This is an optimization exercise on Yosys and OpenROAD, whose aim is small area, not a production implementation.
Where RTL was checked, it was by simulation tests only, not by an equivalence proof against the original.
Some runs may be left out. An edit can pass the tests and still lose a function that they never use.
The RTL of runs 4 to 9 and 11 to 14 was laid out without a check of its function.
Power figures rest on the tool's default switching activity, not on a simulated workload.

Run 1, sequential cells colored by netlist name:
Drawn at 2 px/micron. Other sequential cells in the stronger gray, the rest of the logic in the fainter gray.
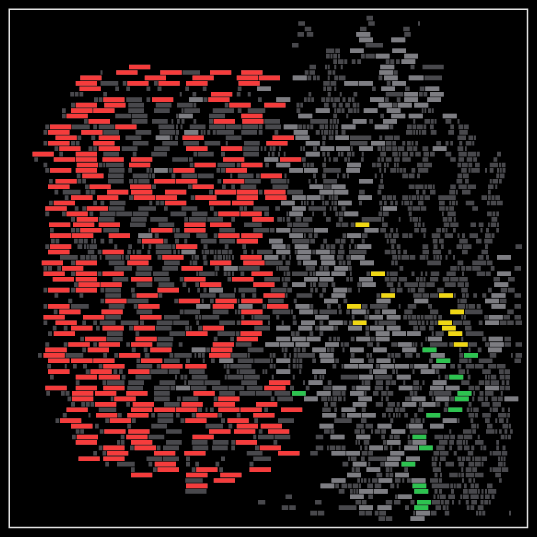
Run 1, clock wires, drivers and flops:
Drawn at 2 px/micron.
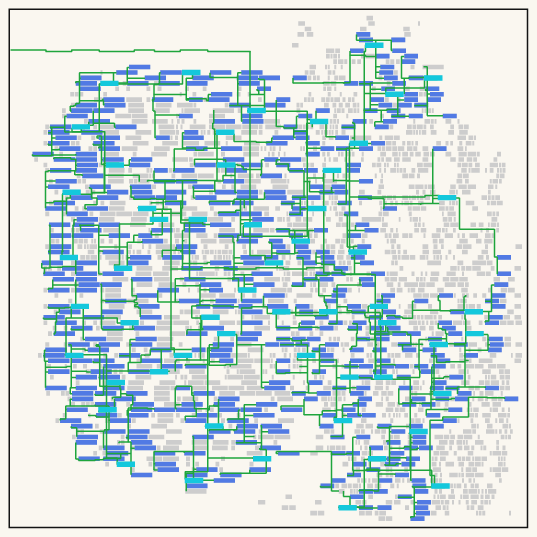
Run 1, signal wires on met4:
Drawn at 2 px/micron.
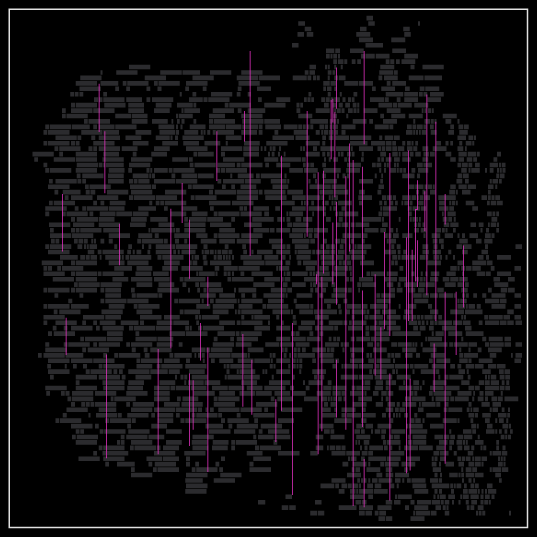
==> flow/design.v <==
module alu # (
	parameter 	REG_WIDTH=16)(
	input	wire	clk,
	input	wire	[REG_WIDTH-1:0]	i_R_alu_in1,
	input	wire	[REG_WIDTH-1:0]	i_R_alu_in2,
	input	wire 	[4:0]		i_5_alu_opcode,
	output 	reg	[REG_WIDTH-1:0]	or_R_alu_out,
	output 	reg			or_1_alu_zero);
	localparam 	NULL	= 5'b00000;
	localparam 	ADDSP	= 5'b00001;
	localparam	SUBSP	= 5'b00010;
	localparam	MOVS	= 5'b00011;
	localparam	MOV	= 5'b00100;
	localparam	ADDS	= 5'b00101;
	localparam	LDRPC	= 5'b00110;
	localparam	LDR	= 5'b00111;
	localparam	BN	= 5'b01001;
	localparam	CMP	= 5'b10000;
	localparam	BLEN	= 5'b11000;
	always @(posedge clk) begin
		case (i_5_alu_opcode)
			ADDSP	: begin
					or_R_alu_out 	<= i_R_alu_in1 + ({{REG_WIDTH-8}*{1'b0},i_R_alu_in2[7:0]}<<2);
					or_1_alu_zero 	<= 0;
			end
            		SUBSP  	: begin
					or_R_alu_out 	<= i_R_alu_in1 - {{REG_WIDTH-7}*{1'b0},(i_R_alu_in2[6:0]<<2)};
					or_1_alu_zero 	<= 0;
			end
            		MOVS  	: begin
					or_R_alu_out 	<= {{REG_WIDTH-8}*{1'b0},i_R_alu_in2[7:0]};
					or_1_alu_zero	<= 0;
			end
			MOV  	: begin
					or_R_alu_out 	<= i_R_alu_in2;
					or_1_alu_zero	<= 0;
			end
			ADDS  	: begin
					or_R_alu_out 	<= i_R_alu_in1+ {{REG_WIDTH-3}*{1'b0},i_R_alu_in2[8:6]};
					or_1_alu_zero	<= 0;
			end
			LDRPC	: begin
					if ((i_R_alu_in2[1]) || (i_R_alu_in2[3]&&(!i_R_alu_in2[0]))) begin
						or_R_alu_out 	<= i_R_alu_in1 + ({{REG_WIDTH-8}*{1'b0},i_R_alu_in2[7:0]}<<2)+2;
					end
					else begin
						or_R_alu_out 	<= i_R_alu_in1 + ({{REG_WIDTH-8}*{1'b0},i_R_alu_in2[7:0]}<<2);
					end
					or_1_alu_zero 	<= 0;
			end
			LDR	: begin
					or_R_alu_out 	<= i_R_alu_in1 + {{REG_WIDTH-7}*{1'b0},i_R_alu_in2[10:6],2'b00};
					or_1_alu_zero 	<= 0;
			end
			BN	: begin
					or_R_alu_out 	<= 0;
					or_1_alu_zero 	<= 1;
			end
			CMP	: begin
					if(i_R_alu_in2[7:0]>i_R_alu_in1[7:0]) begin
						or_1_alu_zero 	<=0;
						or_R_alu_out	<=0;
					end 
					else begin
						or_1_alu_zero 	<=1;
						or_R_alu_out	<=0;
					end
			end
			BLEN	: begin
					or_R_alu_out 	<= 0;
					or_1_alu_zero 	<= 1;
			end
			default : begin 
					or_R_alu_out 	<= 'h0;
					or_1_alu_zero 	<= 'h0;
			end
		endcase
	end
endmodule
module execute # (
	parameter	REG_WIDTH=16)(
	input	wire 	clk,
	input  	wire 	rst,
	input	wire			i_1_alu_in2_sel, 				
	input	wire	[4:0]		i_5_alu_control,			
	input	wire			i_1_branch,
	input	wire			i_1_mem_wr_en,   	
	input	wire			i_1_mem2reg_sel, 
	input	wire			i_1_reg_wr_en, 
	input	wire			i_1_mem_addr_sel,
	input	wire 	[REG_WIDTH-1:0] i_R_rd1_data,
	input	wire 	[REG_WIDTH-1:0] i_R_rd2_data,
	input	wire	[3:0] 		i_4_reg_wr_addr,
	input	wire	[REG_WIDTH-1:0] i_R_sign_imm,
	input 	wire	[REG_WIDTH-1:0] i_R_pcplus,
	output	wire			o_1_alu_zero,
	output	wire	[REG_WIDTH-1:0]	o_R_alu_out,
	output	reg	[REG_WIDTH-1:0]	or_R_wr_data,
	output	reg	[3:0]		or_4_reg_wr_addr,
	output	reg	[REG_WIDTH-1:0]	or_R_pc_branch,
	output	reg			or_1_mem_addr_sel,
	output	reg			or_1_reg_wr_en,
	output	reg			or_1_mem2reg_sel,
	output	reg			or_1_mem_wr_en,
	output	reg			or_1_branch);
	wire	[REG_WIDTH-1:0]	w_R_alu_in2;
	assign	w_R_alu_in2	= (i_1_alu_in2_sel) ? i_R_sign_imm : i_R_rd2_data ;
	alu # (
		.REG_WIDTH(REG_WIDTH))
	u_alu (
		.clk(clk),
		.i_R_alu_in1	(i_R_rd1_data),
		.i_R_alu_in2	(w_R_alu_in2),
		.i_5_alu_opcode	(i_5_alu_control),
		.or_R_alu_out	(o_R_alu_out),
		.or_1_alu_zero	(o_1_alu_zero)
	);
	always @ (posedge clk) begin
		if(rst==1) begin
			or_R_wr_data		<= 'h0; 
			or_4_reg_wr_addr	<= 'h0;
			or_R_pc_branch		<= 'h0;
			or_1_mem_addr_sel	<= 'h0;
			or_1_reg_wr_en		<= 'h0;
			or_1_mem2reg_sel	<= 'h0;
			or_1_mem_wr_en		<= 'h0;
			or_1_branch		<= 'h0;
		end
		else begin
			or_R_wr_data		<= i_R_rd2_data;
			or_4_reg_wr_addr	<= i_4_reg_wr_addr;
			if (i_5_alu_control[4:3]== 2'b10) begin		 
				or_R_pc_branch		<= i_R_pcplus + 2;  
			end
			else if (i_5_alu_control[4:3]== 2'b11) begin 	 
				or_R_pc_branch		<= {7'b1111111,i_R_sign_imm[7:0],1'b0 } + i_R_pcplus +2;	 
			end
			else begin
				or_R_pc_branch		<= (i_R_sign_imm << 1) + i_R_pcplus +2;	 
			end
			or_1_mem_addr_sel	<=i_1_mem_addr_sel;
			or_1_reg_wr_en		<=i_1_reg_wr_en;
			or_1_mem2reg_sel	<=i_1_mem2reg_sel;
			or_1_mem_wr_en		<=i_1_mem_wr_en;
			or_1_branch		<=i_1_branch;
		end
	end
endmodule
module registers # (
	parameter	REG_WIDTH=16)(
	input 	wire	clk,				 
	input 	wire	rst,				 
	input	wire	[3:0]		i_4_rd1_addr,
	input	wire	[3:0]		i_4_rd2_addr,
	input 	wire	[3:0] 		i_4_wr_addr,
	input 	wire 	[REG_WIDTH-1:0] i_R_wr_data,
	input	wire			i_1_reg_wr_en,
	input	wire 	[REG_WIDTH-1:0] i_R_pcplus,
	output	reg	[REG_WIDTH-1:0] or_R_rd1_data,
	output	reg	[REG_WIDTH-1:0] or_R_rd2_data
	);
 	reg	[REG_WIDTH-1:0] reg_array[15:0];
	integer i,j;
	always @ (posedge clk) begin
		if(rst == 1) begin
			or_R_rd1_data	<= 'h0;
			or_R_rd2_data	<= 'h0;
			reg_array[0] <= 0;	
			reg_array[1] <= 0;	
			reg_array[2] <= 1;	
			reg_array[3] <= 1;	
			reg_array[4] <= 0;	
			reg_array[5] <= 0;	
			reg_array[6] <= 0;	
			reg_array[7] <= 0;	
			reg_array[8] <= 0;	
			reg_array[9] <= 0;	
			reg_array[10] <= 0;	
			reg_array[11] <= 0;	
			reg_array[12] <= 0;	
			reg_array[13] <= 16'ha0;	 
			reg_array[14] <= 0;	 
		end
		else begin
			if(i_1_reg_wr_en == 0) begin
				or_R_rd1_data	<= (i_4_rd1_addr == 4'b1111) ? i_R_pcplus : reg_array[i_4_rd1_addr];
				or_R_rd2_data	<= (i_4_rd2_addr == 4'b1111) ? i_R_pcplus : reg_array[i_4_rd2_addr];
			end
			else begin
				reg_array[i_4_wr_addr] <= i_R_wr_data;
			end	
		end
	end
endmodule 
module reg_rd_wr # (
	parameter	REG_WIDTH=16)(
	input 	wire	clk,				 
	input 	wire	rst,				 
	input	wire	[3:0]	i_4_fwd_wr_addr_from_cu,
	input 	wire 	[3:0]	i_4_rd1_addr_from_cu,
	input	wire		i_1_rd1_addr_sel,
	input	wire		i_1_rd2_addr_sel,
	input	wire 	[1:0]	i_2_fwd_wr_sel,
	input	wire		i_1_alu_in2_sel,
	input	wire 	[4:0]	i_5_alu_control,
	input	wire		i_1_branch,
	input 	wire		i_1_mem_wr_en,
	input 	wire		i_1_mem2reg_sel,
	input	wire		i_1_reg_wr_en,
	input	wire		i_1_mem_addr_sel,	
	output 	reg		or_1_alu_in2_sel, 				
	output	reg	[4:0]	or_5_alu_control,			
	output	reg		or_1_branch,
	output	reg		or_1_mem_wr_en,   	
	output	reg		or_1_mem2reg_sel, 
	output	reg		or_1_reg_wr_en, 
	output	reg		or_1_mem_addr_sel,
	input	wire	[3:0]		i_4_rd1_addr1,
	input	wire 	[3:0]		i_4_rd2_addr1,
	input	wire	[3:0]		i_4_rd2_addr2,
	input	wire	[REG_WIDTH-1:0]	i_R_wr_data,
	input	wire	[3:0]		i_4_reg_wr_addr,
	input	wire			i_1_reg_wr_en_2,
	input	wire	[3:0] 		i_4_fwd_wr_addr1,
	input	wire	[3:0] 		i_4_fwd_wr_addr2,
	input	wire	[10:0]		i_11_imm,
	input	wire	[REG_WIDTH-1:0]	i_R_pcplus,
	output	wire 	[REG_WIDTH-1:0] o_R_rd1_data,
	output	wire 	[REG_WIDTH-1:0] o_R_rd2_data,
	output	reg 	[3:0] 		or_4_reg_wr_addr,
	output	reg 	[REG_WIDTH-1:0] or_R_sign_imm,
	output 	reg	[REG_WIDTH-1:0] or_R_pcplus);
	wire 	[3:0]	w_4_rd1_addr;
	wire 	[3:0]	w_4_rd2_addr;
	assign	w_4_rd1_addr	= (i_1_rd1_addr_sel) ? i_4_rd1_addr_from_cu : i_4_rd1_addr1;
	assign	w_4_rd2_addr	= (i_1_rd2_addr_sel) ? i_4_rd2_addr1 : i_4_rd2_addr2;
	always @ (posedge clk) begin
		if(rst == 1) begin
			or_1_alu_in2_sel	<= 'h0;
			or_5_alu_control	<= 'h0;
			or_1_branch		<= 'h0;	
			or_1_mem_wr_en		<= 'h0;
			or_1_mem2reg_sel	<= 'h0;
			or_1_reg_wr_en		<= 'h0;
			or_1_mem_addr_sel	<= 'h0;
			or_4_reg_wr_addr	<= 'h0;	
			or_R_sign_imm		<= 'h0;
			or_R_pcplus		<= 'h0;
		end
		else begin
			or_1_alu_in2_sel	<= i_1_alu_in2_sel;
			or_5_alu_control	<= i_5_alu_control;
			or_1_branch		<= i_1_branch;	
			or_1_mem_wr_en		<= i_1_mem_wr_en;
			or_1_mem2reg_sel	<= i_1_mem2reg_sel;
			or_1_reg_wr_en		<= i_1_reg_wr_en;
			or_1_mem_addr_sel	<= i_1_mem_addr_sel;
				if(i_2_fwd_wr_sel == 2'b01) 		or_4_reg_wr_addr	<= i_4_fwd_wr_addr2;
				else if (i_2_fwd_wr_sel == 2'b10)	or_4_reg_wr_addr	<= i_4_fwd_wr_addr_from_cu;
				else			 		or_4_reg_wr_addr	<= i_4_fwd_wr_addr1;
			or_R_sign_imm		<= {5'b00000,i_11_imm};  
			or_R_pcplus		<= i_R_pcplus;
		end
	end
	registers # (
		.REG_WIDTH(REG_WIDTH))
	u_registers (
		.clk(clk),
		.rst(rst),
		.i_4_rd1_addr	(w_4_rd1_addr),
		.i_4_rd2_addr	(w_4_rd2_addr),
		.i_4_wr_addr	(i_4_reg_wr_addr),
		.i_R_wr_data	(i_R_wr_data),
		.i_1_reg_wr_en	(i_1_reg_wr_en_2),
		.i_R_pcplus	(i_R_pcplus),
		.or_R_rd1_data	(o_R_rd1_data),
		.or_R_rd2_data	(o_R_rd2_data)
	);
endmodule 
module decode (
	input	wire	[15:0] 	decode_in,
	output	reg	[4:0] 	decoded_opcode,
	output	reg	[7:0] 	decoded_imm);
	localparam	NULL 	= 5'b00000;
	localparam	ADDSP	= 5'b00001;
	localparam	SUBSP	= 5'b00010;
	localparam	MOVS	= 5'b00011;
	localparam	MOV	= 5'b00100;
	localparam	ADDS	= 5'b00101;
	localparam	LDRPC	= 5'b00110;
	localparam	LDR	= 5'b00111;
	localparam	STR	= 5'b01000;
	localparam	BN	= 5'b01001;
	localparam	CMP	= 5'b10000;	 
	localparam	BLEN	= 5'b11000;	 
	localparam	POP  	= 5'b01010;
	localparam	PUSH 	= 5'b01011;
	always @ (decode_in) begin
		casez (decode_in[15:10])
		6'b10101?: begin  
				decoded_opcode	= ADDSP;
				decoded_imm	= 'h0; 
			end
		6'b101100: begin
				decoded_opcode	= SUBSP;
				decoded_imm	= 'h0;
			end	
		6'b00100?: begin
				decoded_opcode	= MOVS;
				decoded_imm	= 'h0;
			end		
		6'b010001: begin
				decoded_opcode	= MOV;
				decoded_imm	= {4'b0000,decode_in[7],decode_in[2:0]};
			end		
		6'b000111: begin
				decoded_opcode	= ADDS;
				decoded_imm	= 'h0;
			end
		6'b01001?: begin
				decoded_opcode	= LDRPC;
				decoded_imm	= 'h0;
			end	
		6'b01101?: begin
				decoded_opcode	= LDR;
				decoded_imm	= 'h0;
			end
		6'b01100?: begin
				decoded_opcode	= STR;
				decoded_imm	= 'h0;
			end
		6'b11100?: begin
				decoded_opcode	= BN;
				decoded_imm	= 'h0;
			end		
		6'b00101?: begin
				decoded_opcode	= CMP;
				decoded_imm	= {5'b00000,decode_in[10:8]};
			end	
		6'b10110?: begin
				decoded_opcode	= PUSH;
				decoded_imm	= decode_in[7:0]; 
			end
		6'b10111?: begin
				decoded_opcode	= POP;
				decoded_imm	= decode_in[7:0]; 
			end
		6'b110111: begin
				decoded_opcode	= BLEN;
				decoded_imm	= decode_in[7:0]; 
			end
		default: begin
				decoded_opcode	= NULL;
				decoded_imm	= 'h0; 				
			end
		endcase
	end
endmodule 
module control (
	input  	wire 	clk,
	input  	wire 	rst,
	input	wire 	[4:0]	i_5_control_opcode,
	input	wire	[7:0]	i_8_control_imm,
	output	reg	[3:0]	or_4_fwd_wr_addr_from_cu,	 
	output	reg 	[3:0]	or_4_rd1_addr_from_cu,
	output	reg 		or_1_rd1_addr_sel,
	output	reg 		or_1_rd2_addr_sel,
	output	reg 	[1:0]	or_2_fwd_wr_sel,		 
	output	reg		or_1_alu_in2_sel,
	output	reg	[4:0]	or_5_alu_control,		 
	output	reg		or_1_branch,
	output	reg		or_1_mem_wr_en,
	output	reg		or_1_mem2reg_sel,
	output	reg		or_1_reg_wr_en,
	output	reg		or_1_mem_addr_sel);  
	reg	[4:0]	current_state;
	reg	[4:0]	next_state;
	localparam	SP   = 13;	 
	localparam	INIT 	= 5'b00000;
	localparam	ADDSP 	= 5'b00001;
	localparam	SUBSP  	= 5'b00010;
	localparam	MOVS	= 5'b00011;
	localparam	MOV	= 5'b00100;
	localparam	ADDS	= 5'b00101;
	localparam	LDRPC	= 5'b00110;
	localparam	LDR	= 5'b00111;
	localparam	STR	= 5'b01000;
	localparam	BN	= 5'b01001;
	localparam	CMP	= 5'b10000;
	localparam	BLEN	= 5'b11000;
	localparam	POP  	= 5'b01010;
	localparam	PUSH 	= 5'b01011;
	always @ (posedge clk) begin
		if(rst == 1) begin
			current_state	<= INIT;
		end
		else begin
			current_state	<= next_state;
		end
	end
	always @ ( posedge clk) begin
		case (current_state)
			INIT	: begin
				if (i_5_control_opcode == ADDSP) begin
					next_state		<= ADDSP;
					or_4_fwd_wr_addr_from_cu<='h0;
					or_4_rd1_addr_from_cu	<= SP; 	
					or_1_rd1_addr_sel    	<= 1;	
					or_1_rd2_addr_sel    	<= 'h0;
					or_2_fwd_wr_sel	     	<= 2'b01;
					or_1_alu_in2_sel     	<= 1;
					or_5_alu_control     	<= ADDSP;
					or_1_branch	     	<= 'h0;
					or_1_mem_wr_en	     	<= 'h0;
					or_1_mem2reg_sel     	<= 'h0;
					or_1_reg_wr_en	     	<= 1;
					or_1_mem_addr_sel    	<= 'h0;
				end
				else if (i_5_control_opcode == SUBSP) begin
					next_state		<= SUBSP;
					or_4_fwd_wr_addr_from_cu<= SP;
					or_4_rd1_addr_from_cu	<= SP; 	
					or_1_rd1_addr_sel    	<= 1;	
					or_1_rd2_addr_sel    	<= 'h0;
					or_2_fwd_wr_sel	     	<= 2'b10;
					or_1_alu_in2_sel     	<= 1;
					or_5_alu_control     	<= SUBSP;
					or_1_branch	     	<= 'h0;
					or_1_mem_wr_en	     	<= 'h0;
					or_1_mem2reg_sel     	<= 'h0;
					or_1_reg_wr_en	     	<= 1;
					or_1_mem_addr_sel    	<= 'h0;
				end
				else if (i_5_control_opcode == MOVS) begin
					next_state		<= MOVS;
					or_4_fwd_wr_addr_from_cu<= 'h0;
					or_4_rd1_addr_from_cu	<= 'h0; 	
					or_1_rd1_addr_sel    	<= 0;	
					or_1_rd2_addr_sel    	<= 'h0;
					or_2_fwd_wr_sel	     	<= 2'b01;
					or_1_alu_in2_sel     	<= 1;
					or_5_alu_control     	<= MOVS;
					or_1_branch	     	<= 'h0;
					or_1_mem_wr_en	     	<= 'h0;
					or_1_mem2reg_sel     	<= 'h0;
					or_1_reg_wr_en	     	<= 1;
					or_1_mem_addr_sel    	<= 'h0;
				end
				else if (i_5_control_opcode == MOV) begin
					next_state		<= MOV;
					or_4_fwd_wr_addr_from_cu<= i_8_control_imm[3:0];
					or_4_rd1_addr_from_cu	<= 'h0; 	
					or_1_rd1_addr_sel    	<= 0;	
					or_1_rd2_addr_sel    	<= 1;
					or_2_fwd_wr_sel	     	<= 2'b10;
					or_1_alu_in2_sel     	<= 0;
					or_5_alu_control     	<= MOV;
					or_1_branch	     	<= 'h0;
					or_1_mem_wr_en	     	<= 'h0;
					or_1_mem2reg_sel     	<= 'h0;
					or_1_reg_wr_en	     	<= 1;
					or_1_mem_addr_sel    	<= 'h0;
				end
				else if (i_5_control_opcode == ADDS) begin
					next_state		<= ADDS;
					or_4_fwd_wr_addr_from_cu<= 'h0;
					or_4_rd1_addr_from_cu	<= 'h0; 	
					or_1_rd1_addr_sel    	<= 0;	
					or_1_rd2_addr_sel    	<= 'h0;
					or_2_fwd_wr_sel	     	<= 2'b00;
					or_1_alu_in2_sel     	<= 1;
					or_5_alu_control     	<= ADDS;
					or_1_branch	     	<= 'h0;
					or_1_mem_wr_en	     	<= 'h0;
					or_1_mem2reg_sel     	<= 'h0;
					or_1_reg_wr_en	     	<= 1;
					or_1_mem_addr_sel    	<= 'h0;
				end
				else if (i_5_control_opcode == LDRPC) begin
					next_state		<= LDRPC;
					or_4_fwd_wr_addr_from_cu<= 'h0;
					or_4_rd1_addr_from_cu	<= 4'hf; 	 
					or_1_rd1_addr_sel    	<= 1;	
					or_1_rd2_addr_sel    	<= 'h0;
					or_2_fwd_wr_sel	     	<= 2'b01;
					or_1_alu_in2_sel     	<= 1;
					or_5_alu_control     	<= LDRPC;
					or_1_branch	     	<= 'h0;
					or_1_mem_wr_en	     	<= 'h0;
					or_1_mem2reg_sel     	<= 1;
					or_1_reg_wr_en	     	<= 1;
					or_1_mem_addr_sel    	<= 1;
				end
				else if (i_5_control_opcode == LDR) begin
					next_state		<= LDR;
					or_4_fwd_wr_addr_from_cu<= 'h0;
					or_4_rd1_addr_from_cu	<= 0;
					or_1_rd1_addr_sel    	<= 0;	
					or_1_rd2_addr_sel    	<= 'h0;
					or_2_fwd_wr_sel	     	<= 2'b00;
					or_1_alu_in2_sel     	<= 1;
					or_5_alu_control     	<= LDR;
					or_1_branch	     	<= 'h0;
					or_1_mem_wr_en	     	<= 'h0;
					or_1_mem2reg_sel     	<= 1;
					or_1_reg_wr_en	     	<= 1;
					or_1_mem_addr_sel    	<= 1;
				end
				else if (i_5_control_opcode == STR) begin
					next_state		<= STR;
					or_4_fwd_wr_addr_from_cu<= 'h0;
					or_4_rd1_addr_from_cu	<= 0;
					or_1_rd1_addr_sel    	<= 0;	
					or_1_rd2_addr_sel    	<= 0;
					or_2_fwd_wr_sel	     	<= 2'b00;
					or_1_alu_in2_sel     	<= 1;
					or_5_alu_control     	<= LDR;  
					or_1_branch	     	<= 'h0;
					or_1_mem_wr_en	     	<= 1;  
					or_1_mem2reg_sel     	<= 0;
					or_1_reg_wr_en	     	<= 0;
					or_1_mem_addr_sel    	<= 1;
				end
				else if (i_5_control_opcode == BN) begin
					next_state		<= BN;
					or_4_fwd_wr_addr_from_cu<= 'h0;
					or_4_rd1_addr_from_cu	<= 0;
					or_1_rd1_addr_sel    	<= 0;	
					or_1_rd2_addr_sel    	<= 0;
					or_2_fwd_wr_sel	     	<= 2'b00;
					or_1_alu_in2_sel     	<= 0;
					or_5_alu_control     	<= BN;
					or_1_branch	     	<= 1;
					or_1_mem_wr_en	     	<= 0; 
					or_1_mem2reg_sel     	<= 0;
					or_1_reg_wr_en	     	<= 0;
					or_1_mem_addr_sel    	<= 0;
				end
				else if (i_5_control_opcode == CMP) begin
					next_state		<= CMP;
					or_4_fwd_wr_addr_from_cu<= 'h0;
					or_4_rd1_addr_from_cu	<= i_8_control_imm[2:0];
					or_1_rd1_addr_sel    	<= 1;	
					or_1_rd2_addr_sel    	<= 0;
					or_2_fwd_wr_sel	     	<= 2'b00;
					or_1_alu_in2_sel     	<= 1;
					or_5_alu_control     	<= CMP;
					or_1_branch	     	<= 1;
					or_1_mem_wr_en	     	<= 0; 
					or_1_mem2reg_sel     	<= 0;
					or_1_reg_wr_en	     	<= 0;
					or_1_mem_addr_sel    	<= 0;
				end
				else if (i_5_control_opcode == BLEN) begin
					next_state		<= BLEN;
					or_4_fwd_wr_addr_from_cu<= 'h0;
					or_4_rd1_addr_from_cu	<= 0;
					or_1_rd1_addr_sel    	<= 0;	
					or_1_rd2_addr_sel    	<= 0;
					or_2_fwd_wr_sel	     	<= 2'b00;
					or_1_alu_in2_sel     	<= 0;
					or_5_alu_control     	<= BLEN;
					or_1_branch	     	<= 1;
					or_1_mem_wr_en	     	<= 0; 
					or_1_mem2reg_sel     	<= 0;
					or_1_reg_wr_en	     	<= 0;
					or_1_mem_addr_sel    	<= 0;
				end
				else begin
					next_state		<= INIT;
					or_4_fwd_wr_addr_from_cu<= 'h0;
					or_4_rd1_addr_from_cu	<= 'h0;
					or_1_rd1_addr_sel	<= 'h0;
					or_1_rd2_addr_sel	<= 'h0;
					or_2_fwd_wr_sel		<= 'h0;
					or_1_alu_in2_sel	<= 'h0;
					or_5_alu_control	<= 'h0;
					or_1_branch		<= 'h0;
					or_1_mem_wr_en		<= 'h0;
					or_1_mem2reg_sel	<= 'h0;
					or_1_reg_wr_en		<= 'h0;
					or_1_mem_addr_sel	<= 'h0; 	
				end
			end
			ADDSP	: begin
				if (i_5_control_opcode == ADDSP) begin
					next_state		<= ADDSP;
					or_4_fwd_wr_addr_from_cu<='h0;
					or_4_rd1_addr_from_cu	<= SP; 	
					or_1_rd1_addr_sel    	<= 1;	
					or_1_rd2_addr_sel    	<= 'h0;
					or_2_fwd_wr_sel	     	<= 2'b01;
					or_1_alu_in2_sel     	<= 1;
					or_5_alu_control     	<= ADDSP;
					or_1_branch	     	<= 'h0;
					or_1_mem_wr_en	     	<= 'h0;
					or_1_mem2reg_sel     	<= 'h0;
					or_1_reg_wr_en	     	<= 1;
					or_1_mem_addr_sel    	<= 'h0;
				end
				else if (i_5_control_opcode == SUBSP) begin
					next_state		<= SUBSP;
					or_4_fwd_wr_addr_from_cu<= SP;
					or_4_rd1_addr_from_cu	<= SP; 	
					or_1_rd1_addr_sel    	<= 1;	
					or_1_rd2_addr_sel    	<= 'h0;
					or_2_fwd_wr_sel	     	<= 2'b10;
					or_1_alu_in2_sel     	<= 1;
					or_5_alu_control     	<= SUBSP;
					or_1_branch	     	<= 'h0;
					or_1_mem_wr_en	     	<= 'h0;
					or_1_mem2reg_sel     	<= 'h0;
					or_1_reg_wr_en	     	<= 1;
					or_1_mem_addr_sel    	<= 'h0;
				end
				else if (i_5_control_opcode == MOVS) begin
					next_state		<= MOVS;
					or_4_fwd_wr_addr_from_cu<= 'h0;
					or_4_rd1_addr_from_cu	<= 'h0; 	
					or_1_rd1_addr_sel    	<= 0;	
					or_1_rd2_addr_sel    	<= 'h0;
					or_2_fwd_wr_sel	     	<= 2'b01;
					or_1_alu_in2_sel     	<= 1;
					or_5_alu_control     	<= MOVS;
					or_1_branch	     	<= 'h0;
					or_1_mem_wr_en	     	<= 'h0;
					or_1_mem2reg_sel     	<= 'h0;
					or_1_reg_wr_en	     	<= 1;
					or_1_mem_addr_sel    	<= 'h0;
				end
				else if (i_5_control_opcode == MOV) begin
					next_state		<= MOV;
					or_4_fwd_wr_addr_from_cu<= i_8_control_imm[3:0];
					or_4_rd1_addr_from_cu	<= 'h0; 	
					or_1_rd1_addr_sel    	<= 0;	
					or_1_rd2_addr_sel    	<= 1;
					or_2_fwd_wr_sel	     	<= 2'b10;
					or_1_alu_in2_sel     	<= 0;
					or_5_alu_control     	<= MOV;
					or_1_branch	     	<= 'h0;
					or_1_mem_wr_en	     	<= 'h0;
					or_1_mem2reg_sel     	<= 'h0;
					or_1_reg_wr_en	     	<= 1;
					or_1_mem_addr_sel    	<= 'h0;
				end
				else if (i_5_control_opcode == ADDS) begin
					next_state		<= ADDS;
					or_4_fwd_wr_addr_from_cu<= 'h0;
					or_4_rd1_addr_from_cu	<= 'h0; 	
					or_1_rd1_addr_sel    	<= 0;	
					or_1_rd2_addr_sel    	<= 'h0;
					or_2_fwd_wr_sel	     	<= 2'b00;
					or_1_alu_in2_sel     	<= 1;
					or_5_alu_control     	<= ADDS;
					or_1_branch	     	<= 'h0;
					or_1_mem_wr_en	     	<= 'h0;
					or_1_mem2reg_sel     	<= 'h0;
					or_1_reg_wr_en	     	<= 1;
					or_1_mem_addr_sel    	<= 'h0;
				end
				else if (i_5_control_opcode == LDRPC) begin
					next_state		<= LDRPC;
					or_4_fwd_wr_addr_from_cu<= 'h0;
					or_4_rd1_addr_from_cu	<= 4'hf; 	 
					or_1_rd1_addr_sel    	<= 1;	
					or_1_rd2_addr_sel    	<= 'h0;
					or_2_fwd_wr_sel	     	<= 2'b01;
					or_1_alu_in2_sel     	<= 1;
					or_5_alu_control     	<= LDRPC;
					or_1_branch	     	<= 'h0;
					or_1_mem_wr_en	     	<= 'h0;
					or_1_mem2reg_sel     	<= 1;
					or_1_reg_wr_en	     	<= 1;
					or_1_mem_addr_sel    	<= 1;
				end
				else if (i_5_control_opcode == LDR) begin
					next_state		<= LDR;
					or_4_fwd_wr_addr_from_cu<= 'h0;
					or_4_rd1_addr_from_cu	<= 0;
					or_1_rd1_addr_sel    	<= 0;	
					or_1_rd2_addr_sel    	<= 'h0;
					or_2_fwd_wr_sel	     	<= 2'b00;
					or_1_alu_in2_sel     	<= 1;
					or_5_alu_control     	<= LDR;
					or_1_branch	     	<= 'h0;
					or_1_mem_wr_en	     	<= 'h0;
					or_1_mem2reg_sel     	<= 1;
					or_1_reg_wr_en	     	<= 1;
					or_1_mem_addr_sel    	<= 1;
				end
				else if (i_5_control_opcode == STR) begin
					next_state		<= STR;
					or_4_fwd_wr_addr_from_cu<= 'h0;
					or_4_rd1_addr_from_cu	<= 0;
					or_1_rd1_addr_sel    	<= 0;	
					or_1_rd2_addr_sel    	<= 0;
					or_2_fwd_wr_sel	     	<= 2'b00;
					or_1_alu_in2_sel     	<= 1;
					or_5_alu_control     	<= LDR;  
					or_1_branch	     	<= 'h0;
					or_1_mem_wr_en	     	<= 1;  
					or_1_mem2reg_sel     	<= 0;
					or_1_reg_wr_en	     	<= 0;
					or_1_mem_addr_sel    	<= 1;
				end
				else if (i_5_control_opcode == BN) begin
					next_state		<= BN;
					or_4_fwd_wr_addr_from_cu<= 'h0;
					or_4_rd1_addr_from_cu	<= 0;
					or_1_rd1_addr_sel    	<= 0;	
					or_1_rd2_addr_sel    	<= 0;
					or_2_fwd_wr_sel	     	<= 2'b00;
					or_1_alu_in2_sel     	<= 0;
					or_5_alu_control     	<= BN;
					or_1_branch	     	<= 1;
					or_1_mem_wr_en	     	<= 0; 
					or_1_mem2reg_sel     	<= 0;
					or_1_reg_wr_en	     	<= 0;
					or_1_mem_addr_sel    	<= 0;
				end
				else if (i_5_control_opcode == CMP) begin
					next_state		<= CMP;
					or_4_fwd_wr_addr_from_cu<= 'h0;
					or_4_rd1_addr_from_cu	<= i_8_control_imm[2:0];
					or_1_rd1_addr_sel    	<= 1;	
					or_1_rd2_addr_sel    	<= 0;
					or_2_fwd_wr_sel	     	<= 2'b00;
					or_1_alu_in2_sel     	<= 1;
					or_5_alu_control     	<= CMP;
					or_1_branch	     	<= 1;
					or_1_mem_wr_en	     	<= 0; 
					or_1_mem2reg_sel     	<= 0;
					or_1_reg_wr_en	     	<= 0;
					or_1_mem_addr_sel    	<= 0;
				end
				else if (i_5_control_opcode == BLEN) begin
					next_state		<= BLEN;
					or_4_fwd_wr_addr_from_cu<= 'h0;
					or_4_rd1_addr_from_cu	<= 0;
					or_1_rd1_addr_sel    	<= 0;	
					or_1_rd2_addr_sel    	<= 0;
					or_2_fwd_wr_sel	     	<= 2'b00;
					or_1_alu_in2_sel     	<= 0;
					or_5_alu_control     	<= BLEN;
					or_1_branch	     	<= 1;
					or_1_mem_wr_en	     	<= 0; 
					or_1_mem2reg_sel     	<= 0;
					or_1_reg_wr_en	     	<= 0;
					or_1_mem_addr_sel    	<= 0;
				end
				else begin
					next_state		<= INIT;
					or_4_fwd_wr_addr_from_cu<= 'h0;
					or_4_rd1_addr_from_cu	<= 'h0;
					or_1_rd1_addr_sel	<= 'h0;
					or_1_rd2_addr_sel	<= 'h0;
					or_2_fwd_wr_sel		<= 'h0;
					or_1_alu_in2_sel	<= 'h0;
					or_5_alu_control	<= 'h0;
					or_1_branch		<= 'h0;
					or_1_mem_wr_en		<= 'h0;
					or_1_mem2reg_sel	<= 'h0;
					or_1_reg_wr_en		<= 'h0;
					or_1_mem_addr_sel	<= 'h0; 	
				end	
			end
			SUBSP	: begin
							if (i_5_control_opcode == ADDSP) begin
					next_state		<= ADDSP;
					or_4_fwd_wr_addr_from_cu<='h0;
					or_4_rd1_addr_from_cu	<= SP; 	
					or_1_rd1_addr_sel    	<= 1;	
					or_1_rd2_addr_sel    	<= 'h0;
					or_2_fwd_wr_sel	     	<= 2'b01;
					or_1_alu_in2_sel     	<= 1;
					or_5_alu_control     	<= ADDSP;
					or_1_branch	     	<= 'h0;
					or_1_mem_wr_en	     	<= 'h0;
					or_1_mem2reg_sel     	<= 'h0;
					or_1_reg_wr_en	     	<= 1;
					or_1_mem_addr_sel    	<= 'h0;
				end
				else if (i_5_control_opcode == SUBSP) begin
					next_state		<= SUBSP;
					or_4_fwd_wr_addr_from_cu<= SP;
					or_4_rd1_addr_from_cu	<= SP; 	
					or_1_rd1_addr_sel    	<= 1;	
					or_1_rd2_addr_sel    	<= 'h0;
					or_2_fwd_wr_sel	     	<= 2'b10;
					or_1_alu_in2_sel     	<= 1;
					or_5_alu_control     	<= SUBSP;
					or_1_branch	     	<= 'h0;
					or_1_mem_wr_en	     	<= 'h0;
					or_1_mem2reg_sel     	<= 'h0;
					or_1_reg_wr_en	     	<= 1;
					or_1_mem_addr_sel    	<= 'h0;
				end
				else if (i_5_control_opcode == MOVS) begin
					next_state		<= MOVS;
					or_4_fwd_wr_addr_from_cu<= 'h0;
					or_4_rd1_addr_from_cu	<= 'h0; 	
					or_1_rd1_addr_sel    	<= 0;	
					or_1_rd2_addr_sel    	<= 'h0;
					or_2_fwd_wr_sel	     	<= 2'b01;
					or_1_alu_in2_sel     	<= 1;
					or_5_alu_control     	<= MOVS;
					or_1_branch	     	<= 'h0;
					or_1_mem_wr_en	     	<= 'h0;
					or_1_mem2reg_sel     	<= 'h0;
					or_1_reg_wr_en	     	<= 1;
					or_1_mem_addr_sel    	<= 'h0;
				end
				else if (i_5_control_opcode == MOV) begin
					next_state		<= MOV;
					or_4_fwd_wr_addr_from_cu<= i_8_control_imm[3:0];
					or_4_rd1_addr_from_cu	<= 'h0; 	
					or_1_rd1_addr_sel    	<= 0;	
					or_1_rd2_addr_sel    	<= 1;
					or_2_fwd_wr_sel	     	<= 2'b10;
					or_1_alu_in2_sel     	<= 0;
					or_5_alu_control     	<= MOV;
					or_1_branch	     	<= 'h0;
					or_1_mem_wr_en	     	<= 'h0;
					or_1_mem2reg_sel     	<= 'h0;
					or_1_reg_wr_en	     	<= 1;
					or_1_mem_addr_sel    	<= 'h0;
				end
				else if (i_5_control_opcode == ADDS) begin
					next_state		<= ADDS;
					or_4_fwd_wr_addr_from_cu<= 'h0;
					or_4_rd1_addr_from_cu	<= 'h0; 	
					or_1_rd1_addr_sel    	<= 0;	
					or_1_rd2_addr_sel    	<= 'h0;
					or_2_fwd_wr_sel	     	<= 2'b00;
					or_1_alu_in2_sel     	<= 1;
					or_5_alu_control     	<= ADDS;
					or_1_branch	     	<= 'h0;
					or_1_mem_wr_en	     	<= 'h0;
					or_1_mem2reg_sel     	<= 'h0;
					or_1_reg_wr_en	     	<= 1;
					or_1_mem_addr_sel    	<= 'h0;
				end
				else if (i_5_control_opcode == LDRPC) begin
					next_state		<= LDRPC;
					or_4_fwd_wr_addr_from_cu<= 'h0;
					or_4_rd1_addr_from_cu	<= 4'hf; 	 
					or_1_rd1_addr_sel    	<= 1;	
					or_1_rd2_addr_sel    	<= 'h0;
					or_2_fwd_wr_sel	     	<= 2'b01;
					or_1_alu_in2_sel     	<= 1;
					or_5_alu_control     	<= LDRPC;
					or_1_branch	     	<= 'h0;
					or_1_mem_wr_en	     	<= 'h0;
					or_1_mem2reg_sel     	<= 1;
					or_1_reg_wr_en	     	<= 1;
					or_1_mem_addr_sel    	<= 1;
				end
				else if (i_5_control_opcode == LDR) begin
					next_state		<= LDR;
					or_4_fwd_wr_addr_from_cu<= 'h0;
					or_4_rd1_addr_from_cu	<= 0;
					or_1_rd1_addr_sel    	<= 0;	
					or_1_rd2_addr_sel    	<= 'h0;
					or_2_fwd_wr_sel	     	<= 2'b00;
					or_1_alu_in2_sel     	<= 1;
					or_5_alu_control     	<= LDR;
					or_1_branch	     	<= 'h0;
					or_1_mem_wr_en	     	<= 'h0;
					or_1_mem2reg_sel     	<= 1;
					or_1_reg_wr_en	     	<= 1;
					or_1_mem_addr_sel    	<= 1;
				end
				else if (i_5_control_opcode == STR) begin
					next_state		<= STR;
					or_4_fwd_wr_addr_from_cu<= 'h0;
					or_4_rd1_addr_from_cu	<= 0;
					or_1_rd1_addr_sel    	<= 0;	
					or_1_rd2_addr_sel    	<= 0;
					or_2_fwd_wr_sel	     	<= 2'b00;
					or_1_alu_in2_sel     	<= 1;
					or_5_alu_control     	<= LDR;  
					or_1_branch	     	<= 'h0;
					or_1_mem_wr_en	     	<= 1;  
					or_1_mem2reg_sel     	<= 0;
					or_1_reg_wr_en	     	<= 0;
					or_1_mem_addr_sel    	<= 1;
				end
				else if (i_5_control_opcode == BN) begin
					next_state		<= BN;
					or_4_fwd_wr_addr_from_cu<= 'h0;
					or_4_rd1_addr_from_cu	<= 0;
					or_1_rd1_addr_sel    	<= 0;	
					or_1_rd2_addr_sel    	<= 0;
					or_2_fwd_wr_sel	     	<= 2'b00;
					or_1_alu_in2_sel     	<= 0;
					or_5_alu_control     	<= BN;
					or_1_branch	     	<= 1;
					or_1_mem_wr_en	     	<= 0; 
					or_1_mem2reg_sel     	<= 0;
					or_1_reg_wr_en	     	<= 0;
					or_1_mem_addr_sel    	<= 0;
				end
				else if (i_5_control_opcode == CMP) begin
					next_state		<= CMP;
					or_4_fwd_wr_addr_from_cu<= 'h0;
					or_4_rd1_addr_from_cu	<= i_8_control_imm[2:0];
					or_1_rd1_addr_sel    	<= 1;	
					or_1_rd2_addr_sel    	<= 0;
					or_2_fwd_wr_sel	     	<= 2'b00;
					or_1_alu_in2_sel     	<= 1;
					or_5_alu_control     	<= CMP;
					or_1_branch	     	<= 1;
					or_1_mem_wr_en	     	<= 0; 
					or_1_mem2reg_sel     	<= 0;
					or_1_reg_wr_en	     	<= 0;
					or_1_mem_addr_sel    	<= 0;
				end
				else if (i_5_control_opcode == BLEN) begin
					next_state		<= BLEN;
					or_4_fwd_wr_addr_from_cu<= 'h0;
					or_4_rd1_addr_from_cu	<= 0;
					or_1_rd1_addr_sel    	<= 0;	
					or_1_rd2_addr_sel    	<= 0;
					or_2_fwd_wr_sel	     	<= 2'b00;
					or_1_alu_in2_sel     	<= 0;
					or_5_alu_control     	<= BLEN;
					or_1_branch	     	<= 1;
					or_1_mem_wr_en	     	<= 0; 
					or_1_mem2reg_sel     	<= 0;
					or_1_reg_wr_en	     	<= 0;
					or_1_mem_addr_sel    	<= 0;
				end
				else begin
					next_state		<= INIT;
					or_4_fwd_wr_addr_from_cu<= 'h0;
					or_4_rd1_addr_from_cu	<= 'h0;
					or_1_rd1_addr_sel	<= 'h0;
					or_1_rd2_addr_sel	<= 'h0;
					or_2_fwd_wr_sel		<= 'h0;
					or_1_alu_in2_sel	<= 'h0;
					or_5_alu_control	<= 'h0;
					or_1_branch		<= 'h0;
					or_1_mem_wr_en		<= 'h0;
					or_1_mem2reg_sel	<= 'h0;
					or_1_reg_wr_en		<= 'h0;
					or_1_mem_addr_sel	<= 'h0; 	
				end	
			end
			MOVS	: begin
							if (i_5_control_opcode == ADDSP) begin
					next_state		<= ADDSP;
					or_4_fwd_wr_addr_from_cu<='h0;
					or_4_rd1_addr_from_cu	<= SP; 	
					or_1_rd1_addr_sel    	<= 1;	
					or_1_rd2_addr_sel    	<= 'h0;
					or_2_fwd_wr_sel	     	<= 2'b01;
					or_1_alu_in2_sel     	<= 1;
					or_5_alu_control     	<= ADDSP;
					or_1_branch	     	<= 'h0;
					or_1_mem_wr_en	     	<= 'h0;
					or_1_mem2reg_sel     	<= 'h0;
					or_1_reg_wr_en	     	<= 1;
					or_1_mem_addr_sel    	<= 'h0;
				end
				else if (i_5_control_opcode == SUBSP) begin
					next_state		<= SUBSP;
					or_4_fwd_wr_addr_from_cu<= SP;
					or_4_rd1_addr_from_cu	<= SP; 	
					or_1_rd1_addr_sel    	<= 1;	
					or_1_rd2_addr_sel    	<= 'h0;
					or_2_fwd_wr_sel	     	<= 2'b10;
					or_1_alu_in2_sel     	<= 1;
					or_5_alu_control     	<= SUBSP;
					or_1_branch	     	<= 'h0;
					or_1_mem_wr_en	     	<= 'h0;
					or_1_mem2reg_sel     	<= 'h0;
					or_1_reg_wr_en	     	<= 1;
					or_1_mem_addr_sel    	<= 'h0;
				end
				else if (i_5_control_opcode == MOVS) begin
					next_state		<= MOVS;
					or_4_fwd_wr_addr_from_cu<= 'h0;
					or_4_rd1_addr_from_cu	<= 'h0; 	
					or_1_rd1_addr_sel    	<= 0;	
					or_1_rd2_addr_sel    	<= 'h0;
					or_2_fwd_wr_sel	     	<= 2'b01;
					or_1_alu_in2_sel     	<= 1;
					or_5_alu_control     	<= MOVS;
					or_1_branch	     	<= 'h0;
					or_1_mem_wr_en	     	<= 'h0;
					or_1_mem2reg_sel     	<= 'h0;
					or_1_reg_wr_en	     	<= 1;
					or_1_mem_addr_sel    	<= 'h0;
				end
				else if (i_5_control_opcode == MOV) begin
					next_state		<= MOV;
					or_4_fwd_wr_addr_from_cu<= i_8_control_imm[3:0];
					or_4_rd1_addr_from_cu	<= 'h0; 	
					or_1_rd1_addr_sel    	<= 0;	
					or_1_rd2_addr_sel    	<= 1;
					or_2_fwd_wr_sel	     	<= 2'b10;
					or_1_alu_in2_sel     	<= 0;
					or_5_alu_control     	<= MOV;
					or_1_branch	     	<= 'h0;
					or_1_mem_wr_en	     	<= 'h0;
					or_1_mem2reg_sel     	<= 'h0;
					or_1_reg_wr_en	     	<= 1;
					or_1_mem_addr_sel    	<= 'h0;
				end
				else if (i_5_control_opcode == ADDS) begin
					next_state		<= ADDS;
					or_4_fwd_wr_addr_from_cu<= 'h0;
					or_4_rd1_addr_from_cu	<= 'h0; 	
					or_1_rd1_addr_sel    	<= 0;	
					or_1_rd2_addr_sel    	<= 'h0;
					or_2_fwd_wr_sel	     	<= 2'b00;
					or_1_alu_in2_sel     	<= 1;
					or_5_alu_control     	<= ADDS;
					or_1_branch	     	<= 'h0;
					or_1_mem_wr_en	     	<= 'h0;
					or_1_mem2reg_sel     	<= 'h0;
					or_1_reg_wr_en	     	<= 1;
					or_1_mem_addr_sel    	<= 'h0;
				end
				else if (i_5_control_opcode == LDRPC) begin
					next_state		<= LDRPC;
					or_4_fwd_wr_addr_from_cu<= 'h0;
					or_4_rd1_addr_from_cu	<= 4'hf; 	 
					or_1_rd1_addr_sel    	<= 1;	
					or_1_rd2_addr_sel    	<= 'h0;
					or_2_fwd_wr_sel	     	<= 2'b01;
					or_1_alu_in2_sel     	<= 1;
					or_5_alu_control     	<= LDRPC;
					or_1_branch	     	<= 'h0;
					or_1_mem_wr_en	     	<= 'h0;
					or_1_mem2reg_sel     	<= 1;
					or_1_reg_wr_en	     	<= 1;
					or_1_mem_addr_sel    	<= 1;
				end
				else if (i_5_control_opcode == LDR) begin
					next_state		<= LDR;
					or_4_fwd_wr_addr_from_cu<= 'h0;
					or_4_rd1_addr_from_cu	<= 0;
					or_1_rd1_addr_sel    	<= 0;	
					or_1_rd2_addr_sel    	<= 'h0;
					or_2_fwd_wr_sel	     	<= 2'b00;
					or_1_alu_in2_sel     	<= 1;
					or_5_alu_control     	<= LDR;
					or_1_branch	     	<= 'h0;
					or_1_mem_wr_en	     	<= 'h0;
					or_1_mem2reg_sel     	<= 1;
					or_1_reg_wr_en	     	<= 1;
					or_1_mem_addr_sel    	<= 1;
				end
				else if (i_5_control_opcode == STR) begin
					next_state		<= STR;
					or_4_fwd_wr_addr_from_cu<= 'h0;
					or_4_rd1_addr_from_cu	<= 0;
					or_1_rd1_addr_sel    	<= 0;	
					or_1_rd2_addr_sel    	<= 0;
					or_2_fwd_wr_sel	     	<= 2'b00;
					or_1_alu_in2_sel     	<= 1;
					or_5_alu_control     	<= LDR;  
					or_1_branch	     	<= 'h0;
					or_1_mem_wr_en	     	<= 1;  
					or_1_mem2reg_sel     	<= 0;
					or_1_reg_wr_en	     	<= 0;
					or_1_mem_addr_sel    	<= 1;
				end
				else if (i_5_control_opcode == BN) begin
					next_state		<= BN;
					or_4_fwd_wr_addr_from_cu<= 'h0;
					or_4_rd1_addr_from_cu	<= 0;
					or_1_rd1_addr_sel    	<= 0;	
					or_1_rd2_addr_sel    	<= 0;
					or_2_fwd_wr_sel	     	<= 2'b00;
					or_1_alu_in2_sel     	<= 0;
					or_5_alu_control     	<= BN;
					or_1_branch	     	<= 1;
					or_1_mem_wr_en	     	<= 0; 
					or_1_mem2reg_sel     	<= 0;
					or_1_reg_wr_en	     	<= 0;
					or_1_mem_addr_sel    	<= 0;
				end
				else if (i_5_control_opcode == CMP) begin
					next_state		<= CMP;
					or_4_fwd_wr_addr_from_cu<= 'h0;
					or_4_rd1_addr_from_cu	<= i_8_control_imm[2:0];
					or_1_rd1_addr_sel    	<= 1;	
					or_1_rd2_addr_sel    	<= 0;
					or_2_fwd_wr_sel	     	<= 2'b00;
					or_1_alu_in2_sel     	<= 1;
					or_5_alu_control     	<= CMP;
					or_1_branch	     	<= 1;
					or_1_mem_wr_en	     	<= 0; 
					or_1_mem2reg_sel     	<= 0;
					or_1_reg_wr_en	     	<= 0;
					or_1_mem_addr_sel    	<= 0;
				end
				else if (i_5_control_opcode == BLEN) begin
					next_state		<= BLEN;
					or_4_fwd_wr_addr_from_cu<= 'h0;
					or_4_rd1_addr_from_cu	<= 0;
					or_1_rd1_addr_sel    	<= 0;	
					or_1_rd2_addr_sel    	<= 0;
					or_2_fwd_wr_sel	     	<= 2'b00;
					or_1_alu_in2_sel     	<= 0;
					or_5_alu_control     	<= BLEN;
					or_1_branch	     	<= 1;
					or_1_mem_wr_en	     	<= 0; 
					or_1_mem2reg_sel     	<= 0;
					or_1_reg_wr_en	     	<= 0;
					or_1_mem_addr_sel    	<= 0;
				end
				else begin
					next_state		<= INIT;
					or_4_fwd_wr_addr_from_cu<= 'h0;
					or_4_rd1_addr_from_cu	<= 'h0;
					or_1_rd1_addr_sel	<= 'h0;
					or_1_rd2_addr_sel	<= 'h0;
					or_2_fwd_wr_sel		<= 'h0;
					or_1_alu_in2_sel	<= 'h0;
					or_5_alu_control	<= 'h0;
					or_1_branch		<= 'h0;
					or_1_mem_wr_en		<= 'h0;
					or_1_mem2reg_sel	<= 'h0;
					or_1_reg_wr_en		<= 'h0;
					or_1_mem_addr_sel	<= 'h0; 	
				end	
			end
			MOV	: begin
							if (i_5_control_opcode == ADDSP) begin
					next_state		<= ADDSP;
					or_4_fwd_wr_addr_from_cu<='h0;
					or_4_rd1_addr_from_cu	<= SP; 	
					or_1_rd1_addr_sel    	<= 1;	
					or_1_rd2_addr_sel    	<= 'h0;
					or_2_fwd_wr_sel	     	<= 2'b01;
					or_1_alu_in2_sel     	<= 1;
					or_5_alu_control     	<= ADDSP;
					or_1_branch	     	<= 'h0;
					or_1_mem_wr_en	     	<= 'h0;
					or_1_mem2reg_sel     	<= 'h0;
					or_1_reg_wr_en	     	<= 1;
					or_1_mem_addr_sel    	<= 'h0;
				end
				else if (i_5_control_opcode == SUBSP) begin
					next_state		<= SUBSP;
					or_4_fwd_wr_addr_from_cu<= SP;
					or_4_rd1_addr_from_cu	<= SP; 	
					or_1_rd1_addr_sel    	<= 1;	
					or_1_rd2_addr_sel    	<= 'h0;
					or_2_fwd_wr_sel	     	<= 2'b10;
					or_1_alu_in2_sel     	<= 1;
					or_5_alu_control     	<= SUBSP;
					or_1_branch	     	<= 'h0;
					or_1_mem_wr_en	     	<= 'h0;
					or_1_mem2reg_sel     	<= 'h0;
					or_1_reg_wr_en	     	<= 1;
					or_1_mem_addr_sel    	<= 'h0;
				end
				else if (i_5_control_opcode == MOVS) begin
					next_state		<= MOVS;
					or_4_fwd_wr_addr_from_cu<= 'h0;
					or_4_rd1_addr_from_cu	<= 'h0; 	
					or_1_rd1_addr_sel    	<= 0;	
					or_1_rd2_addr_sel    	<= 'h0;
					or_2_fwd_wr_sel	     	<= 2'b01;
					or_1_alu_in2_sel     	<= 1;
					or_5_alu_control     	<= MOVS;
					or_1_branch	     	<= 'h0;
					or_1_mem_wr_en	     	<= 'h0;
					or_1_mem2reg_sel     	<= 'h0;
					or_1_reg_wr_en	     	<= 1;
					or_1_mem_addr_sel    	<= 'h0;
				end
				else if (i_5_control_opcode == MOV) begin
					next_state		<= MOV;
					or_4_fwd_wr_addr_from_cu<= i_8_control_imm[3:0];
					or_4_rd1_addr_from_cu	<= 'h0; 	
					or_1_rd1_addr_sel    	<= 0;	
					or_1_rd2_addr_sel    	<= 1;
					or_2_fwd_wr_sel	     	<= 2'b10;
					or_1_alu_in2_sel     	<= 0;
					or_5_alu_control     	<= MOV;
					or_1_branch	     	<= 'h0;
					or_1_mem_wr_en	     	<= 'h0;
					or_1_mem2reg_sel     	<= 'h0;
					or_1_reg_wr_en	     	<= 1;
					or_1_mem_addr_sel    	<= 'h0;
				end
				else if (i_5_control_opcode == ADDS) begin
					next_state		<= ADDS;
					or_4_fwd_wr_addr_from_cu<= 'h0;
					or_4_rd1_addr_from_cu	<= 'h0; 	
					or_1_rd1_addr_sel    	<= 0;	
					or_1_rd2_addr_sel    	<= 'h0;
					or_2_fwd_wr_sel	     	<= 2'b00;
					or_1_alu_in2_sel     	<= 1;
					or_5_alu_control     	<= ADDS;
					or_1_branch	     	<= 'h0;
					or_1_mem_wr_en	     	<= 'h0;
					or_1_mem2reg_sel     	<= 'h0;
					or_1_reg_wr_en	     	<= 1;
					or_1_mem_addr_sel    	<= 'h0;
				end
				else if (i_5_control_opcode == LDRPC) begin
					next_state		<= LDRPC;
					or_4_fwd_wr_addr_from_cu<= 'h0;
					or_4_rd1_addr_from_cu	<= 4'hf; 	 
					or_1_rd1_addr_sel    	<= 1;	
					or_1_rd2_addr_sel    	<= 'h0;
					or_2_fwd_wr_sel	     	<= 2'b01;
					or_1_alu_in2_sel     	<= 1;
					or_5_alu_control     	<= LDRPC;
					or_1_branch	     	<= 'h0;
					or_1_mem_wr_en	     	<= 'h0;
					or_1_mem2reg_sel     	<= 1;
					or_1_reg_wr_en	     	<= 1;
					or_1_mem_addr_sel    	<= 1;
				end
				else if (i_5_control_opcode == LDR) begin
					next_state		<= LDR;
					or_4_fwd_wr_addr_from_cu<= 'h0;
					or_4_rd1_addr_from_cu	<= 0;
					or_1_rd1_addr_sel    	<= 0;	
					or_1_rd2_addr_sel    	<= 'h0;
					or_2_fwd_wr_sel	     	<= 2'b00;
					or_1_alu_in2_sel     	<= 1;
					or_5_alu_control     	<= LDR;
					or_1_branch	     	<= 'h0;
					or_1_mem_wr_en	     	<= 'h0;
					or_1_mem2reg_sel     	<= 1;
					or_1_reg_wr_en	     	<= 1;
					or_1_mem_addr_sel    	<= 1;
				end
				else if (i_5_control_opcode == STR) begin
					next_state		<= STR;
					or_4_fwd_wr_addr_from_cu<= 'h0;
					or_4_rd1_addr_from_cu	<= 0;
					or_1_rd1_addr_sel    	<= 0;	
					or_1_rd2_addr_sel    	<= 0;
					or_2_fwd_wr_sel	     	<= 2'b00;
					or_1_alu_in2_sel     	<= 1;
					or_5_alu_control     	<= LDR;  
					or_1_branch	     	<= 'h0;
					or_1_mem_wr_en	     	<= 1;  
					or_1_mem2reg_sel     	<= 0;
					or_1_reg_wr_en	     	<= 0;
					or_1_mem_addr_sel    	<= 1;
				end
				else if (i_5_control_opcode == BN) begin
					next_state		<= BN;
					or_4_fwd_wr_addr_from_cu<= 'h0;
					or_4_rd1_addr_from_cu	<= 0;
					or_1_rd1_addr_sel    	<= 0;	
					or_1_rd2_addr_sel    	<= 0;
					or_2_fwd_wr_sel	     	<= 2'b00;
					or_1_alu_in2_sel     	<= 0;
					or_5_alu_control     	<= BN;
					or_1_branch	     	<= 1;
					or_1_mem_wr_en	     	<= 0; 
					or_1_mem2reg_sel     	<= 0;
					or_1_reg_wr_en	     	<= 0;
					or_1_mem_addr_sel    	<= 0;
				end
				else if (i_5_control_opcode == CMP) begin
					next_state		<= CMP;
					or_4_fwd_wr_addr_from_cu<= 'h0;
					or_4_rd1_addr_from_cu	<= i_8_control_imm[2:0];
					or_1_rd1_addr_sel    	<= 1;	
					or_1_rd2_addr_sel    	<= 0;
					or_2_fwd_wr_sel	     	<= 2'b00;
					or_1_alu_in2_sel     	<= 1;
					or_5_alu_control     	<= CMP;
					or_1_branch	     	<= 1;
					or_1_mem_wr_en	     	<= 0; 
					or_1_mem2reg_sel     	<= 0;
					or_1_reg_wr_en	     	<= 0;
					or_1_mem_addr_sel    	<= 0;
				end
				else if (i_5_control_opcode == BLEN) begin
					next_state		<= BLEN;
					or_4_fwd_wr_addr_from_cu<= 'h0;
					or_4_rd1_addr_from_cu	<= 0;
					or_1_rd1_addr_sel    	<= 0;	
					or_1_rd2_addr_sel    	<= 0;
					or_2_fwd_wr_sel	     	<= 2'b00;
					or_1_alu_in2_sel     	<= 0;
					or_5_alu_control     	<= BLEN;
					or_1_branch	     	<= 1;
					or_1_mem_wr_en	     	<= 0; 
					or_1_mem2reg_sel     	<= 0;
					or_1_reg_wr_en	     	<= 0;
					or_1_mem_addr_sel    	<= 0;
				end
				else begin
					next_state		<= INIT;
					or_4_fwd_wr_addr_from_cu<= 'h0;
					or_4_rd1_addr_from_cu	<= 'h0;
					or_1_rd1_addr_sel	<= 'h0;
					or_1_rd2_addr_sel	<= 'h0;
					or_2_fwd_wr_sel		<= 'h0;
					or_1_alu_in2_sel	<= 'h0;
					or_5_alu_control	<= 'h0;
					or_1_branch		<= 'h0;
					or_1_mem_wr_en		<= 'h0;
					or_1_mem2reg_sel	<= 'h0;
					or_1_reg_wr_en		<= 'h0;
					or_1_mem_addr_sel	<= 'h0; 	
				end	
			end
			ADDS	: begin
						if (i_5_control_opcode == ADDSP) begin
					next_state		<= ADDSP;
					or_4_fwd_wr_addr_from_cu<='h0;
					or_4_rd1_addr_from_cu	<= SP; 	
					or_1_rd1_addr_sel    	<= 1;	
					or_1_rd2_addr_sel    	<= 'h0;
					or_2_fwd_wr_sel	     	<= 2'b01;
					or_1_alu_in2_sel     	<= 1;
					or_5_alu_control     	<= ADDSP;
					or_1_branch	     	<= 'h0;
					or_1_mem_wr_en	     	<= 'h0;
					or_1_mem2reg_sel     	<= 'h0;
					or_1_reg_wr_en	     	<= 1;
					or_1_mem_addr_sel    	<= 'h0;
				end
				else if (i_5_control_opcode == SUBSP) begin
					next_state		<= SUBSP;
					or_4_fwd_wr_addr_from_cu<= SP;
					or_4_rd1_addr_from_cu	<= SP; 	
					or_1_rd1_addr_sel    	<= 1;	
					or_1_rd2_addr_sel    	<= 'h0;
					or_2_fwd_wr_sel	     	<= 2'b10;
					or_1_alu_in2_sel     	<= 1;
					or_5_alu_control     	<= SUBSP;
					or_1_branch	     	<= 'h0;
					or_1_mem_wr_en	     	<= 'h0;
					or_1_mem2reg_sel     	<= 'h0;
					or_1_reg_wr_en	     	<= 1;
					or_1_mem_addr_sel    	<= 'h0;
				end
				else if (i_5_control_opcode == MOVS) begin
					next_state		<= MOVS;
					or_4_fwd_wr_addr_from_cu<= 'h0;
					or_4_rd1_addr_from_cu	<= 'h0; 	
					or_1_rd1_addr_sel    	<= 0;	
					or_1_rd2_addr_sel    	<= 'h0;
					or_2_fwd_wr_sel	     	<= 2'b01;
					or_1_alu_in2_sel     	<= 1;
					or_5_alu_control     	<= MOVS;
					or_1_branch	     	<= 'h0;
					or_1_mem_wr_en	     	<= 'h0;
					or_1_mem2reg_sel     	<= 'h0;
					or_1_reg_wr_en	     	<= 1;
					or_1_mem_addr_sel    	<= 'h0;
				end
				else if (i_5_control_opcode == MOV) begin
					next_state		<= MOV;
					or_4_fwd_wr_addr_from_cu<= i_8_control_imm[3:0];
					or_4_rd1_addr_from_cu	<= 'h0; 	
					or_1_rd1_addr_sel    	<= 0;	
					or_1_rd2_addr_sel    	<= 1;
					or_2_fwd_wr_sel	     	<= 2'b10;
					or_1_alu_in2_sel     	<= 0;
					or_5_alu_control     	<= MOV;
					or_1_branch	     	<= 'h0;
					or_1_mem_wr_en	     	<= 'h0;
					or_1_mem2reg_sel     	<= 'h0;
					or_1_reg_wr_en	     	<= 1;
					or_1_mem_addr_sel    	<= 'h0;
				end
				else if (i_5_control_opcode == ADDS) begin
					next_state		<= ADDS;
					or_4_fwd_wr_addr_from_cu<= 'h0;
					or_4_rd1_addr_from_cu	<= 'h0; 	
					or_1_rd1_addr_sel    	<= 0;	
					or_1_rd2_addr_sel    	<= 'h0;
					or_2_fwd_wr_sel	     	<= 2'b00;
					or_1_alu_in2_sel     	<= 1;
					or_5_alu_control     	<= ADDS;
					or_1_branch	     	<= 'h0;
					or_1_mem_wr_en	     	<= 'h0;
					or_1_mem2reg_sel     	<= 'h0;
					or_1_reg_wr_en	     	<= 1;
					or_1_mem_addr_sel    	<= 'h0;
				end
				else if (i_5_control_opcode == LDRPC) begin
					next_state		<= LDRPC;
					or_4_fwd_wr_addr_from_cu<= 'h0;
					or_4_rd1_addr_from_cu	<= 4'hf; 	 
					or_1_rd1_addr_sel    	<= 1;	
					or_1_rd2_addr_sel    	<= 'h0;
					or_2_fwd_wr_sel	     	<= 2'b01;
					or_1_alu_in2_sel     	<= 1;
					or_5_alu_control     	<= LDRPC;
					or_1_branch	     	<= 'h0;
					or_1_mem_wr_en	     	<= 'h0;
					or_1_mem2reg_sel     	<= 1;
					or_1_reg_wr_en	     	<= 1;
					or_1_mem_addr_sel    	<= 1;
				end
				else if (i_5_control_opcode == LDR) begin
					next_state		<= LDR;
					or_4_fwd_wr_addr_from_cu<= 'h0;
					or_4_rd1_addr_from_cu	<= 0;
					or_1_rd1_addr_sel    	<= 0;	
					or_1_rd2_addr_sel    	<= 'h0;
					or_2_fwd_wr_sel	     	<= 2'b00;
					or_1_alu_in2_sel     	<= 1;
					or_5_alu_control     	<= LDR;
					or_1_branch	     	<= 'h0;
					or_1_mem_wr_en	     	<= 'h0;
					or_1_mem2reg_sel     	<= 1;
					or_1_reg_wr_en	     	<= 1;
					or_1_mem_addr_sel    	<= 1;
				end
				else if (i_5_control_opcode == STR) begin
					next_state		<= STR;
					or_4_fwd_wr_addr_from_cu<= 'h0;
					or_4_rd1_addr_from_cu	<= 0;
					or_1_rd1_addr_sel    	<= 0;	
					or_1_rd2_addr_sel    	<= 0;
					or_2_fwd_wr_sel	     	<= 2'b00;
					or_1_alu_in2_sel     	<= 1;
					or_5_alu_control     	<= LDR;  
					or_1_branch	     	<= 'h0;
					or_1_mem_wr_en	     	<= 1;  
					or_1_mem2reg_sel     	<= 0;
					or_1_reg_wr_en	     	<= 0;
					or_1_mem_addr_sel    	<= 1;
				end
				else if (i_5_control_opcode == BN) begin
					next_state		<= BN;
					or_4_fwd_wr_addr_from_cu<= 'h0;
					or_4_rd1_addr_from_cu	<= 0;
					or_1_rd1_addr_sel    	<= 0;	
					or_1_rd2_addr_sel    	<= 0;
					or_2_fwd_wr_sel	     	<= 2'b00;
					or_1_alu_in2_sel     	<= 0;
					or_5_alu_control     	<= BN;
					or_1_branch	     	<= 1;
					or_1_mem_wr_en	     	<= 0; 
					or_1_mem2reg_sel     	<= 0;
					or_1_reg_wr_en	     	<= 0;
					or_1_mem_addr_sel    	<= 0;
				end
				else if (i_5_control_opcode == CMP) begin
					next_state		<= CMP;
					or_4_fwd_wr_addr_from_cu<= 'h0;
					or_4_rd1_addr_from_cu	<= i_8_control_imm[2:0];
					or_1_rd1_addr_sel    	<= 1;	
					or_1_rd2_addr_sel    	<= 0;
					or_2_fwd_wr_sel	     	<= 2'b00;
					or_1_alu_in2_sel     	<= 1;
					or_5_alu_control     	<= CMP;
					or_1_branch	     	<= 1;
					or_1_mem_wr_en	     	<= 0; 
					or_1_mem2reg_sel     	<= 0;
					or_1_reg_wr_en	     	<= 0;
					or_1_mem_addr_sel    	<= 0;
				end
				else if (i_5_control_opcode == BLEN) begin
					next_state		<= BLEN;
					or_4_fwd_wr_addr_from_cu<= 'h0;
					or_4_rd1_addr_from_cu	<= 0;
					or_1_rd1_addr_sel    	<= 0;	
					or_1_rd2_addr_sel    	<= 0;
					or_2_fwd_wr_sel	     	<= 2'b00;
					or_1_alu_in2_sel     	<= 0;
					or_5_alu_control     	<= BLEN;
					or_1_branch	     	<= 1;
					or_1_mem_wr_en	     	<= 0; 
					or_1_mem2reg_sel     	<= 0;
					or_1_reg_wr_en	     	<= 0;
					or_1_mem_addr_sel    	<= 0;
				end
				else begin
					next_state		<= INIT;
					or_4_fwd_wr_addr_from_cu<= 'h0;
					or_4_rd1_addr_from_cu	<= 'h0;
					or_1_rd1_addr_sel	<= 'h0;
					or_1_rd2_addr_sel	<= 'h0;
					or_2_fwd_wr_sel		<= 'h0;
					or_1_alu_in2_sel	<= 'h0;
					or_5_alu_control	<= 'h0;
					or_1_branch		<= 'h0;
					or_1_mem_wr_en		<= 'h0;
					or_1_mem2reg_sel	<= 'h0;
					or_1_reg_wr_en		<= 'h0;
					or_1_mem_addr_sel	<= 'h0; 	
				end	
			end
			LDRPC	: begin
				if (i_5_control_opcode == ADDSP) begin
					next_state		<= ADDSP;
					or_4_fwd_wr_addr_from_cu<='h0;
					or_4_rd1_addr_from_cu	<= SP; 	
					or_1_rd1_addr_sel    	<= 1;	
					or_1_rd2_addr_sel    	<= 'h0;
					or_2_fwd_wr_sel	     	<= 2'b01;
					or_1_alu_in2_sel     	<= 1;
					or_5_alu_control     	<= ADDSP;
					or_1_branch	     	<= 'h0;
					or_1_mem_wr_en	     	<= 'h0;
					or_1_mem2reg_sel     	<= 'h0;
					or_1_reg_wr_en	     	<= 1;
					or_1_mem_addr_sel    	<= 'h0;
				end
				else if (i_5_control_opcode == SUBSP) begin
					next_state		<= SUBSP;
					or_4_fwd_wr_addr_from_cu<= SP;
					or_4_rd1_addr_from_cu	<= SP; 	
					or_1_rd1_addr_sel    	<= 1;	
					or_1_rd2_addr_sel    	<= 'h0;
					or_2_fwd_wr_sel	     	<= 2'b10;
					or_1_alu_in2_sel     	<= 1;
					or_5_alu_control     	<= SUBSP;
					or_1_branch	     	<= 'h0;
					or_1_mem_wr_en	     	<= 'h0;
					or_1_mem2reg_sel     	<= 'h0;
					or_1_reg_wr_en	     	<= 1;
					or_1_mem_addr_sel    	<= 'h0;
				end
				else if (i_5_control_opcode == MOVS) begin
					next_state		<= MOVS;
					or_4_fwd_wr_addr_from_cu<= 'h0;
					or_4_rd1_addr_from_cu	<= 'h0; 	
					or_1_rd1_addr_sel    	<= 0;	
					or_1_rd2_addr_sel    	<= 'h0;
					or_2_fwd_wr_sel	     	<= 2'b01;
					or_1_alu_in2_sel     	<= 1;
					or_5_alu_control     	<= MOVS;
					or_1_branch	     	<= 'h0;
					or_1_mem_wr_en	     	<= 'h0;
					or_1_mem2reg_sel     	<= 'h0;
					or_1_reg_wr_en	     	<= 1;
					or_1_mem_addr_sel    	<= 'h0;
				end
				else if (i_5_control_opcode == MOV) begin
					next_state		<= MOV;
					or_4_fwd_wr_addr_from_cu<= i_8_control_imm[3:0];
					or_4_rd1_addr_from_cu	<= 'h0; 	
					or_1_rd1_addr_sel    	<= 0;	
					or_1_rd2_addr_sel    	<= 1;
					or_2_fwd_wr_sel	     	<= 2'b10;
					or_1_alu_in2_sel     	<= 0;
					or_5_alu_control     	<= MOV;
					or_1_branch	     	<= 'h0;
					or_1_mem_wr_en	     	<= 'h0;
					or_1_mem2reg_sel     	<= 'h0;
					or_1_reg_wr_en	     	<= 1;
					or_1_mem_addr_sel    	<= 'h0;
				end
				else if (i_5_control_opcode == ADDS) begin
					next_state		<= ADDS;
					or_4_fwd_wr_addr_from_cu<= 'h0;
					or_4_rd1_addr_from_cu	<= 'h0; 	
					or_1_rd1_addr_sel    	<= 0;	
					or_1_rd2_addr_sel    	<= 'h0;
					or_2_fwd_wr_sel	     	<= 2'b00;
					or_1_alu_in2_sel     	<= 1;
					or_5_alu_control     	<= ADDS;
					or_1_branch	     	<= 'h0;
					or_1_mem_wr_en	     	<= 'h0;
					or_1_mem2reg_sel     	<= 'h0;
					or_1_reg_wr_en	     	<= 1;
					or_1_mem_addr_sel    	<= 'h0;
				end
				else if (i_5_control_opcode == LDRPC) begin
					next_state		<= LDRPC;
					or_4_fwd_wr_addr_from_cu<= 'h0;
					or_4_rd1_addr_from_cu	<= 4'hf; 	 
					or_1_rd1_addr_sel    	<= 1;	
					or_1_rd2_addr_sel    	<= 'h0;
					or_2_fwd_wr_sel	     	<= 2'b01;
					or_1_alu_in2_sel     	<= 1;
					or_5_alu_control     	<= LDRPC;
					or_1_branch	     	<= 'h0;
					or_1_mem_wr_en	     	<= 'h0;
					or_1_mem2reg_sel     	<= 1;
					or_1_reg_wr_en	     	<= 1;
					or_1_mem_addr_sel    	<= 1;
				end
				else if (i_5_control_opcode == LDR) begin
					next_state		<= LDR;
					or_4_fwd_wr_addr_from_cu<= 'h0;
					or_4_rd1_addr_from_cu	<= 0;
					or_1_rd1_addr_sel    	<= 0;	
					or_1_rd2_addr_sel    	<= 'h0;
					or_2_fwd_wr_sel	     	<= 2'b00;
					or_1_alu_in2_sel     	<= 1;
					or_5_alu_control     	<= LDR;
					or_1_branch	     	<= 'h0;
					or_1_mem_wr_en	     	<= 'h0;
					or_1_mem2reg_sel     	<= 1;
					or_1_reg_wr_en	     	<= 1;
					or_1_mem_addr_sel    	<= 1;
				end
				else if (i_5_control_opcode == STR) begin
					next_state		<= STR;
					or_4_fwd_wr_addr_from_cu<= 'h0;
					or_4_rd1_addr_from_cu	<= 0;
					or_1_rd1_addr_sel    	<= 0;	
					or_1_rd2_addr_sel    	<= 0;
					or_2_fwd_wr_sel	     	<= 2'b00;
					or_1_alu_in2_sel     	<= 1;
					or_5_alu_control     	<= LDR;  
					or_1_branch	     	<= 'h0;
					or_1_mem_wr_en	     	<= 1;  
					or_1_mem2reg_sel     	<= 0;
					or_1_reg_wr_en	     	<= 0;
					or_1_mem_addr_sel    	<= 1;
				end
				else if (i_5_control_opcode == BN) begin
					next_state		<= BN;
					or_4_fwd_wr_addr_from_cu<= 'h0;
					or_4_rd1_addr_from_cu	<= 0;
					or_1_rd1_addr_sel    	<= 0;	
					or_1_rd2_addr_sel    	<= 0;
					or_2_fwd_wr_sel	     	<= 2'b00;
					or_1_alu_in2_sel     	<= 0;
					or_5_alu_control     	<= BN;
					or_1_branch	     	<= 1;
					or_1_mem_wr_en	     	<= 0; 
					or_1_mem2reg_sel     	<= 0;
					or_1_reg_wr_en	     	<= 0;
					or_1_mem_addr_sel    	<= 0;
				end
				else if (i_5_control_opcode == CMP) begin
					next_state		<= CMP;
					or_4_fwd_wr_addr_from_cu<= 'h0;
					or_4_rd1_addr_from_cu	<= i_8_control_imm[2:0];
					or_1_rd1_addr_sel    	<= 1;	
					or_1_rd2_addr_sel    	<= 0;
					or_2_fwd_wr_sel	     	<= 2'b00;
					or_1_alu_in2_sel     	<= 1;
					or_5_alu_control     	<= CMP;
					or_1_branch	     	<= 1;
					or_1_mem_wr_en	     	<= 0; 
					or_1_mem2reg_sel     	<= 0;
					or_1_reg_wr_en	     	<= 0;
					or_1_mem_addr_sel    	<= 0;
				end
				else if (i_5_control_opcode == BLEN) begin
					next_state		<= BLEN;
					or_4_fwd_wr_addr_from_cu<= 'h0;
					or_4_rd1_addr_from_cu	<= 0;
					or_1_rd1_addr_sel    	<= 0;	
					or_1_rd2_addr_sel    	<= 0;
					or_2_fwd_wr_sel	     	<= 2'b00;
					or_1_alu_in2_sel     	<= 0;
					or_5_alu_control     	<= BLEN;
					or_1_branch	     	<= 1;
					or_1_mem_wr_en	     	<= 0; 
					or_1_mem2reg_sel     	<= 0;
					or_1_reg_wr_en	     	<= 0;
					or_1_mem_addr_sel    	<= 0;
				end
				else begin
					next_state		<= INIT;
					or_4_fwd_wr_addr_from_cu<= 'h0;
					or_4_rd1_addr_from_cu	<= 'h0;
					or_1_rd1_addr_sel	<= 'h0;
					or_1_rd2_addr_sel	<= 'h0;
					or_2_fwd_wr_sel		<= 'h0;
					or_1_alu_in2_sel	<= 'h0;
					or_5_alu_control	<= 'h0;
					or_1_branch		<= 'h0;
					or_1_mem_wr_en		<= 'h0;
					or_1_mem2reg_sel	<= 'h0;
					or_1_reg_wr_en		<= 'h0;
					or_1_mem_addr_sel	<= 'h0; 	
				end	
			end
			LDR	: begin
							if (i_5_control_opcode == ADDSP) begin
					next_state		<= ADDSP;
					or_4_fwd_wr_addr_from_cu<='h0;
					or_4_rd1_addr_from_cu	<= SP; 	
					or_1_rd1_addr_sel    	<= 1;	
					or_1_rd2_addr_sel    	<= 'h0;
					or_2_fwd_wr_sel	     	<= 2'b01;
					or_1_alu_in2_sel     	<= 1;
					or_5_alu_control     	<= ADDSP;
					or_1_branch	     	<= 'h0;
					or_1_mem_wr_en	     	<= 'h0;
					or_1_mem2reg_sel     	<= 'h0;
					or_1_reg_wr_en	     	<= 1;
					or_1_mem_addr_sel    	<= 'h0;
				end
				else if (i_5_control_opcode == SUBSP) begin
					next_state		<= SUBSP;
					or_4_fwd_wr_addr_from_cu<= SP;
					or_4_rd1_addr_from_cu	<= SP; 	
					or_1_rd1_addr_sel    	<= 1;	
					or_1_rd2_addr_sel    	<= 'h0;
					or_2_fwd_wr_sel	     	<= 2'b10;
					or_1_alu_in2_sel     	<= 1;
					or_5_alu_control     	<= SUBSP;
					or_1_branch	     	<= 'h0;
					or_1_mem_wr_en	     	<= 'h0;
					or_1_mem2reg_sel     	<= 'h0;
					or_1_reg_wr_en	     	<= 1;
					or_1_mem_addr_sel    	<= 'h0;
				end
				else if (i_5_control_opcode == MOVS) begin
					next_state		<= MOVS;
					or_4_fwd_wr_addr_from_cu<= 'h0;
					or_4_rd1_addr_from_cu	<= 'h0; 	
					or_1_rd1_addr_sel    	<= 0;	
					or_1_rd2_addr_sel    	<= 'h0;
					or_2_fwd_wr_sel	     	<= 2'b01;
					or_1_alu_in2_sel     	<= 1;
					or_5_alu_control     	<= MOVS;
					or_1_branch	     	<= 'h0;
					or_1_mem_wr_en	     	<= 'h0;
					or_1_mem2reg_sel     	<= 'h0;
					or_1_reg_wr_en	     	<= 1;
					or_1_mem_addr_sel    	<= 'h0;
				end
				else if (i_5_control_opcode == MOV) begin
					next_state		<= MOV;
					or_4_fwd_wr_addr_from_cu<= i_8_control_imm[3:0];
					or_4_rd1_addr_from_cu	<= 'h0; 	
					or_1_rd1_addr_sel    	<= 0;	
					or_1_rd2_addr_sel    	<= 1;
					or_2_fwd_wr_sel	     	<= 2'b10;
					or_1_alu_in2_sel     	<= 0;
					or_5_alu_control     	<= MOV;
					or_1_branch	     	<= 'h0;
					or_1_mem_wr_en	     	<= 'h0;
					or_1_mem2reg_sel     	<= 'h0;
					or_1_reg_wr_en	     	<= 1;
					or_1_mem_addr_sel    	<= 'h0;
				end
				else if (i_5_control_opcode == ADDS) begin
					next_state		<= ADDS;
					or_4_fwd_wr_addr_from_cu<= 'h0;
					or_4_rd1_addr_from_cu	<= 'h0; 	
					or_1_rd1_addr_sel    	<= 0;	
					or_1_rd2_addr_sel    	<= 'h0;
					or_2_fwd_wr_sel	     	<= 2'b00;
					or_1_alu_in2_sel     	<= 1;
					or_5_alu_control     	<= ADDS;
					or_1_branch	     	<= 'h0;
					or_1_mem_wr_en	     	<= 'h0;
					or_1_mem2reg_sel     	<= 'h0;
					or_1_reg_wr_en	     	<= 1;
					or_1_mem_addr_sel    	<= 'h0;
				end
				else if (i_5_control_opcode == LDRPC) begin
					next_state		<= LDRPC;
					or_4_fwd_wr_addr_from_cu<= 'h0;
					or_4_rd1_addr_from_cu	<= 4'hf; 	 
					or_1_rd1_addr_sel    	<= 1;	
					or_1_rd2_addr_sel    	<= 'h0;
					or_2_fwd_wr_sel	     	<= 2'b01;
					or_1_alu_in2_sel     	<= 1;
					or_5_alu_control     	<= LDRPC;
					or_1_branch	     	<= 'h0;
					or_1_mem_wr_en	     	<= 'h0;
					or_1_mem2reg_sel     	<= 1;
					or_1_reg_wr_en	     	<= 1;
					or_1_mem_addr_sel    	<= 1;
				end
				else if (i_5_control_opcode == LDR) begin
					next_state		<= LDR;
					or_4_fwd_wr_addr_from_cu<= 'h0;
					or_4_rd1_addr_from_cu	<= 0;
					or_1_rd1_addr_sel    	<= 0;	
					or_1_rd2_addr_sel    	<= 'h0;
					or_2_fwd_wr_sel	     	<= 2'b00;
					or_1_alu_in2_sel     	<= 1;
					or_5_alu_control     	<= LDR;
					or_1_branch	     	<= 'h0;
					or_1_mem_wr_en	     	<= 'h0;
					or_1_mem2reg_sel     	<= 1;
					or_1_reg_wr_en	     	<= 1;
					or_1_mem_addr_sel    	<= 1;
				end
				else if (i_5_control_opcode == STR) begin
					next_state		<= STR;
					or_4_fwd_wr_addr_from_cu<= 'h0;
					or_4_rd1_addr_from_cu	<= 0;
					or_1_rd1_addr_sel    	<= 0;	
					or_1_rd2_addr_sel    	<= 0;
					or_2_fwd_wr_sel	     	<= 2'b00;
					or_1_alu_in2_sel     	<= 1;
					or_5_alu_control     	<= LDR;  
					or_1_branch	     	<= 'h0;
					or_1_mem_wr_en	     	<= 1;  
					or_1_mem2reg_sel     	<= 0;
					or_1_reg_wr_en	     	<= 0;
					or_1_mem_addr_sel    	<= 1;
				end
				else if (i_5_control_opcode == BN) begin
					next_state		<= BN;
					or_4_fwd_wr_addr_from_cu<= 'h0;
					or_4_rd1_addr_from_cu	<= 0;
					or_1_rd1_addr_sel    	<= 0;	
					or_1_rd2_addr_sel    	<= 0;
					or_2_fwd_wr_sel	     	<= 2'b00;
					or_1_alu_in2_sel     	<= 0;
					or_5_alu_control     	<= BN;
					or_1_branch	     	<= 1;
					or_1_mem_wr_en	     	<= 0; 
					or_1_mem2reg_sel     	<= 0;
					or_1_reg_wr_en	     	<= 0;
					or_1_mem_addr_sel    	<= 0;
				end
				else if (i_5_control_opcode == CMP) begin
					next_state		<= CMP;
					or_4_fwd_wr_addr_from_cu<= 'h0;
					or_4_rd1_addr_from_cu	<= i_8_control_imm[2:0];
					or_1_rd1_addr_sel    	<= 1;	
					or_1_rd2_addr_sel    	<= 0;
					or_2_fwd_wr_sel	     	<= 2'b00;
					or_1_alu_in2_sel     	<= 1;
					or_5_alu_control     	<= CMP;
					or_1_branch	     	<= 1;
					or_1_mem_wr_en	     	<= 0; 
					or_1_mem2reg_sel     	<= 0;
					or_1_reg_wr_en	     	<= 0;
					or_1_mem_addr_sel    	<= 0;
				end
				else if (i_5_control_opcode == BLEN) begin
					next_state		<= BLEN;
					or_4_fwd_wr_addr_from_cu<= 'h0;
					or_4_rd1_addr_from_cu	<= 0;
					or_1_rd1_addr_sel    	<= 0;	
					or_1_rd2_addr_sel    	<= 0;
					or_2_fwd_wr_sel	     	<= 2'b00;
					or_1_alu_in2_sel     	<= 0;
					or_5_alu_control     	<= BLEN;
					or_1_branch	     	<= 1;
					or_1_mem_wr_en	     	<= 0; 
					or_1_mem2reg_sel     	<= 0;
					or_1_reg_wr_en	     	<= 0;
					or_1_mem_addr_sel    	<= 0;
				end
				else begin
					next_state		<= INIT;
					or_4_fwd_wr_addr_from_cu<= 'h0;
					or_4_rd1_addr_from_cu	<= 'h0;
					or_1_rd1_addr_sel	<= 'h0;
					or_1_rd2_addr_sel	<= 'h0;
					or_2_fwd_wr_sel		<= 'h0;
					or_1_alu_in2_sel	<= 'h0;
					or_5_alu_control	<= 'h0;
					or_1_branch		<= 'h0;
					or_1_mem_wr_en		<= 'h0;
					or_1_mem2reg_sel	<= 'h0;
					or_1_reg_wr_en		<= 'h0;
					or_1_mem_addr_sel	<= 'h0; 	
				end	
			end
			STR	: begin
						if (i_5_control_opcode == ADDSP) begin
					next_state		<= ADDSP;
					or_4_fwd_wr_addr_from_cu<='h0;
					or_4_rd1_addr_from_cu	<= SP; 	
					or_1_rd1_addr_sel    	<= 1;	
					or_1_rd2_addr_sel    	<= 'h0;
					or_2_fwd_wr_sel	     	<= 2'b01;
					or_1_alu_in2_sel     	<= 1;
					or_5_alu_control     	<= ADDSP;
					or_1_branch	     	<= 'h0;
					or_1_mem_wr_en	     	<= 'h0;
					or_1_mem2reg_sel     	<= 'h0;
					or_1_reg_wr_en	     	<= 1;
					or_1_mem_addr_sel    	<= 'h0;
				end
				else if (i_5_control_opcode == SUBSP) begin
					next_state		<= SUBSP;
					or_4_fwd_wr_addr_from_cu<= SP;
					or_4_rd1_addr_from_cu	<= SP; 	
					or_1_rd1_addr_sel    	<= 1;	
					or_1_rd2_addr_sel    	<= 'h0;
					or_2_fwd_wr_sel	     	<= 2'b10;
					or_1_alu_in2_sel     	<= 1;
					or_5_alu_control     	<= SUBSP;
					or_1_branch	     	<= 'h0;
					or_1_mem_wr_en	     	<= 'h0;
					or_1_mem2reg_sel     	<= 'h0;
					or_1_reg_wr_en	     	<= 1;
					or_1_mem_addr_sel    	<= 'h0;
				end
				else if (i_5_control_opcode == MOVS) begin
					next_state		<= MOVS;
					or_4_fwd_wr_addr_from_cu<= 'h0;
					or_4_rd1_addr_from_cu	<= 'h0; 	
					or_1_rd1_addr_sel    	<= 0;	
					or_1_rd2_addr_sel    	<= 'h0;
					or_2_fwd_wr_sel	     	<= 2'b01;
					or_1_alu_in2_sel     	<= 1;
					or_5_alu_control     	<= MOVS;
					or_1_branch	     	<= 'h0;
					or_1_mem_wr_en	     	<= 'h0;
					or_1_mem2reg_sel     	<= 'h0;
					or_1_reg_wr_en	     	<= 1;
					or_1_mem_addr_sel    	<= 'h0;
				end
				else if (i_5_control_opcode == MOV) begin
					next_state		<= MOV;
					or_4_fwd_wr_addr_from_cu<= i_8_control_imm[3:0];
					or_4_rd1_addr_from_cu	<= 'h0; 	
					or_1_rd1_addr_sel    	<= 0;	
					or_1_rd2_addr_sel    	<= 1;
					or_2_fwd_wr_sel	     	<= 2'b10;
					or_1_alu_in2_sel     	<= 0;
					or_5_alu_control     	<= MOV;
					or_1_branch	     	<= 'h0;
					or_1_mem_wr_en	     	<= 'h0;
					or_1_mem2reg_sel     	<= 'h0;
					or_1_reg_wr_en	     	<= 1;
					or_1_mem_addr_sel    	<= 'h0;
				end
				else if (i_5_control_opcode == ADDS) begin
					next_state		<= ADDS;
					or_4_fwd_wr_addr_from_cu<= 'h0;
					or_4_rd1_addr_from_cu	<= 'h0; 	
					or_1_rd1_addr_sel    	<= 0;	
					or_1_rd2_addr_sel    	<= 'h0;
					or_2_fwd_wr_sel	     	<= 2'b00;
					or_1_alu_in2_sel     	<= 1;
					or_5_alu_control     	<= ADDS;
					or_1_branch	     	<= 'h0;
					or_1_mem_wr_en	     	<= 'h0;
					or_1_mem2reg_sel     	<= 'h0;
					or_1_reg_wr_en	     	<= 1;
					or_1_mem_addr_sel    	<= 'h0;
				end
				else if (i_5_control_opcode == LDRPC) begin
					next_state		<= LDRPC;
					or_4_fwd_wr_addr_from_cu<= 'h0;
					or_4_rd1_addr_from_cu	<= 4'hf; 	 
					or_1_rd1_addr_sel    	<= 1;	
					or_1_rd2_addr_sel    	<= 'h0;
					or_2_fwd_wr_sel	     	<= 2'b01;
					or_1_alu_in2_sel     	<= 1;
					or_5_alu_control     	<= LDRPC;
					or_1_branch	     	<= 'h0;
					or_1_mem_wr_en	     	<= 'h0;
					or_1_mem2reg_sel     	<= 1;
					or_1_reg_wr_en	     	<= 1;
					or_1_mem_addr_sel    	<= 1;
				end
				else if (i_5_control_opcode == LDR) begin
					next_state		<= LDR;
					or_4_fwd_wr_addr_from_cu<= 'h0;
					or_4_rd1_addr_from_cu	<= 0;
					or_1_rd1_addr_sel    	<= 0;	
					or_1_rd2_addr_sel    	<= 'h0;
					or_2_fwd_wr_sel	     	<= 2'b00;
					or_1_alu_in2_sel     	<= 1;
					or_5_alu_control     	<= LDR;
					or_1_branch	     	<= 'h0;
					or_1_mem_wr_en	     	<= 'h0;
					or_1_mem2reg_sel     	<= 1;
					or_1_reg_wr_en	     	<= 1;
					or_1_mem_addr_sel    	<= 1;
				end
				else if (i_5_control_opcode == STR) begin
					next_state		<= STR;
					or_4_fwd_wr_addr_from_cu<= 'h0;
					or_4_rd1_addr_from_cu	<= 0;
					or_1_rd1_addr_sel    	<= 0;	
					or_1_rd2_addr_sel    	<= 0;
					or_2_fwd_wr_sel	     	<= 2'b00;
					or_1_alu_in2_sel     	<= 1;
					or_5_alu_control     	<= LDR;  
					or_1_branch	     	<= 'h0;
					or_1_mem_wr_en	     	<= 1;  
					or_1_mem2reg_sel     	<= 0;
					or_1_reg_wr_en	     	<= 0;
					or_1_mem_addr_sel    	<= 1;
				end
				else if (i_5_control_opcode == BN) begin
					next_state		<= BN;
					or_4_fwd_wr_addr_from_cu<= 'h0;
					or_4_rd1_addr_from_cu	<= 0;
					or_1_rd1_addr_sel    	<= 0;	
					or_1_rd2_addr_sel    	<= 0;
					or_2_fwd_wr_sel	     	<= 2'b00;
					or_1_alu_in2_sel     	<= 0;
					or_5_alu_control     	<= BN;
					or_1_branch	     	<= 1;
					or_1_mem_wr_en	     	<= 0; 
					or_1_mem2reg_sel     	<= 0;
					or_1_reg_wr_en	     	<= 0;
					or_1_mem_addr_sel    	<= 0;
				end
				else if (i_5_control_opcode == CMP) begin
					next_state		<= CMP;
					or_4_fwd_wr_addr_from_cu<= 'h0;
					or_4_rd1_addr_from_cu	<= i_8_control_imm[2:0];
					or_1_rd1_addr_sel    	<= 1;	
					or_1_rd2_addr_sel    	<= 0;
					or_2_fwd_wr_sel	     	<= 2'b00;
					or_1_alu_in2_sel     	<= 1;
					or_5_alu_control     	<= CMP;
					or_1_branch	     	<= 1;
					or_1_mem_wr_en	     	<= 0; 
					or_1_mem2reg_sel     	<= 0;
					or_1_reg_wr_en	     	<= 0;
					or_1_mem_addr_sel    	<= 0;
				end
				else if (i_5_control_opcode == BLEN) begin
					next_state		<= BLEN;
					or_4_fwd_wr_addr_from_cu<= 'h0;
					or_4_rd1_addr_from_cu	<= 0;
					or_1_rd1_addr_sel    	<= 0;	
					or_1_rd2_addr_sel    	<= 0;
					or_2_fwd_wr_sel	     	<= 2'b00;
					or_1_alu_in2_sel     	<= 0;
					or_5_alu_control     	<= BLEN;
					or_1_branch	     	<= 1;
					or_1_mem_wr_en	     	<= 0; 
					or_1_mem2reg_sel     	<= 0;
					or_1_reg_wr_en	     	<= 0;
					or_1_mem_addr_sel    	<= 0;
				end
				else begin
					next_state		<= INIT;
					or_4_fwd_wr_addr_from_cu<= 'h0;
					or_4_rd1_addr_from_cu	<= 'h0;
					or_1_rd1_addr_sel	<= 'h0;
					or_1_rd2_addr_sel	<= 'h0;
					or_2_fwd_wr_sel		<= 'h0;
					or_1_alu_in2_sel	<= 'h0;
					or_5_alu_control	<= 'h0;
					or_1_branch		<= 'h0;
					or_1_mem_wr_en		<= 'h0;
					or_1_mem2reg_sel	<= 'h0;
					or_1_reg_wr_en		<= 'h0;
					or_1_mem_addr_sel	<= 'h0; 	
				end	
			end	
			BN	: begin
						if (i_5_control_opcode == ADDSP) begin
					next_state		<= ADDSP;
					or_4_fwd_wr_addr_from_cu<='h0;
					or_4_rd1_addr_from_cu	<= SP; 	
					or_1_rd1_addr_sel    	<= 1;	
					or_1_rd2_addr_sel    	<= 'h0;
					or_2_fwd_wr_sel	     	<= 2'b01;
					or_1_alu_in2_sel     	<= 1;
					or_5_alu_control     	<= ADDSP;
					or_1_branch	     	<= 'h0;
					or_1_mem_wr_en	     	<= 'h0;
					or_1_mem2reg_sel     	<= 'h0;
					or_1_reg_wr_en	     	<= 1;
					or_1_mem_addr_sel    	<= 'h0;
				end
				else if (i_5_control_opcode == SUBSP) begin
					next_state		<= SUBSP;
					or_4_fwd_wr_addr_from_cu<= SP;
					or_4_rd1_addr_from_cu	<= SP; 	
					or_1_rd1_addr_sel    	<= 1;	
					or_1_rd2_addr_sel    	<= 'h0;
					or_2_fwd_wr_sel	     	<= 2'b10;
					or_1_alu_in2_sel     	<= 1;
					or_5_alu_control     	<= SUBSP;
					or_1_branch	     	<= 'h0;
					or_1_mem_wr_en	     	<= 'h0;
					or_1_mem2reg_sel     	<= 'h0;
					or_1_reg_wr_en	     	<= 1;
					or_1_mem_addr_sel    	<= 'h0;
				end
				else if (i_5_control_opcode == MOVS) begin
					next_state		<= MOVS;
					or_4_fwd_wr_addr_from_cu<= 'h0;
					or_4_rd1_addr_from_cu	<= 'h0; 	
					or_1_rd1_addr_sel    	<= 0;	
					or_1_rd2_addr_sel    	<= 'h0;
					or_2_fwd_wr_sel	     	<= 2'b01;
					or_1_alu_in2_sel     	<= 1;
					or_5_alu_control     	<= MOVS;
					or_1_branch	     	<= 'h0;
					or_1_mem_wr_en	     	<= 'h0;
					or_1_mem2reg_sel     	<= 'h0;
					or_1_reg_wr_en	     	<= 1;
					or_1_mem_addr_sel    	<= 'h0;
				end
				else if (i_5_control_opcode == MOV) begin
					next_state		<= MOV;
					or_4_fwd_wr_addr_from_cu<= i_8_control_imm[3:0];
					or_4_rd1_addr_from_cu	<= 'h0; 	
					or_1_rd1_addr_sel    	<= 0;	
					or_1_rd2_addr_sel    	<= 1;
					or_2_fwd_wr_sel	     	<= 2'b10;
					or_1_alu_in2_sel     	<= 0;
					or_5_alu_control     	<= MOV;
					or_1_branch	     	<= 'h0;
					or_1_mem_wr_en	     	<= 'h0;
					or_1_mem2reg_sel     	<= 'h0;
					or_1_reg_wr_en	     	<= 1;
					or_1_mem_addr_sel    	<= 'h0;
				end
				else if (i_5_control_opcode == ADDS) begin
					next_state		<= ADDS;
					or_4_fwd_wr_addr_from_cu<= 'h0;
					or_4_rd1_addr_from_cu	<= 'h0; 	
					or_1_rd1_addr_sel    	<= 0;	
					or_1_rd2_addr_sel    	<= 'h0;
					or_2_fwd_wr_sel	     	<= 2'b00;
					or_1_alu_in2_sel     	<= 1;
					or_5_alu_control     	<= ADDS;
					or_1_branch	     	<= 'h0;
					or_1_mem_wr_en	     	<= 'h0;
					or_1_mem2reg_sel     	<= 'h0;
					or_1_reg_wr_en	     	<= 1;
					or_1_mem_addr_sel    	<= 'h0;
				end
				else if (i_5_control_opcode == LDRPC) begin
					next_state		<= LDRPC;
					or_4_fwd_wr_addr_from_cu<= 'h0;
					or_4_rd1_addr_from_cu	<= 4'hf; 	 
					or_1_rd1_addr_sel    	<= 1;	
					or_1_rd2_addr_sel    	<= 'h0;
					or_2_fwd_wr_sel	     	<= 2'b01;
					or_1_alu_in2_sel     	<= 1;
					or_5_alu_control     	<= LDRPC;
					or_1_branch	     	<= 'h0;
					or_1_mem_wr_en	     	<= 'h0;
					or_1_mem2reg_sel     	<= 1;
					or_1_reg_wr_en	     	<= 1;
					or_1_mem_addr_sel    	<= 1;
				end
				else if (i_5_control_opcode == LDR) begin
					next_state		<= LDR;
					or_4_fwd_wr_addr_from_cu<= 'h0;
					or_4_rd1_addr_from_cu	<= 0;
					or_1_rd1_addr_sel    	<= 0;	
					or_1_rd2_addr_sel    	<= 'h0;
					or_2_fwd_wr_sel	     	<= 2'b00;
					or_1_alu_in2_sel     	<= 1;
					or_5_alu_control     	<= LDR;
					or_1_branch	     	<= 'h0;
					or_1_mem_wr_en	     	<= 'h0;
					or_1_mem2reg_sel     	<= 1;
					or_1_reg_wr_en	     	<= 1;
					or_1_mem_addr_sel    	<= 1;
				end
				else if (i_5_control_opcode == STR) begin
					next_state		<= STR;
					or_4_fwd_wr_addr_from_cu<= 'h0;
					or_4_rd1_addr_from_cu	<= 0;
					or_1_rd1_addr_sel    	<= 0;	
					or_1_rd2_addr_sel    	<= 0;
					or_2_fwd_wr_sel	     	<= 2'b00;
					or_1_alu_in2_sel     	<= 1;
					or_5_alu_control     	<= LDR;  
					or_1_branch	     	<= 'h0;
					or_1_mem_wr_en	     	<= 1;  
					or_1_mem2reg_sel     	<= 0;
					or_1_reg_wr_en	     	<= 0;
					or_1_mem_addr_sel    	<= 1;
				end
				else if (i_5_control_opcode == BN) begin
					next_state		<= BN;
					or_4_fwd_wr_addr_from_cu<= 'h0;
					or_4_rd1_addr_from_cu	<= 0;
					or_1_rd1_addr_sel    	<= 0;	
					or_1_rd2_addr_sel    	<= 0;
					or_2_fwd_wr_sel	     	<= 2'b00;
					or_1_alu_in2_sel     	<= 0;
					or_5_alu_control     	<= BN;
					or_1_branch	     	<= 1;
					or_1_mem_wr_en	     	<= 0; 
					or_1_mem2reg_sel     	<= 0;
					or_1_reg_wr_en	     	<= 0;
					or_1_mem_addr_sel    	<= 0;
				end
				else if (i_5_control_opcode == CMP) begin
					next_state		<= CMP;
					or_4_fwd_wr_addr_from_cu<= 'h0;
					or_4_rd1_addr_from_cu	<= i_8_control_imm[2:0];
					or_1_rd1_addr_sel    	<= 1;	
					or_1_rd2_addr_sel    	<= 0;
					or_2_fwd_wr_sel	     	<= 2'b00;
					or_1_alu_in2_sel     	<= 1;
					or_5_alu_control     	<= CMP;
					or_1_branch	     	<= 1;
					or_1_mem_wr_en	     	<= 0; 
					or_1_mem2reg_sel     	<= 0;
					or_1_reg_wr_en	     	<= 0;
					or_1_mem_addr_sel    	<= 0;
				end
				else if (i_5_control_opcode == BLEN) begin
					next_state		<= BLEN;
					or_4_fwd_wr_addr_from_cu<= 'h0;
					or_4_rd1_addr_from_cu	<= 0;
					or_1_rd1_addr_sel    	<= 0;	
					or_1_rd2_addr_sel    	<= 0;
					or_2_fwd_wr_sel	     	<= 2'b00;
					or_1_alu_in2_sel     	<= 0;
					or_5_alu_control     	<= BLEN;
					or_1_branch	     	<= 1;
					or_1_mem_wr_en	     	<= 0; 
					or_1_mem2reg_sel     	<= 0;
					or_1_reg_wr_en	     	<= 0;
					or_1_mem_addr_sel    	<= 0;
				end
				else begin
					next_state		<= INIT;
					or_4_fwd_wr_addr_from_cu<= 'h0;
					or_4_rd1_addr_from_cu	<= 'h0;
					or_1_rd1_addr_sel	<= 'h0;
					or_1_rd2_addr_sel	<= 'h0;
					or_2_fwd_wr_sel		<= 'h0;
					or_1_alu_in2_sel	<= 'h0;
					or_5_alu_control	<= 'h0;
					or_1_branch		<= 'h0;
					or_1_mem_wr_en		<= 'h0;
					or_1_mem2reg_sel	<= 'h0;
					or_1_reg_wr_en		<= 'h0;
					or_1_mem_addr_sel	<= 'h0; 	
				end	
			end
			CMP	: begin
						if (i_5_control_opcode == ADDSP) begin
					next_state		<= ADDSP;
					or_4_fwd_wr_addr_from_cu<='h0;
					or_4_rd1_addr_from_cu	<= SP; 	
					or_1_rd1_addr_sel    	<= 1;	
					or_1_rd2_addr_sel    	<= 'h0;
					or_2_fwd_wr_sel	     	<= 2'b01;
					or_1_alu_in2_sel     	<= 1;
					or_5_alu_control     	<= ADDSP;
					or_1_branch	     	<= 'h0;
					or_1_mem_wr_en	     	<= 'h0;
					or_1_mem2reg_sel     	<= 'h0;
					or_1_reg_wr_en	     	<= 1;
					or_1_mem_addr_sel    	<= 'h0;
				end
				else if (i_5_control_opcode == SUBSP) begin
					next_state		<= SUBSP;
					or_4_fwd_wr_addr_from_cu<= SP;
					or_4_rd1_addr_from_cu	<= SP; 	
					or_1_rd1_addr_sel    	<= 1;	
					or_1_rd2_addr_sel    	<= 'h0;
					or_2_fwd_wr_sel	     	<= 2'b10;
					or_1_alu_in2_sel     	<= 1;
					or_5_alu_control     	<= SUBSP;
					or_1_branch	     	<= 'h0;
					or_1_mem_wr_en	     	<= 'h0;
					or_1_mem2reg_sel     	<= 'h0;
					or_1_reg_wr_en	     	<= 1;
					or_1_mem_addr_sel    	<= 'h0;
				end
				else if (i_5_control_opcode == MOVS) begin
					next_state		<= MOVS;
					or_4_fwd_wr_addr_from_cu<= 'h0;
					or_4_rd1_addr_from_cu	<= 'h0; 	
					or_1_rd1_addr_sel    	<= 0;	
					or_1_rd2_addr_sel    	<= 'h0;
					or_2_fwd_wr_sel	     	<= 2'b01;
					or_1_alu_in2_sel     	<= 1;
					or_5_alu_control     	<= MOVS;
					or_1_branch	     	<= 'h0;
					or_1_mem_wr_en	     	<= 'h0;
					or_1_mem2reg_sel     	<= 'h0;
					or_1_reg_wr_en	     	<= 1;
					or_1_mem_addr_sel    	<= 'h0;
				end
				else if (i_5_control_opcode == MOV) begin
					next_state		<= MOV;
					or_4_fwd_wr_addr_from_cu<= i_8_control_imm[3:0];
					or_4_rd1_addr_from_cu	<= 'h0; 	
					or_1_rd1_addr_sel    	<= 0;	
					or_1_rd2_addr_sel    	<= 1;
					or_2_fwd_wr_sel	     	<= 2'b10;
					or_1_alu_in2_sel     	<= 0;
					or_5_alu_control     	<= MOV;
					or_1_branch	     	<= 'h0;
					or_1_mem_wr_en	     	<= 'h0;
					or_1_mem2reg_sel     	<= 'h0;
					or_1_reg_wr_en	     	<= 1;
					or_1_mem_addr_sel    	<= 'h0;
				end
				else if (i_5_control_opcode == ADDS) begin
					next_state		<= ADDS;
					or_4_fwd_wr_addr_from_cu<= 'h0;
					or_4_rd1_addr_from_cu	<= 'h0; 	
					or_1_rd1_addr_sel    	<= 0;	
					or_1_rd2_addr_sel    	<= 'h0;
					or_2_fwd_wr_sel	     	<= 2'b00;
					or_1_alu_in2_sel     	<= 1;
					or_5_alu_control     	<= ADDS;
					or_1_branch	     	<= 'h0;
					or_1_mem_wr_en	     	<= 'h0;
					or_1_mem2reg_sel     	<= 'h0;
					or_1_reg_wr_en	     	<= 1;
					or_1_mem_addr_sel    	<= 'h0;
				end
				else if (i_5_control_opcode == LDRPC) begin
					next_state		<= LDRPC;
					or_4_fwd_wr_addr_from_cu<= 'h0;
					or_4_rd1_addr_from_cu	<= 4'hf; 	 
					or_1_rd1_addr_sel    	<= 1;	
					or_1_rd2_addr_sel    	<= 'h0;
					or_2_fwd_wr_sel	     	<= 2'b01;
					or_1_alu_in2_sel     	<= 1;
					or_5_alu_control     	<= LDRPC;
					or_1_branch	     	<= 'h0;
					or_1_mem_wr_en	     	<= 'h0;
					or_1_mem2reg_sel     	<= 1;
					or_1_reg_wr_en	     	<= 1;
					or_1_mem_addr_sel    	<= 1;
				end
				else if (i_5_control_opcode == LDR) begin
					next_state		<= LDR;
					or_4_fwd_wr_addr_from_cu<= 'h0;
					or_4_rd1_addr_from_cu	<= 0;
					or_1_rd1_addr_sel    	<= 0;	
					or_1_rd2_addr_sel    	<= 'h0;
					or_2_fwd_wr_sel	     	<= 2'b00;
					or_1_alu_in2_sel     	<= 1;
					or_5_alu_control     	<= LDR;
					or_1_branch	     	<= 'h0;
					or_1_mem_wr_en	     	<= 'h0;
					or_1_mem2reg_sel     	<= 1;
					or_1_reg_wr_en	     	<= 1;
					or_1_mem_addr_sel    	<= 1;
				end
				else if (i_5_control_opcode == STR) begin
					next_state		<= STR;
					or_4_fwd_wr_addr_from_cu<= 'h0;
					or_4_rd1_addr_from_cu	<= 0;
					or_1_rd1_addr_sel    	<= 0;	
					or_1_rd2_addr_sel    	<= 0;
					or_2_fwd_wr_sel	     	<= 2'b00;
					or_1_alu_in2_sel     	<= 1;
					or_5_alu_control     	<= LDR;  
					or_1_branch	     	<= 'h0;
					or_1_mem_wr_en	     	<= 1;  
					or_1_mem2reg_sel     	<= 0;
					or_1_reg_wr_en	     	<= 0;
					or_1_mem_addr_sel    	<= 1;
				end
				else if (i_5_control_opcode == BN) begin
					next_state		<= BN;
					or_4_fwd_wr_addr_from_cu<= 'h0;
					or_4_rd1_addr_from_cu	<= 0;
					or_1_rd1_addr_sel    	<= 0;	
					or_1_rd2_addr_sel    	<= 0;
					or_2_fwd_wr_sel	     	<= 2'b00;
					or_1_alu_in2_sel     	<= 0;
					or_5_alu_control     	<= BN;
					or_1_branch	     	<= 1;
					or_1_mem_wr_en	     	<= 0; 
					or_1_mem2reg_sel     	<= 0;
					or_1_reg_wr_en	     	<= 0;
					or_1_mem_addr_sel    	<= 0;
				end
				else if (i_5_control_opcode == CMP) begin
					next_state		<= CMP;
					or_4_fwd_wr_addr_from_cu<= 'h0;
					or_4_rd1_addr_from_cu	<= i_8_control_imm[2:0];
					or_1_rd1_addr_sel    	<= 1;	
					or_1_rd2_addr_sel    	<= 0;
					or_2_fwd_wr_sel	     	<= 2'b00;
					or_1_alu_in2_sel     	<= 1;
					or_5_alu_control     	<= CMP;
					or_1_branch	     	<= 1;
					or_1_mem_wr_en	     	<= 0; 
					or_1_mem2reg_sel     	<= 0;
					or_1_reg_wr_en	     	<= 0;
					or_1_mem_addr_sel    	<= 0;
				end
				else if (i_5_control_opcode == BLEN) begin
					next_state		<= BLEN;
					or_4_fwd_wr_addr_from_cu<= 'h0;
					or_4_rd1_addr_from_cu	<= 0;
					or_1_rd1_addr_sel    	<= 0;	
					or_1_rd2_addr_sel    	<= 0;
					or_2_fwd_wr_sel	     	<= 2'b00;
					or_1_alu_in2_sel     	<= 0;
					or_5_alu_control     	<= BLEN;
					or_1_branch	     	<= 1;
					or_1_mem_wr_en	     	<= 0; 
					or_1_mem2reg_sel     	<= 0;
					or_1_reg_wr_en	     	<= 0;
					or_1_mem_addr_sel    	<= 0;
				end
				else begin
					next_state		<= INIT;
					or_4_fwd_wr_addr_from_cu<= 'h0;
					or_4_rd1_addr_from_cu	<= 'h0;
					or_1_rd1_addr_sel	<= 'h0;
					or_1_rd2_addr_sel	<= 'h0;
					or_2_fwd_wr_sel		<= 'h0;
					or_1_alu_in2_sel	<= 'h0;
					or_5_alu_control	<= 'h0;
					or_1_branch		<= 'h0;
					or_1_mem_wr_en		<= 'h0;
					or_1_mem2reg_sel	<= 'h0;
					or_1_reg_wr_en		<= 'h0;
					or_1_mem_addr_sel	<= 'h0; 	
				end	
			end
			BLEN	: begin
				if (i_5_control_opcode == ADDSP) begin
					next_state		<= ADDSP;
					or_4_fwd_wr_addr_from_cu<='h0;
					or_4_rd1_addr_from_cu	<= SP; 	
					or_1_rd1_addr_sel    	<= 1;	
					or_1_rd2_addr_sel    	<= 'h0;
					or_2_fwd_wr_sel	     	<= 2'b01;
					or_1_alu_in2_sel     	<= 1;
					or_5_alu_control     	<= ADDSP;
					or_1_branch	     	<= 'h0;
					or_1_mem_wr_en	     	<= 'h0;
					or_1_mem2reg_sel     	<= 'h0;
					or_1_reg_wr_en	     	<= 1;
					or_1_mem_addr_sel    	<= 'h0;
				end
				else if (i_5_control_opcode == SUBSP) begin
					next_state		<= SUBSP;
					or_4_fwd_wr_addr_from_cu<= SP;
					or_4_rd1_addr_from_cu	<= SP; 	
					or_1_rd1_addr_sel    	<= 1;	
					or_1_rd2_addr_sel    	<= 'h0;
					or_2_fwd_wr_sel	     	<= 2'b10;
					or_1_alu_in2_sel     	<= 1;
					or_5_alu_control     	<= SUBSP;
					or_1_branch	     	<= 'h0;
					or_1_mem_wr_en	     	<= 'h0;
					or_1_mem2reg_sel     	<= 'h0;
					or_1_reg_wr_en	     	<= 1;
					or_1_mem_addr_sel    	<= 'h0;
				end
				else if (i_5_control_opcode == MOVS) begin
					next_state		<= MOVS;
					or_4_fwd_wr_addr_from_cu<= 'h0;
					or_4_rd1_addr_from_cu	<= 'h0; 	
					or_1_rd1_addr_sel    	<= 0;	
					or_1_rd2_addr_sel    	<= 'h0;
					or_2_fwd_wr_sel	     	<= 2'b01;
					or_1_alu_in2_sel     	<= 1;
					or_5_alu_control     	<= MOVS;
					or_1_branch	     	<= 'h0;
					or_1_mem_wr_en	     	<= 'h0;
					or_1_mem2reg_sel     	<= 'h0;
					or_1_reg_wr_en	     	<= 1;
					or_1_mem_addr_sel    	<= 'h0;
				end
				else if (i_5_control_opcode == MOV) begin
					next_state		<= MOV;
					or_4_fwd_wr_addr_from_cu<= i_8_control_imm[3:0];
					or_4_rd1_addr_from_cu	<= 'h0; 	
					or_1_rd1_addr_sel    	<= 0;	
					or_1_rd2_addr_sel    	<= 1;
					or_2_fwd_wr_sel	     	<= 2'b10;
					or_1_alu_in2_sel     	<= 0;
					or_5_alu_control     	<= MOV;
					or_1_branch	     	<= 'h0;
					or_1_mem_wr_en	     	<= 'h0;
					or_1_mem2reg_sel     	<= 'h0;
					or_1_reg_wr_en	     	<= 1;
					or_1_mem_addr_sel    	<= 'h0;
				end
				else if (i_5_control_opcode == ADDS) begin
					next_state		<= ADDS;
					or_4_fwd_wr_addr_from_cu<= 'h0;
					or_4_rd1_addr_from_cu	<= 'h0; 	
					or_1_rd1_addr_sel    	<= 0;	
					or_1_rd2_addr_sel    	<= 'h0;
					or_2_fwd_wr_sel	     	<= 2'b00;
					or_1_alu_in2_sel     	<= 1;
					or_5_alu_control     	<= ADDS;
					or_1_branch	     	<= 'h0;
					or_1_mem_wr_en	     	<= 'h0;
					or_1_mem2reg_sel     	<= 'h0;
					or_1_reg_wr_en	     	<= 1;
					or_1_mem_addr_sel    	<= 'h0;
				end
				else if (i_5_control_opcode == LDRPC) begin
					next_state		<= LDRPC;
					or_4_fwd_wr_addr_from_cu<= 'h0;
					or_4_rd1_addr_from_cu	<= 4'hf; 	 
					or_1_rd1_addr_sel    	<= 1;	
					or_1_rd2_addr_sel    	<= 'h0;
					or_2_fwd_wr_sel	     	<= 2'b01;
					or_1_alu_in2_sel     	<= 1;
					or_5_alu_control     	<= LDRPC;
					or_1_branch	     	<= 'h0;
					or_1_mem_wr_en	     	<= 'h0;
					or_1_mem2reg_sel     	<= 1;
					or_1_reg_wr_en	     	<= 1;
					or_1_mem_addr_sel    	<= 1;
				end
				else if (i_5_control_opcode == LDR) begin
					next_state		<= LDR;
					or_4_fwd_wr_addr_from_cu<= 'h0;
					or_4_rd1_addr_from_cu	<= 0;
					or_1_rd1_addr_sel    	<= 0;	
					or_1_rd2_addr_sel    	<= 'h0;
					or_2_fwd_wr_sel	     	<= 2'b00;
					or_1_alu_in2_sel     	<= 1;
					or_5_alu_control     	<= LDR;
					or_1_branch	     	<= 'h0;
					or_1_mem_wr_en	     	<= 'h0;
					or_1_mem2reg_sel     	<= 1;
					or_1_reg_wr_en	     	<= 1;
					or_1_mem_addr_sel    	<= 1;
				end
				else if (i_5_control_opcode == STR) begin
					next_state		<= STR;
					or_4_fwd_wr_addr_from_cu<= 'h0;
					or_4_rd1_addr_from_cu	<= 0;
					or_1_rd1_addr_sel    	<= 0;	
					or_1_rd2_addr_sel    	<= 0;
					or_2_fwd_wr_sel	     	<= 2'b00;
					or_1_alu_in2_sel     	<= 1;
					or_5_alu_control     	<= LDR;  
					or_1_branch	     	<= 'h0;
					or_1_mem_wr_en	     	<= 1;  
					or_1_mem2reg_sel     	<= 0;
					or_1_reg_wr_en	     	<= 0;
					or_1_mem_addr_sel    	<= 1;
				end
				else if (i_5_control_opcode == BN) begin
					next_state		<= BN;
					or_4_fwd_wr_addr_from_cu<= 'h0;
					or_4_rd1_addr_from_cu	<= 0;
					or_1_rd1_addr_sel    	<= 0;	
					or_1_rd2_addr_sel    	<= 0;
					or_2_fwd_wr_sel	     	<= 2'b00;
					or_1_alu_in2_sel     	<= 0;
					or_5_alu_control     	<= BN;
					or_1_branch	     	<= 1;
					or_1_mem_wr_en	     	<= 0; 
					or_1_mem2reg_sel     	<= 0;
					or_1_reg_wr_en	     	<= 0;
					or_1_mem_addr_sel    	<= 0;
				end
				else if (i_5_control_opcode == CMP) begin
					next_state		<= CMP;
					or_4_fwd_wr_addr_from_cu<= 'h0;
					or_4_rd1_addr_from_cu	<= i_8_control_imm[2:0];
					or_1_rd1_addr_sel    	<= 1;	
					or_1_rd2_addr_sel    	<= 0;
					or_2_fwd_wr_sel	     	<= 2'b00;
					or_1_alu_in2_sel     	<= 1;
					or_5_alu_control     	<= CMP;
					or_1_branch	     	<= 1;
					or_1_mem_wr_en	     	<= 0; 
					or_1_mem2reg_sel     	<= 0;
					or_1_reg_wr_en	     	<= 0;
					or_1_mem_addr_sel    	<= 0;
				end
				else if (i_5_control_opcode == BLEN) begin
					next_state		<= BLEN;
					or_4_fwd_wr_addr_from_cu<= 'h0;
					or_4_rd1_addr_from_cu	<= 0;
					or_1_rd1_addr_sel    	<= 0;	
					or_1_rd2_addr_sel    	<= 0;
					or_2_fwd_wr_sel	     	<= 2'b00;
					or_1_alu_in2_sel     	<= 0;
					or_5_alu_control     	<= BLEN;
					or_1_branch	     	<= 1;
					or_1_mem_wr_en	     	<= 0; 
					or_1_mem2reg_sel     	<= 0;
					or_1_reg_wr_en	     	<= 0;
					or_1_mem_addr_sel    	<= 0;
				end
				else begin
					next_state		<= INIT;
					or_4_fwd_wr_addr_from_cu<= 'h0;
					or_4_rd1_addr_from_cu	<= 'h0;
					or_1_rd1_addr_sel	<= 'h0;
					or_1_rd2_addr_sel	<= 'h0;
					or_2_fwd_wr_sel		<= 'h0;
					or_1_alu_in2_sel	<= 'h0;
					or_5_alu_control	<= 'h0;
					or_1_branch		<= 'h0;
					or_1_mem_wr_en		<= 'h0;
					or_1_mem2reg_sel	<= 'h0;
					or_1_reg_wr_en		<= 'h0;
					or_1_mem_addr_sel	<= 'h0; 	
				end	
			end
			default	: begin
						if (i_5_control_opcode == ADDSP) begin
					next_state		<= ADDSP;
					or_4_fwd_wr_addr_from_cu<='h0;
					or_4_rd1_addr_from_cu	<= SP; 	
					or_1_rd1_addr_sel    	<= 1;	
					or_1_rd2_addr_sel    	<= 'h0;
					or_2_fwd_wr_sel	     	<= 2'b01;
					or_1_alu_in2_sel     	<= 1;
					or_5_alu_control     	<= ADDSP;
					or_1_branch	     	<= 'h0;
					or_1_mem_wr_en	     	<= 'h0;
					or_1_mem2reg_sel     	<= 'h0;
					or_1_reg_wr_en	     	<= 1;
					or_1_mem_addr_sel    	<= 'h0;
				end
				else if (i_5_control_opcode == SUBSP) begin
					next_state		<= SUBSP;
					or_4_fwd_wr_addr_from_cu<= SP;
					or_4_rd1_addr_from_cu	<= SP; 	
					or_1_rd1_addr_sel    	<= 1;	
					or_1_rd2_addr_sel    	<= 'h0;
					or_2_fwd_wr_sel	     	<= 2'b10;
					or_1_alu_in2_sel     	<= 1;
					or_5_alu_control     	<= SUBSP;
					or_1_branch	     	<= 'h0;
					or_1_mem_wr_en	     	<= 'h0;
					or_1_mem2reg_sel     	<= 'h0;
					or_1_reg_wr_en	     	<= 1;
					or_1_mem_addr_sel    	<= 'h0;
				end
				else if (i_5_control_opcode == MOVS) begin
					next_state		<= MOVS;
					or_4_fwd_wr_addr_from_cu<= 'h0;
					or_4_rd1_addr_from_cu	<= 'h0; 	
					or_1_rd1_addr_sel    	<= 0;	
					or_1_rd2_addr_sel    	<= 'h0;
					or_2_fwd_wr_sel	     	<= 2'b01;
					or_1_alu_in2_sel     	<= 1;
					or_5_alu_control     	<= MOVS;
					or_1_branch	     	<= 'h0;
					or_1_mem_wr_en	     	<= 'h0;
					or_1_mem2reg_sel     	<= 'h0;
					or_1_reg_wr_en	     	<= 1;
					or_1_mem_addr_sel    	<= 'h0;
				end
				else if (i_5_control_opcode == MOV) begin
					next_state		<= MOV;
					or_4_fwd_wr_addr_from_cu<= i_8_control_imm[3:0];
					or_4_rd1_addr_from_cu	<= 'h0; 	
					or_1_rd1_addr_sel    	<= 0;	
					or_1_rd2_addr_sel    	<= 1;
					or_2_fwd_wr_sel	     	<= 2'b10;
					or_1_alu_in2_sel     	<= 0;
					or_5_alu_control     	<= MOV;
					or_1_branch	     	<= 'h0;
					or_1_mem_wr_en	     	<= 'h0;
					or_1_mem2reg_sel     	<= 'h0;
					or_1_reg_wr_en	     	<= 1;
					or_1_mem_addr_sel    	<= 'h0;
				end
				else if (i_5_control_opcode == ADDS) begin
					next_state		<= ADDS;
					or_4_fwd_wr_addr_from_cu<= 'h0;
					or_4_rd1_addr_from_cu	<= 'h0; 	
					or_1_rd1_addr_sel    	<= 0;	
					or_1_rd2_addr_sel    	<= 'h0;
					or_2_fwd_wr_sel	     	<= 2'b00;
					or_1_alu_in2_sel     	<= 1;
					or_5_alu_control     	<= ADDS;
					or_1_branch	     	<= 'h0;
					or_1_mem_wr_en	     	<= 'h0;
					or_1_mem2reg_sel     	<= 'h0;
					or_1_reg_wr_en	     	<= 1;
					or_1_mem_addr_sel    	<= 'h0;
				end
				else if (i_5_control_opcode == LDRPC) begin
					next_state		<= LDRPC;
					or_4_fwd_wr_addr_from_cu<= 'h0;
					or_4_rd1_addr_from_cu	<= 4'hf; 	 
					or_1_rd1_addr_sel    	<= 1;	
					or_1_rd2_addr_sel    	<= 'h0;
					or_2_fwd_wr_sel	     	<= 2'b01;
					or_1_alu_in2_sel     	<= 1;
					or_5_alu_control     	<= LDRPC;
					or_1_branch	     	<= 'h0;
					or_1_mem_wr_en	     	<= 'h0;
					or_1_mem2reg_sel     	<= 1;
					or_1_reg_wr_en	     	<= 1;
					or_1_mem_addr_sel    	<= 1;
				end
				else if (i_5_control_opcode == LDR) begin
					next_state		<= LDR;
					or_4_fwd_wr_addr_from_cu<= 'h0;
					or_4_rd1_addr_from_cu	<= 0;
					or_1_rd1_addr_sel    	<= 0;	
					or_1_rd2_addr_sel    	<= 'h0;
					or_2_fwd_wr_sel	     	<= 2'b00;
					or_1_alu_in2_sel     	<= 1;
					or_5_alu_control     	<= LDR;
					or_1_branch	     	<= 'h0;
					or_1_mem_wr_en	     	<= 'h0;
					or_1_mem2reg_sel     	<= 1;
					or_1_reg_wr_en	     	<= 1;
					or_1_mem_addr_sel    	<= 1;
				end
				else if (i_5_control_opcode == STR) begin
					next_state		<= STR;
					or_4_fwd_wr_addr_from_cu<= 'h0;
					or_4_rd1_addr_from_cu	<= 0;
					or_1_rd1_addr_sel    	<= 0;	
					or_1_rd2_addr_sel    	<= 0;
					or_2_fwd_wr_sel	     	<= 2'b00;
					or_1_alu_in2_sel     	<= 1;
					or_5_alu_control     	<= LDR;  
					or_1_branch	     	<= 'h0;
					or_1_mem_wr_en	     	<= 1;  
					or_1_mem2reg_sel     	<= 0;
					or_1_reg_wr_en	     	<= 0;
					or_1_mem_addr_sel    	<= 1;
				end
				else if (i_5_control_opcode == BN) begin
					next_state		<= BN;
					or_4_fwd_wr_addr_from_cu<= 'h0;
					or_4_rd1_addr_from_cu	<= 0;
					or_1_rd1_addr_sel    	<= 0;	
					or_1_rd2_addr_sel    	<= 0;
					or_2_fwd_wr_sel	     	<= 2'b00;
					or_1_alu_in2_sel     	<= 0;
					or_5_alu_control     	<= BN;
					or_1_branch	     	<= 1;
					or_1_mem_wr_en	     	<= 0; 
					or_1_mem2reg_sel     	<= 0;
					or_1_reg_wr_en	     	<= 0;
					or_1_mem_addr_sel    	<= 0;
				end
				else if (i_5_control_opcode == CMP) begin
					next_state		<= CMP;
					or_4_fwd_wr_addr_from_cu<= 'h0;
					or_4_rd1_addr_from_cu	<= i_8_control_imm[2:0];
					or_1_rd1_addr_sel    	<= 1;	
					or_1_rd2_addr_sel    	<= 0;
					or_2_fwd_wr_sel	     	<= 2'b00;
					or_1_alu_in2_sel     	<= 1;
					or_5_alu_control     	<= CMP;
					or_1_branch	     	<= 1;
					or_1_mem_wr_en	     	<= 0; 
					or_1_mem2reg_sel     	<= 0;
					or_1_reg_wr_en	     	<= 0;
					or_1_mem_addr_sel    	<= 0;
				end
				else if (i_5_control_opcode == BLEN) begin
					next_state		<= BLEN;
					or_4_fwd_wr_addr_from_cu<= 'h0;
					or_4_rd1_addr_from_cu	<= 0;
					or_1_rd1_addr_sel    	<= 0;	
					or_1_rd2_addr_sel    	<= 0;
					or_2_fwd_wr_sel	     	<= 2'b00;
					or_1_alu_in2_sel     	<= 0;
					or_5_alu_control     	<= BLEN;
					or_1_branch	     	<= 1;
					or_1_mem_wr_en	     	<= 0; 
					or_1_mem2reg_sel     	<= 0;
					or_1_reg_wr_en	     	<= 0;
					or_1_mem_addr_sel    	<= 0;
				end
				else begin
					next_state		<= INIT;
					or_4_fwd_wr_addr_from_cu<= 'h0;
					or_4_rd1_addr_from_cu	<= 'h0;
					or_1_rd1_addr_sel	<= 'h0;
					or_1_rd2_addr_sel	<= 'h0;
					or_2_fwd_wr_sel		<= 'h0;
					or_1_alu_in2_sel	<= 'h0;
					or_5_alu_control	<= 'h0;
					or_1_branch		<= 'h0;
					or_1_mem_wr_en		<= 'h0;
					or_1_mem2reg_sel	<= 'h0;
					or_1_reg_wr_en		<= 'h0;
					or_1_mem_addr_sel	<= 'h0; 	
				end	
			end
		endcase
	end
endmodule	
module decode_control # (
	parameter	REG_WIDTH=16)(
	input 	wire	clk,				 
	input 	wire	rst,				 
	input	wire	[15:0] 		i_16_data_mem2cpu,
	input 	wire	[REG_WIDTH-1:0] i_R_pcplus,
	input	wire	[REG_WIDTH-1:0] i_R_alu_out,
	input 	wire 			i_1_mem2reg_sel,
	input	wire	[3:0] 		i_4_reg_wr_addr,
	input	wire			i_1_reg_wr_en,
	output 	wire 	[3:0] 		o_4_fwd_wr_addr_from_cu,
	output 	wire 	[3:0] 		o_4_rd1_addr_from_cu,
	output	wire			o_1_rd1_addr_sel,
	output	wire			o_1_rd2_addr_sel,
	output  wire 	[1:0]		o_2_fwd_wr_sel,
	output	wire			o_1_alu_in2_sel,
	output	wire 	[4:0]		o_5_alu_control,
	output	wire			o_1_branch,
	output 	wire			o_1_mem_wr_en,
	output 	wire			o_1_mem2reg_sel,
	output	wire			o_1_reg_wr_en,
	output	wire			o_1_mem_addr_sel,	
	output	reg	[3:0]		or_4_rd1_addr1,
	output	reg	[3:0]		or_4_rd2_addr1,
	output	reg	[3:0]		or_4_rd2_addr2,
	output	reg	[REG_WIDTH-1:0]	or_R_wr_data,
	output	reg	[3:0]		or_4_reg_wr_addr,
	output	reg 			or_1_reg_wr_en,
	output	reg	[3:0] 		or_4_fwd_wr_addr1,
	output	reg	[3:0] 		or_4_fwd_wr_addr2,
	output	reg	[10:0]		or_11_imm,
	output	reg 	[REG_WIDTH-1:0]	or_R_pcplus
	);
	wire	[4:0]	w_5_decoded_opcode;
	wire 	[7:0]	w_8_decoded_imm;
	wire 	[15:0]	w_16_data_mem2cpu;
	assign w_16_data_mem2cpu = (i_1_mem2reg_sel) ? 0 : i_16_data_mem2cpu;
	always @ (posedge clk) begin
		if(rst == 1) begin
			or_4_rd1_addr1		<= 'h0;
			or_4_rd2_addr1		<= 'h0;
			or_4_rd2_addr2		<= 'h0;
			or_R_wr_data		<= 'h0; 
			or_4_reg_wr_addr	<= 'h0; 
			or_1_reg_wr_en		<= 'h0; 
			or_4_fwd_wr_addr1	<= 'h0; 
			or_4_fwd_wr_addr2	<= 'h0; 
			or_11_imm		<= 'h0; 
			or_R_pcplus		<= 'h0; 
		end
		else begin
			or_4_rd1_addr1		<= {1'b0,w_16_data_mem2cpu[5:3]};           
			or_4_rd2_addr1		<= {w_16_data_mem2cpu[6:3]};
			or_4_rd2_addr2		<= {1'b0,w_16_data_mem2cpu[2:0]};
			or_R_wr_data		<= (i_1_mem2reg_sel) ? i_16_data_mem2cpu : i_R_alu_out;
			or_4_reg_wr_addr	<= i_4_reg_wr_addr;
			or_1_reg_wr_en		<= i_1_reg_wr_en;
			or_4_fwd_wr_addr1	<= {1'b0,w_16_data_mem2cpu[2:0]};
			or_4_fwd_wr_addr2	<= {1'b0,w_16_data_mem2cpu[10:8]};
			or_11_imm		<= w_16_data_mem2cpu[10:0];
			or_R_pcplus		<= i_R_pcplus;
		end
	end
	decode	u_decode (
		.decode_in(w_16_data_mem2cpu), 
		.decoded_opcode(w_5_decoded_opcode), 
		.decoded_imm(w_8_decoded_imm));
	control	u_control (
		.clk(clk),
		.rst(rst),
		.i_5_control_opcode	(w_5_decoded_opcode),
		.i_8_control_imm	(w_8_decoded_imm),
		.or_4_fwd_wr_addr_from_cu(o_4_fwd_wr_addr_from_cu),
		.or_4_rd1_addr_from_cu	(o_4_rd1_addr_from_cu),	
		.or_1_rd1_addr_sel	(o_1_rd1_addr_sel),	
		.or_1_rd2_addr_sel	(o_1_rd2_addr_sel),	
		.or_2_fwd_wr_sel	(o_2_fwd_wr_sel),  	
		.or_1_alu_in2_sel	(o_1_alu_in2_sel), 	
		.or_5_alu_control	(o_5_alu_control), 	
		.or_1_branch		(o_1_branch),     
		.or_1_mem_wr_en		(o_1_mem_wr_en),   	
		.or_1_mem2reg_sel	(o_1_mem2reg_sel), 	
		.or_1_reg_wr_en		(o_1_reg_wr_en),   	
		.or_1_mem_addr_sel	(o_1_mem_addr_sel)	 
		);
endmodule 
module fetch_mem_wr #(
	parameter	ADDR_WIDTH=12,
	parameter	REG_WIDTH=16)(
	input 	wire	clk,
	input 	wire	rst,
	output	wire	[15:0] 		o_16_data_mem2cpu, 	 
	output	reg	[REG_WIDTH-1:0] or_R_pcplus,	
	output	reg	[REG_WIDTH-1:0]	or_R_alu_out,
	output	reg			or_1_mem2reg_sel,
	output	reg	[3:0] 		or_4_reg_wr_addr,
	output	reg			or_1_reg_wr_en,
	input	wire 			i_1_alu_zero,
	input	wire 	[REG_WIDTH-1:0]	i_R_alu_out,
	input	wire	[REG_WIDTH-1:0]	i_R_wr_data,
	input	wire	[3:0]		i_4_reg_wr_addr,
	input	wire  	[REG_WIDTH-1:0]	i_R_pc_branch,
	input	wire			i_1_mem_addr_sel,
	input	wire			i_1_reg_wr_en,
	input	wire			i_1_mem2reg_sel,
	input	wire			i_1_mem_wr_en,
	input	wire			i_1_branch,
	input	wire	[15:0] 		i_16_data_mem2cpu,
	output	wire			o_1_mem_en,
	output	wire			o_1_mem_rd_en,
	output	wire			o_1_mem_wr_en,
	output	wire	[15:0]		o_16_data_cpu2mem,
	output	wire	[ADDR_WIDTH-1:0]o_A_addr_cpu2mem);
	reg	[2:0] counter;	 
	always @ (posedge clk) begin
		if (rst == 1 || counter == 3'b100 || (i_1_alu_zero&& i_1_branch)) begin
			counter	<= 'h0;
		end
		else	begin
			counter <= counter + 1;
		end
	end
	wire 	[15:0] w_16_data_mem2cpu;
	assign	w_16_data_mem2cpu = {i_16_data_mem2cpu[7:0], i_16_data_mem2cpu[15:8]};
	reg	[REG_WIDTH-1:0] pc;
	always @ (posedge clk) begin
		if (rst == 1)	pc <= 'h0;
		else begin
			if(i_1_alu_zero && i_1_branch) begin 
				pc <= i_R_pc_branch;	 
			end 
			else if(counter == 4) pc <= pc+2;			 
			else pc <= pc;
		end
	end
	reg loading_from_memory;
	always @ (posedge clk) begin
		if( i_1_mem_addr_sel == 1 && i_1_mem_wr_en == 0)
			loading_from_memory <=1;
		else 
			loading_from_memory <=0;
	end
	assign	o_16_data_mem2cpu	= (counter == 1 || loading_from_memory == 1) ? w_16_data_mem2cpu : 'h0 ;  
	assign	o_A_addr_cpu2mem	= (i_1_mem_addr_sel) ? i_R_alu_out[ADDR_WIDTH-1:0]>>1 : pc[ADDR_WIDTH-1:0]>>1;	 
	assign 	o_16_data_cpu2mem	= {i_R_wr_data[7:0],i_R_wr_data[15:8]};  
	assign 	o_1_mem_en		= 1'b1;		 
	assign	o_1_mem_rd_en		= ~(i_1_mem_wr_en);	 
	assign	o_1_mem_wr_en		= i_1_mem_wr_en;	 
	always @ (posedge clk)  begin
		or_R_pcplus	<= pc+2;  
		or_R_alu_out	<= i_R_alu_out;
		or_1_mem2reg_sel<= i_1_mem2reg_sel;
		or_4_reg_wr_addr<= i_4_reg_wr_addr;
		or_1_reg_wr_en	<= i_1_reg_wr_en;
	end	
endmodule 
module cpu # (
	parameter	ADDR_WIDTH = 12,
	parameter 	REG_WIDTH = 16 
	)(
	input  wire	clk,				 
	input  wire	rst,				 
	input  wire	[15:0] data_mem2cpu,		 
	output wire	[15:0] data_cpu2mem,		 
	output wire	[ADDR_WIDTH-1:0] addr_cpu2mem,	 
	output wire	mem_en, 			 
	output wire	mem_rd_en, 			 
	output wire	mem_wr_en 			 
	);
	wire	[15:0] 		w_16_f_d_data_mem2cpu;
	wire 	[REG_WIDTH-1:0] w_R_f_d_pcplus;
	wire	[REG_WIDTH-1:0] w_R_f_d_alu_out;
	wire			w_1_f_d_mem2reg_sel;
	wire	[3:0] 		w_4_f_d_reg_wr_addr;
	wire			w_1_f_d_reg_wr_en;
	wire			w_1_d_r_mem_addr_sel;
	wire			w_1_d_r_reg_wr_en;
	wire			w_1_d_r_mem2reg_sel;
	wire			w_1_d_r_mem_wr_en;
	wire			w_1_d_r_branch;
	wire	[4:0]		w_5_d_r_alu_control;
	wire			w_1_d_r_alu_in2_sel;
	wire	[1:0]		w_2_d_r_fwd_wr_sel;
	wire			w_1_d_r_rd1_addr_sel;
	wire			w_1_d_r_rd2_addr_sel;
	wire	[3:0]		w_4_d_r_rd1_addr_from_cu;
	wire	[3:0]		w_4_d_r_fwd_wr_addr_from_cu;
	wire	[3:0]		w_4_d_r_rd1_addr1;
	wire	[3:0]		w_4_d_r_rd2_addr1;
	wire	[3:0]		w_4_d_r_rd2_addr2;
	wire	[3:0]		w_4_d_r_reg_wr_addr;
	wire	[REG_WIDTH-1:0]	w_R_d_r_wr_data;
	wire			w_1_d_r_reg_wr_en_2;	 
	wire	[3:0]		w_4_d_r_fwd_wr_addr1;
	wire	[3:0]		w_4_d_r_fwd_wr_addr2;
	wire	[10:0]		w_11_d_r_imm;
	wire	[REG_WIDTH-1:0] w_R_d_r_pcplus;
	wire			w_1_r_e_mem_addr_sel;
	wire			w_1_r_e_reg_wr_en;
	wire			w_1_r_e_mem2reg_sel;
	wire			w_1_r_e_mem_wr_en;
	wire			w_1_r_e_branch;
	wire	[4:0]		w_5_r_e_alu_control;
	wire			w_1_r_e_alu_in2_sel;
	wire	[REG_WIDTH-1:0] w_R_r_e_rd1_data;
	wire	[REG_WIDTH-1:0] w_R_r_e_rd2_data;
	wire 	[3:0]		w_4_r_e_reg_wr_addr;	
	wire	[REG_WIDTH-1:0] w_R_r_e_sign_imm;
	wire	[REG_WIDTH-1:0] w_R_r_e_pcplus;
	wire			w_1_e_f_mem_addr_sel;
	wire			w_1_e_f_reg_wr_en;
	wire			w_1_e_f_mem2reg_sel;
	wire			w_1_e_f_mem_wr_en;
	wire			w_1_e_f_branch;
	wire			w_1_e_f_alu_zero;
	wire	[REG_WIDTH-1:0] w_R_e_f_alu_out;
	wire	[REG_WIDTH-1:0] w_R_e_f_wr_data;
	wire	[3:0]		w_4_e_f_reg_wr_addr;
	wire	[REG_WIDTH-1:0]	w_R_e_f_pc_branch;
	fetch_mem_wr #(	
	.ADDR_WIDTH(ADDR_WIDTH),
	.REG_WIDTH(REG_WIDTH))
	u_fetch_mem_wr(
	.clk(clk),
	.rst(rst),
	.o_16_data_mem2cpu	(w_16_f_d_data_mem2cpu),
	.or_R_pcplus		(w_R_f_d_pcplus),
	.or_R_alu_out		(w_R_f_d_alu_out),
	.or_1_mem2reg_sel	(w_1_f_d_mem2reg_sel),
	.or_4_reg_wr_addr	(w_4_f_d_reg_wr_addr),
	.or_1_reg_wr_en		(w_1_f_d_reg_wr_en),
	.i_1_alu_zero		(w_1_e_f_alu_zero),
	.i_R_alu_out		(w_R_e_f_alu_out),
	.i_R_wr_data		(w_R_e_f_wr_data),
	.i_4_reg_wr_addr	(w_4_e_f_reg_wr_addr),
	.i_R_pc_branch		(w_R_e_f_pc_branch),
	.i_1_mem_addr_sel	(w_1_e_f_mem_addr_sel),
	.i_1_reg_wr_en		(w_1_e_f_reg_wr_en),
	.i_1_mem2reg_sel	(w_1_e_f_mem2reg_sel),
	.i_1_mem_wr_en		(w_1_e_f_mem_wr_en),
	.i_1_branch		(w_1_e_f_branch),
	.i_16_data_mem2cpu	(data_mem2cpu),
	.o_1_mem_en		(mem_en),
	.o_1_mem_rd_en		(mem_rd_en),
	.o_1_mem_wr_en		(mem_wr_en),
	.o_16_data_cpu2mem	(data_cpu2mem),
	.o_A_addr_cpu2mem	(addr_cpu2mem)
	);
	decode_control # (
	.REG_WIDTH(REG_WIDTH))
	u_decode_control(
	.clk(clk),				 
	.rst(rst),				 
	.i_16_data_mem2cpu	(w_16_f_d_data_mem2cpu),
	.i_R_pcplus		(w_R_f_d_pcplus),
	.i_R_alu_out		(w_R_f_d_alu_out),
	.i_1_mem2reg_sel	(w_1_f_d_mem2reg_sel),
	.i_4_reg_wr_addr	(w_4_f_d_reg_wr_addr),
	.i_1_reg_wr_en		(w_1_f_d_reg_wr_en),
	.o_4_fwd_wr_addr_from_cu(w_4_d_r_fwd_wr_addr_from_cu),
	.o_4_rd1_addr_from_cu	(w_4_d_r_rd1_addr_from_cu),
	.o_1_rd1_addr_sel	(w_1_d_r_rd1_addr_sel),
	.o_1_rd2_addr_sel	(w_1_d_r_rd2_addr_sel),
	.o_2_fwd_wr_sel		(w_2_d_r_fwd_wr_sel),
	.o_1_alu_in2_sel	(w_1_d_r_alu_in2_sel),
	.o_5_alu_control	(w_5_d_r_alu_control),
	.o_1_branch		(w_1_d_r_branch),
	.o_1_mem_wr_en		(w_1_d_r_mem_wr_en),
	.o_1_mem2reg_sel	(w_1_d_r_mem2reg_sel),
	.o_1_reg_wr_en		(w_1_d_r_reg_wr_en),
	.o_1_mem_addr_sel	(w_1_d_r_mem_addr_sel),	
	.or_4_rd1_addr1		(w_4_d_r_rd1_addr1),
	.or_4_rd2_addr1		(w_4_d_r_rd2_addr1),
	.or_4_rd2_addr2		(w_4_d_r_rd2_addr2),
	.or_R_wr_data		(w_R_d_r_wr_data),
	.or_4_reg_wr_addr	(w_4_d_r_reg_wr_addr),
	.or_1_reg_wr_en		(w_1_d_r_reg_wr_en_2),
	.or_4_fwd_wr_addr1	(w_4_d_r_fwd_wr_addr1),
	.or_4_fwd_wr_addr2	(w_4_d_r_fwd_wr_addr2),
	.or_11_imm		(w_11_d_r_imm),
	.or_R_pcplus      	(w_R_d_r_pcplus)      
	);
	reg_rd_wr # (
	.REG_WIDTH(REG_WIDTH))
	u_reg_rd_wr(
	.clk(clk),				 
	.rst(rst),				 
	.i_4_fwd_wr_addr_from_cu(w_4_d_r_fwd_wr_addr_from_cu),
	.i_4_rd1_addr_from_cu	(w_4_d_r_rd1_addr_from_cu),
	.i_1_rd1_addr_sel	(w_1_d_r_rd1_addr_sel),
	.i_1_rd2_addr_sel	(w_1_d_r_rd2_addr_sel),
	.i_2_fwd_wr_sel		(w_2_d_r_fwd_wr_sel),
	.i_1_alu_in2_sel	(w_1_d_r_alu_in2_sel),
	.i_5_alu_control	(w_5_d_r_alu_control),
	.i_1_branch		(w_1_d_r_branch),
	.i_1_mem_wr_en		(w_1_d_r_mem_wr_en),
	.i_1_mem2reg_sel	(w_1_d_r_mem2reg_sel),
	.i_1_reg_wr_en		(w_1_d_r_reg_wr_en),
	.i_1_mem_addr_sel	(w_1_d_r_mem_addr_sel),
	.or_1_alu_in2_sel	(w_1_r_e_alu_in2_sel),  
	.or_5_alu_control	(w_5_r_e_alu_control),  
	.or_1_branch		(w_1_r_e_branch),       
	.or_1_mem_wr_en		(w_1_r_e_mem_wr_en),    
	.or_1_mem2reg_sel	(w_1_r_e_mem2reg_sel),  
	.or_1_reg_wr_en		(w_1_r_e_reg_wr_en),    
	.or_1_mem_addr_sel	(w_1_r_e_mem_addr_sel), 
	.i_4_rd1_addr1		(w_4_d_r_rd1_addr1),  
	.i_4_rd2_addr1		(w_4_d_r_rd2_addr1),  
	.i_4_rd2_addr2		(w_4_d_r_rd2_addr2),  
	.i_R_wr_data		(w_R_d_r_wr_data),    
	.i_4_reg_wr_addr	(w_4_d_r_reg_wr_addr),    
	.i_1_reg_wr_en_2	(w_1_d_r_reg_wr_en_2),   
	.i_4_fwd_wr_addr1	(w_4_d_r_fwd_wr_addr1),
	.i_4_fwd_wr_addr2	(w_4_d_r_fwd_wr_addr2),
	.i_11_imm		(w_11_d_r_imm),        
	.i_R_pcplus     	(w_R_d_r_pcplus),      
	.o_R_rd1_data		(w_R_r_e_rd1_data),
	.o_R_rd2_data		(w_R_r_e_rd2_data),
	.or_4_reg_wr_addr	(w_4_r_e_reg_wr_addr),
	.or_R_sign_imm		(w_R_r_e_sign_imm),
	.or_R_pcplus		(w_R_r_e_pcplus)       
);
	execute # (
	.REG_WIDTH(REG_WIDTH))
	u_execute(
	.clk(clk),
	.rst(rst),
	.i_1_alu_in2_sel	(w_1_r_e_alu_in2_sel),   
	.i_5_alu_control	(w_5_r_e_alu_control),   
	.i_1_mem_addr_sel	(w_1_r_e_mem_addr_sel),
	.i_1_reg_wr_en		(w_1_r_e_reg_wr_en),
	.i_1_mem2reg_sel	(w_1_r_e_mem2reg_sel),
	.i_1_mem_wr_en		(w_1_r_e_mem_wr_en),
	.i_1_branch		(w_1_r_e_branch),
	.i_R_rd1_data		(w_R_r_e_rd1_data),    
	.i_R_rd2_data		(w_R_r_e_rd2_data),    
	.i_4_reg_wr_addr	(w_4_r_e_reg_wr_addr),    	 
	.i_R_sign_imm		(w_R_r_e_sign_imm),
	.i_R_pcplus		(w_R_r_e_pcplus),
	.o_1_alu_zero		(w_1_e_f_alu_zero),   
	.o_R_alu_out		(w_R_e_f_alu_out),    
	.or_R_wr_data		(w_R_e_f_wr_data),    
	.or_4_reg_wr_addr	(w_4_e_f_reg_wr_addr),
	.or_R_pc_branch 	(w_R_e_f_pc_branch),  
	.or_1_mem_addr_sel	(w_1_e_f_mem_addr_sel),
	.or_1_reg_wr_en		(w_1_e_f_reg_wr_en),   
	.or_1_mem2reg_sel	(w_1_e_f_mem2reg_sel), 
	.or_1_mem_wr_en		(w_1_e_f_mem_wr_en),   
	.or_1_branch		(w_1_e_f_branch)
);
endmodule 
==> flow/run.sh <==
#!/bin/bash
# synth_recipe.tcl (not shown) runs the flow's synth.tcl, then flattens the netlist and writes it again
# the make line also repeats each setting of config.mk as NAME=value (left out here)
make -C /OpenROAD-flow-scripts/flow DESIGN_CONFIG=/design/flow/config.mk WORK_HOME=/design/flow/orfs CLKGATE_MAP_FILE= SYNTH_SCRIPT=/design/flow/synth_recipe.tcl finish
==> flow/config.mk <==
export PLATFORM = sky130hd
export DESIGN_NAME = cpu
export DESIGN_NICKNAME = cpu
export VERILOG_FILES = /design/flow/design.v
export SDC_FILE = /design/flow/constraint.sdc
export NUM_CORES = 4
export LEC_CHECK = 0
export CAP_MARGIN = 20
export CORE_MARGIN = 2
export CORE_UTILIZATION = 40
export SLEW_MARGIN = 20
==> flow/constraint.sdc <==
create_clock -name core_clock -period 7.0 [get_ports {clk}]
set_input_delay 1.4000 -clock core_clock [delete_from_list [all_inputs] [get_ports {clk}]]
set_output_delay 1.4000 -clock core_clock [all_outputs]
set_load 0.01 [all_outputs]
==> results_dict.tcl, run 1 <==
set metrics [dict create \
    power.share.sequential_pct 47.5 \
    gr-total-overflow 0 \
    ys.flop_type "dfxtp_1" \
    ys_ff_latch 517 \
    design_area_sq_um 29000 \
    grt_pass1_wl_microns 117000 \
    yosysUniqueCellTypes 86 \
    synth_xor_xnor_area_share_pct 3.15 \
    yosys.area_share.simple_pct 16.8 \
    hp-class "reg2reg" \
    min_period_over_period_pct 57.9 \
    place_area_sq_um 27100 \
    area_delta_synth_final_pct 12.0 \
    setup_tns_ns 0 \
    diodes 0 \
    layout_setup_ws_ns 2.95 \
    hold_depth 0 \
    ys_warn_count 8 \
    grt_pass1_vias 17500 \
    relSlewSlack_pct 23.3 \
    finalNetCount 2272 \
    fill_cells 5867 \
    ant_nets 0 \
    setup_violations 0 \
    p_clk_mw 3.04 \
    root_buffer "clkbuf_16" \
    clockBufferDepth 3 \
    min_to "u_fetch_mem_wr.or_1_mem2reg_sel" \
    reg2reg_depth 12 \
    synth_area_leader_cell "edfxtp_1" \
    cts.clk_slew.worst_paths_ns 0.06 \
    wl_per_cell_microns 25.3 \
    run_status "finished clean" \
    cp_num_cells 12 \
    crit_start "u_reg_rd_wr.or_1_alu_in2_sel" \
    synth.avg_cell_area_sq_um 11.9 \
    multiInputGateArea_sq_um 12300 \
    async_reset_ff_share_pct 0 \
    synth_edf_count 256 \
    grt_use_total_pct 23.4 \
    worstPathArrival_ns 4.53 \
    tightestPinTransition_ns 1.14 \
    r2r_end "u_execute.u_alu.or_R_alu_out[15]" \
    post_cts_buffers 0 \
    antenna_found_initial 0 \
    cts_tree "yes" \
    mostFrequentLayoutCells "260 x dfxtp_1, 256 x edfxtp_1, 252 x and2_1" \
    cts_buffers 55 \
    clkPwrFrac_pct 42.9 \
    postSynthCellCount 2180 \
    dieArea_sq_um 66700 \
]
Back to the opening pictures, 'sequential cells colored by netlist name':
Key: u_reg_rd_wr.or_R_sign_imm = yellow [sequential cells 11, where east]; u_reg_rd_wr.u_registers.reg_array = red [sequential cells 256]; u_reg_rd_wr.or_R_pcplus = green [sequential cells 16, where south-east]
Another 234 sequential cells are not colored.

Back to the opening pictures, 'clock wires, drivers and flops':
Key: clock wires = green [length 6770 microns]; flip-flops = blue [count 517]; clock-net drivers = cyan [count 55]
Position of the flops: all over the die.

Back to the opening pictures, 'signal wires on met4':
The longest straight run is 173 microns. The layer holds 4.0% of the routed length.

-- run 1: final cells by class --
cell class,instances,share of cell area [%]
Clock buffer,67,4.97
Clock inverter,34,1.42
Inverter,49,0.635
Multi-Input combinational cell,1479,42.3
Sequential cell,517,44.6
Tap cell,855,3.69
Timing Repair Buffer,75,2.45
-- run 1: sequential cells by signal, indices dropped and copies added (netlist names), 11 cells and up --
name and cells:
u_reg_rd_wr.or_R_pcplus 16, u_fetch_mem_wr.or_R_pcplus 16, u_reg_rd_wr.u_registers.or_R_rd1_data 16, u_execute.or_R_pc_branch 16
u_decode_control.or_R_pcplus 16, u_fetch_mem_wr.or_R_alu_out 16, u_decode_control.or_R_wr_data 16, u_execute.or_R_wr_data 16
u_reg_rd_wr.or_R_sign_imm 11, u_execute.u_alu.or_R_alu_out 16, u_fetch_mem_wr.pc 16, u_reg_rd_wr.u_registers.reg_array 256
u_decode_control.or_11_imm 11, u_reg_rd_wr.u_registers.or_R_rd2_data 16
-- run 1: layer usage --
layer  GRT usage [%]  up-vias  part of all wire, %
met5               0        -                    0
met4            8.72        0                  3.9
met3            5.67      149                  9.4
met2            35.3      821                   44
met1            32.8     8888                   43
li1                -     7945                    -
## Run 2: files that changed since run 1, shown whole
==> flow/design.v <==
module cpu # (
	parameter	ADDR_WIDTH = 12,
	parameter 	REG_WIDTH = 16
	)(
	input  wire	clk,
	input  wire	rst,
	input  wire	[15:0] data_mem2cpu,
	output wire	[15:0] data_cpu2mem,
	output wire	[ADDR_WIDTH-1:0] addr_cpu2mem,
	output wire	mem_en,
	output wire	mem_rd_en,
	output wire	mem_wr_en
	);
	localparam [3:0] C_NULL  = 4'd0;
	localparam [3:0] C_ADDSP = 4'd1;
	localparam [3:0] C_SUBSP = 4'd2;
	localparam [3:0] C_MOVS  = 4'd3;
	localparam [3:0] C_MOV   = 4'd4;
	localparam [3:0] C_ADDS  = 4'd5;
	localparam [3:0] C_LDRPC = 4'd6;
	localparam [3:0] C_LDR   = 4'd7;
	localparam [3:0] C_STR   = 4'd8;
	localparam [3:0] C_BN    = 4'd9;
	localparam [3:0] C_CMP   = 4'd10;
	localparam [3:0] C_BLEN  = 4'd11;
	localparam [1:0] E_NULL = 2'b00;
	localparam [1:0] E_WR   = 2'b01;
	localparam [1:0] E_LD   = 2'b11;
	localparam [1:0] E_ST   = 2'b10;
	wire [15:0] din = {data_mem2cpu[7:0], data_mem2cpu[15:8]};
	reg  [2:0]  cnt;
	reg  [15:1] pc;
	reg  [15:1] f_pcp;		 
	reg  [15:0] f_alu;
	reg         f_m2r;		 
	reg  [3:0]  f_wa;
	reg         f_we;
	reg  [3:0]  c_op;
	reg  [10:0] wq;
	reg         dR;			 
	reg         d_we;		 
	reg  [3:0]  r_op;
	reg  [3:0]  r_wa;
	reg  [10:0] r_imm;
	reg  [15:1] r_pcp;
	reg  [15:0] rd1, rd2;
	reg  [15:0] alu;
	reg         tb;			 
	reg  [15:0] e_wd;
	reg  [3:0]  e_wa;
	reg  [15:1] e_pcb;
	reg  [1:0]  e_cls;
	reg  [15:0] rf0, rf1, rf2, rf3, rf4, rf5, rf6, rf7;
	reg  [15:0] rf8, rf9, rf10, rf11, rf12, rf13, rf14;
	wire        cnt4  = (cnt == 3'd4);
	wire [15:1] pcinc = pc + 15'd1;
	always @(posedge clk) begin
		if (rst || cnt4 || tb) cnt <= 3'd0;
		else                   cnt <= cnt + 3'd1;
		if (rst)       pc <= 15'd0;
		else if (tb)   pc <= e_pcb;
		else if (cnt4) pc <= pcinc;
		f_pcp <= pcinc;
		f_alu <= alu;
		f_m2r <= (e_cls == E_LD);
		f_wa  <= e_wa;
		f_we  <= e_cls[0];
	end
	assign addr_cpu2mem = e_cls[1] ? {1'b0, alu[11:1]} : {1'b0, pc[11:1]};
	assign data_cpu2mem = {e_wd[7:0], e_wd[15:8]};
	assign mem_en       = 1'b1;
	assign mem_wr_en    = (e_cls == E_ST);
	assign mem_rd_en    = ~mem_wr_en;
	wire        fetch = (cnt == 3'd1) && !f_m2r;
	reg  [3:0]  cls;
	always @(*) begin
		casez (din[15:10])
			6'b10101?: cls = C_ADDSP;
			6'b101100: cls = C_SUBSP;
			6'b00100?: cls = C_MOVS;
			6'b010001: cls = C_MOV;
			6'b000111: cls = C_ADDS;
			6'b01001?: cls = C_LDRPC;
			6'b01101?: cls = C_LDR;
			6'b01100?: cls = C_STR;
			6'b11100?: cls = C_BN;
			6'b00101?: cls = C_CMP;
			6'b110111: cls = C_BLEN;
			default:   cls = C_NULL;
		endcase
	end
	always @(posedge clk) begin
		c_op <= fetch ? cls : C_NULL;
		wq   <= fetch ? din[10:0] : 11'd0;
		dR   <= rst;
		d_we <= rst ? 1'b0 : f_we;
	end
	wire [15:0] wd = f_m2r ? din : f_alu;
	wire        wen = f_we && !rst;
	always @(posedge clk) begin
		if (rst) begin
			rf0 <= 16'd0; rf1 <= 16'd0; rf2 <= 16'd1; rf3 <= 16'd1;
			rf4 <= 16'd0; rf5 <= 16'd0; rf6 <= 16'd0; rf7 <= 16'd0;
			rf8 <= 16'd0; rf9 <= 16'd0; rf10 <= 16'd0; rf11 <= 16'd0;
			rf12 <= 16'd0; rf13 <= 16'h00a0; rf14 <= 16'd0;
		end else if (f_we) begin
			case (f_wa)
				4'd0:  rf0  <= wd;
				4'd1:  rf1  <= wd;
				4'd2:  rf2  <= wd;
				4'd3:  rf3  <= wd;
				4'd4:  rf4  <= wd;
				4'd5:  rf5  <= wd;
				4'd6:  rf6  <= wd;
				4'd7:  rf7  <= wd;
				4'd8:  rf8  <= wd;
				4'd9:  rf9  <= wd;
				4'd10: rf10 <= wd;
				4'd11: rf11 <= wd;
				4'd12: rf12 <= wd;
				4'd13: rf13 <= wd;
				4'd14: rf14 <= wd;
				default: ;
			endcase
		end
	end
	wire [10:0] d_imm = dR ? 11'd0 : wq;
	wire [15:0] pcv   = dR ? 16'd0 : {f_pcp, 1'b0};
	wire        c_sp  = (c_op == C_ADDSP) || (c_op == C_SUBSP);
	reg  [15:0] lo1;
	always @(*) begin
		case ((c_op == C_CMP) ? wq[10:8] : d_imm[5:3])
			3'd0: lo1 = rf0;
			3'd1: lo1 = rf1;
			3'd2: lo1 = rf2;
			3'd3: lo1 = rf3;
			3'd4: lo1 = rf4;
			3'd5: lo1 = rf5;
			3'd6: lo1 = rf6;
			default: lo1 = rf7;
		endcase
	end
	wire [15:0] v1 = c_sp ? rf13 : (c_op == C_LDRPC) ? pcv : lo1;
	wire [3:0]  a2 = (c_op == C_MOV) ? d_imm[6:3] : {1'b0, d_imm[2:0]};
	reg  [15:0] v2;
	always @(*) begin
		case (a2)
			4'd0:  v2 = rf0;
			4'd1:  v2 = rf1;
			4'd2:  v2 = rf2;
			4'd3:  v2 = rf3;
			4'd4:  v2 = rf4;
			4'd5:  v2 = rf5;
			4'd6:  v2 = rf6;
			4'd7:  v2 = rf7;
			4'd8:  v2 = rf8;
			4'd9:  v2 = rf9;
			4'd10: v2 = rf10;
			4'd11: v2 = rf11;
			4'd12: v2 = rf12;
			4'd13: v2 = rf13;
			4'd14: v2 = rf14;
			default: v2 = pcv;
		endcase
	end
	reg [3:0] wa_n;
	always @(*) begin
		case (c_op)
			C_ADDSP, C_MOVS, C_LDRPC: wa_n = {1'b0, d_imm[10:8]};
			C_SUBSP:                  wa_n = 4'd13;
			C_MOV:                    wa_n = {wq[7], wq[2:0]};
			default:                  wa_n = {1'b0, d_imm[2:0]};
		endcase
	end
	always @(posedge clk) begin
		if (!d_we) rd1 <= v1;
		if (rst)        rd2 <= 16'd0;
		else if (!d_we) rd2 <= v2;
		r_op  <= rst ? C_NULL : c_op;
		r_wa  <= wa_n;
		r_imm <= d_imm;
		r_pcp <= dR ? 15'd0 : f_pcp;
	end
	wire [10:0] b = r_imm;
	wire ldpc_c = b[1] | (b[3] & ~b[0]);
	reg  [15:0] opa, opb;
	reg         cin;
	always @(*) begin
		opa = rd1; opb = 16'd0; cin = 1'b0;
		case (r_op)
			C_ADDSP: opb = {6'd0, b[7:0], 2'b00};
			C_SUBSP: begin opb = ~{9'd0, b[4:0], 2'b00}; cin = 1'b1; end
			C_MOVS:  begin opa = 16'd0; opb = {8'd0, b[7:0]}; end
			C_MOV:   begin opa = 16'd0; opb = rd2; end
			C_ADDS:  opb = {13'd0, b[8:6]};
			C_LDRPC: opb = {6'd0, b[7:0], ldpc_c, 1'b0};
			C_LDR, C_STR: opb = {9'd0, b[10:6], 2'b00};
			C_CMP:   begin opb = {8'd0, ~b[7:0]}; cin = 1'b1; end
			default: ;
		endcase
	end
	wire [15:0] sum = opa + opb + {15'd0, cin};
	wire        ge  = sum[8] ^ rd1[8];	 
	wire        is_res = (r_op != C_NULL) && (r_op != C_BN) && (r_op != C_CMP) && (r_op != C_BLEN);
	wire        take = (r_op == C_BN) || (r_op == C_BLEN) || ((r_op == C_CMP) && ge);
	reg [14:0] tx;
	always @(*) begin
		case (r_op)
			C_CMP:   tx = 15'd0;
			C_BLEN:  tx = {7'h7f, b[7:0]};
			default: tx = {4'd0, b[10:0]};
		endcase
	end
	reg [1:0] ecls_n;
	always @(*) begin
		case (r_op)
			C_ADDSP, C_SUBSP, C_MOVS, C_MOV, C_ADDS: ecls_n = E_WR;
			C_LDRPC, C_LDR: ecls_n = E_LD;
			C_STR:          ecls_n = E_ST;
			default:        ecls_n = E_NULL;
		endcase
	end
	always @(posedge clk) begin
		alu   <= is_res ? sum : 16'd0;
		tb    <= rst ? 1'b0 : take;
		e_wd  <= rst ? 16'd0 : rd2;
		e_wa  <= r_wa;
		e_pcb <= r_pcp + tx + 15'd1;
		e_cls <= rst ? E_NULL : ecls_n;
	end
endmodule
==> results_dict.tcl, run 2 <==
set metrics [dict create \
    run_status "finished clean" \
    post_cts_buffers 0 \
    synth_xor_xnor_area_share_pct 2.24 \
    grt_pass1_wl_microns 111000 \
    mostFrequentLayoutCells "415 x dfxtp_1, 378 x nor2_1, 248 x a211oi_1" \
    place_area_sq_um 21100 \
    grt_pass1_vias 16600 \
    layout_setup_ws_ns 2.61 \
    power.share.sequential_pct 47.3 \
    r2r_end "alu[14]" \
    synth_edf_count 16 \
    cts_tree "yes" \
    tightestPinTransition_ns 1.16 \
    final_cells 2968 \
    clkPwrFrac_pct 47.7 \
    reg2reg_depth 14 \
    grt_use_total_pct 28.8 \
    hp-class "reg2reg" \
    final_util_pct 46.2 \
    design_area_sq_um 22700 \
    root_buffer "clkbuf_16" \
    ys.flop_type "dfxtp_1" \
    area_delta_synth_final_pct 13.5 \
    total_power_mw 5.36 \
    p_clk_mw 2.56 \
    cts_buffers 47 \
    relSlewSlack_pct 20.5 \
    wl_per_cell_microns 25.1 \
    ys_warn_count 1 \
    ant_nets 0 \
    diodes 0 \
    yosysMostFrequentCell "dfxtp_1" \
    insertion_delay_ns 0.58 \
    seq-power_mw 2.53 \
    worstPathArrival_ns 4.86 \
    synth_area_leader_cell "dfxtp_1" \
    dp_slack_ns 2.70 \
    dieArea_sq_um 51800 \
    setup_violations 0 \
    yosys.area_share.simple_pct 17.9 \
    gr-total-overflow 0 \
    yosysUniqueCellTypes 81 \
    clockBufferDepth 3 \
    postSynthCellCount 2302 \
    min_period_over_period_pct 62.7 \
    ys_ff_latch 432 \
    hold_depth 0 \
    finalNetCount 2318 \
    setup_tns_ns 0 \
    finalWorstPathRequiredPeriod_ns 4.39 \
    synth.avg_cell_area_sq_um 8.68 \
    crit_start "r_op[1]" \
    min_to "f_wa[2]" \
]
==> run 2: changes by cell type in the layout (fill, tap and decap cells not counted), sizes merged, moves of 80 or more <==
cell    previous run  this run
dfxtp            261       416
a211oi            29       250
and2             252        21
mux4             160         0
a22oi              4        84
nor2             117       391
edfxtp           256        16
==> run 2: routing by layer <==
layer / vias up / routed length (microns) / track usage [%]
met1: 8398 / 32100 / 38.2
met3: 181 / 5560 / 5.09
li1: 8297 / - / -
met4: 0 / 3250 / 12.6
met5: - / 0 / 0
met2: 750 / 33500 / 46.0
==> run 2: final cells by class <==
type	count	area, sq um
Timing Repair Buffer	100	883
Clock buffer	74	1400
Fill cell	4814	26500
Inverter	31	116
Tap cell	664	831
Clock inverter	14	189
Sequential cell	432	8810
Multi-Input combinational cell	1653	10500
==> run 2: critical path: stages (launching register included) <==
cell and delay, ns:
dfxtp_1 0.72, nand2_1 0.26, nor2_1 0.16, a21oi_1 0.06
nor2_1 0.73, nor2b_1 0.16, fa_1 0.46, fa_1 0.48
a21o_1 0.20, a21oi_1 0.19, o31ai_1 0.14, o31a_1 0.28
a31oi_1 0.20, xor2_1 0.18, nor2_1 0.06
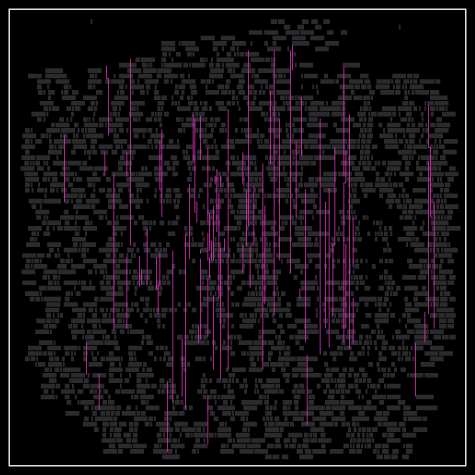
Run 2: signal wires on met4
Drawn at 2 px/micron.
50 nets have wire on it. The wires run mostly vertical. The layer holds 4.4% of the routed length.

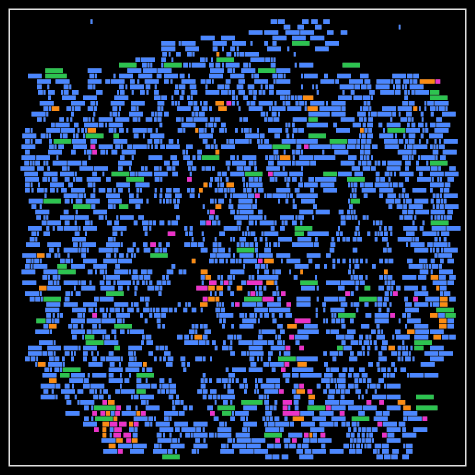
Run 2: cells by drive strength
Drawn at 2 px/micron.
Key: x3 and x4 = magenta [cells 67, share 2.9%]; x6 and larger = green [cells 69, share 3.0%]; x1 and smaller = blue [cells 2102, share 91%]; x2 = orange [cells 66, share 2.9%]

Run 2, wire density map:
Drawn at 1.5 px/micron. 23 x 23 tiles, from white (low) to dark blue (high), scaled to the fullest tile. Values are wire area over tile area, all layers added.
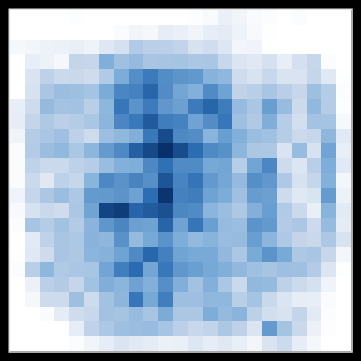

## Run 3: what changed since run 2
--- a/flow/design.v
+++ b/flow/design.v
@@ -95,34 +95,31 @@
 		dR   <= rst;
 		d_we <= rst ? 1'b0 : f_we;
 	end
-	wire [15:0] wd = f_m2r ? din : f_alu;
-	wire        wen = f_we && !rst;
-	always @(posedge clk) begin
-		if (rst) begin
-			rf0 <= 16'd0; rf1 <= 16'd0; rf2 <= 16'd1; rf3 <= 16'd1;
-			rf4 <= 16'd0; rf5 <= 16'd0; rf6 <= 16'd0; rf7 <= 16'd0;
-			rf8 <= 16'd0; rf9 <= 16'd0; rf10 <= 16'd0; rf11 <= 16'd0;
-			rf12 <= 16'd0; rf13 <= 16'h00a0; rf14 <= 16'd0;
-		end else if (f_we) begin
-			case (f_wa)
-				4'd0:  rf0  <= wd;
-				4'd1:  rf1  <= wd;
-				4'd2:  rf2  <= wd;
-				4'd3:  rf3  <= wd;
-				4'd4:  rf4  <= wd;
-				4'd5:  rf5  <= wd;
-				4'd6:  rf6  <= wd;
-				4'd7:  rf7  <= wd;
-				4'd8:  rf8  <= wd;
-				4'd9:  rf9  <= wd;
-				4'd10: rf10 <= wd;
-				4'd11: rf11 <= wd;
-				4'd12: rf12 <= wd;
-				4'd13: rf13 <= wd;
-				4'd14: rf14 <= wd;
-				default: ;
-			endcase
-		end
+	wire [15:0] wd  = f_m2r ? din : f_alu;
+	wire [15:0] wdz = wd & {16{~rst}};		 
+	wire [15:0] wd1 = {wdz[15:1], wd[0] | rst};	 
+	wire [15:0] wda = {wdz[15:8], wd[7] | rst, wdz[6], wd[5] | rst, wdz[4:0]};	 
+	wire [14:0] wsel;
+	genvar gi;
+	generate for (gi = 0; gi < 15; gi = gi + 1) begin : g_we
+		assign wsel[gi] = rst | (f_we & (f_wa == gi));
+	end endgenerate
+	always @(posedge clk) begin
+		if (wsel[0])  rf0  <= wdz;
+		if (wsel[1])  rf1  <= wdz;
+		if (wsel[2])  rf2  <= wd1;
+		if (wsel[3])  rf3  <= wd1;
+		if (wsel[4])  rf4  <= wdz;
+		if (wsel[5])  rf5  <= wdz;
+		if (wsel[6])  rf6  <= wdz;
+		if (wsel[7])  rf7  <= wdz;
+		if (wsel[8])  rf8  <= wdz;
+		if (wsel[9])  rf9  <= wdz;
+		if (wsel[10]) rf10 <= wdz;
+		if (wsel[11]) rf11 <= wdz;
+		if (wsel[12]) rf12 <= wdz;
+		if (wsel[13]) rf13 <= wda;
+		if (wsel[14]) rf14 <= wdz;
 	end
 	wire [10:0] d_imm = dR ? 11'd0 : wq;
 	wire [15:0] pcv   = dR ? 16'd0 : {f_pcp, 1'b0};
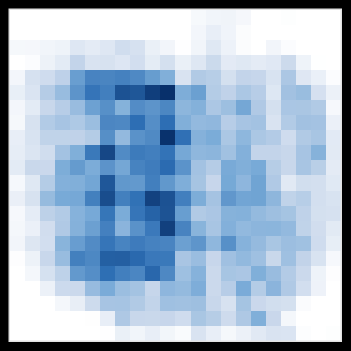
Run 3: wire density map
Drawn at 1.5 px/micron. 22 x 22 tiles, from white (low) to dark blue (high), scaled to the fullest tile. Values are wire area over tile area, all layers added.
The emptiest ninth of the die: north-east. The mean over all tiles is 0.22. The fullest tile reaches 0.72.

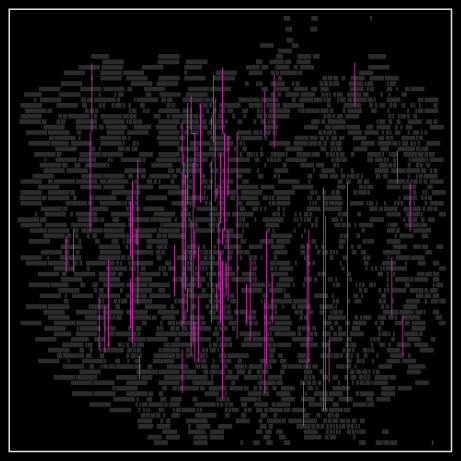
Run 3: signal wires on met4
Drawn at 2 px/micron.
The wires run mostly vertical. The longest straight run is 112 microns. The layer holds 4.1% of the routed length.

==> results_dict.tcl, run 3 <==
set metrics [dict create \
    synth_area_leader_cell "edfxtp_1" \
    setup_violations 0 \
    layout_setup_ws_ns 2.43 \
    wl_per_cell_microns 27.6 \
    avgViaCountPerCell 6.04 \
    total_power_mw 5.67 \
    ant_nets 0 \
    final_util_pct 46.5 \
    dr_wl_met2_microns 28300 \
    ys.flop_type "edfxtp_1" \
    use_met1_pct 36.5 \
    cpPeakStageDelay_ns 0.80 \
    final_cells 2313 \
    dp_slack_ns 2.50 \
    seq-power_mw 2.88 \
    grt_pass1_vias 13500 \
    drt_first_pass_iters 9 \
    clockBufferDepth 3 \
    postSynthCellCount 1624 \
    met3WireLength_microns 5990 \
    cts_tree "yes" \
    place_area_sq_um 20000 \
    antenna_found_initial 1 \
    crit_chain "nand2_1, nor2_1, a21oi_1, nor2_1, nor2b_1, fa_1, fa_1, a21o_1, a21boi_0, o21ai_0, a31oi_1, xnor3_1, a21oi_1, nor3_1" \
    maxUsedRoutingLayer "met5" \
    grtUsageMet2_pct 41.3 \
    m1WireLength_microns 26800 \
    yosysUniqueCellTypes 77 \
    finalWorstPathRequiredPeriod_ns 4.57 \
    setup_tns_ns 0 \
    core_area_sq_um 46400 \
    cts_buffers 45 \
    clkPwrFrac_pct 42.8 \
    multiInputGateArea_sq_um 7200 \
    crit_start "r_op[1]" \
    crit_required_ns 7.44 \
    crit_slowest_cell "dfxtp_1" \
    mostFrequentLayoutCells "256 x edfxtp_1, 176 x dfxtp_1, 117 x nor2_1" \
    grt_pass1_wl_microns 93400 \
    worstPathArrival_ns 5.01 \
    synth.avg_cell_area_sq_um 11.5 \
    grt.met3_usage_pct 5.83 \
    ys_warn_count 1 \
    hp-class "reg2reg" \
    ys_ff_latch 432 \
    min_period_over_period_pct 65.3 \
    routed_wl_microns 63800 \
    insertion_delay_ns 0.60 \
    p_clk_mw 2.43 \
    crit_family "simple AND/OR/NAND/NOR gates" \
    fill_cells 4229 \
    seq_area_sq_um 11200 \
    area_delta_synth_final_pct 15.1 \
    whs_ns 0.328 \
    design_area_sq_um 21600 \
    synth_edf_count 256 \
    run_status "finished clean" \
    post_cts_buffers 0 \
]
[run 3: cell types whose count changed in the layout (fill, tap and decap cells not counted), moves of 36 or more]
cell / previous run / this run
nor2_1: 378 / 117
mux2i_1: 66 / 30
a21oi_1: 126 / 73
edfxtp_1: 16 / 256
dfxtp_1: 415 / 176
a211oi_1: 248 / 18
[run 3: area by class of cell]
class / count / share of cell area [%]
flip-flops and latches: 432 / 52.0
repair buffers: 90 / 3.64
diodes: 1 / 0.0116
well taps: 607 / 3.52
multi-input cells: 1065 / 33.4
clock buffers: 57 / 5.53
inverters: 34 / 0.592
clock inverters: 27 / 1.34
[run 3: path summary, 6_finish.rpt]
check | depth (start not counted) | to
setup / recovery | 14 | tb
hold / removal | 0 | f_alu[15]
setup reg to reg | 14 | tb
hold reg to reg | 0 | f_alu[15]
[run 3: logic make-up after synthesis]
group                    count (synthesis)  share of synthesized area [%]
AND/OR/NAND/NOR                        510                           14.0
flip-flops                             432                           59.9
AO/OA/AOI/OAI                          423                           15.9
buffers and inverters                  127                           2.82
multiplexers                            49                           2.77
XOR/XNOR                                46                           2.22
adder cells (fa/ha/maj)                 35                           2.46
other                                    2                         0.0401
Run 3, placed standard cells:
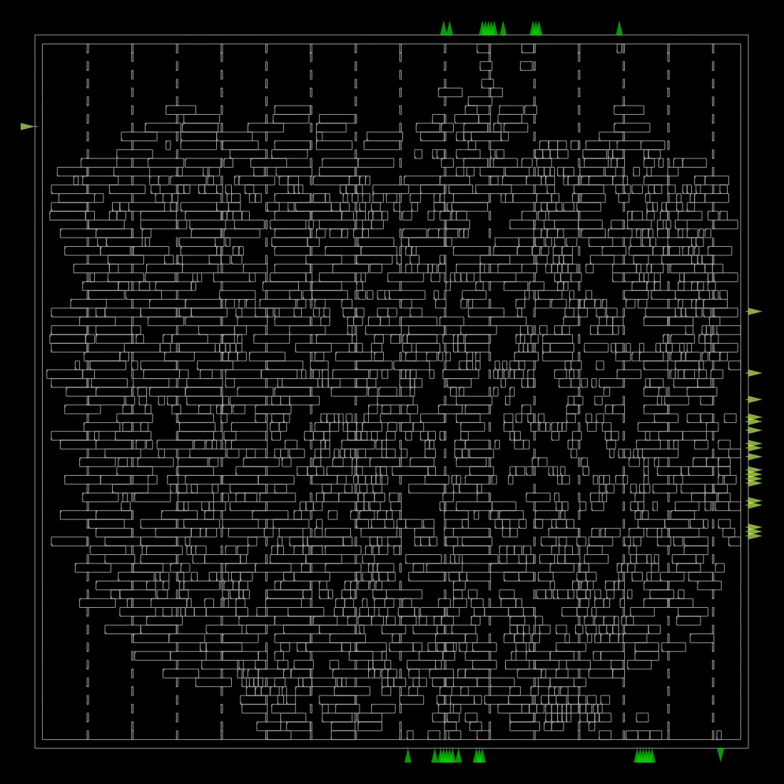

==> run 4: a larger rewrite; changed files in full <==
==> flow/design.v <==
module cpu # (
	parameter	ADDR_WIDTH = 12,
	parameter 	REG_WIDTH = 16
	)(
	input  wire	clk,
	input  wire	rst,
	input  wire	[15:0] data_mem2cpu,
	output wire	[15:0] data_cpu2mem,
	output wire	[ADDR_WIDTH-1:0] addr_cpu2mem,
	output wire	mem_en,
	output wire	mem_rd_en,
	output wire	mem_wr_en
	);
	localparam [3:0] C_NULL  = 4'd0;
	localparam [3:0] C_ADDSP = 4'd1;
	localparam [3:0] C_SUBSP = 4'd2;
	localparam [3:0] C_MOVS  = 4'd3;
	localparam [3:0] C_MOV   = 4'd4;
	localparam [3:0] C_ADDS  = 4'd5;
	localparam [3:0] C_LDRPC = 4'd6;
	localparam [3:0] C_LDR   = 4'd7;
	localparam [3:0] C_STR   = 4'd8;
	localparam [3:0] C_BN    = 4'd9;
	localparam [3:0] C_CMP   = 4'd10;
	localparam [3:0] C_BLEN  = 4'd11;
	localparam [1:0] E_NULL = 2'b00;
	localparam [1:0] E_WR   = 2'b01;
	localparam [1:0] E_LD   = 2'b11;
	localparam [1:0] E_ST   = 2'b10;
	wire [15:0] din = {data_mem2cpu[7:0], data_mem2cpu[15:8]};
	reg  [2:0]  cnt;
	reg  [15:1] pc;
	reg  [15:1] f_pcp;		 
	reg  [15:0] f_alu;
	reg         f_m2r;		 
	reg  [3:0]  f_wa;
	reg         f_we;
	reg  [3:0]  c_op;
	reg  [10:0] wq;
	reg         dR;			 
	reg         d_we;		 
	reg  [15:0] r_res;
	reg         r_take;
	reg  [3:0]  r_wa;
	reg  [1:0]  r_cls;
	reg  [15:0] rd2;
	reg  [15:0] alu;
	reg         tb;			 
	reg  [15:0] e_wd;
	reg  [3:0]  e_wa;
	reg  [1:0]  e_cls;
	reg  [15:0] rf0, rf1, rf2, rf3, rf4, rf5, rf6, rf7;
	reg  [15:0] rf8, rf9, rf10, rf11, rf12, rf13, rf14;
	wire        cnt4  = (cnt == 3'd4);
	wire [15:1] pcinc = pc + 15'd1;
	always @(posedge clk) begin
		if (rst || cnt4 || tb) cnt <= 3'd0;
		else                   cnt <= cnt + 3'd1;
		if (rst)       pc <= 15'd0;
		else if (tb)   pc <= alu[15:1];
		else if (cnt4) pc <= pcinc;
		f_pcp <= pcinc;
		f_alu <= alu;
		f_m2r <= (e_cls == E_LD);
		f_wa  <= e_wa;
		f_we  <= e_cls[0];
	end
	assign addr_cpu2mem = e_cls[1] ? {1'b0, alu[11:1]} : {1'b0, pc[11:1]};
	assign data_cpu2mem = {e_wd[7:0], e_wd[15:8]};
	assign mem_en       = 1'b1;
	assign mem_wr_en    = (e_cls == E_ST);
	assign mem_rd_en    = ~mem_wr_en;
	wire        fetch = (cnt == 3'd1) && !f_m2r;
	reg  [3:0]  cls;
	always @(*) begin
		casez (din[15:10])
			6'b10101?: cls = C_ADDSP;
			6'b101100: cls = C_SUBSP;
			6'b00100?: cls = C_MOVS;
			6'b010001: cls = C_MOV;
			6'b000111: cls = C_ADDS;
			6'b01001?: cls = C_LDRPC;
			6'b01101?: cls = C_LDR;
			6'b01100?: cls = C_STR;
			6'b11100?: cls = C_BN;
			6'b00101?: cls = C_CMP;
			6'b110111: cls = C_BLEN;
			default:   cls = C_NULL;
		endcase
	end
	always @(posedge clk) begin
		c_op <= fetch ? cls : C_NULL;
		wq   <= fetch ? din[10:0] : 11'd0;
		dR   <= rst;
		d_we <= rst ? 1'b0 : f_we;
	end
	wire [15:0] wd  = f_m2r ? din : f_alu;
	wire [15:0] wdz = wd & {16{~rst}};		 
	wire [15:0] wd1 = {wdz[15:1], wd[0] | rst};	 
	wire [15:0] wda = {wdz[15:8], wd[7] | rst, wdz[6], wd[5] | rst, wdz[4:0]};	 
	wire [14:0] wsel;
	genvar gi;
	generate for (gi = 0; gi < 15; gi = gi + 1) begin : g_we
		assign wsel[gi] = rst | (f_we & (f_wa == gi));
	end endgenerate
	always @(posedge clk) begin
		if (wsel[0])  rf0  <= wdz;
		if (wsel[1])  rf1  <= wdz;
		if (wsel[2])  rf2  <= wd1;
		if (wsel[3])  rf3  <= wd1;
		if (wsel[4])  rf4  <= wdz;
		if (wsel[5])  rf5  <= wdz;
		if (wsel[6])  rf6  <= wdz;
		if (wsel[7])  rf7  <= wdz;
		if (wsel[8])  rf8  <= wdz;
		if (wsel[9])  rf9  <= wdz;
		if (wsel[10]) rf10 <= wdz;
		if (wsel[11]) rf11 <= wdz;
		if (wsel[12]) rf12 <= wdz;
		if (wsel[13]) rf13 <= wda;
		if (wsel[14]) rf14 <= wdz;
	end
	wire        c_mov = (c_op == C_MOV);
	wire [10:0] d_imm = dR ? 11'd0 : wq;
	wire [15:1] pcp   = dR ? 15'd0 : f_pcp;
	wire        c_sp  = (c_op == C_ADDSP) || (c_op == C_SUBSP);
	reg  [15:0] lo1;
	always @(*) begin
		case ((c_op == C_CMP) ? wq[10:8] : d_imm[5:3])
			3'd0: lo1 = rf0;
			3'd1: lo1 = rf1;
			3'd2: lo1 = rf2;
			3'd3: lo1 = rf3;
			3'd4: lo1 = rf4;
			3'd5: lo1 = rf5;
			3'd6: lo1 = rf6;
			default: lo1 = rf7;
		endcase
	end
	wire        ge = (lo1[7:0] >= d_imm[7:0]);	 
	wire [3:0]  a2 = c_mov ? d_imm[6:3] : {1'b0, d_imm[2:0]};
	wire [255:0] rfa = {{pcp,1'b0}, rf14, rf13, rf12, rf11, rf10, rf9, rf8, rf7, rf6, rf5, rf4, rf3, rf2, rf1, rf0};
	reg  [15:0] v2;
	integer k;
	always @(*) begin
		v2 = 16'd0;
		for (k = 0; k < 16; k = k + 1)
			v2 = v2 | (rfa[k*16 +: 16] & {16{a2 == k}});
	end
	wire [15:0] rd2_n = d_we ? rd2 : v2;	 
	wire [10:0] b = d_imm;
	wire ldpc_c = b[1] | (b[3] & ~b[0]);
	reg  [15:0] opa, opb;
	reg         cin;
	always @(*) begin
		opa = lo1; opb = 16'd0; cin = 1'b0;
		case (c_op)
			C_ADDSP: begin opa = rf13; opb = {6'd0, b[7:0], 2'b00}; end
			C_SUBSP: begin opa = rf13; opb = ~{9'd0, b[4:0], 2'b00}; cin = 1'b1; end
			C_MOVS:  begin opa = 16'd0; opb = {8'd0, b[7:0]}; end
			C_MOV:   begin opa = 16'd0; opb = rd2_n; end
			C_ADDS:  opb = {13'd0, b[8:6]};
			C_LDRPC: begin opa = {pcp, 1'b0}; opb = {6'd0, b[7:0], ldpc_c, 1'b0}; end
			C_LDR, C_STR: opb = {9'd0, b[10:6], 2'b00};
			C_BN:    begin opa = {pcp, 1'b0}; opb = {4'd0, b[10:0], 1'b1}; cin = 1'b1; end
			C_BLEN:  begin opa = {pcp, 1'b0}; opb = {7'h7f, b[7:0], 1'b1}; cin = 1'b1; end
			C_CMP:   begin opa = {pcp, 1'b0}; opb = 16'd1; cin = 1'b1; end
			default: ;
		endcase
	end
	wire [15:0] sum  = opa + opb + {15'd0, cin};
	wire        take = (c_op == C_BN) || (c_op == C_BLEN) || ((c_op == C_CMP) && ge);
	reg [3:0] wa_n;
	always @(*) begin
		case (c_op)
			C_ADDSP, C_MOVS, C_LDRPC: wa_n = {1'b0, d_imm[10:8]};
			C_SUBSP:                  wa_n = 4'd13;
			C_MOV:                    wa_n = {wq[7], wq[2:0]};
			default:                  wa_n = {1'b0, d_imm[2:0]};
		endcase
	end
	reg [1:0] ecls_n;
	always @(*) begin
		case (c_op)
			C_ADDSP, C_SUBSP, C_MOVS, C_MOV, C_ADDS: ecls_n = E_WR;
			C_LDRPC, C_LDR: ecls_n = E_LD;
			C_STR:          ecls_n = E_ST;
			default:        ecls_n = E_NULL;
		endcase
	end
	always @(posedge clk) begin
		rd2   <= rst ? 16'd0 : rd2_n;
		r_res <= sum;
		r_take <= rst ? 1'b0 : take;
		r_wa  <= wa_n;
		r_cls <= rst ? E_NULL : ecls_n;
	end
	always @(posedge clk) begin
		alu   <= r_res;
		tb    <= rst ? 1'b0 : r_take;
		e_wd  <= rst ? 16'd0 : rd2;
		e_wa  <= r_wa;
		e_cls <= rst ? E_NULL : r_cls;
	end
endmodule
==> flow/config.mk <==
export PLATFORM = sky130hd
export DESIGN_NAME = cpu
export DESIGN_NICKNAME = cpu
export VERILOG_FILES = /design/flow/design.v
export SDC_FILE = /design/flow/constraint.sdc
export NUM_CORES = 4
export LEC_CHECK = 0
export CAP_MARGIN = 20
export CORE_MARGIN = 2
export CORE_UTILIZATION = 55
export CTS_BUF_LIST = sky130_fd_sc_hd__clkbuf_16
export CTS_CLUSTER_DIAMETER = 100
export CTS_CLUSTER_SIZE = 30
export PLACE_DENSITY = 0.7
export SLEW_MARGIN = 20
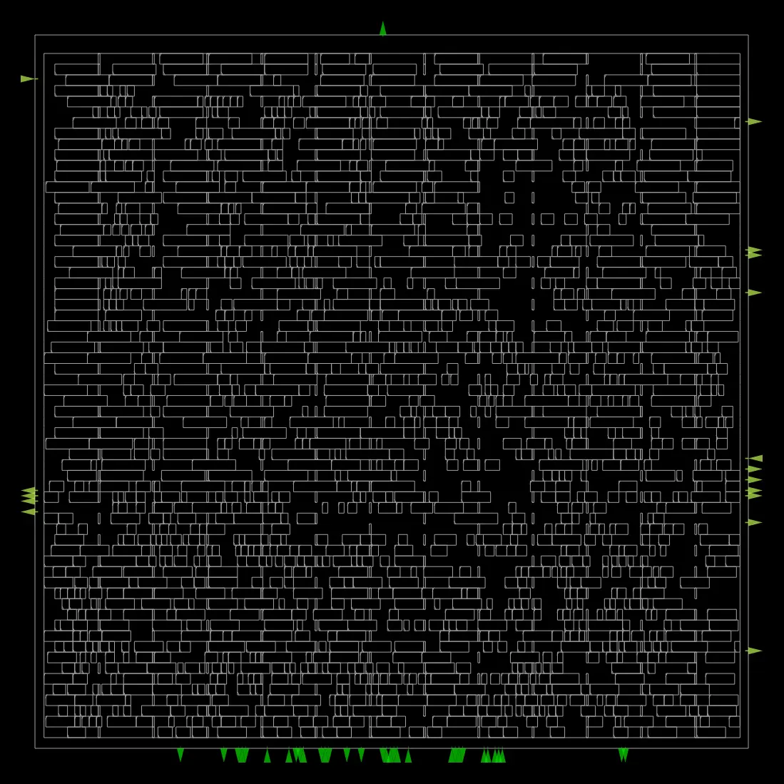
Run 4: placed standard cells
fillers: 2534
Layout Cells excl Fill: 1973
FFs & Latches: 390
tap cells: 396

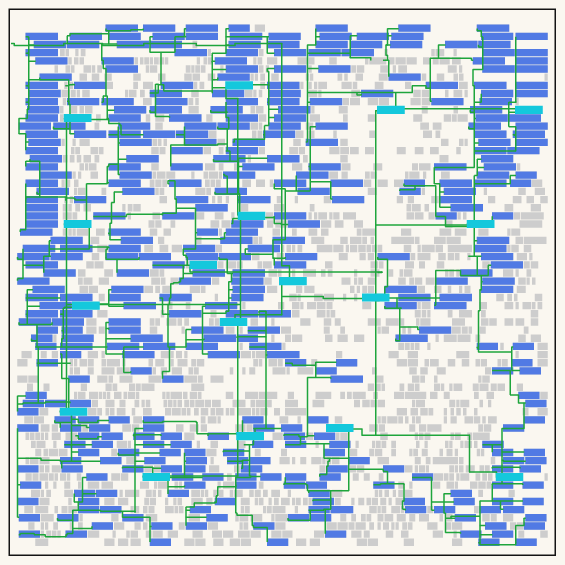
Run 4: clock wires, drivers and flops
Drawn at 3 px/micron.
Key: clock-net drivers = cyan [count 17]; clock wires = green [length 3950 microns]; flip-flops = blue [count 390]
There are 18 routed clock nets.

==> results_dict.tcl, run 4 <==
set metrics [dict create \
    grt_pass1_vias 12700 \
    n_all_inverters 39 \
    ys_warn_count 1 \
    hold_depth 0 \
    hp-class "reg2reg" \
    grt_pass1_wl_microns 86400 \
    signal_buffers 109 \
    min_to "alu[9]" \
    routed_wl_microns 60200 \
    mostFrequentLayoutCells "240 x edfxtp_1, 149 x dfxtp_1, 132 x nand2_1" \
    antenna_found_initial 2 \
    p_clk_mw 1.19 \
    wl_per_cell_microns 30.5 \
    final_util_pct 61.5 \
    crit_slowest_cell "or4b_4" \
    cts_tree "yes" \
    total_power_mw 4.76 \
    core_area_sq_um 30800 \
    synth_area_leader_cell "edfxtp_1" \
    ys.flop_type "edfxtp_1" \
    drt_first_pass_iters 6 \
    worstPathArrival_ns 6.60 \
    grt.met3_usage_pct 6.04 \
    dp_slack_ns 1.03 \
    post_cts_buffers 0 \
    place_area_sq_um 18400 \
    run_status "finished clean" \
    ys_ff_latch 390 \
    maxCapViolCount 0 \
    ant_nets 0 \
    seq-power_mw 2.91 \
    setup_tns_ns 0 \
    seq_area_sq_um 10200 \
    bufAreaShareNonClock_pct 4.90 \
    ctsHtreeMaxLevel 1 \
    postSynthCellCount 1533 \
    synth_edf_count 240 \
    area_delta_synth_final_pct 9.36 \
    multi_input_gates 1008 \
    m1WireLength_microns 24300 \
    multi_input_area_share_pct 35.2 \
    crit_required_ns 7.43 \
    cts_num_sinks 390 \
    clock_buffers 17 \
    use_met1_pct 52.7 \
    grtUsageMet2_pct 53.3 \
    synth.avg_cell_area_sq_um 11.3 \
    r2r_end "r_res[14]" \
    crit_family "compound AO/OA/AOI/OAI gates" \
    avgViaCountPerCell 6.88 \
    dr_wl_met2_microns 25700 \
    clkPwrFrac_pct 24.9 \
    cp_num_cells 16 \
    setup_violations 0 \
    yosysUniqueCellTypes 88 \
    min_from "r_res[9]" \
    finalWorstPathRequiredPeriod_ns 6.16 \
    cts_buffers 17 \
    seq_area_share_pct 53.9 \
    whs_ns 0.338 \
    cpPeakStageDelay_ns 0.84 \
    insertion_delay_ns 0.55 \
    design_area_sq_um 19000 \
    crit_chain "or4b_4, or3_4, o22ai_2, a22oi_1, and3_1, a32oi_1, a211oi_1, fa_1, fa_1, nor2b_1, o21a_1, o21a_1, o211ai_1, a21oi_1, o31ai_1, o311ai_0" \
]
-- run 4: changes by cell type after synthesis, sizes merged, moves of 10 or more --
| cell | before | now |
|---|---|---|
| nor2b | 72 | 40 |
| dfxtp | 176 | 150 |
| a221oi | 6 | 28 |
| a22oi | 79 | 58 |
| nand2 | 112 | 133 |
| nor2 | 127 | 110 |
| a222oi | 31 | 15 |
| and3 | 8 | 24 |
| edfxtp | 256 | 240 |
| o211ai | 18 | 5 |
| a211oi | 18 | 7 |
| a221o | 5 | 16 |
| nand3 | 48 | 59 |
| o21ai | 86 | 76 |
-- run 4: worst max-delay path by stage --
stage | slack, ns | startpoint | to
floorplan | 2.52 | c_op[1] | r_res[14]
global placement | 1.13 | c_op[3] | r_res[14]
detailed placement | 1.03 | c_op[3] | r_res[14]
CTS | 0.98 | c_op[3] | r_res[14]
global route | 0.57 | c_op[3] | r_res[14]
finish | 0.84 | c_op[3] | r_res[14]
-- run 4: cell families after synthesis --
family                     after synthesis  synth area share [%]
AOI/OAI and AO/OA                      407                  16.7
xor gates and xnor gates                38                  1.92
adders and majority gates               27                  2.04
buffers and inverters                  135                  3.26
DFF                                    390                  58.9
muxes                                   54                  3.26
other                                    2                0.0433
and+or+nand+nor                        480                  13.9
## Run 5: what changed since run 4
--- a/flow/config.mk
+++ b/flow/config.mk
@@ -9,7 +9,9 @@
 export CORE_MARGIN = 2
 export CORE_UTILIZATION = 55
 export CTS_BUF_LIST = sky130_fd_sc_hd__clkbuf_16
-export CTS_CLUSTER_DIAMETER = 100
-export CTS_CLUSTER_SIZE = 30
+export CTS_CLUSTER_DIAMETER = 80
+export CTS_CLUSTER_SIZE = 24
+export GPL_ROUTABILITY_DRIVEN = 0
+export GPL_TIMING_DRIVEN = 0
 export PLACE_DENSITY = 0.7
 export SLEW_MARGIN = 20
==> results_dict.tcl, run 5 <==
set metrics [dict create \
    synth_area_leader_cell "edfxtp_1" \
    place_area_sq_um 18600 \
    grt_pass1_vias 12900 \
    whs_ns 0.333 \
    cts_num_sinks 390 \
    dp_cells 1983 \
    multiInputGateArea_sq_um 6710 \
    post-dp-hpwl_microns 44000 \
    p_clk_mw 1.34 \
    power.share.sequential_pct 59.0 \
    run_status "finished clean" \
    num_vias 14200 \
    async_reset_ff_share_pct 0 \
    crit_slowest_cell "o21ai_0" \
    mostFrequentLayoutCells "240 x edfxtp_1, 150 x dfxtp_1, 131 x nand2_1" \
    vdd_drop_max_mv 0.252 \
    ys.flop_type "edfxtp_1" \
    synth_seq_area_share_pct 58.9 \
    finalNetCount 1655 \
    ys_warn_count 1 \
    crit_required_ns 7.45 \
    grt_pass1_wl_microns 86900 \
    slew_violations 0 \
    cts_buffers 21 \
    clockBufferDepth 3 \
    ys_ff_latch 390 \
    grtUsageMet2_pct 53.8 \
    path_max_fanout 10 \
    total_power_mw 4.90 \
    busiest_layer "met2" \
    gr-total-overflow 0 \
    finalWorstPathRequiredPeriod_ns 6.76 \
    wl_per_cell_microns 30.2 \
    path_class "reg2reg" \
    ios 49 \
    layout_setup_ws_ns 0.240 \
    crit_chain "buf_2, nor4b_4, o21ai_0, o21ai_0, buf_2, a221oi_1, and3_1, a32oi_1, a211oi_1, fa_1, fa_1, nor2b_1, o21a_1, o21a_1, o211ai_1, a21oi_1, o31ai_1, o311ai_0" \
    io_buffers 45 \
    synthTopCellsByCount "240 x edfxtp_1, 150 x dfxtp_1, 133 x nand2_1" \
    start_util_pct 56.2 \
    max_freq_ghz 0.148 \
    hold_buffers 0 \
    postSynthCellCount 1533 \
    dr_wl_met2_microns 25700 \
    die_x_microns 182 \
    cp-end-kind "flop" \
    cpPeakStageDelay_ns 0.83 \
    routed_wl_microns 60900 \
    fill_cells 2481 \
    hp-class "reg2reg" \
    drive_above_1_share_pct 7.26 \
    ant_nets 0 \
    p_per_area_nw_per_um2 255 \
    skew_ns 0.0135 \
    seq-power_mw 2.89 \
    cts_tree "yes" \
    netlist.area_leader.share_pct 41.6 \
    sw_frac_of_total_pct 27.8 \
    seq_area_sq_um 10200 \
    die_h_microns 182 \
    syn-num-nets 1578 \
    post_cts_buffers 0 \
    met3WireLength_microns 8670 \
    clkPwrFrac_pct 27.4 \
    design_area_sq_um 19200 \
    yosysUniqueCellTypes 88 \
    drt_first_pass_iters 13 \
    crit_family "compound AO/OA/AOI/OAI gates" \
    maxCapViolCount 0 \
    insertion_delay_ns 0.56 \
    setup_violations 0 \
    grt_max_degree 26 \
    synth_edf_count 240 \
    syn_area_sq_um 17300 \
    startpoint_type "flop" \
    power-top-group "sequential cells" \
    avgViaCountPerCell 7.04 \
    root_buffer "clkbuf_16" \
    antenna_found_initial 3 \
    m1WireLength_microns 23000 \
    p_int_mw 3.54 \
    synth.avg_cell_area_sq_um 11.3 \
    drcViolationCount 0 \
    grt.met3_usage_pct 9.67 \
    synth_area_leaders "edfxtp_1 42%, dfxtp_1 17%, nand2_1 2.9%, a22oi_1 2.5%, nor2_1 2.4%" \
    worstPathArrival_ns 7.21 \
    rsz0062_at_grt "false" \
    switching_power_mw 1.36 \
    dieArea_sq_um 32900 \
    ctsHtreeMaxLevel 1 \
    relSlewSlack_pct 17.7 \
    p_comb_share_pct 13.6 \
    dp_slack_ns 0.647 \
    pg_comb_uw 668 \
    tightestPinTransition_ns 1.23 \
    area_delta_synth_final_pct 10.8 \
    hold_viol_final 0 \
    min_period_over_period_pct 96.6 \
    critPathBufInv 2 \
    setup_tns_ns 0 \
    first_iter_violations 2832 \
    use_met1_pct 50.4 \
    yosysMostFrequentCell "edfxtp_1" \
]
[run 5: cell counts after synthesis]
No cell type changed its count.
[run 5: cells by family (layout without fill, tap and decap cells)]
group                    Yosys count  count (layout)  synth area share, %
adder cells (fa/ha/maj)           27              27                 2.04
AO/OA/AOI/OAI                    407             407                 16.7
buffers and inverters            135             227                 3.26
multiplexers                      54              54                 3.26
AND/OR/NAND/NOR                  480             480                 13.9
flip-flops                       390             390                 58.9
XOR/XNOR                          38              38                 1.92
other                              2               2               0.0433
[run 5: worst paths after layout]
kind | from | to | slack (ns) | cells past startpoint
min reg2reg | r_wa[0] | e_wa[0] | 0.33 | 0
min | r_wa[0] | e_wa[0] | 0.33 | 0
max | c_op[3] | r_res[14] | 0.24 | 18
max reg2reg | c_op[3] | r_res[14] | 0.24 | 18
[run 5: final cells by class]
class	instances	area share, %
Inverter	39	0.762
Buffer	96	2.18
Clock buffer	21	2.74
Multi-Input combinational cell	1008	34.9
Tap cell	396	2.58
Clock inverter	17	0.534
Sequential cell	390	53.2
Timing Repair Buffer	54	3.12
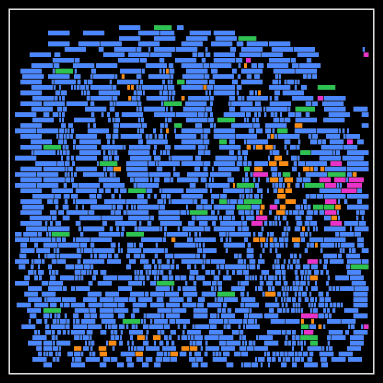
Run 5: cells by drive strength
Drawn at 2 px/micron.
Key: x6 and larger = green [cells 36, share 2.2%]; x2 = orange [cells 60, share 3.7%]; x3 and x4 = magenta [cells 22, share 1.4%]; x1 and smaller = blue [cells 1507, share 93%]

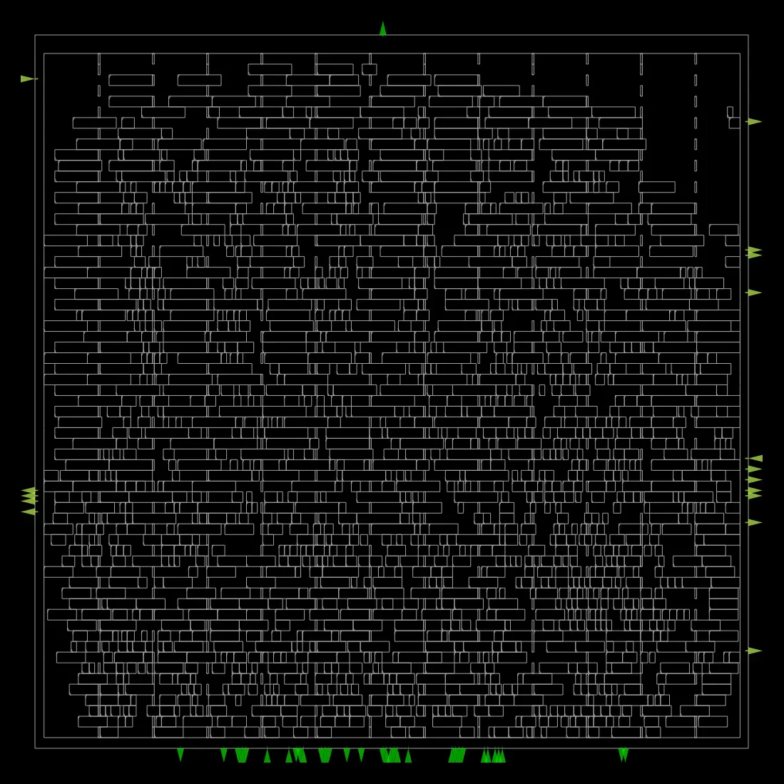
Run 5: placed standard cells
Core Region: 30800 sq um
FP Rows: 64
Layout Cells excl Fill: 2021
utilization after layout: 62.3%

## Run 6: what changed since run 5
--- a/flow/design.v
+++ b/flow/design.v
@@ -37,6 +37,7 @@
 	reg         f_we;
 	reg  [3:0]  c_op;
 	reg  [10:0] wq;
+	reg         fv;			 
 	reg         dR;			 
 	reg         d_we;		 
 	reg  [15:0] r_res;
@@ -90,7 +91,8 @@
 	end
 	always @(posedge clk) begin
 		c_op <= fetch ? cls : C_NULL;
-		wq   <= fetch ? din[10:0] : 11'd0;
+		wq   <= din[10:0];
+		fv   <= fetch;
 		dR   <= rst;
 		d_we <= rst ? 1'b0 : f_we;
 	end
@@ -121,22 +123,12 @@
 		if (wsel[14]) rf14 <= wdz;
 	end
 	wire        c_mov = (c_op == C_MOV);
-	wire [10:0] d_imm = dR ? 11'd0 : wq;
+	wire [10:0] d_imm = (dR || !fv) ? 11'd0 : wq;
 	wire [15:1] pcp   = dR ? 15'd0 : f_pcp;
 	wire        c_sp  = (c_op == C_ADDSP) || (c_op == C_SUBSP);
-	reg  [15:0] lo1;
-	always @(*) begin
-		case ((c_op == C_CMP) ? wq[10:8] : d_imm[5:3])
-			3'd0: lo1 = rf0;
-			3'd1: lo1 = rf1;
-			3'd2: lo1 = rf2;
-			3'd3: lo1 = rf3;
-			3'd4: lo1 = rf4;
-			3'd5: lo1 = rf5;
-			3'd6: lo1 = rf6;
-			default: lo1 = rf7;
-		endcase
-	end
+	wire [2:0]  a1 = (c_op == C_CMP) ? wq[10:8] : d_imm[5:3];
+	wire [15:0] lo1 = (rf0 & {16{a1 == 3'd0}}) | (rf1 & {16{a1 == 3'd1}}) | (rf2 & {16{a1 == 3'd2}}) | (rf3 & {16{a1 == 3'd3}})
+	                | (rf4 & {16{a1 == 3'd4}}) | (rf5 & {16{a1 == 3'd5}}) | (rf6 & {16{a1 == 3'd6}}) | (rf7 & {16{a1 == 3'd7}});
 	wire        ge = (lo1[7:0] >= d_imm[7:0]);	 
 	wire [3:0]  a2 = c_mov ? d_imm[6:3] : {1'b0, d_imm[2:0]};
 	wire [255:0] rfa = {{pcp,1'b0}, rf14, rf13, rf12, rf11, rf10, rf9, rf8, rf7, rf6, rf5, rf4, rf3, rf2, rf1, rf0};
@@ -147,7 +139,6 @@
 		for (k = 0; k < 16; k = k + 1)
 			v2 = v2 | (rfa[k*16 +: 16] & {16{a2 == k}});
 	end
-	wire [15:0] rd2_n = d_we ? rd2 : v2;	 
 	wire [10:0] b = d_imm;
 	wire ldpc_c = b[1] | (b[3] & ~b[0]);
 	reg  [15:0] opa, opb;
@@ -158,7 +149,7 @@
 			C_ADDSP: begin opa = rf13; opb = {6'd0, b[7:0], 2'b00}; end
 			C_SUBSP: begin opa = rf13; opb = ~{9'd0, b[4:0], 2'b00}; cin = 1'b1; end
 			C_MOVS:  begin opa = 16'd0; opb = {8'd0, b[7:0]}; end
-			C_MOV:   begin opa = 16'd0; opb = rd2_n; end
+			C_MOV:   begin opa = 16'd0; opb = v2; end
 			C_ADDS:  opb = {13'd0, b[8:6]};
 			C_LDRPC: begin opa = {pcp, 1'b0}; opb = {6'd0, b[7:0], ldpc_c, 1'b0}; end
 			C_LDR, C_STR: opb = {9'd0, b[10:6], 2'b00};
@@ -189,7 +180,7 @@
 		endcase
 	end
 	always @(posedge clk) begin
-		rd2   <= rst ? 16'd0 : rd2_n;
+		if (rst || !d_we) rd2 <= v2 & {16{~rst}};	 
 		r_res <= sum;
 		r_take <= rst ? 1'b0 : take;
 		r_wa  <= wa_n;
==> flow/flow/run.sh (new file) <==
#!/bin/bash
# Own layout flow: the standard flow (standard.sh) with
#  - port buffers: the smallest buffer cell
#  - clock tree: large sink clusters driven by clkbuf_16, no dummy loads
# Each make run's full output goes to a log file in the work folder.
set -euo pipefail
W=$(pwd)
cat > "$W/area_synth.tcl" <<EOF
proc abc {args} {
  set out {}
  set skip 0
  foreach a \$args {
    if {\$skip} {
      set skip 0
      if {[string match *retime* \$a]} { lappend out -script \$a } else { lappend out -script $W/flow/area.abc }
      continue
    }
    if {\$a eq "-script"} { set skip 1; continue }
    lappend out \$a
  }
  yosys abc {*}\$out
}
source $W/synth_recipe.tcl
EOF
sed "s#SYNTH_SCRIPT=[^ ]*#SYNTH_SCRIPT=$W/area_synth.tcl#" "$W/standard.sh" > "$W/area_standard.sh"
grep -q "SYNTH_SCRIPT=$W/area_synth.tcl" "$W/area_standard.sh"
export BUFFER_PORTS_ARGS="-buffer_cell sky130_fd_sc_hd__buf_1"
export CTS_ARGS="-sink_clustering_enable -repair_clock_nets -dont_use_dummy_load -sink_clustering_size 30 -sink_clustering_max_diameter 100 -buf_list sky130_fd_sc_hd__clkbuf_16"
bash "$W/area_standard.sh" > "$W/flow_make.log" 2>&1
==> flow/flow/area.abc (new file) <==
strash
&get -n
&fraig -x
&put
scorr
dc2
strash
&get -n
&dch -f
&nf -R 1000
&put
==> flow/standard.sh (new file) <==
#!/bin/bash
# synth_recipe.tcl (not shown) runs the flow's synth.tcl, then flattens the netlist and writes it again
# the make line also repeats each setting of config.mk as NAME=value (left out here)
make -C /OpenROAD-flow-scripts/flow DESIGN_CONFIG=/design/flow/config.mk WORK_HOME=/design/flow/orfs CLKGATE_MAP_FILE= SYNTH_SCRIPT=/design/flow/synth_recipe.tcl "${@:-finish}"
==> flow/config.mk (replaced) <==
export PLATFORM = sky130hd
export DESIGN_NAME = cpu
export DESIGN_NICKNAME = cpu
export VERILOG_FILES = /design/flow/design.v
export SDC_FILE = /design/flow/constraint.sdc
export NUM_CORES = 4
export LEC_CHECK = 0
export CAP_MARGIN = 20
export CORE_MARGIN = 2
export CORE_UTILIZATION = 55
export PLACE_DENSITY = 0.7
export SLEW_MARGIN = 20
removed: flow/run.sh
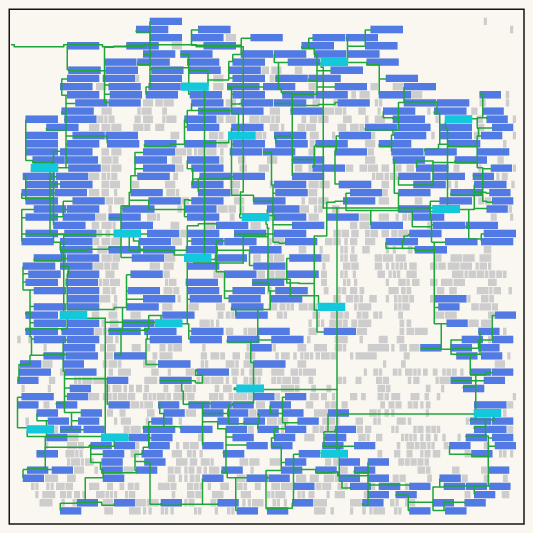
Run 6: clock wires, drivers and flops
Drawn at 3 px/micron.
Key: clock wires = green [length 3610 microns]; flip-flops = blue [count 391]; clock-net drivers = cyan [count 17]
There are 18 routed clock nets.

==> results_dict.tcl, run 6 <==
set metrics [dict create \
    design_area_sq_um 16800 \
    pg_comb_uw 588 \
    grtUsageMet2_pct 50.8 \
    drive_above_1_share_pct 6.55 \
    synth.avg_cell_area_sq_um 13.4 \
    synth_seq_area_share_pct 67.7 \
    cts_buffers 17 \
    drt_first_pass_iters 12 \
    power.share.sequential_pct 64.4 \
    avgViaCountPerCell 6.92 \
    netlist.area_leader.share_pct 50.1 \
    path_class "reg2reg" \
    synth_area_leader_cell "edfxtp_1" \
    max_freq_ghz 0.164 \
    ant_nets 0 \
    syn-num-nets 1191 \
    hold_buffers 0 \
    synth_area_leaders "edfxtp_1 50%, dfxtp_1 18%, a222oi_1 6.1%, nor2_1 2.7%, nand2_1 2.3%" \
    rows 61 \
    drcViolationCount 0 \
    grt_pass1_vias 10600 \
    maxCapViolCount 0 \
    dp_slack_ns 1.06 \
    relSlewSlack_pct 18.2 \
    num_vias 11300 \
    tightestPinTransition_ns 1.22 \
    yosysUniqueCellTypes 50 \
    hp-class "reg2reg" \
    root_buffer "clkbuf_16" \
    ys_ff_latch 391 \
    m1WireLength_microns 18100 \
    cts_num_sinks 391 \
    die_h_microns 171 \
    first_iter_violations 2218 \
    ys_warn_count 1 \
    synthTopCellsByCount "256 x edfxtp_1, 135 x dfxtp_1, 109 x nor2_1" \
    ys.flop_type "edfxtp_1" \
    use_met1_pct 45.7 \
    total_power_mw 4.73 \
    min_period_over_period_pct 87.1 \
    r2r-start "c_op[2]" \
    clkPwrFrac_pct 23.2 \
    area_delta_synth_final_pct 9.54 \
    die_x_microns 171 \
    io_buffers 46 \
    dieArea_sq_um 29300 \
    setup_violations 0 \
    rsz0062_at_grt "false" \
    cpPeakStageDelay_ns 0.47 \
    layout_setup_ws_ns 0.905 \
    ios 49 \
    postSynthCellCount 1146 \
    dp_cells 1613 \
    cp-end-kind "flop" \
    ctsHtreeMaxLevel 1 \
    finalNetCount 1299 \
    p_per_area_nw_per_um2 281 \
    clockBufferDepth 3 \
    post_cts_buffers 0 \
    met3WireLength_microns 5830 \
    crit_family "compound AO/OA/AOI/OAI gates" \
    p_int_mw 3.49 \
    yosysMostFrequentCell "edfxtp_1" \
    grt_max_degree 48 \
    grt.met3_usage_pct 6.57 \
    async_reset_ff_share_pct 0 \
    grt_pass1_wl_microns 69200 \
    sw_frac_of_total_pct 26.2 \
    power-top-group "sequential cells" \
    hold_viol_final 0 \
    insertion_delay_ns 0.54 \
    p_clk_mw 1.10 \
    min_from "e_wa[0]" \
    crit_required_ns 7.43 \
    routed_wl_microns 47600 \
    skew_ns 0.0668 \
    place_area_sq_um 16400 \
    gr-total-overflow 0 \
    finalWorstPathRequiredPeriod_ns 6.10 \
    switching_power_mw 1.24 \
    antenna_found_initial 0 \
    synth_edf_count 256 \
    post-dp-hpwl_microns 31400 \
    crit_start "c_op[2]" \
    run_status "finished clean" \
    dr_wl_met2_microns 21300 \
    slew_violations 0 \
    core_area_sq_um 27600 \
    cp_common_cell "a21oi_1" \
    setup_tns_ns 0 \
    crit_slowest_cell "dfxtp_1" \
    startpoint_type "flop" \
    worstPathArrival_ns 6.52 \
    path_max_fanout 16 \
    mostFrequentLayoutCells "256 x edfxtp_1, 135 x dfxtp_1, 107 x nor2_1" \
]
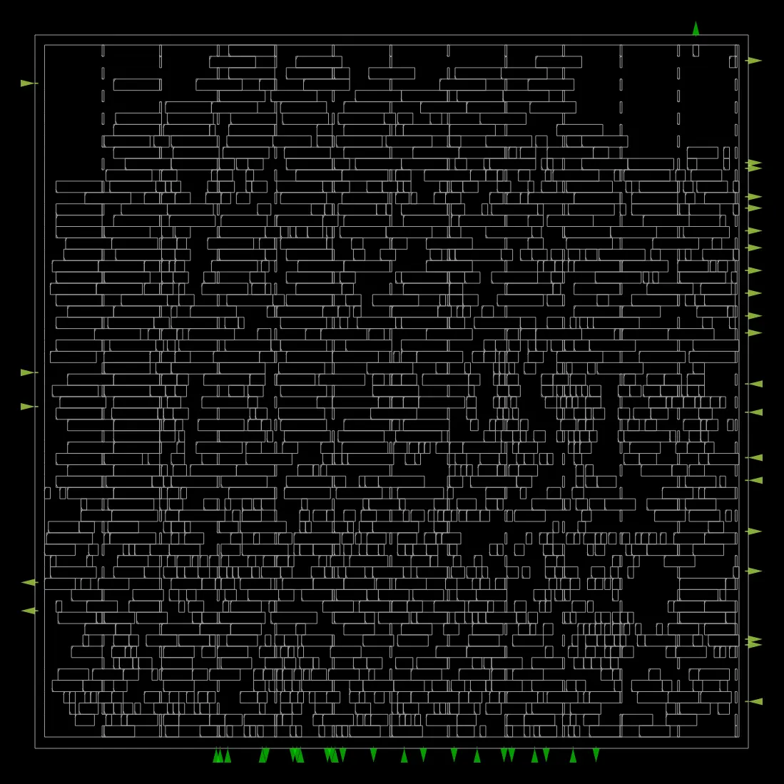
Run 6: placed standard cells
Layout Cells excl Fill: 1630
tap cells: 378

==> run 6: cells by family after synthesis <==
family	after synthesis	synth area share [%]
AOI/OAI and AO/OA	298	15.3
xor gates and xnor gates	26	1.48
adders and majority gates	27	2.30
buffers and inverters	23	0.611
DFF	391	67.7
muxes	26	1.78
other	2	0.0489
and+or+nand+nor	353	10.8
==> run 6: path summary, 6_finish.rpt <==
check | endpoint | slack [ns] | cells past startpoint
max | r_res[15] | 0.90 | 27
min | f_wa[0] | 0.33 | 0
max reg2reg | r_res[15] | 0.90 | 27
min reg2reg | f_wa[0] | 0.33 | 0
==> run 6: area by class of cell <==
| cell class | count | area [sq um] |
|---|---|---|
| fillers | 2211 | 10800 |
| flip-flops and latches | 391 | 10400 |
| multi-input cells | 732 | 4930 |
| repair buffers | 91 | 512 |
| well taps | 378 | 473 |
| clock buffers | 17 | 425 |
| inverters | 21 | 78.8 |
==> run 6: per-stage QoR <==
stage,utilization [%],hold WS [ns]
2_1_floorplan,-,0.310
3_3_place_gp,59.3,0.310
3_5_place_dp,59.3,0.313
4_1_cts,60.8,0.335
5_1_grt,60.9,0.341
6_report,60.9,0.330
Run 6, cells by drive strength:
Drawn at 3 px/micron.
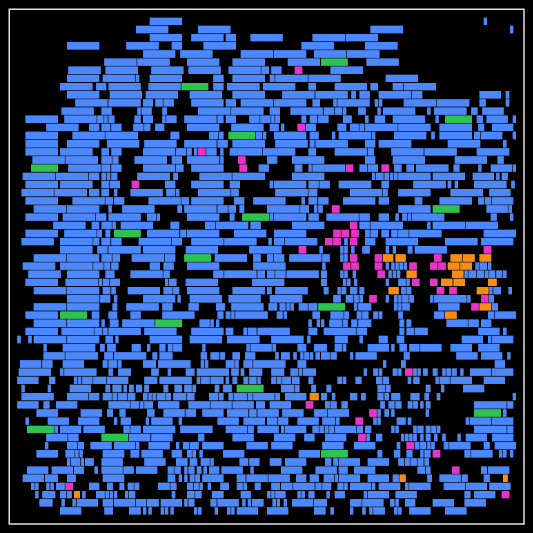

## Run 7: what changed since run 6
--- a/flow/design.v
+++ b/flow/design.v
@@ -11,18 +11,18 @@
 	output wire	mem_rd_en,
 	output wire	mem_wr_en
 	);
-	localparam [3:0] C_NULL  = 4'd0;
-	localparam [3:0] C_ADDSP = 4'd1;
-	localparam [3:0] C_SUBSP = 4'd2;
-	localparam [3:0] C_MOVS  = 4'd3;
-	localparam [3:0] C_MOV   = 4'd4;
-	localparam [3:0] C_ADDS  = 4'd5;
-	localparam [3:0] C_LDRPC = 4'd6;
-	localparam [3:0] C_LDR   = 4'd7;
-	localparam [3:0] C_STR   = 4'd8;
-	localparam [3:0] C_BN    = 4'd9;
-	localparam [3:0] C_CMP   = 4'd10;
-	localparam [3:0] C_BLEN  = 4'd11;
+	localparam [3:0] C_NULL  = 4'b0000;
+	localparam [3:0] C_MOVS  = 4'b0001;
+	localparam [3:0] C_MOV   = 4'b0010;
+	localparam [3:0] C_ADDS  = 4'b0100;
+	localparam [3:0] C_LDR   = 4'b0101;
+	localparam [3:0] C_STR   = 4'b0110;
+	localparam [3:0] C_ADDSP = 4'b1000;
+	localparam [3:0] C_SUBSP = 4'b1001;
+	localparam [3:0] C_LDRPC = 4'b1100;
+	localparam [3:0] C_BN    = 4'b1101;
+	localparam [3:0] C_BLEN  = 4'b1110;
+	localparam [3:0] C_CMP   = 4'b1111;
 	localparam [1:0] E_NULL = 2'b00;
 	localparam [1:0] E_WR   = 2'b01;
 	localparam [1:0] E_LD   = 2'b11;
@@ -141,21 +141,22 @@
 	end
 	wire [10:0] b = d_imm;
 	wire ldpc_c = b[1] | (b[3] & ~b[0]);
-	reg  [15:0] opa, opb;
+	reg  [15:0] opb;
+	wire [15:0] opa = c_op[3] ? (c_op[2] ? {pcp, 1'b0} : rf13) : (c_op[2] ? lo1 : 16'd0);
 	reg         cin;
 	always @(*) begin
-		opa = lo1; opb = 16'd0; cin = 1'b0;
+		opb = 16'd0; cin = 1'b0;
 		case (c_op)
-			C_ADDSP: begin opa = rf13; opb = {6'd0, b[7:0], 2'b00}; end
-			C_SUBSP: begin opa = rf13; opb = ~{9'd0, b[4:0], 2'b00}; cin = 1'b1; end
-			C_MOVS:  begin opa = 16'd0; opb = {8'd0, b[7:0]}; end
-			C_MOV:   begin opa = 16'd0; opb = v2; end
+			C_ADDSP: begin opb = {6'd0, b[7:0], 2'b00}; end
+			C_SUBSP: begin opb = ~{9'd0, b[4:0], 2'b00}; cin = 1'b1; end
+			C_MOVS:  begin opb = {8'd0, b[7:0]}; end
+			C_MOV:   begin opb = v2; end
 			C_ADDS:  opb = {13'd0, b[8:6]};
-			C_LDRPC: begin opa = {pcp, 1'b0}; opb = {6'd0, b[7:0], ldpc_c, 1'b0}; end
+			C_LDRPC: begin opb = {6'd0, b[7:0], ldpc_c, 1'b0}; end
 			C_LDR, C_STR: opb = {9'd0, b[10:6], 2'b00};
-			C_BN:    begin opa = {pcp, 1'b0}; opb = {4'd0, b[10:0], 1'b1}; cin = 1'b1; end
-			C_BLEN:  begin opa = {pcp, 1'b0}; opb = {7'h7f, b[7:0], 1'b1}; cin = 1'b1; end
-			C_CMP:   begin opa = {pcp, 1'b0}; opb = 16'd1; cin = 1'b1; end
+			C_BN:    begin opb = {4'd0, b[10:0], 1'b1}; cin = 1'b1; end
+			C_BLEN:  begin opb = {7'h7f, b[7:0], 1'b1}; cin = 1'b1; end
+			C_CMP:   begin opb = 16'd1; cin = 1'b1; end
 			default: ;
 		endcase
 	end
--- a/flow/flow/run.sh
+++ b/flow/flow/run.sh
@@ -25,5 +25,5 @@
 sed "s#SYNTH_SCRIPT=[^ ]*#SYNTH_SCRIPT=$W/area_synth.tcl#" "$W/standard.sh" > "$W/area_standard.sh"
 grep -q "SYNTH_SCRIPT=$W/area_synth.tcl" "$W/area_standard.sh"
 export BUFFER_PORTS_ARGS="-buffer_cell sky130_fd_sc_hd__buf_1"
-export CTS_ARGS="-sink_clustering_enable -repair_clock_nets -dont_use_dummy_load -sink_clustering_size 30 -sink_clustering_max_diameter 100 -buf_list sky130_fd_sc_hd__clkbuf_16"
+export CTS_ARGS="-sink_clustering_enable -repair_clock_nets -dont_use_dummy_load -sink_clustering_size 24 -sink_clustering_max_diameter 80 -buf_list sky130_fd_sc_hd__clkbuf_16"
 bash "$W/area_standard.sh" > "$W/flow_make.log" 2>&1
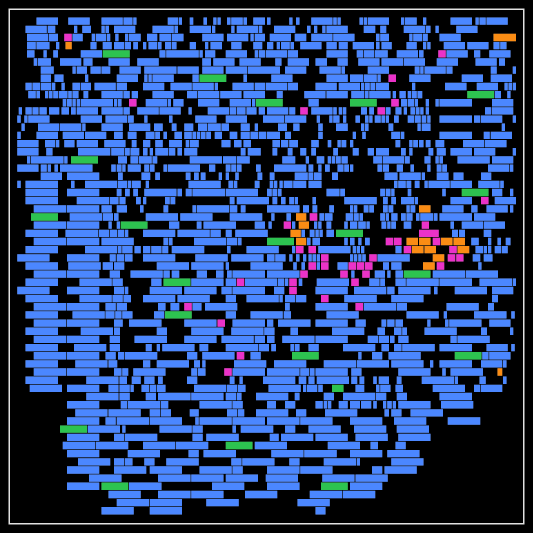
Run 7: cells by drive strength
Drawn at 3 px/micron.
Key: x3 and x4 = magenta [cells 42, share 3.4%]; x2 = orange [cells 17, share 1.4%]; x1 and smaller = blue [cells 1169, share 94%]; x6 and larger = green [cells 21, share 1.7%]

==> results_dict.tcl, run 7 <==
set metrics [dict create \
    run_status "finished clean" \
    skew_ns 0.0467 \
    cts_buffers 20 \
    p_comb_share_pct 9.5 \
    ys_warn_count 1 \
    mostFrequentLayoutCells "256 x edfxtp_1, 134 x dfxtp_1, 120 x nor2_1" \
    worstPathArrival_ns 6.76 \
    setup_tns_ns 0 \
    synth_xor_xnor_area_share_pct 1.48 \
    whs_ns 0.331 \
    sw_frac_of_total_pct 24.3 \
    use_met1_pct 45.0 \
    hold_buffers 0 \
    maxCapViolCount 0 \
    dp_cells 1606 \
    dr_wl_met2_microns 20700 \
    max_freq_ghz 0.159 \
    finalWorstPathRequiredPeriod_ns 6.29 \
    gr-total-overflow 0 \
    total_power_mw 4.33 \
    p_per_area_nw_per_um2 257 \
    cts_tree "yes" \
    ys_ff_latch 391 \
    post-dp-hpwl_microns 31100 \
    cp_common_cell "a21o_1" \
    maxUsedRoutingLayer "met4" \
    dieArea_sq_um 29200 \
    finalNetCount 1299 \
    die_h_microns 171 \
    area_delta_synth_final_pct 9.97 \
    rsz0062_at_grt "false" \
    io_buffers 46 \
    routed_wl_microns 46600 \
    clockBufferDepth 3 \
    drt_first_pass_iters 11 \
    clkPwrFrac_pct 27.4 \
    power.share.sequential_pct 63.1 \
    cp-end-kind "flop" \
    rows 61 \
    cts_num_sinks 391 \
    synth_top_family_by_area "compound AO/OA/AOI/OAI gates" \
    synth_compound_area_share_pct 15.2 \
    antenna_found_initial 1 \
    design_area_sq_um 16900 \
    ctsHtreeMaxLevel 1 \
    ios 49 \
    grt.met3_usage_pct 5.41 \
    path_class "reg2reg" \
    p_int_mw 3.28 \
    synth_edf_count 256 \
    yosysUniqueCellTypes 47 \
    cpPeakStageDelay_ns 0.97 \
    synth_adder_area_share_pct 2.54 \
    fill_cells 2186 \
    ant_nets 0 \
    synth_area_leader_cell "edfxtp_1" \
    insertion_delay_ns 0.55 \
    slew_violations 0 \
    switching_power_mw 1.06 \
    startpoint_type "flop" \
    drive_above_1_share_pct 6.41 \
    synth_area_leaders "edfxtp_1 50%, dfxtp_1 18%, a222oi_1 6.7%, nor2_1 3.0%, ha_1 2.3%" \
    grtUsageMet2_pct 48.8 \
    place_area_sq_um 16300 \
    relSlewSlack_pct 17.5 \
    final_util_pct 61.1 \
    grt_pass1_wl_microns 67600 \
    final_cells 1629 \
    seq_area_sq_um 10400 \
    hp-class "reg2reg" \
    crit_slowest_cell "nor2_1" \
    yosys.area_share.simple_pct 10.7 \
    root_buffer "clkbuf_16" \
    synthTopCellsByCount "256 x edfxtp_1, 135 x dfxtp_1, 121 x nor2_1" \
    synth.avg_cell_area_sq_um 13.4 \
    synthMuxAreaShare_pct 1.78 \
    crit_required_ns 7.47 \
    synth_seq_area_share_pct 67.7 \
    setup_violations 0 \
    post_cts_buffers 0 \
    grt_pass1_vias 10600 \
    yosysMostFrequentCell "edfxtp_1" \
    drcViolationCount 0 \
    dp_slack_ns 0.963 \
    start_util_pct 55.5 \
    num_vias 11100 \
    netlist.area_leader.share_pct 50.1 \
    grt_max_degree 47 \
    postSynthCellCount 1143 \
    path_max_fanout 10 \
    tightestPinTransition_ns 1.23 \
    met3WireLength_microns 5950 \
    layout_setup_ws_ns 0.709 \
    core_area_sq_um 27600 \
]
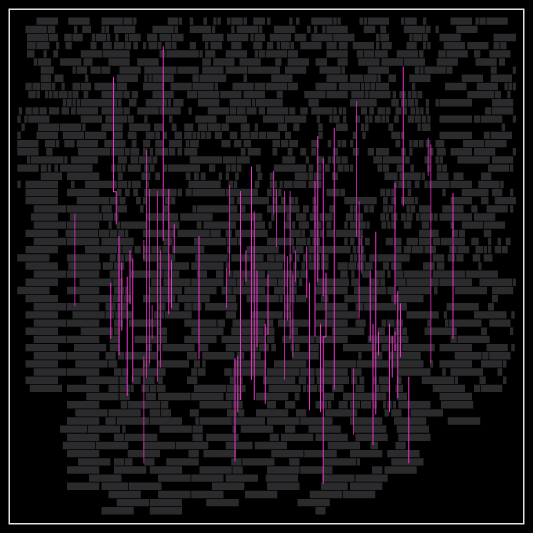
Run 7: signal wires on met4
Drawn at 3 px/micron.
The wires run mostly vertical. The longest straight run is 87.0 microns. The layer holds 4.9% of the routed length. The layer carries 2290 microns of wire. 54 nets have wire on it.

run 7: critical path, delay by kind of cell, from the launching register on:
family | cells | cell delay, ns
fa+ha+maj | 2 | 0.50
flops | 1 | 0.39
compound gates | 13 | 2.43
xor+xnor | 1 | 0.13
simple gates | 10 | 2.64
buf+inv | 1 | 0.11
run 7: worst paths after layout:
path                                from        end  slack (ns)  depth (start not counted)
worst max register to register   c_op[0]  r_res[15]        0.71                         27
worst min-delay path            r_res[6]     alu[6]        0.33                          0
worst min register to register  r_res[6]     alu[6]        0.33                          0
worst max-delay path             c_op[0]  r_res[15]        0.71                         27
run 7: power groups by stage:
stage / Clock [mW] / Combinational, mW / Sequential (mW)
2_1_floorplan: 0 / 0.221 / 2.75
3_3_place_gp: 0 / 0.393 / 2.78
3_5_place_dp: 0 / 0.397 / 2.78
4_1_cts: 1.21 / 0.399 / 2.73
5_1_grt: 1.27 / 0.440 / 2.75
6_report: 1.19 / 0.414 / 2.73
run 7: cell type report:
class / count / area share [%]
inverters: 15 / 0.334
flip-flops and latches: 391 / 61.6
multi-input cells: 735 / 29.3
clock buffers: 20 / 2.97
well taps: 378 / 2.80
repair buffers: 88 / 2.92
diodes: 2 / 0.0297
## Run 8: what changed since run 7
--- a/flow/config.mk
+++ b/flow/config.mk
@@ -5,8 +5,8 @@
 export SDC_FILE = /design/flow/constraint.sdc
 export NUM_CORES = 4
 export LEC_CHECK = 0
-export CAP_MARGIN = 20
+export CAP_MARGIN = 0
 export CORE_MARGIN = 2
 export CORE_UTILIZATION = 55
 export PLACE_DENSITY = 0.7
-export SLEW_MARGIN = 20
+export SLEW_MARGIN = 0
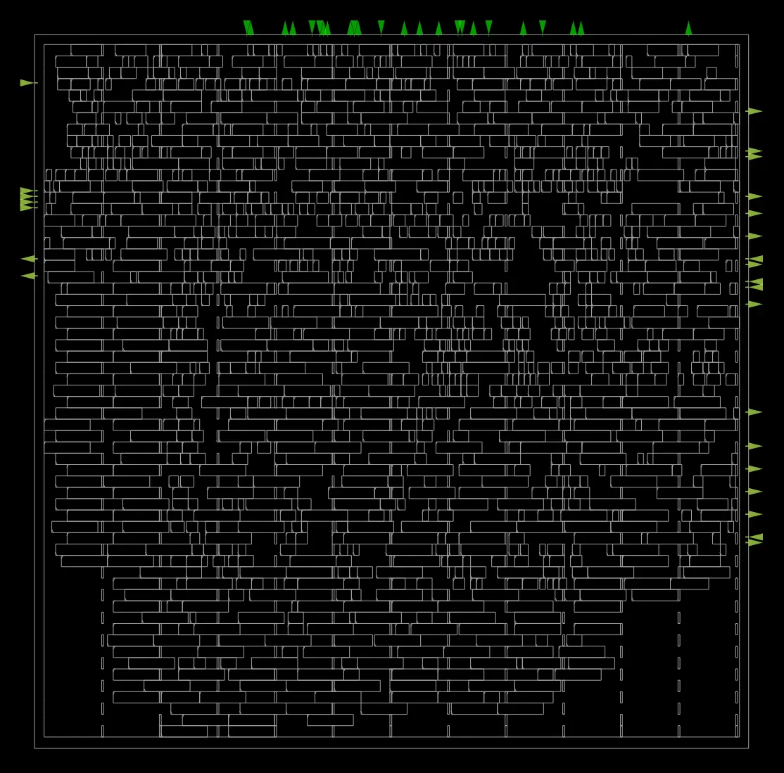
Run 8: placed standard cells
utilization after layout: 61.0%
Core Region: 27600 sq um
Seq area share: 61.7%
FFs & Latches: 391
Layout Cells excl Fill: 1627

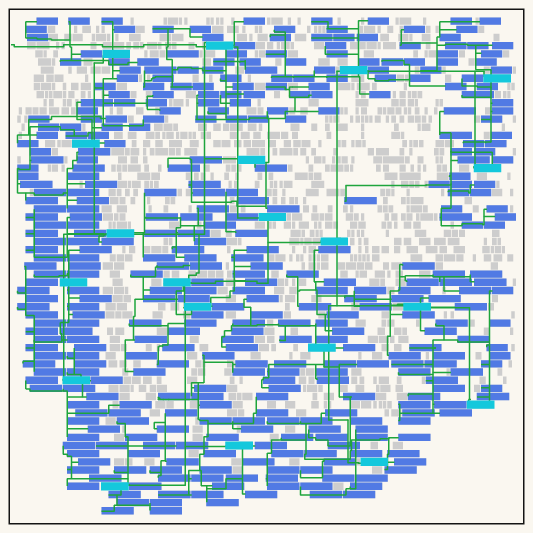
Run 8: clock wires, drivers and flops
Drawn at 3 px/micron.
Key: flip-flops = blue [count 391]; clock wires = green [length 3750 microns]; clock-net drivers = cyan [count 20]
There are 21 routed clock nets.

==> results_dict.tcl, run 8 <==
set metrics [dict create \
    bufAreaShareNonClock_pct 2.86 \
    multi_input_area_share_pct 29.3 \
    tightestPinTransition_ns 1.38 \
    postSynthCellCount 1143 \
    insertion_delay_ns 0.55 \
    dp_cells 1606 \
    yosysUniqueCellTypes 47 \
    synth_seq_area_share_pct 67.7 \
    path_class "reg2reg" \
    io_buffers 46 \
    dieArea_sq_um 29200 \
    startpoint_type "flop" \
    worstPathArrival_ns 6.73 \
    cts_buffers 20 \
    critPathBufInv 2 \
    synth.avg_cell_area_sq_um 13.4 \
    post-dp-hpwl_microns 31000 \
    multi_input_gates 735 \
    grt_pass1_vias 10600 \
    synth_adder_area_share_pct 2.54 \
    p_per_area_nw_per_um2 257 \
    maxCapViolCount 0 \
    cpPeakStageDelay_ns 0.60 \
    relSlewSlack_pct 8.03 \
    synth_compound_area_share_pct 15.2 \
    design_area_sq_um 16800 \
    clkCellAreaFrac_pct 2.97 \
    routed_wl_microns 46400 \
    diodes 1 \
    antenna_found_initial 1 \
    yosysMostFrequentCell "edfxtp_1" \
    ant_nets 0 \
    dominant_cells "flip-flops and latches" \
    hold_buffers 0 \
    crit_required_ns 7.47 \
    max_freq_ghz 0.160 \
    synth_area_leader_cell "edfxtp_1" \
    cts_num_sinks 391 \
    finalNetCount 1298 \
    fill_cells 2205 \
    area_delta_synth_final_pct 9.80 \
    rsz0062_at_grt "false" \
    synthTopCellsByCount "256 x edfxtp_1, 135 x dfxtp_1, 121 x nor2_1" \
    run_status "finished clean" \
    clock_buffers 20 \
    place_area_sq_um 16300 \
    seq_area_sq_um 10400 \
    use_met1_pct 45.2 \
    yosys.area_share.simple_pct 10.7 \
    taps 378 \
    crit_slowest_cell "nor3_1" \
    rows 61 \
]
-- run 8: cell types whose count changed in the layout (fill, tap and decap cells not counted), sizes merged --
cell   delta
buf       -1
diode     -1
-- run 8: logic make-up (layout without fill, tap and decap cells) --
| group | after synthesis | after routing |
|---|---|---|
| DFF | 391 | 391 |
| and+or+nand+nor | 352 | 352 |
| AOI/OAI and AO/OA | 299 | 299 |
| adders and majority gates | 30 | 30 |
| xor gates and xnor gates | 26 | 26 |
| muxes | 26 | 26 |
| buffers and inverters | 17 | 122 |
| other | 2 | 3 |
-- run 8: final timing paths --
kind                  from        end  slack [ns]  depth (start not counted)
setup / recovery   c_op[0]  r_res[15]        0.74                         27
hold / removal    r_res[0]     alu[0]        0.33                          0
setup reg to reg   c_op[0]  r_res[15]        0.74                         27
hold reg to reg   r_res[0]     alu[0]        0.33                          0
-- run 8: where the power goes --
group / internal (mW) / total [mW] / switching [mW]
Combinational: 0.118 / 0.410 / 0.292
Clock: 0.512 / 1.19 / 0.676
Sequential: 2.65 / 2.74 / 0.0875
## Run 9: what changed since run 8
--- a/flow/design.v
+++ b/flow/design.v
@@ -45,10 +45,8 @@
 	reg  [3:0]  r_wa;
 	reg  [1:0]  r_cls;
 	reg  [15:0] rd2;
-	reg  [15:0] alu;
 	reg         tb;			 
 	reg  [15:0] e_wd;
-	reg  [3:0]  e_wa;
 	reg  [1:0]  e_cls;
 	reg  [15:0] rf0, rf1, rf2, rf3, rf4, rf5, rf6, rf7;
 	reg  [15:0] rf8, rf9, rf10, rf11, rf12, rf13, rf14;
@@ -58,15 +56,15 @@
 		if (rst || cnt4 || tb) cnt <= 3'd0;
 		else                   cnt <= cnt + 3'd1;
 		if (rst)       pc <= 15'd0;
-		else if (tb)   pc <= alu[15:1];
+		else if (tb)   pc <= r_res[15:1];
 		else if (cnt4) pc <= pcinc;
 		f_pcp <= pcinc;
-		f_alu <= alu;
+		f_alu <= r_res;
 		f_m2r <= (e_cls == E_LD);
-		f_wa  <= e_wa;
+		f_wa  <= r_wa;
 		f_we  <= e_cls[0];
 	end
-	assign addr_cpu2mem = e_cls[1] ? {1'b0, alu[11:1]} : {1'b0, pc[11:1]};
+	assign addr_cpu2mem = e_cls[1] ? {1'b0, r_res[11:1]} : {1'b0, pc[11:1]};
 	assign data_cpu2mem = {e_wd[7:0], e_wd[15:8]};
 	assign mem_en       = 1'b1;
 	assign mem_wr_en    = (e_cls == E_ST);
@@ -182,16 +180,16 @@
 	end
 	always @(posedge clk) begin
 		if (rst || !d_we) rd2 <= v2 & {16{~rst}};	 
-		r_res <= sum;
+		if (c_op != C_NULL) begin
+			r_res <= sum;
+			r_wa  <= wa_n;
+		end
 		r_take <= rst ? 1'b0 : take;
-		r_wa  <= wa_n;
 		r_cls <= rst ? E_NULL : ecls_n;
 	end
 	always @(posedge clk) begin
-		alu   <= r_res;
 		tb    <= rst ? 1'b0 : r_take;
-		e_wd  <= rst ? 16'd0 : rd2;
-		e_wa  <= r_wa;
+		e_wd  <= rd2;	 
 		e_cls <= rst ? E_NULL : r_cls;
 	end
 endmodule
==> flow/flow/area.abc (replaced) <==
strash
dc2
dc2
&get -n
&deepsyn -T 60
&put
&get -n
&dch -f
&nf -R 1000
&put
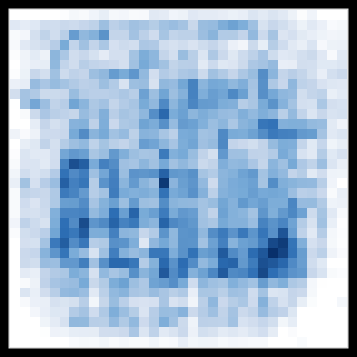
Run 9: wire density map
Drawn at 2 px/micron. 34 x 34 tiles, from white (low) to dark blue (high), scaled to the fullest tile. Values are wire area over tile area, all layers added.
21% of the tiles are over half the peak. The fullest tile reaches 0.84. 6.7% of the tiles are nearly empty.

==> results_dict.tcl, run 9 <==
set metrics [dict create \
    slew_violations 0 \
    relSlewSlack_pct 19.3 \
    reg2reg_depth 29 \
    mostFrequentLayoutCells "276 x edfxtp_1, 101 x a222oi_1, 95 x dfxtp_1" \
    antenna_found_initial 1 \
    min_period_over_period_pct 89.2 \
    syn_area_sq_um 14900 \
    post-dp-hpwl_microns 31300 \
    rows 60 \
    cp_num_cells 29 \
    maxCapViolCount 0 \
    p_int_mw 3.12 \
    grt_max_degree 29 \
    hold_depth 0 \
    run_status "finished clean" \
    die_h_microns 169 \
    layout_commonest_cell "edfxtp_1" \
    root_buffer "clkbuf_16" \
    hold_buffers 0 \
    grt_pass1_wl_microns 68100 \
    rsz0062_at_grt "false" \
    hold_viol_final 0 \
    sw_frac_of_total_pct 23.6 \
    post_cts_buffers 0 \
    yosysMostFrequentCell "edfxtp_1" \
    grt_pass1_vias 10300 \
    synth_area_leader_cell "edfxtp_1" \
    use_met1_pct 46.1 \
    path_max_fanout 15 \
    cts_buffers 20 \
    synthMuxAreaShare_pct 0.891 \
    area_delta_synth_final_pct 9.90 \
    crit_required_ns 7.31 \
    switching_power_uw 964 \
    ys_ff_latch 371 \
    r2r-start "c_op[0]" \
    seq_area_sq_um 10200 \
    min_to "e_wd[10]" \
    m1WireLength_microns 18200 \
    die_x_microns 169 \
    start_util_pct 55.5 \
    insertion_delay_ns 0.56 \
    drive_above_1_share_pct 6.45 \
    drcViolationCount 0 \
    core_area_sq_um 26800 \
    yosys.area_share.simple_pct 8.56 \
    postSynthCellCount 1053 \
    yosysUniqueCellTypes 48 \
    dp_slack_ns 0.863 \
    synthTopCellsByCount "276 x edfxtp_1, 101 x a222oi_1, 95 x dfxtp_1" \
    fill_cells 2049 \
    ant_nets 0 \
    critPathBufInv 2 \
    gr-total-overflow 0 \
    met3WireLength_microns 4680 \
    cp-end-kind "flop" \
    diodes 0 \
    num_vias 10700 \
    crit_end "r_res[15]" \
    first_iter_violations 1984 \
    p_comb_share_pct 7.9 \
    ios 49 \
    synth_seq_area_share_pct 68.4 \
    dieArea_sq_um 28400 \
    path_class "reg2reg" \
    max_freq_ghz 0.160 \
    setup_violations 0 \
    worstPathArrival_ns 6.56 \
    routed_wl_microns 46400 \
    cts_tree "yes" \
    p_per_area_nw_per_um2 250 \
    min_from "rd2[10]" \
    crit_start "c_op[0]" \
    startpoint_type "flop" \
    wl_per_cell_microns 30.9 \
    tightestPinTransition_ns 1.21 \
    r2r_end "r_res[15]" \
    cts_resized 0 \
    syn-num-nets 1101 \
    r2r_slack_ns 0.75 \
    clkPwrFrac_pct 28.5 \
    finalNetCount 1212 \
    power.share.sequential_pct 63.6 \
    cpPeakStageDelay_ns 0.39 \
    synth_adder_area_share_pct 2.62 \
    busiest_layer "met2" \
    synth.avg_cell_area_sq_um 14.1 \
    crit_slowest_cell "dfxtp_1" \
    synth_compound_area_share_pct 17.3 \
    whs_ns 0.345 \
    cts_num_sinks 371 \
    io_buffers 46 \
]
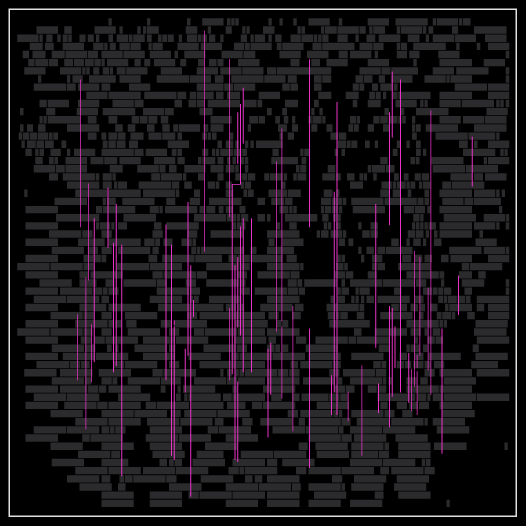
Run 9: signal wires on met4
Drawn at 3 px/micron.
The layer holds 5.3% of the routed length. 53 nets have wire on it. The longest straight run is 104 microns.

run 9: cell count changes after synthesis, sizes merged, moves of 12 or more:
cell    change
nor3       -17
a21oi      -18
clkinv     +15
edfxtp     +20
a221oi     +13
nand4      -12
nor2b      -21
a22o       +24
nor2       -47
mux2i      -14
dfxtp      -40
run 9: through the flow:
stage	area [sq um]	std cells	util, %	power (mW)
after floorplan	14900	1053	-	2.79
after global placement	15900	1483	59.2	2.96
after detailed placement	15900	1483	59.2	2.96
after CTS	16400	1503	61.0	4.09
after global routing	16400	1503	61.0	4.20
final	16400	1503	61.0	4.09
run 9: power by group through the flow:
stage	sequential [mW]	combinational [mW]	clock, mW
detailed placement	2.65	0.315	0
CTS	2.60	0.317	1.17
global route	2.61	0.345	1.25
finish	2.60	0.323	1.17
floorplan	2.62	0.173	0
global placement	2.64	0.312	0
run 9: layout make-up:
type | count | area share (%)
clock buffer | 20 | 3.06
inverter | 30 | 0.688
multi-input combinational | 650 | 28.2
sequential | 371 | 62.3
tap | 341 | 2.61
timing repair buffer | 91 | 3.12
Run 9, placed standard cells:
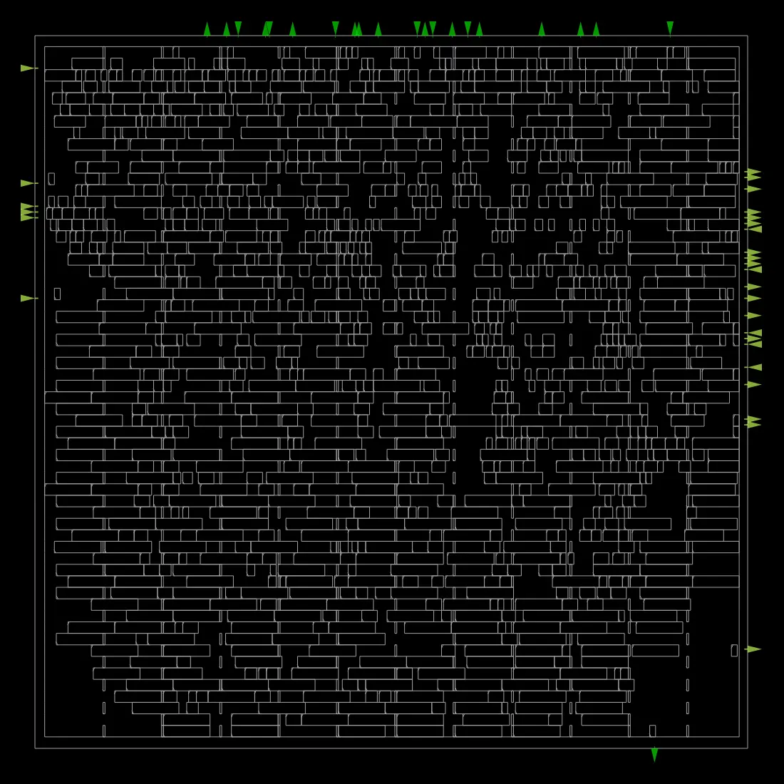

## Run 10: what changed since run 9
--- a/flow/design.v
+++ b/flow/design.v
@@ -189,7 +189,7 @@
 	end
 	always @(posedge clk) begin
 		tb    <= rst ? 1'b0 : r_take;
-		e_wd  <= rd2;	 
+		e_wd  <= rst ? 16'd0 : rd2;
 		e_cls <= rst ? E_NULL : r_cls;
 	end
 endmodule
==> flow/flow/area.abc (replaced) <==
strash
&get -n
&fraig -x
&put
scorr
dc2
strash
&get -n
&dch -f
&nf -R 1000
&put
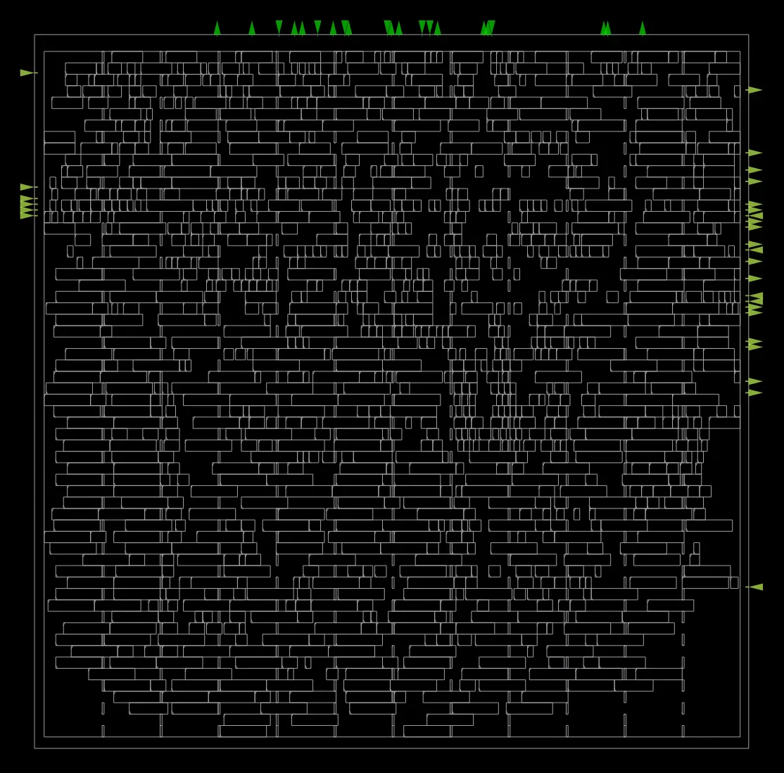
Run 10: placed standard cells
FP Rows: 60
fillers: 2100
tap cells: 341

==> results_dict.tcl, run 10 <==
set metrics [dict create \
    signal_buffers 91 \
    drcViolationCount 0 \
    r2r_slack_ns 0.81 \
    core_area_sq_um 27000 \
    ys_ff_latch 371 \
    synth_area_leader_cell "edfxtp_1" \
    ios 49 \
    clkPwrFrac_pct 27.4 \
    cpPeakStageDelay_ns 0.50 \
    dp_cells 1548 \
    tightestPinTransition_ns 1.27 \
    maxCapViolCount 0 \
    crit_end "r_res[15]" \
    seq_area_share_pct 61.5 \
    hold_buffers 0 \
    min_period_over_period_pct 88.5 \
    insertion_delay_ns 0.55 \
    nFlopsAndLatches 371 \
    p_int_mw 3.14 \
    path_class "reg2reg" \
    rsz0062_at_grt "false" \
    seq-power_mw 2.63 \
    sw_frac_of_total_pct 24.2 \
    power.share.sequential_pct 63.5 \
    startpoint_type "flop" \
    first_iter_violations 2327 \
    gr-total-overflow 0 \
    critPathBufInv 0 \
    seq_area_sq_um 10200 \
    yosysMostFrequentCell "edfxtp_1" \
    power-top-group "sequential cells" \
    bufAreaShareNonClock_pct 3.09 \
    mostFrequentLayoutCells "276 x edfxtp_1, 122 x nor2_1, 98 x a222oi_1" \
    start_util_pct 56.0 \
    antenna_found_initial 0 \
    design_area_sq_um 16600 \
    cts_buffers 19 \
    dieArea_sq_um 28900 \
    p_comb_share_pct 9.1 \
    drive_above_1_share_pct 6.20 \
    final_cells 1567 \
    multi_input_area_share_pct 29.7 \
    run_status "finished clean" \
    place_area_sq_um 16100 \
    setup_violations 0 \
    finalNetCount 1276 \
    cp_num_cells 25 \
    slew_violations 0 \
    switching_power_mw 1.00 \
    root_buffer "clkbuf_16" \
    die_x_microns 170 \
    reg2reg_depth 25 \
    die_h_microns 170 \
    grt_pass1_vias 10300 \
    clkCellAreaFrac_pct 2.87 \
    r2r-start "dR" \
    max_freq_ghz 0.161 \
    final_util_pct 61.4 \
    multi_input_gates 729 \
    cp-end-kind "flop" \
    wl_per_cell_microns 29.6 \
    io_buffers 46 \
    post-dp-hpwl_microns 31000 \
    p_clk_mw 1.13 \
    worstPathArrival_ns 6.45 \
    r2r_end "r_res[15]" \
    post_cts_buffers 0 \
    hold_depth 0 \
    ant_nets 0 \
]
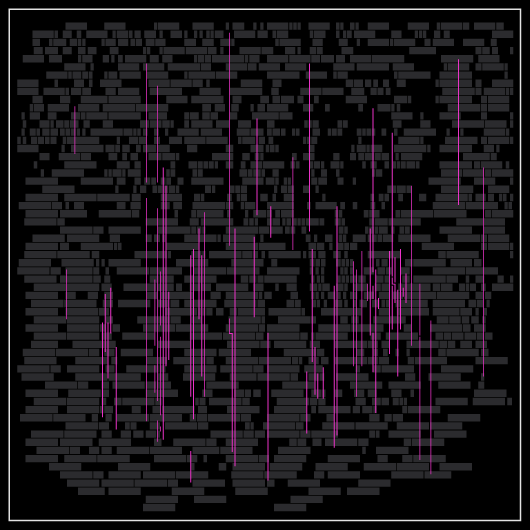
Run 10: signal wires on met4
Drawn at 3 px/micron.
The wires run mostly vertical. The longest straight run is 90.4 microns. 54 nets have wire on it. The layer carries 2210 microns of wire. The layer holds 4.8% of the routed length.

## run 10: cell types whose count changed after synthesis, moves of 16 or more
cell / delta
nor2_1: +48
a22o_1: -23
nor2b_1: +23
nand3_1: -18
nand4_1: +16
## run 10: worst min path at each step
stage                    end  slack (ns)
finish               f_wa[0]        0.35
global placement    f_alu[0]        0.33
CTS                  f_wa[0]        0.35
floorplan           f_alu[0]        0.32
detailed placement   f_wa[0]        0.33
global route         f_wa[3]        0.36
## run 10: cells by family after synthesis
family                   synth area share [%]
AND/OR/NAND/NOR                          10.7
flip-flops                               67.3
adder cells (fa/ha/maj)                  2.64
other                                  0.0496
AO/OA/AOI/OAI                            15.5
buffers and inverters                   0.496
XOR/XNOR                                 1.50
multiplexers                             1.80
## run 10: metal layers
| layer | part of all wire (%) | vias up | track usage [%] |
|---|---|---|---|
| met2 | 44 | 862 | 49.3 |
| met3 | 12 | 142 | 5.14 |
| met4 | 4.8 | 0 | 12.6 |
| met1 | 39 | 5338 | 47.2 |
| met5 | 0 | - | 0 |
| li1 | - | 4736 | - |
## run 10: repair_timing
item | 4_1_cts | 5_1_grt
endpoints found under the setup margin | 0 | 1
gates resized for setup | 0 | 1
endpoints found under the hold margin | 0 | 0
## Run 11: what changed since run 10
--- a/flow/design.v
+++ b/flow/design.v
@@ -189,7 +189,7 @@
 	end
 	always @(posedge clk) begin
 		tb    <= rst ? 1'b0 : r_take;
-		e_wd  <= rst ? 16'd0 : rd2;
+		e_wd  <= rd2;	 
 		e_cls <= rst ? E_NULL : r_cls;
 	end
 endmodule
--- a/flow/flow/run.sh
+++ b/flow/flow/run.sh
@@ -25,5 +25,5 @@
 sed "s#SYNTH_SCRIPT=[^ ]*#SYNTH_SCRIPT=$W/area_synth.tcl#" "$W/standard.sh" > "$W/area_standard.sh"
 grep -q "SYNTH_SCRIPT=$W/area_synth.tcl" "$W/area_standard.sh"
 export BUFFER_PORTS_ARGS="-buffer_cell sky130_fd_sc_hd__buf_1"
-export CTS_ARGS="-sink_clustering_enable -repair_clock_nets -dont_use_dummy_load -sink_clustering_size 24 -sink_clustering_max_diameter 80 -buf_list sky130_fd_sc_hd__clkbuf_16"
+export CTS_ARGS="-sink_clustering_enable -repair_clock_nets -dont_use_dummy_load -sink_clustering_size 16 -sink_clustering_max_diameter 60 -buf_list sky130_fd_sc_hd__clkbuf_8"
 bash "$W/area_standard.sh" > "$W/flow_make.log" 2>&1
==> flow/flow/area.abc (replaced) <==
strash
dc2
dc2
&get -n
&deepsyn -T 60
&put
&get -n
&dch -f
&nf -R 1000
&put
==> results_dict.tcl, run 11 <==
set metrics [dict create \
    hold_buffers 0 \
    dp_cells 1483 \
    cp-end-kind "flop" \
    first_iter_violations 1976 \
    final_cells 1513 \
    fill_cells 2077 \
    signal_buffers 91 \
    yosysMostFrequentCell "edfxtp_1" \
    rows 60 \
    bufAreaShareNonClock_pct 3.14 \
    antenna_found_initial 0 \
    design_area_sq_um 16300 \
    worstPathArrival_ns 6.56 \
    post-dp-hpwl_microns 31300 \
    run_status "finished clean" \
    m1WireLength_microns 17900 \
    start_util_pct 55.5 \
    maxUsedRoutingLayer "met4" \
    grtUsageMet2_pct 50.9 \
    die_h_microns 169 \
    cts_resized 0 \
    ys_ff_latch 371 \
    wl_per_cell_microns 30.7 \
    io_buffers 46 \
    dr_wl_met2_microns 20900 \
    multi_input_area_share_pct 28.4 \
    use_met1_pct 45.8 \
    core_area_sq_um 26800 \
    cts_buffers 30 \
    max_freq_ghz 0.161 \
    place_area_sq_um 15900 \
    ant_nets 0 \
    dieArea_sq_um 28400 \
    ios 49 \
    tightestPinTransition_ns 1.18 \
    post_cts_buffers 0 \
    rsz0062_at_grt "false" \
    path_class "reg2reg" \
    clkCellAreaFrac_pct 2.54 \
    critPathBufInv 2 \
    mostFrequentLayoutCells "276 x edfxtp_1, 101 x a222oi_1, 95 x dfxtp_1" \
    seq_area_sq_um 10200 \
    drive_above_1_share_pct 7.25 \
    die_x_microns 169 \
    final_util_pct 60.7 \
    maxCapViolCount 0 \
    grt_pass1_vias 10300 \
]
run 11: cell count changes in the layout (fill, tap and decap cells not counted), moves of 18 or more:
cell       delta
clkbuf_8     +30
nor2_1       -49
nor2b_1      -23
nand3_1      +18
clkbuf_16    -19
a22o_1       +23
run 11: report_power, final:
part,switching (mW),internal (mW),total [mW]
sequential,0.0773,2.52,2.60
combinational,0.232,0.0917,0.324
clock,0.643,0.380,1.02
run 11: cells by family after synthesis:
logic type / count (synthesis) / synth area share, %
flops: 371 / 68.4
compound gates: 316 / 17.3
simple gates: 268 / 8.56
buf+inv: 32 / 0.857
fa+ha+maj: 30 / 2.62
xor+xnor: 22 / 1.29
mux: 12 / 0.891
other cells: 2 / 0.0504
run 11: final timing paths:
| kind | end | from | cells past startpoint | slack, ns |
|---|---|---|---|---|
| setup / recovery | r_res[15] | c_op[0] | 29 | 0.81 |
| setup reg to reg | r_res[15] | c_op[0] | 29 | 0.81 |
| hold / removal | e_wd[12] | rd2[12] | 0 | 0.33 |
| hold reg to reg | e_wd[12] | rd2[12] | 0 | 0.33 |
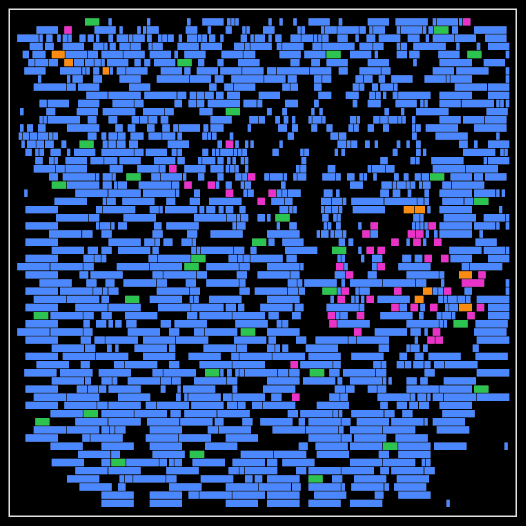
Run 11: cells by drive strength
Drawn at 3 px/micron.
Key: x3 and x4 = magenta [cells 46, share 3.9%]; x6 and larger = green [cells 30, share 2.6%]; x1 and smaller = blue [cells 1087, share 93%]; x2 = orange [cells 9, share 0.77%]

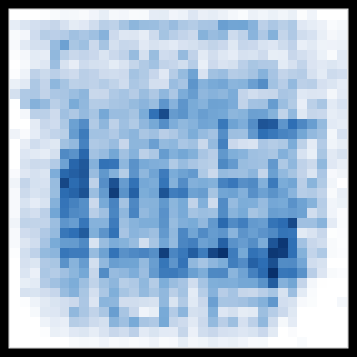
Run 11: wire density map
Drawn at 2 px/micron. 34 x 34 tiles, from white (low) to dark blue (high), scaled to the fullest tile. Values are wire area over tile area, all layers added.
The fullest tile reaches 0.85. The densest ninth of the die: center. 22% of the tiles are over half the peak.

## Run 12: what changed since run 11
--- a/flow/design.v
+++ b/flow/design.v
@@ -51,14 +51,13 @@
 	reg  [15:0] rf0, rf1, rf2, rf3, rf4, rf5, rf6, rf7;
 	reg  [15:0] rf8, rf9, rf10, rf11, rf12, rf13, rf14;
 	wire        cnt4  = (cnt == 3'd4);
-	wire [15:1] pcinc = pc + 15'd1;
 	always @(posedge clk) begin
 		if (rst || cnt4 || tb) cnt <= 3'd0;
 		else                   cnt <= cnt + 3'd1;
 		if (rst)       pc <= 15'd0;
 		else if (tb)   pc <= r_res[15:1];
-		else if (cnt4) pc <= pcinc;
-		f_pcp <= pcinc;
+		else if (cnt4) pc <= sum[15:1];
+		f_pcp <= sum[15:1];
 		f_alu <= r_res;
 		f_m2r <= (e_cls == E_LD);
 		f_wa  <= r_wa;
@@ -140,7 +139,7 @@
 	wire [10:0] b = d_imm;
 	wire ldpc_c = b[1] | (b[3] & ~b[0]);
 	reg  [15:0] opb;
-	wire [15:0] opa = c_op[3] ? (c_op[2] ? {pcp, 1'b0} : rf13) : (c_op[2] ? lo1 : 16'd0);
+	wire [15:0] opa = c_op[3] ? (c_op[2] ? {pcp, 1'b0} : rf13) : (c_op[2] ? lo1 : (c_op[1:0] == 2'b00) ? {pc, 1'b0} : 16'd0);
 	reg         cin;
 	always @(*) begin
 		opb = 16'd0; cin = 1'b0;
@@ -155,6 +154,7 @@
 			C_BN:    begin opb = {4'd0, b[10:0], 1'b1}; cin = 1'b1; end
 			C_BLEN:  begin opb = {7'h7f, b[7:0], 1'b1}; cin = 1'b1; end
 			C_CMP:   begin opb = 16'd1; cin = 1'b1; end
+			C_NULL:  opb = 16'd2;
 			default: ;
 		endcase
 	end
--- a/flow/flow/run.sh
+++ b/flow/flow/run.sh
@@ -25,5 +25,5 @@
 sed "s#SYNTH_SCRIPT=[^ ]*#SYNTH_SCRIPT=$W/area_synth.tcl#" "$W/standard.sh" > "$W/area_standard.sh"
 grep -q "SYNTH_SCRIPT=$W/area_synth.tcl" "$W/area_standard.sh"
 export BUFFER_PORTS_ARGS="-buffer_cell sky130_fd_sc_hd__buf_1"
-export CTS_ARGS="-sink_clustering_enable -repair_clock_nets -dont_use_dummy_load -sink_clustering_size 16 -sink_clustering_max_diameter 60 -buf_list sky130_fd_sc_hd__clkbuf_8"
+export CTS_ARGS="-sink_clustering_enable -repair_clock_nets -dont_use_dummy_load -sink_clustering_size 24 -sink_clustering_max_diameter 80 -buf_list sky130_fd_sc_hd__clkbuf_16"
 bash "$W/area_standard.sh" > "$W/flow_make.log" 2>&1
==> results_dict.tcl, run 12 <==
set metrics [dict create \
    cts_num_sinks 371 \
    ys_ff_latch 371 \
    grtUsageMet2_pct 49.2 \
    synth_adder_area_share_pct 2.55 \
    cts_buffers 19 \
    layout_setup_ws_ns 0.586 \
    ys.flop_type "edfxtp_1" \
    netlist.area_leader.share_pct 55.8 \
    cp_common_cell "a21oi_1" \
    final_cells 1513 \
    skew_ns 0.0368 \
    min_period_over_period_pct 91.6 \
    dieArea_sq_um 28300 \
    critPathBufInv 4 \
    vdd_drop_max_mv 0.200 \
    dr_wl_met2_microns 20300 \
    hold_buffers 0 \
    maxCapViolCount 0 \
    synthMuxAreaShare_pct 0.835 \
    cts.clk_slew.worst_paths_ns 0.10 \
    total_leakage_power_nw 5.80 \
    setup_violations 0 \
    busiest_layer "met2" \
    relSlewSlack_pct 11.6 \
    die_x_microns 168 \
    synth_edf_count 276 \
    drt_first_pass_iters 8 \
    cpPeakStageDelay_ns 0.63 \
    num_vias 10700 \
    io_buffers 46 \
    yosysMostFrequentCell "edfxtp_1" \
    rows 60 \
    post-dp-hpwl_microns 31100 \
    yosys.area_share.simple_pct 8.37 \
    ys_warn_count 1 \
    met3WireLength_microns 5320 \
    synth_xor_xnor_area_share_pct 1.00 \
    syn-num-nets 1116 \
    die_h_microns 168 \
    root_buffer "clkbuf_16" \
    synthTopCellsByCount "276 x edfxtp_1, 98 x nand2_1, 95 x dfxtp_1" \
    rsz0062_at_grt "false" \
    crit_family "compound AO/OA/AOI/OAI gates" \
    finalNetCount 1221 \
    synth_compound_area_share_pct 17.6 \
    ios 49 \
    max_freq_ghz 0.156 \
    cp-end-kind "flop" \
    run_status "finished clean" \
    setup_tns_ns 0 \
    drcViolationCount 0 \
    mostFrequentLayoutCells "276 x edfxtp_1, 98 x nand2_1, 95 x dfxtp_1" \
    synth_top_family_by_area "compound AO/OA/AOI/OAI gates" \
    grt.met3_usage_pct 6.11 \
    ant_nets 0 \
    insertion_delay_ns 0.54 \
    design_area_sq_um 16300 \
    grt_pass1_vias 10100 \
    async_reset_ff_share_pct 0 \
    path_max_fanout 12 \
    diodes 0 \
    p_per_area_nw_per_um2 252 \
    maxUsedRoutingLayer "met4" \
    grt_use_total_pct 32.1 \
    hp-class "reg2reg" \
    antenna_found_initial 0 \
    final_util_pct 61.1 \
    start_util_pct 55.5 \
    core_area_sq_um 26700 \
    drive_above_1_share_pct 6.91 \
    dp_cells 1494 \
    total_power_mw 4.11 \
    crit_slowest_cell "nor3_2" \
    first_iter_violations 2079 \
    crit_required_ns 7.40 \
    whs_ns 0.349 \
    slew_violations 0 \
    grt_pass1_wl_microns 66700 \
    place_area_sq_um 15800 \
    dp_slack_ns 0.676 \
    routed_wl_microns 45800 \
    wl_per_cell_microns 30.3 \
    path_class "reg2reg" \
    worstPathArrival_ns 6.81 \
    synth_area_leader_cell "edfxtp_1" \
    yosysUniqueCellTypes 47 \
    avgViaCountPerCell 7.07 \
    ctsHtreeMaxLevel 1 \
    m1WireLength_microns 18700 \
    tightestPinTransition_ns 1.33 \
    use_met1_pct 47.4 \
    layout_commonest_cell "edfxtp_1" \
    synth_area_leaders "edfxtp_1 56%, dfxtp_1 13%, a222oi_1 4.1%, a22oi_1 3.4%, a22o_1 2.5%" \
]
[run 12: cell families (layout without fill, tap and decap cells)]
logic type,Yosys count,count (layout)
other cells,2,2
flops,371,371
compound gates,335,335
buf+inv,37,140
simple gates,267,267
xor+xnor,17,17
mux,11,11
fa+ha+maj,29,29
[run 12: power breakdown]
part	internal, mW	switching (mW)	total (mW)
Sequential	2.54	0.0889	2.63
Combinational	0.0962	0.254	0.350
Clock	0.487	0.646	1.13
[run 12: repair_timing]
action,4_1_cts,5_1_grt
resized for setup,0,2
buffers inserted,0,0
setup endpoints to repair,0,1
[run 12: final timing paths]
check	slack [ns]	end	startpoint	cells past startpoint
max reg2reg	0.59	pc[14]	c_op[3]	31
min	0.35	e_wd[12]	rd2[12]	0
max	0.59	pc[14]	c_op[3]	31
min reg2reg	0.35	e_wd[12]	rd2[12]	0
[run 12: layout make-up]
class,count,area [sq um]
Clock buffer,19,475
Fill cell,2066,10400
Inverter,35,131
Timing Repair Buffer,86,474
Multi-Input combinational cell,661,4620
Tap cell,341,427
Sequential cell,371,10200
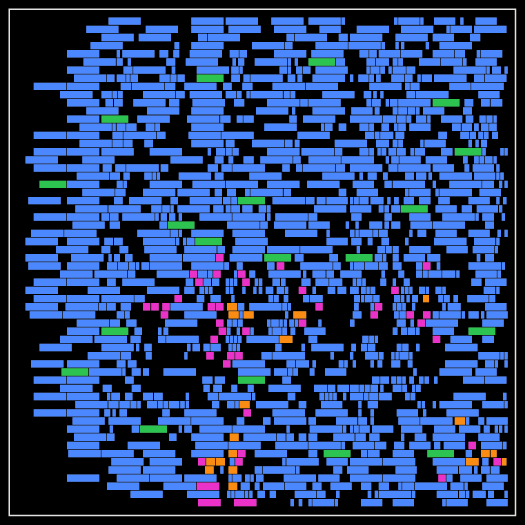
Run 12: cells by drive strength
Drawn at 3 px/micron.
Key: x3 and x4 = magenta [cells 43, share 3.7%]; x1 and smaller = blue [cells 1091, share 93%]; x2 = orange [cells 19, share 1.6%]; x6 and larger = green [cells 19, share 1.6%]

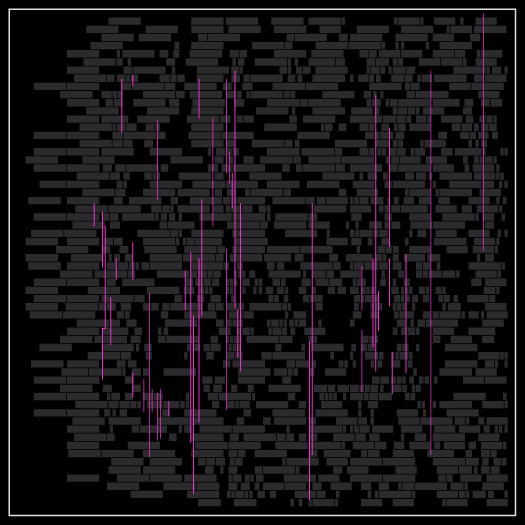
Run 12: signal wires on met4
Drawn at 3 px/micron.
The wires run mostly vertical. The longest straight run is 128 microns.

## Run 13: what changed since run 12
--- a/flow/flow/run.sh
+++ b/flow/flow/run.sh
@@ -25,5 +25,5 @@
 sed "s#SYNTH_SCRIPT=[^ ]*#SYNTH_SCRIPT=$W/area_synth.tcl#" "$W/standard.sh" > "$W/area_standard.sh"
 grep -q "SYNTH_SCRIPT=$W/area_synth.tcl" "$W/area_standard.sh"
 export BUFFER_PORTS_ARGS="-buffer_cell sky130_fd_sc_hd__buf_1"
-export CTS_ARGS="-sink_clustering_enable -repair_clock_nets -dont_use_dummy_load -sink_clustering_size 24 -sink_clustering_max_diameter 80 -buf_list sky130_fd_sc_hd__clkbuf_16"
+export CTS_ARGS="-sink_clustering_enable -repair_clock_nets -dont_use_dummy_load -sink_clustering_size 10 -sink_clustering_max_diameter 40 -buf_list sky130_fd_sc_hd__clkbuf_4"
 bash "$W/area_standard.sh" > "$W/flow_make.log" 2>&1
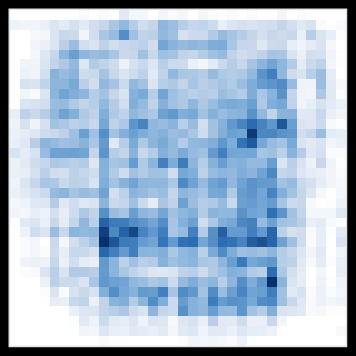
Run 13: wire density map
Drawn at 2 px/micron. 34 x 34 tiles, from white (low) to dark blue (high), scaled to the fullest tile. Values are wire area over tile area, all layers added.
16% of the tiles are over half the peak. The fullest tile reaches 0.96. 11% of the tiles are nearly empty.

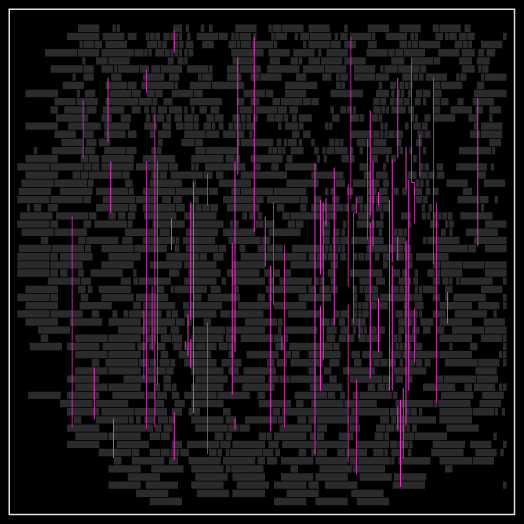
Run 13: signal wires on met4
Drawn at 3 px/micron.
The layer carries 2400 microns of wire. The longest straight run is 104 microns.

==> results_dict.tcl, run 13 <==
set metrics [dict create \
    drcViolationCount 0 \
    first_iter_violations 2228 \
    synth_area_leaders "edfxtp_1 56%, dfxtp_1 13%, a222oi_1 5.6%, a22oi_1 2.6%, ha_1 2.3%" \
    setup_violations 0 \
    crit_family "compound AO/OA/AOI/OAI gates" \
    slew_violations 0 \
    hold_buffers 0 \
    crit_required_ns 7.58 \
    antenna_found_initial 1 \
    synth_adder_area_share_pct 2.56 \
    final_util_pct 61.7 \
    run_status "finished clean" \
    drt_first_pass_iters 13 \
    worstPathArrival_ns 6.77 \
    total_leakage_power_nw 5.83 \
    mostFrequentLayoutCells "276 x edfxtp_1, 95 x dfxtp_1, 83 x a222oi_1" \
    syn-num-nets 1095 \
    synthMuxAreaShare_pct 0.974 \
    synth_xor_xnor_area_share_pct 0.948 \
    whs_ns 0.345 \
    setup_tns_ns 0 \
    critPathBufInv 3 \
    cts_resized 0 \
    yosysMostFrequentCell "edfxtp_1" \
    hp-class "reg2reg" \
    fill_cells 1987 \
    ios 49 \
    cts.clk_slew.worst_paths_ns 0.10 \
    post_cts_buffers 0 \
    maxCapViolCount 0 \
    yosysUniqueCellTypes 50 \
    place_area_sq_um 15800 \
    vdd_drop_max_mv 0.141 \
    total_power_mw 3.93 \
    final_cells 1532 \
    async_reset_ff_share_pct 0 \
    ctsHtreeMaxLevel 2 \
    die_h_microns 168 \
    crit_slowest_cell "a211oi_1" \
    synth_compound_area_share_pct 17.9 \
    layout_commonest_cell "edfxtp_1" \
    dp_cells 1482 \
    wl_per_cell_microns 28.9 \
    finalNetCount 1245 \
    tightestPinTransition_ns 1.14 \
    cts_num_sinks 371 \
    dp_slack_ns 0.877 \
    layout_setup_ws_ns 0.805 \
    synth_edf_count 276 \
    cpPeakStageDelay_ns 0.44 \
    r2r_slack_ns 0.81 \
    rsz0062_at_grt "false" \
    design_area_sq_um 16200 \
    post-dp-hpwl_microns 30900 \
    cts_buffers 49 \
    num_vias 10900 \
    die_x_microns 168 \
]
==> run 13: cell type report <==
class	instances	area, sq um	area share [%]
inverter	35	131	0.813
clock buffer	49	368	2.28
antenna	1	2.50	0.0155
multi-input combinational	640	4470	27.7
timing repair buffer	101	586	3.62
tap	335	419	2.59
sequential	371	10200	63.0
==> run 13: per-layer routing <==
| layer | up-vias | track usage (%) | share of wire, % |
|---|---|---|---|
| li1 | 4629 | - | - |
| met1 | 5276 | 44.0 | 39 |
| met2 | 842 | 47.2 | 44 |
| met3 | 151 | 5.85 | 12 |
| met4 | 0 | 15.7 | 5.4 |
| met5 | - | 0 | 0 |
==> run 13: final timing paths <==
kind         startpoint       end  cells after the start
max             c_op[1]    pc[15]                     30
min            r_res[0]  f_alu[0]                      0
min reg2reg    r_res[0]  f_alu[0]                      0
max reg2reg     c_op[1]    pc[15]                     30
==> run 13: power breakdown <==
| part | total [mW] | switching (mW) | internal, mW |
|---|---|---|---|
| sequential | 2.62 | 0.0822 | 2.53 |
| combinational | 0.339 | 0.246 | 0.0939 |
| clock | 0.978 | 0.658 | 0.321 |
| total | 3.93 | 0.985 | 2.95 |
## Run 14: what changed since run 13
--- a/flow/config.mk
+++ b/flow/config.mk
@@ -7,6 +7,6 @@
 export LEC_CHECK = 0
 export CAP_MARGIN = 0
 export CORE_MARGIN = 2
-export CORE_UTILIZATION = 55
-export PLACE_DENSITY = 0.7
+export CORE_UTILIZATION = 65
+export PLACE_DENSITY = 0.8
 export SLEW_MARGIN = 0
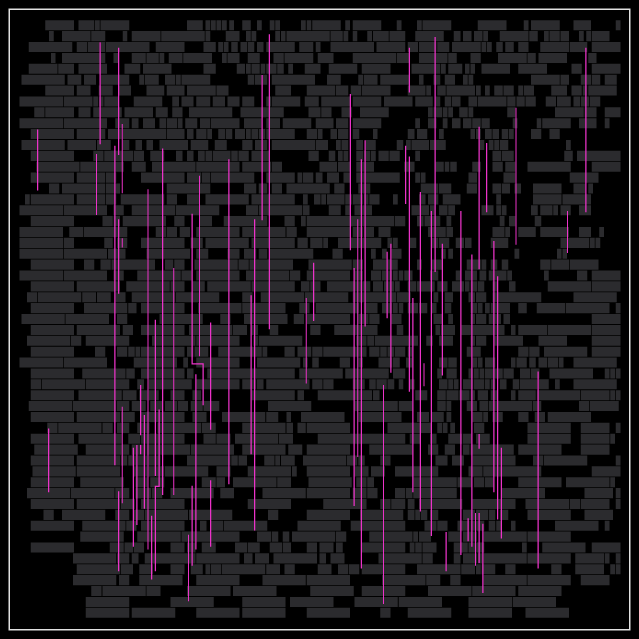
Run 14: signal wires on met4
Drawn at 4 px/micron.
The longest straight run is 102 microns. 55 nets have wire on it. The layer holds 5.9% of the routed length.

==> results_dict.tcl, run 14 <==
set metrics [dict create \
    run_status "finished clean" \
    synth_edf_count 276 \
    crit_slowest_cell "a222oi_1" \
    die_x_microns 155 \
    mostFrequentLayoutCells "276 x edfxtp_1, 95 x dfxtp_1, 83 x a222oi_1" \
    switching_power_uw 977 \
    design_area_sq_um 16000 \
    grt_max_degree 33 \
    antenna_found_initial 1 \
    post_cts_buffers 0 \
    hp-class "reg2reg" \
    hold_buffers 0 \
    die_h_microns 155 \
    syn_area_sq_um 14800 \
    synth.avg_cell_area_sq_um 14.1 \
    startpoint_type "flop" \
    power.share.sequential_pct 67.0 \
    crit_required_ns 7.61 \
    cpPeakStageDelay_ns 0.50 \
    async_reset_ff_share_pct 0 \
    skew_ns 0.0957 \
    r2r-start "c_op[0]" \
    wl_per_cell_microns 29.8 \
    crit_family "compound AO/OA/AOI/OAI gates" \
    setup_violations 0 \
    reg2reg_depth 29 \
    synth_area_leaders "edfxtp_1 56%, dfxtp_1 13%, a222oi_1 5.6%, a22oi_1 2.6%, ha_1 2.3%" \
    slew_violations 0 \
    hold_viol_final 0 \
    rows 55 \
    cts.clk_slew.worst_paths_ns 0.10 \
    syn-num-nets 1095 \
    tightestPinTransition_ns 1.36 \
    drt_first_pass_iters 9 \
    cp-end-kind "flop" \
    power-top-group "sequential cells" \
    crit_end "pc[15]" \
    pg_comb_uw 341 \
    maxCapViolCount 0 \
    rsz0062_at_grt "false" \
    first_iter_violations 2132 \
    p_clk_uw 948 \
    seq-power_mw 2.62 \
    grt_pass1_wl_microns 64300 \
    cts_num_sinks 371 \
    final_util_pct 71.3 \
    ios 49 \
    worstPathArrival_ns 6.97 \
    critPathBufInv 3 \
    p_int_mw 2.93 \
    avgViaCountPerCell 7.43 \
    layout_commonest_cell "edfxtp_1" \
    cp_num_cells 29 \
    ant_nets 0 \
    core_area_sq_um 22500 \
    max_freq_ghz 0.157 \
    drcViolationCount 0 \
    num_vias 10900 \
    dp_slack_ns 0.635 \
    ctsHtreeMaxLevel 2 \
    vdd_drop_max_mv 0.186 \
    cts_buffers 46 \
    total_leakage_power_nw 5.79 \
    gr-total-overflow 0 \
    cts_resized 0 \
    sw_frac_of_total_pct 25.0 \
    total_power_mw 3.91 \
    layout_setup_ws_ns 0.642 \
    whs_ns 0.315 \
    p_comb_share_pct 8.7 \
    dp_cells 1426 \
    post-dp-hpwl_microns 29700 \
    r2r_end "pc[15]" \
    p_per_area_nw_per_um2 243 \
    path_class "reg2reg" \
    yosysMostFrequentCell "edfxtp_1" \
    finalNetCount 1236 \
    yosysUniqueCellTypes 50 \
    io_buffers 46 \
    min_from "r_wa[2]" \
    clkPwrFrac_pct 24.3 \
    r2r_slack_ns 0.64 \
    cp_common_cell "a21oi_1" \
    place_area_sq_um 15700 \
    crit_start "c_op[0]" \
    relSlewSlack_pct 8.98 \
    setup_tns_ns 0 \
]
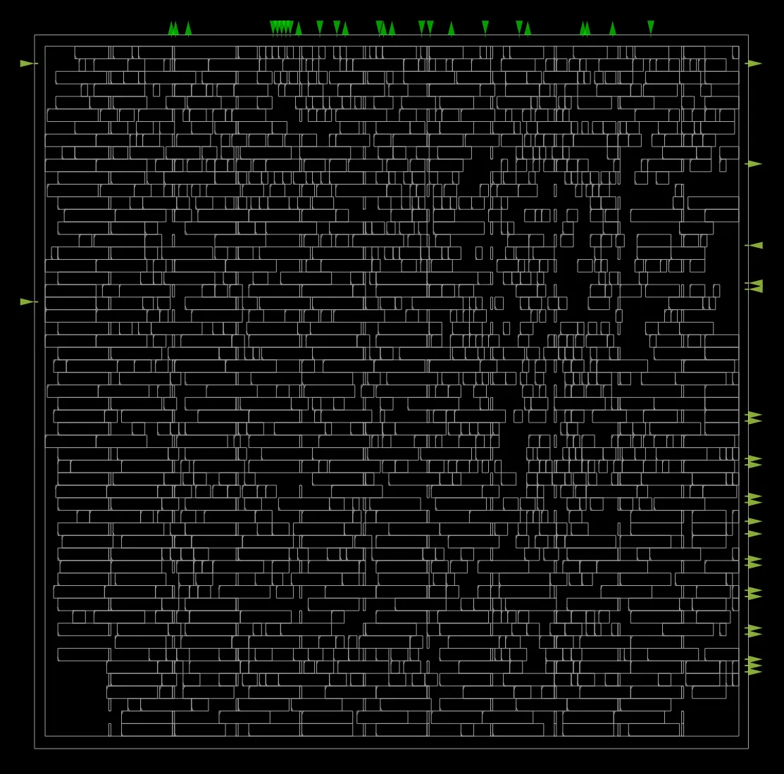
Run 14: placed standard cells
fillers: 1530
Layout Cells excl Fill: 1473

[run 14: cell counts after synthesis]
No cell type changed its count.
[run 14: worst min-delay path by stage]
| stage | cells past startpoint | endpoint |
|---|---|---|
| floorplan | 0 | e_wd[0] |
| global placement | 0 | e_wd[5] |
| detailed placement | 0 | e_wd[6] |
| CTS | 0 | f_wa[2] |
| global route | 0 | f_wa[2] |
| finish | 0 | f_wa[2] |
[run 14: per-layer routing]
metal	up-vias	share of wire, %	global-route usage (%)
met5	-	0	0
met4	0	5.9	18.8
met2	970	44	55.2
li1	4623	-	-
met3	159	14	7.73
met1	5189	36	51.0
[run 14: kinds of logic after synthesis]
group,Yosys count,synth area share [%]
other,2,0.0508
flip-flops,371,69.0
multiplexers,13,0.974
adder cells (fa/ha/maj),29,2.56
AND/OR/NAND/NOR,239,7.61
XOR/XNOR,16,0.948
buffers and inverters,37,0.991
AO/OA/AOI/OAI,341,17.9
[run 14: layout make-up]
type                            count  area, sq um
Multi-Input combinational cell    640         4480
Tap cell                          285          357
Clock buffer                       46          345
Timing Repair Buffer               95          541
Inverter                           35          131
Fill cell                        1530         6460
Sequential cell                   371        10200
Antenna cell                        1         2.50

static timing again, ports no longer ideal:
No port has a modelled driver above. Below, the same layouts with a new extraction and two added sets of constraints. Step 1: set_driving_cell puts a clkbuf_16 on clk and a buf_2 on each other input, an assumption about the parent block. Step 2 adds t to the input delays and takes it off the output delays; t is the mean of the earliest and latest rising clock arrival at the registers after step 1. Input paths then give back, and output paths get back, about the clock's delay inside the block. Three values: ideal, step 1, step 2; two values: the first two.
run | t (ns) | setup slack, ns | worst slew at a driven data input, ns
run 1 | 0.676 | 2.950 / 2.950 / 2.854 | 0.04
run 2 | 0.635 | 2.612 / 2.612 / 2.612 | 0.05
run 3 | 0.643 | 2.429 / 2.429 / 2.429 | 0.04
run 4 | 0.593 | 0.836 / 0.836 / 0.836 | 0.05
run 5 | 0.609 | 0.240 / 0.240 / 0.240 | 0.03
run 6 | 0.552 | 0.905 / 0.905 / 0.905 | 0.04
run 7 | 0.573 | 0.709 / 0.709 / 0.709 | 0.04
run 8 | 0.577 | 0.740 / 0.740 / 0.740 | 0.04
run 9 | 0.573 | 0.754 / 0.754 / 0.754 | 0.03
run 10 | 0.578 | 0.808 / 0.808 / 0.808 | 0.04
run 11 | 0.631 | 0.806 / 0.806 / 0.806 | 0.03
run 12 | 0.570 | 0.586 / 0.586 / 0.586 | 0.03
run 13 | 0.715 | 0.805 / 0.805 / 0.805 | 0.04
run 14 | 0.725 | 0.642 / 0.642 / 0.642 | 0.03
After both steps every run listed still meets setup and hold. The setup slack of run 1, which loses most, moves by 0.000 ns with the drivers and by -0.096 ns with both steps.
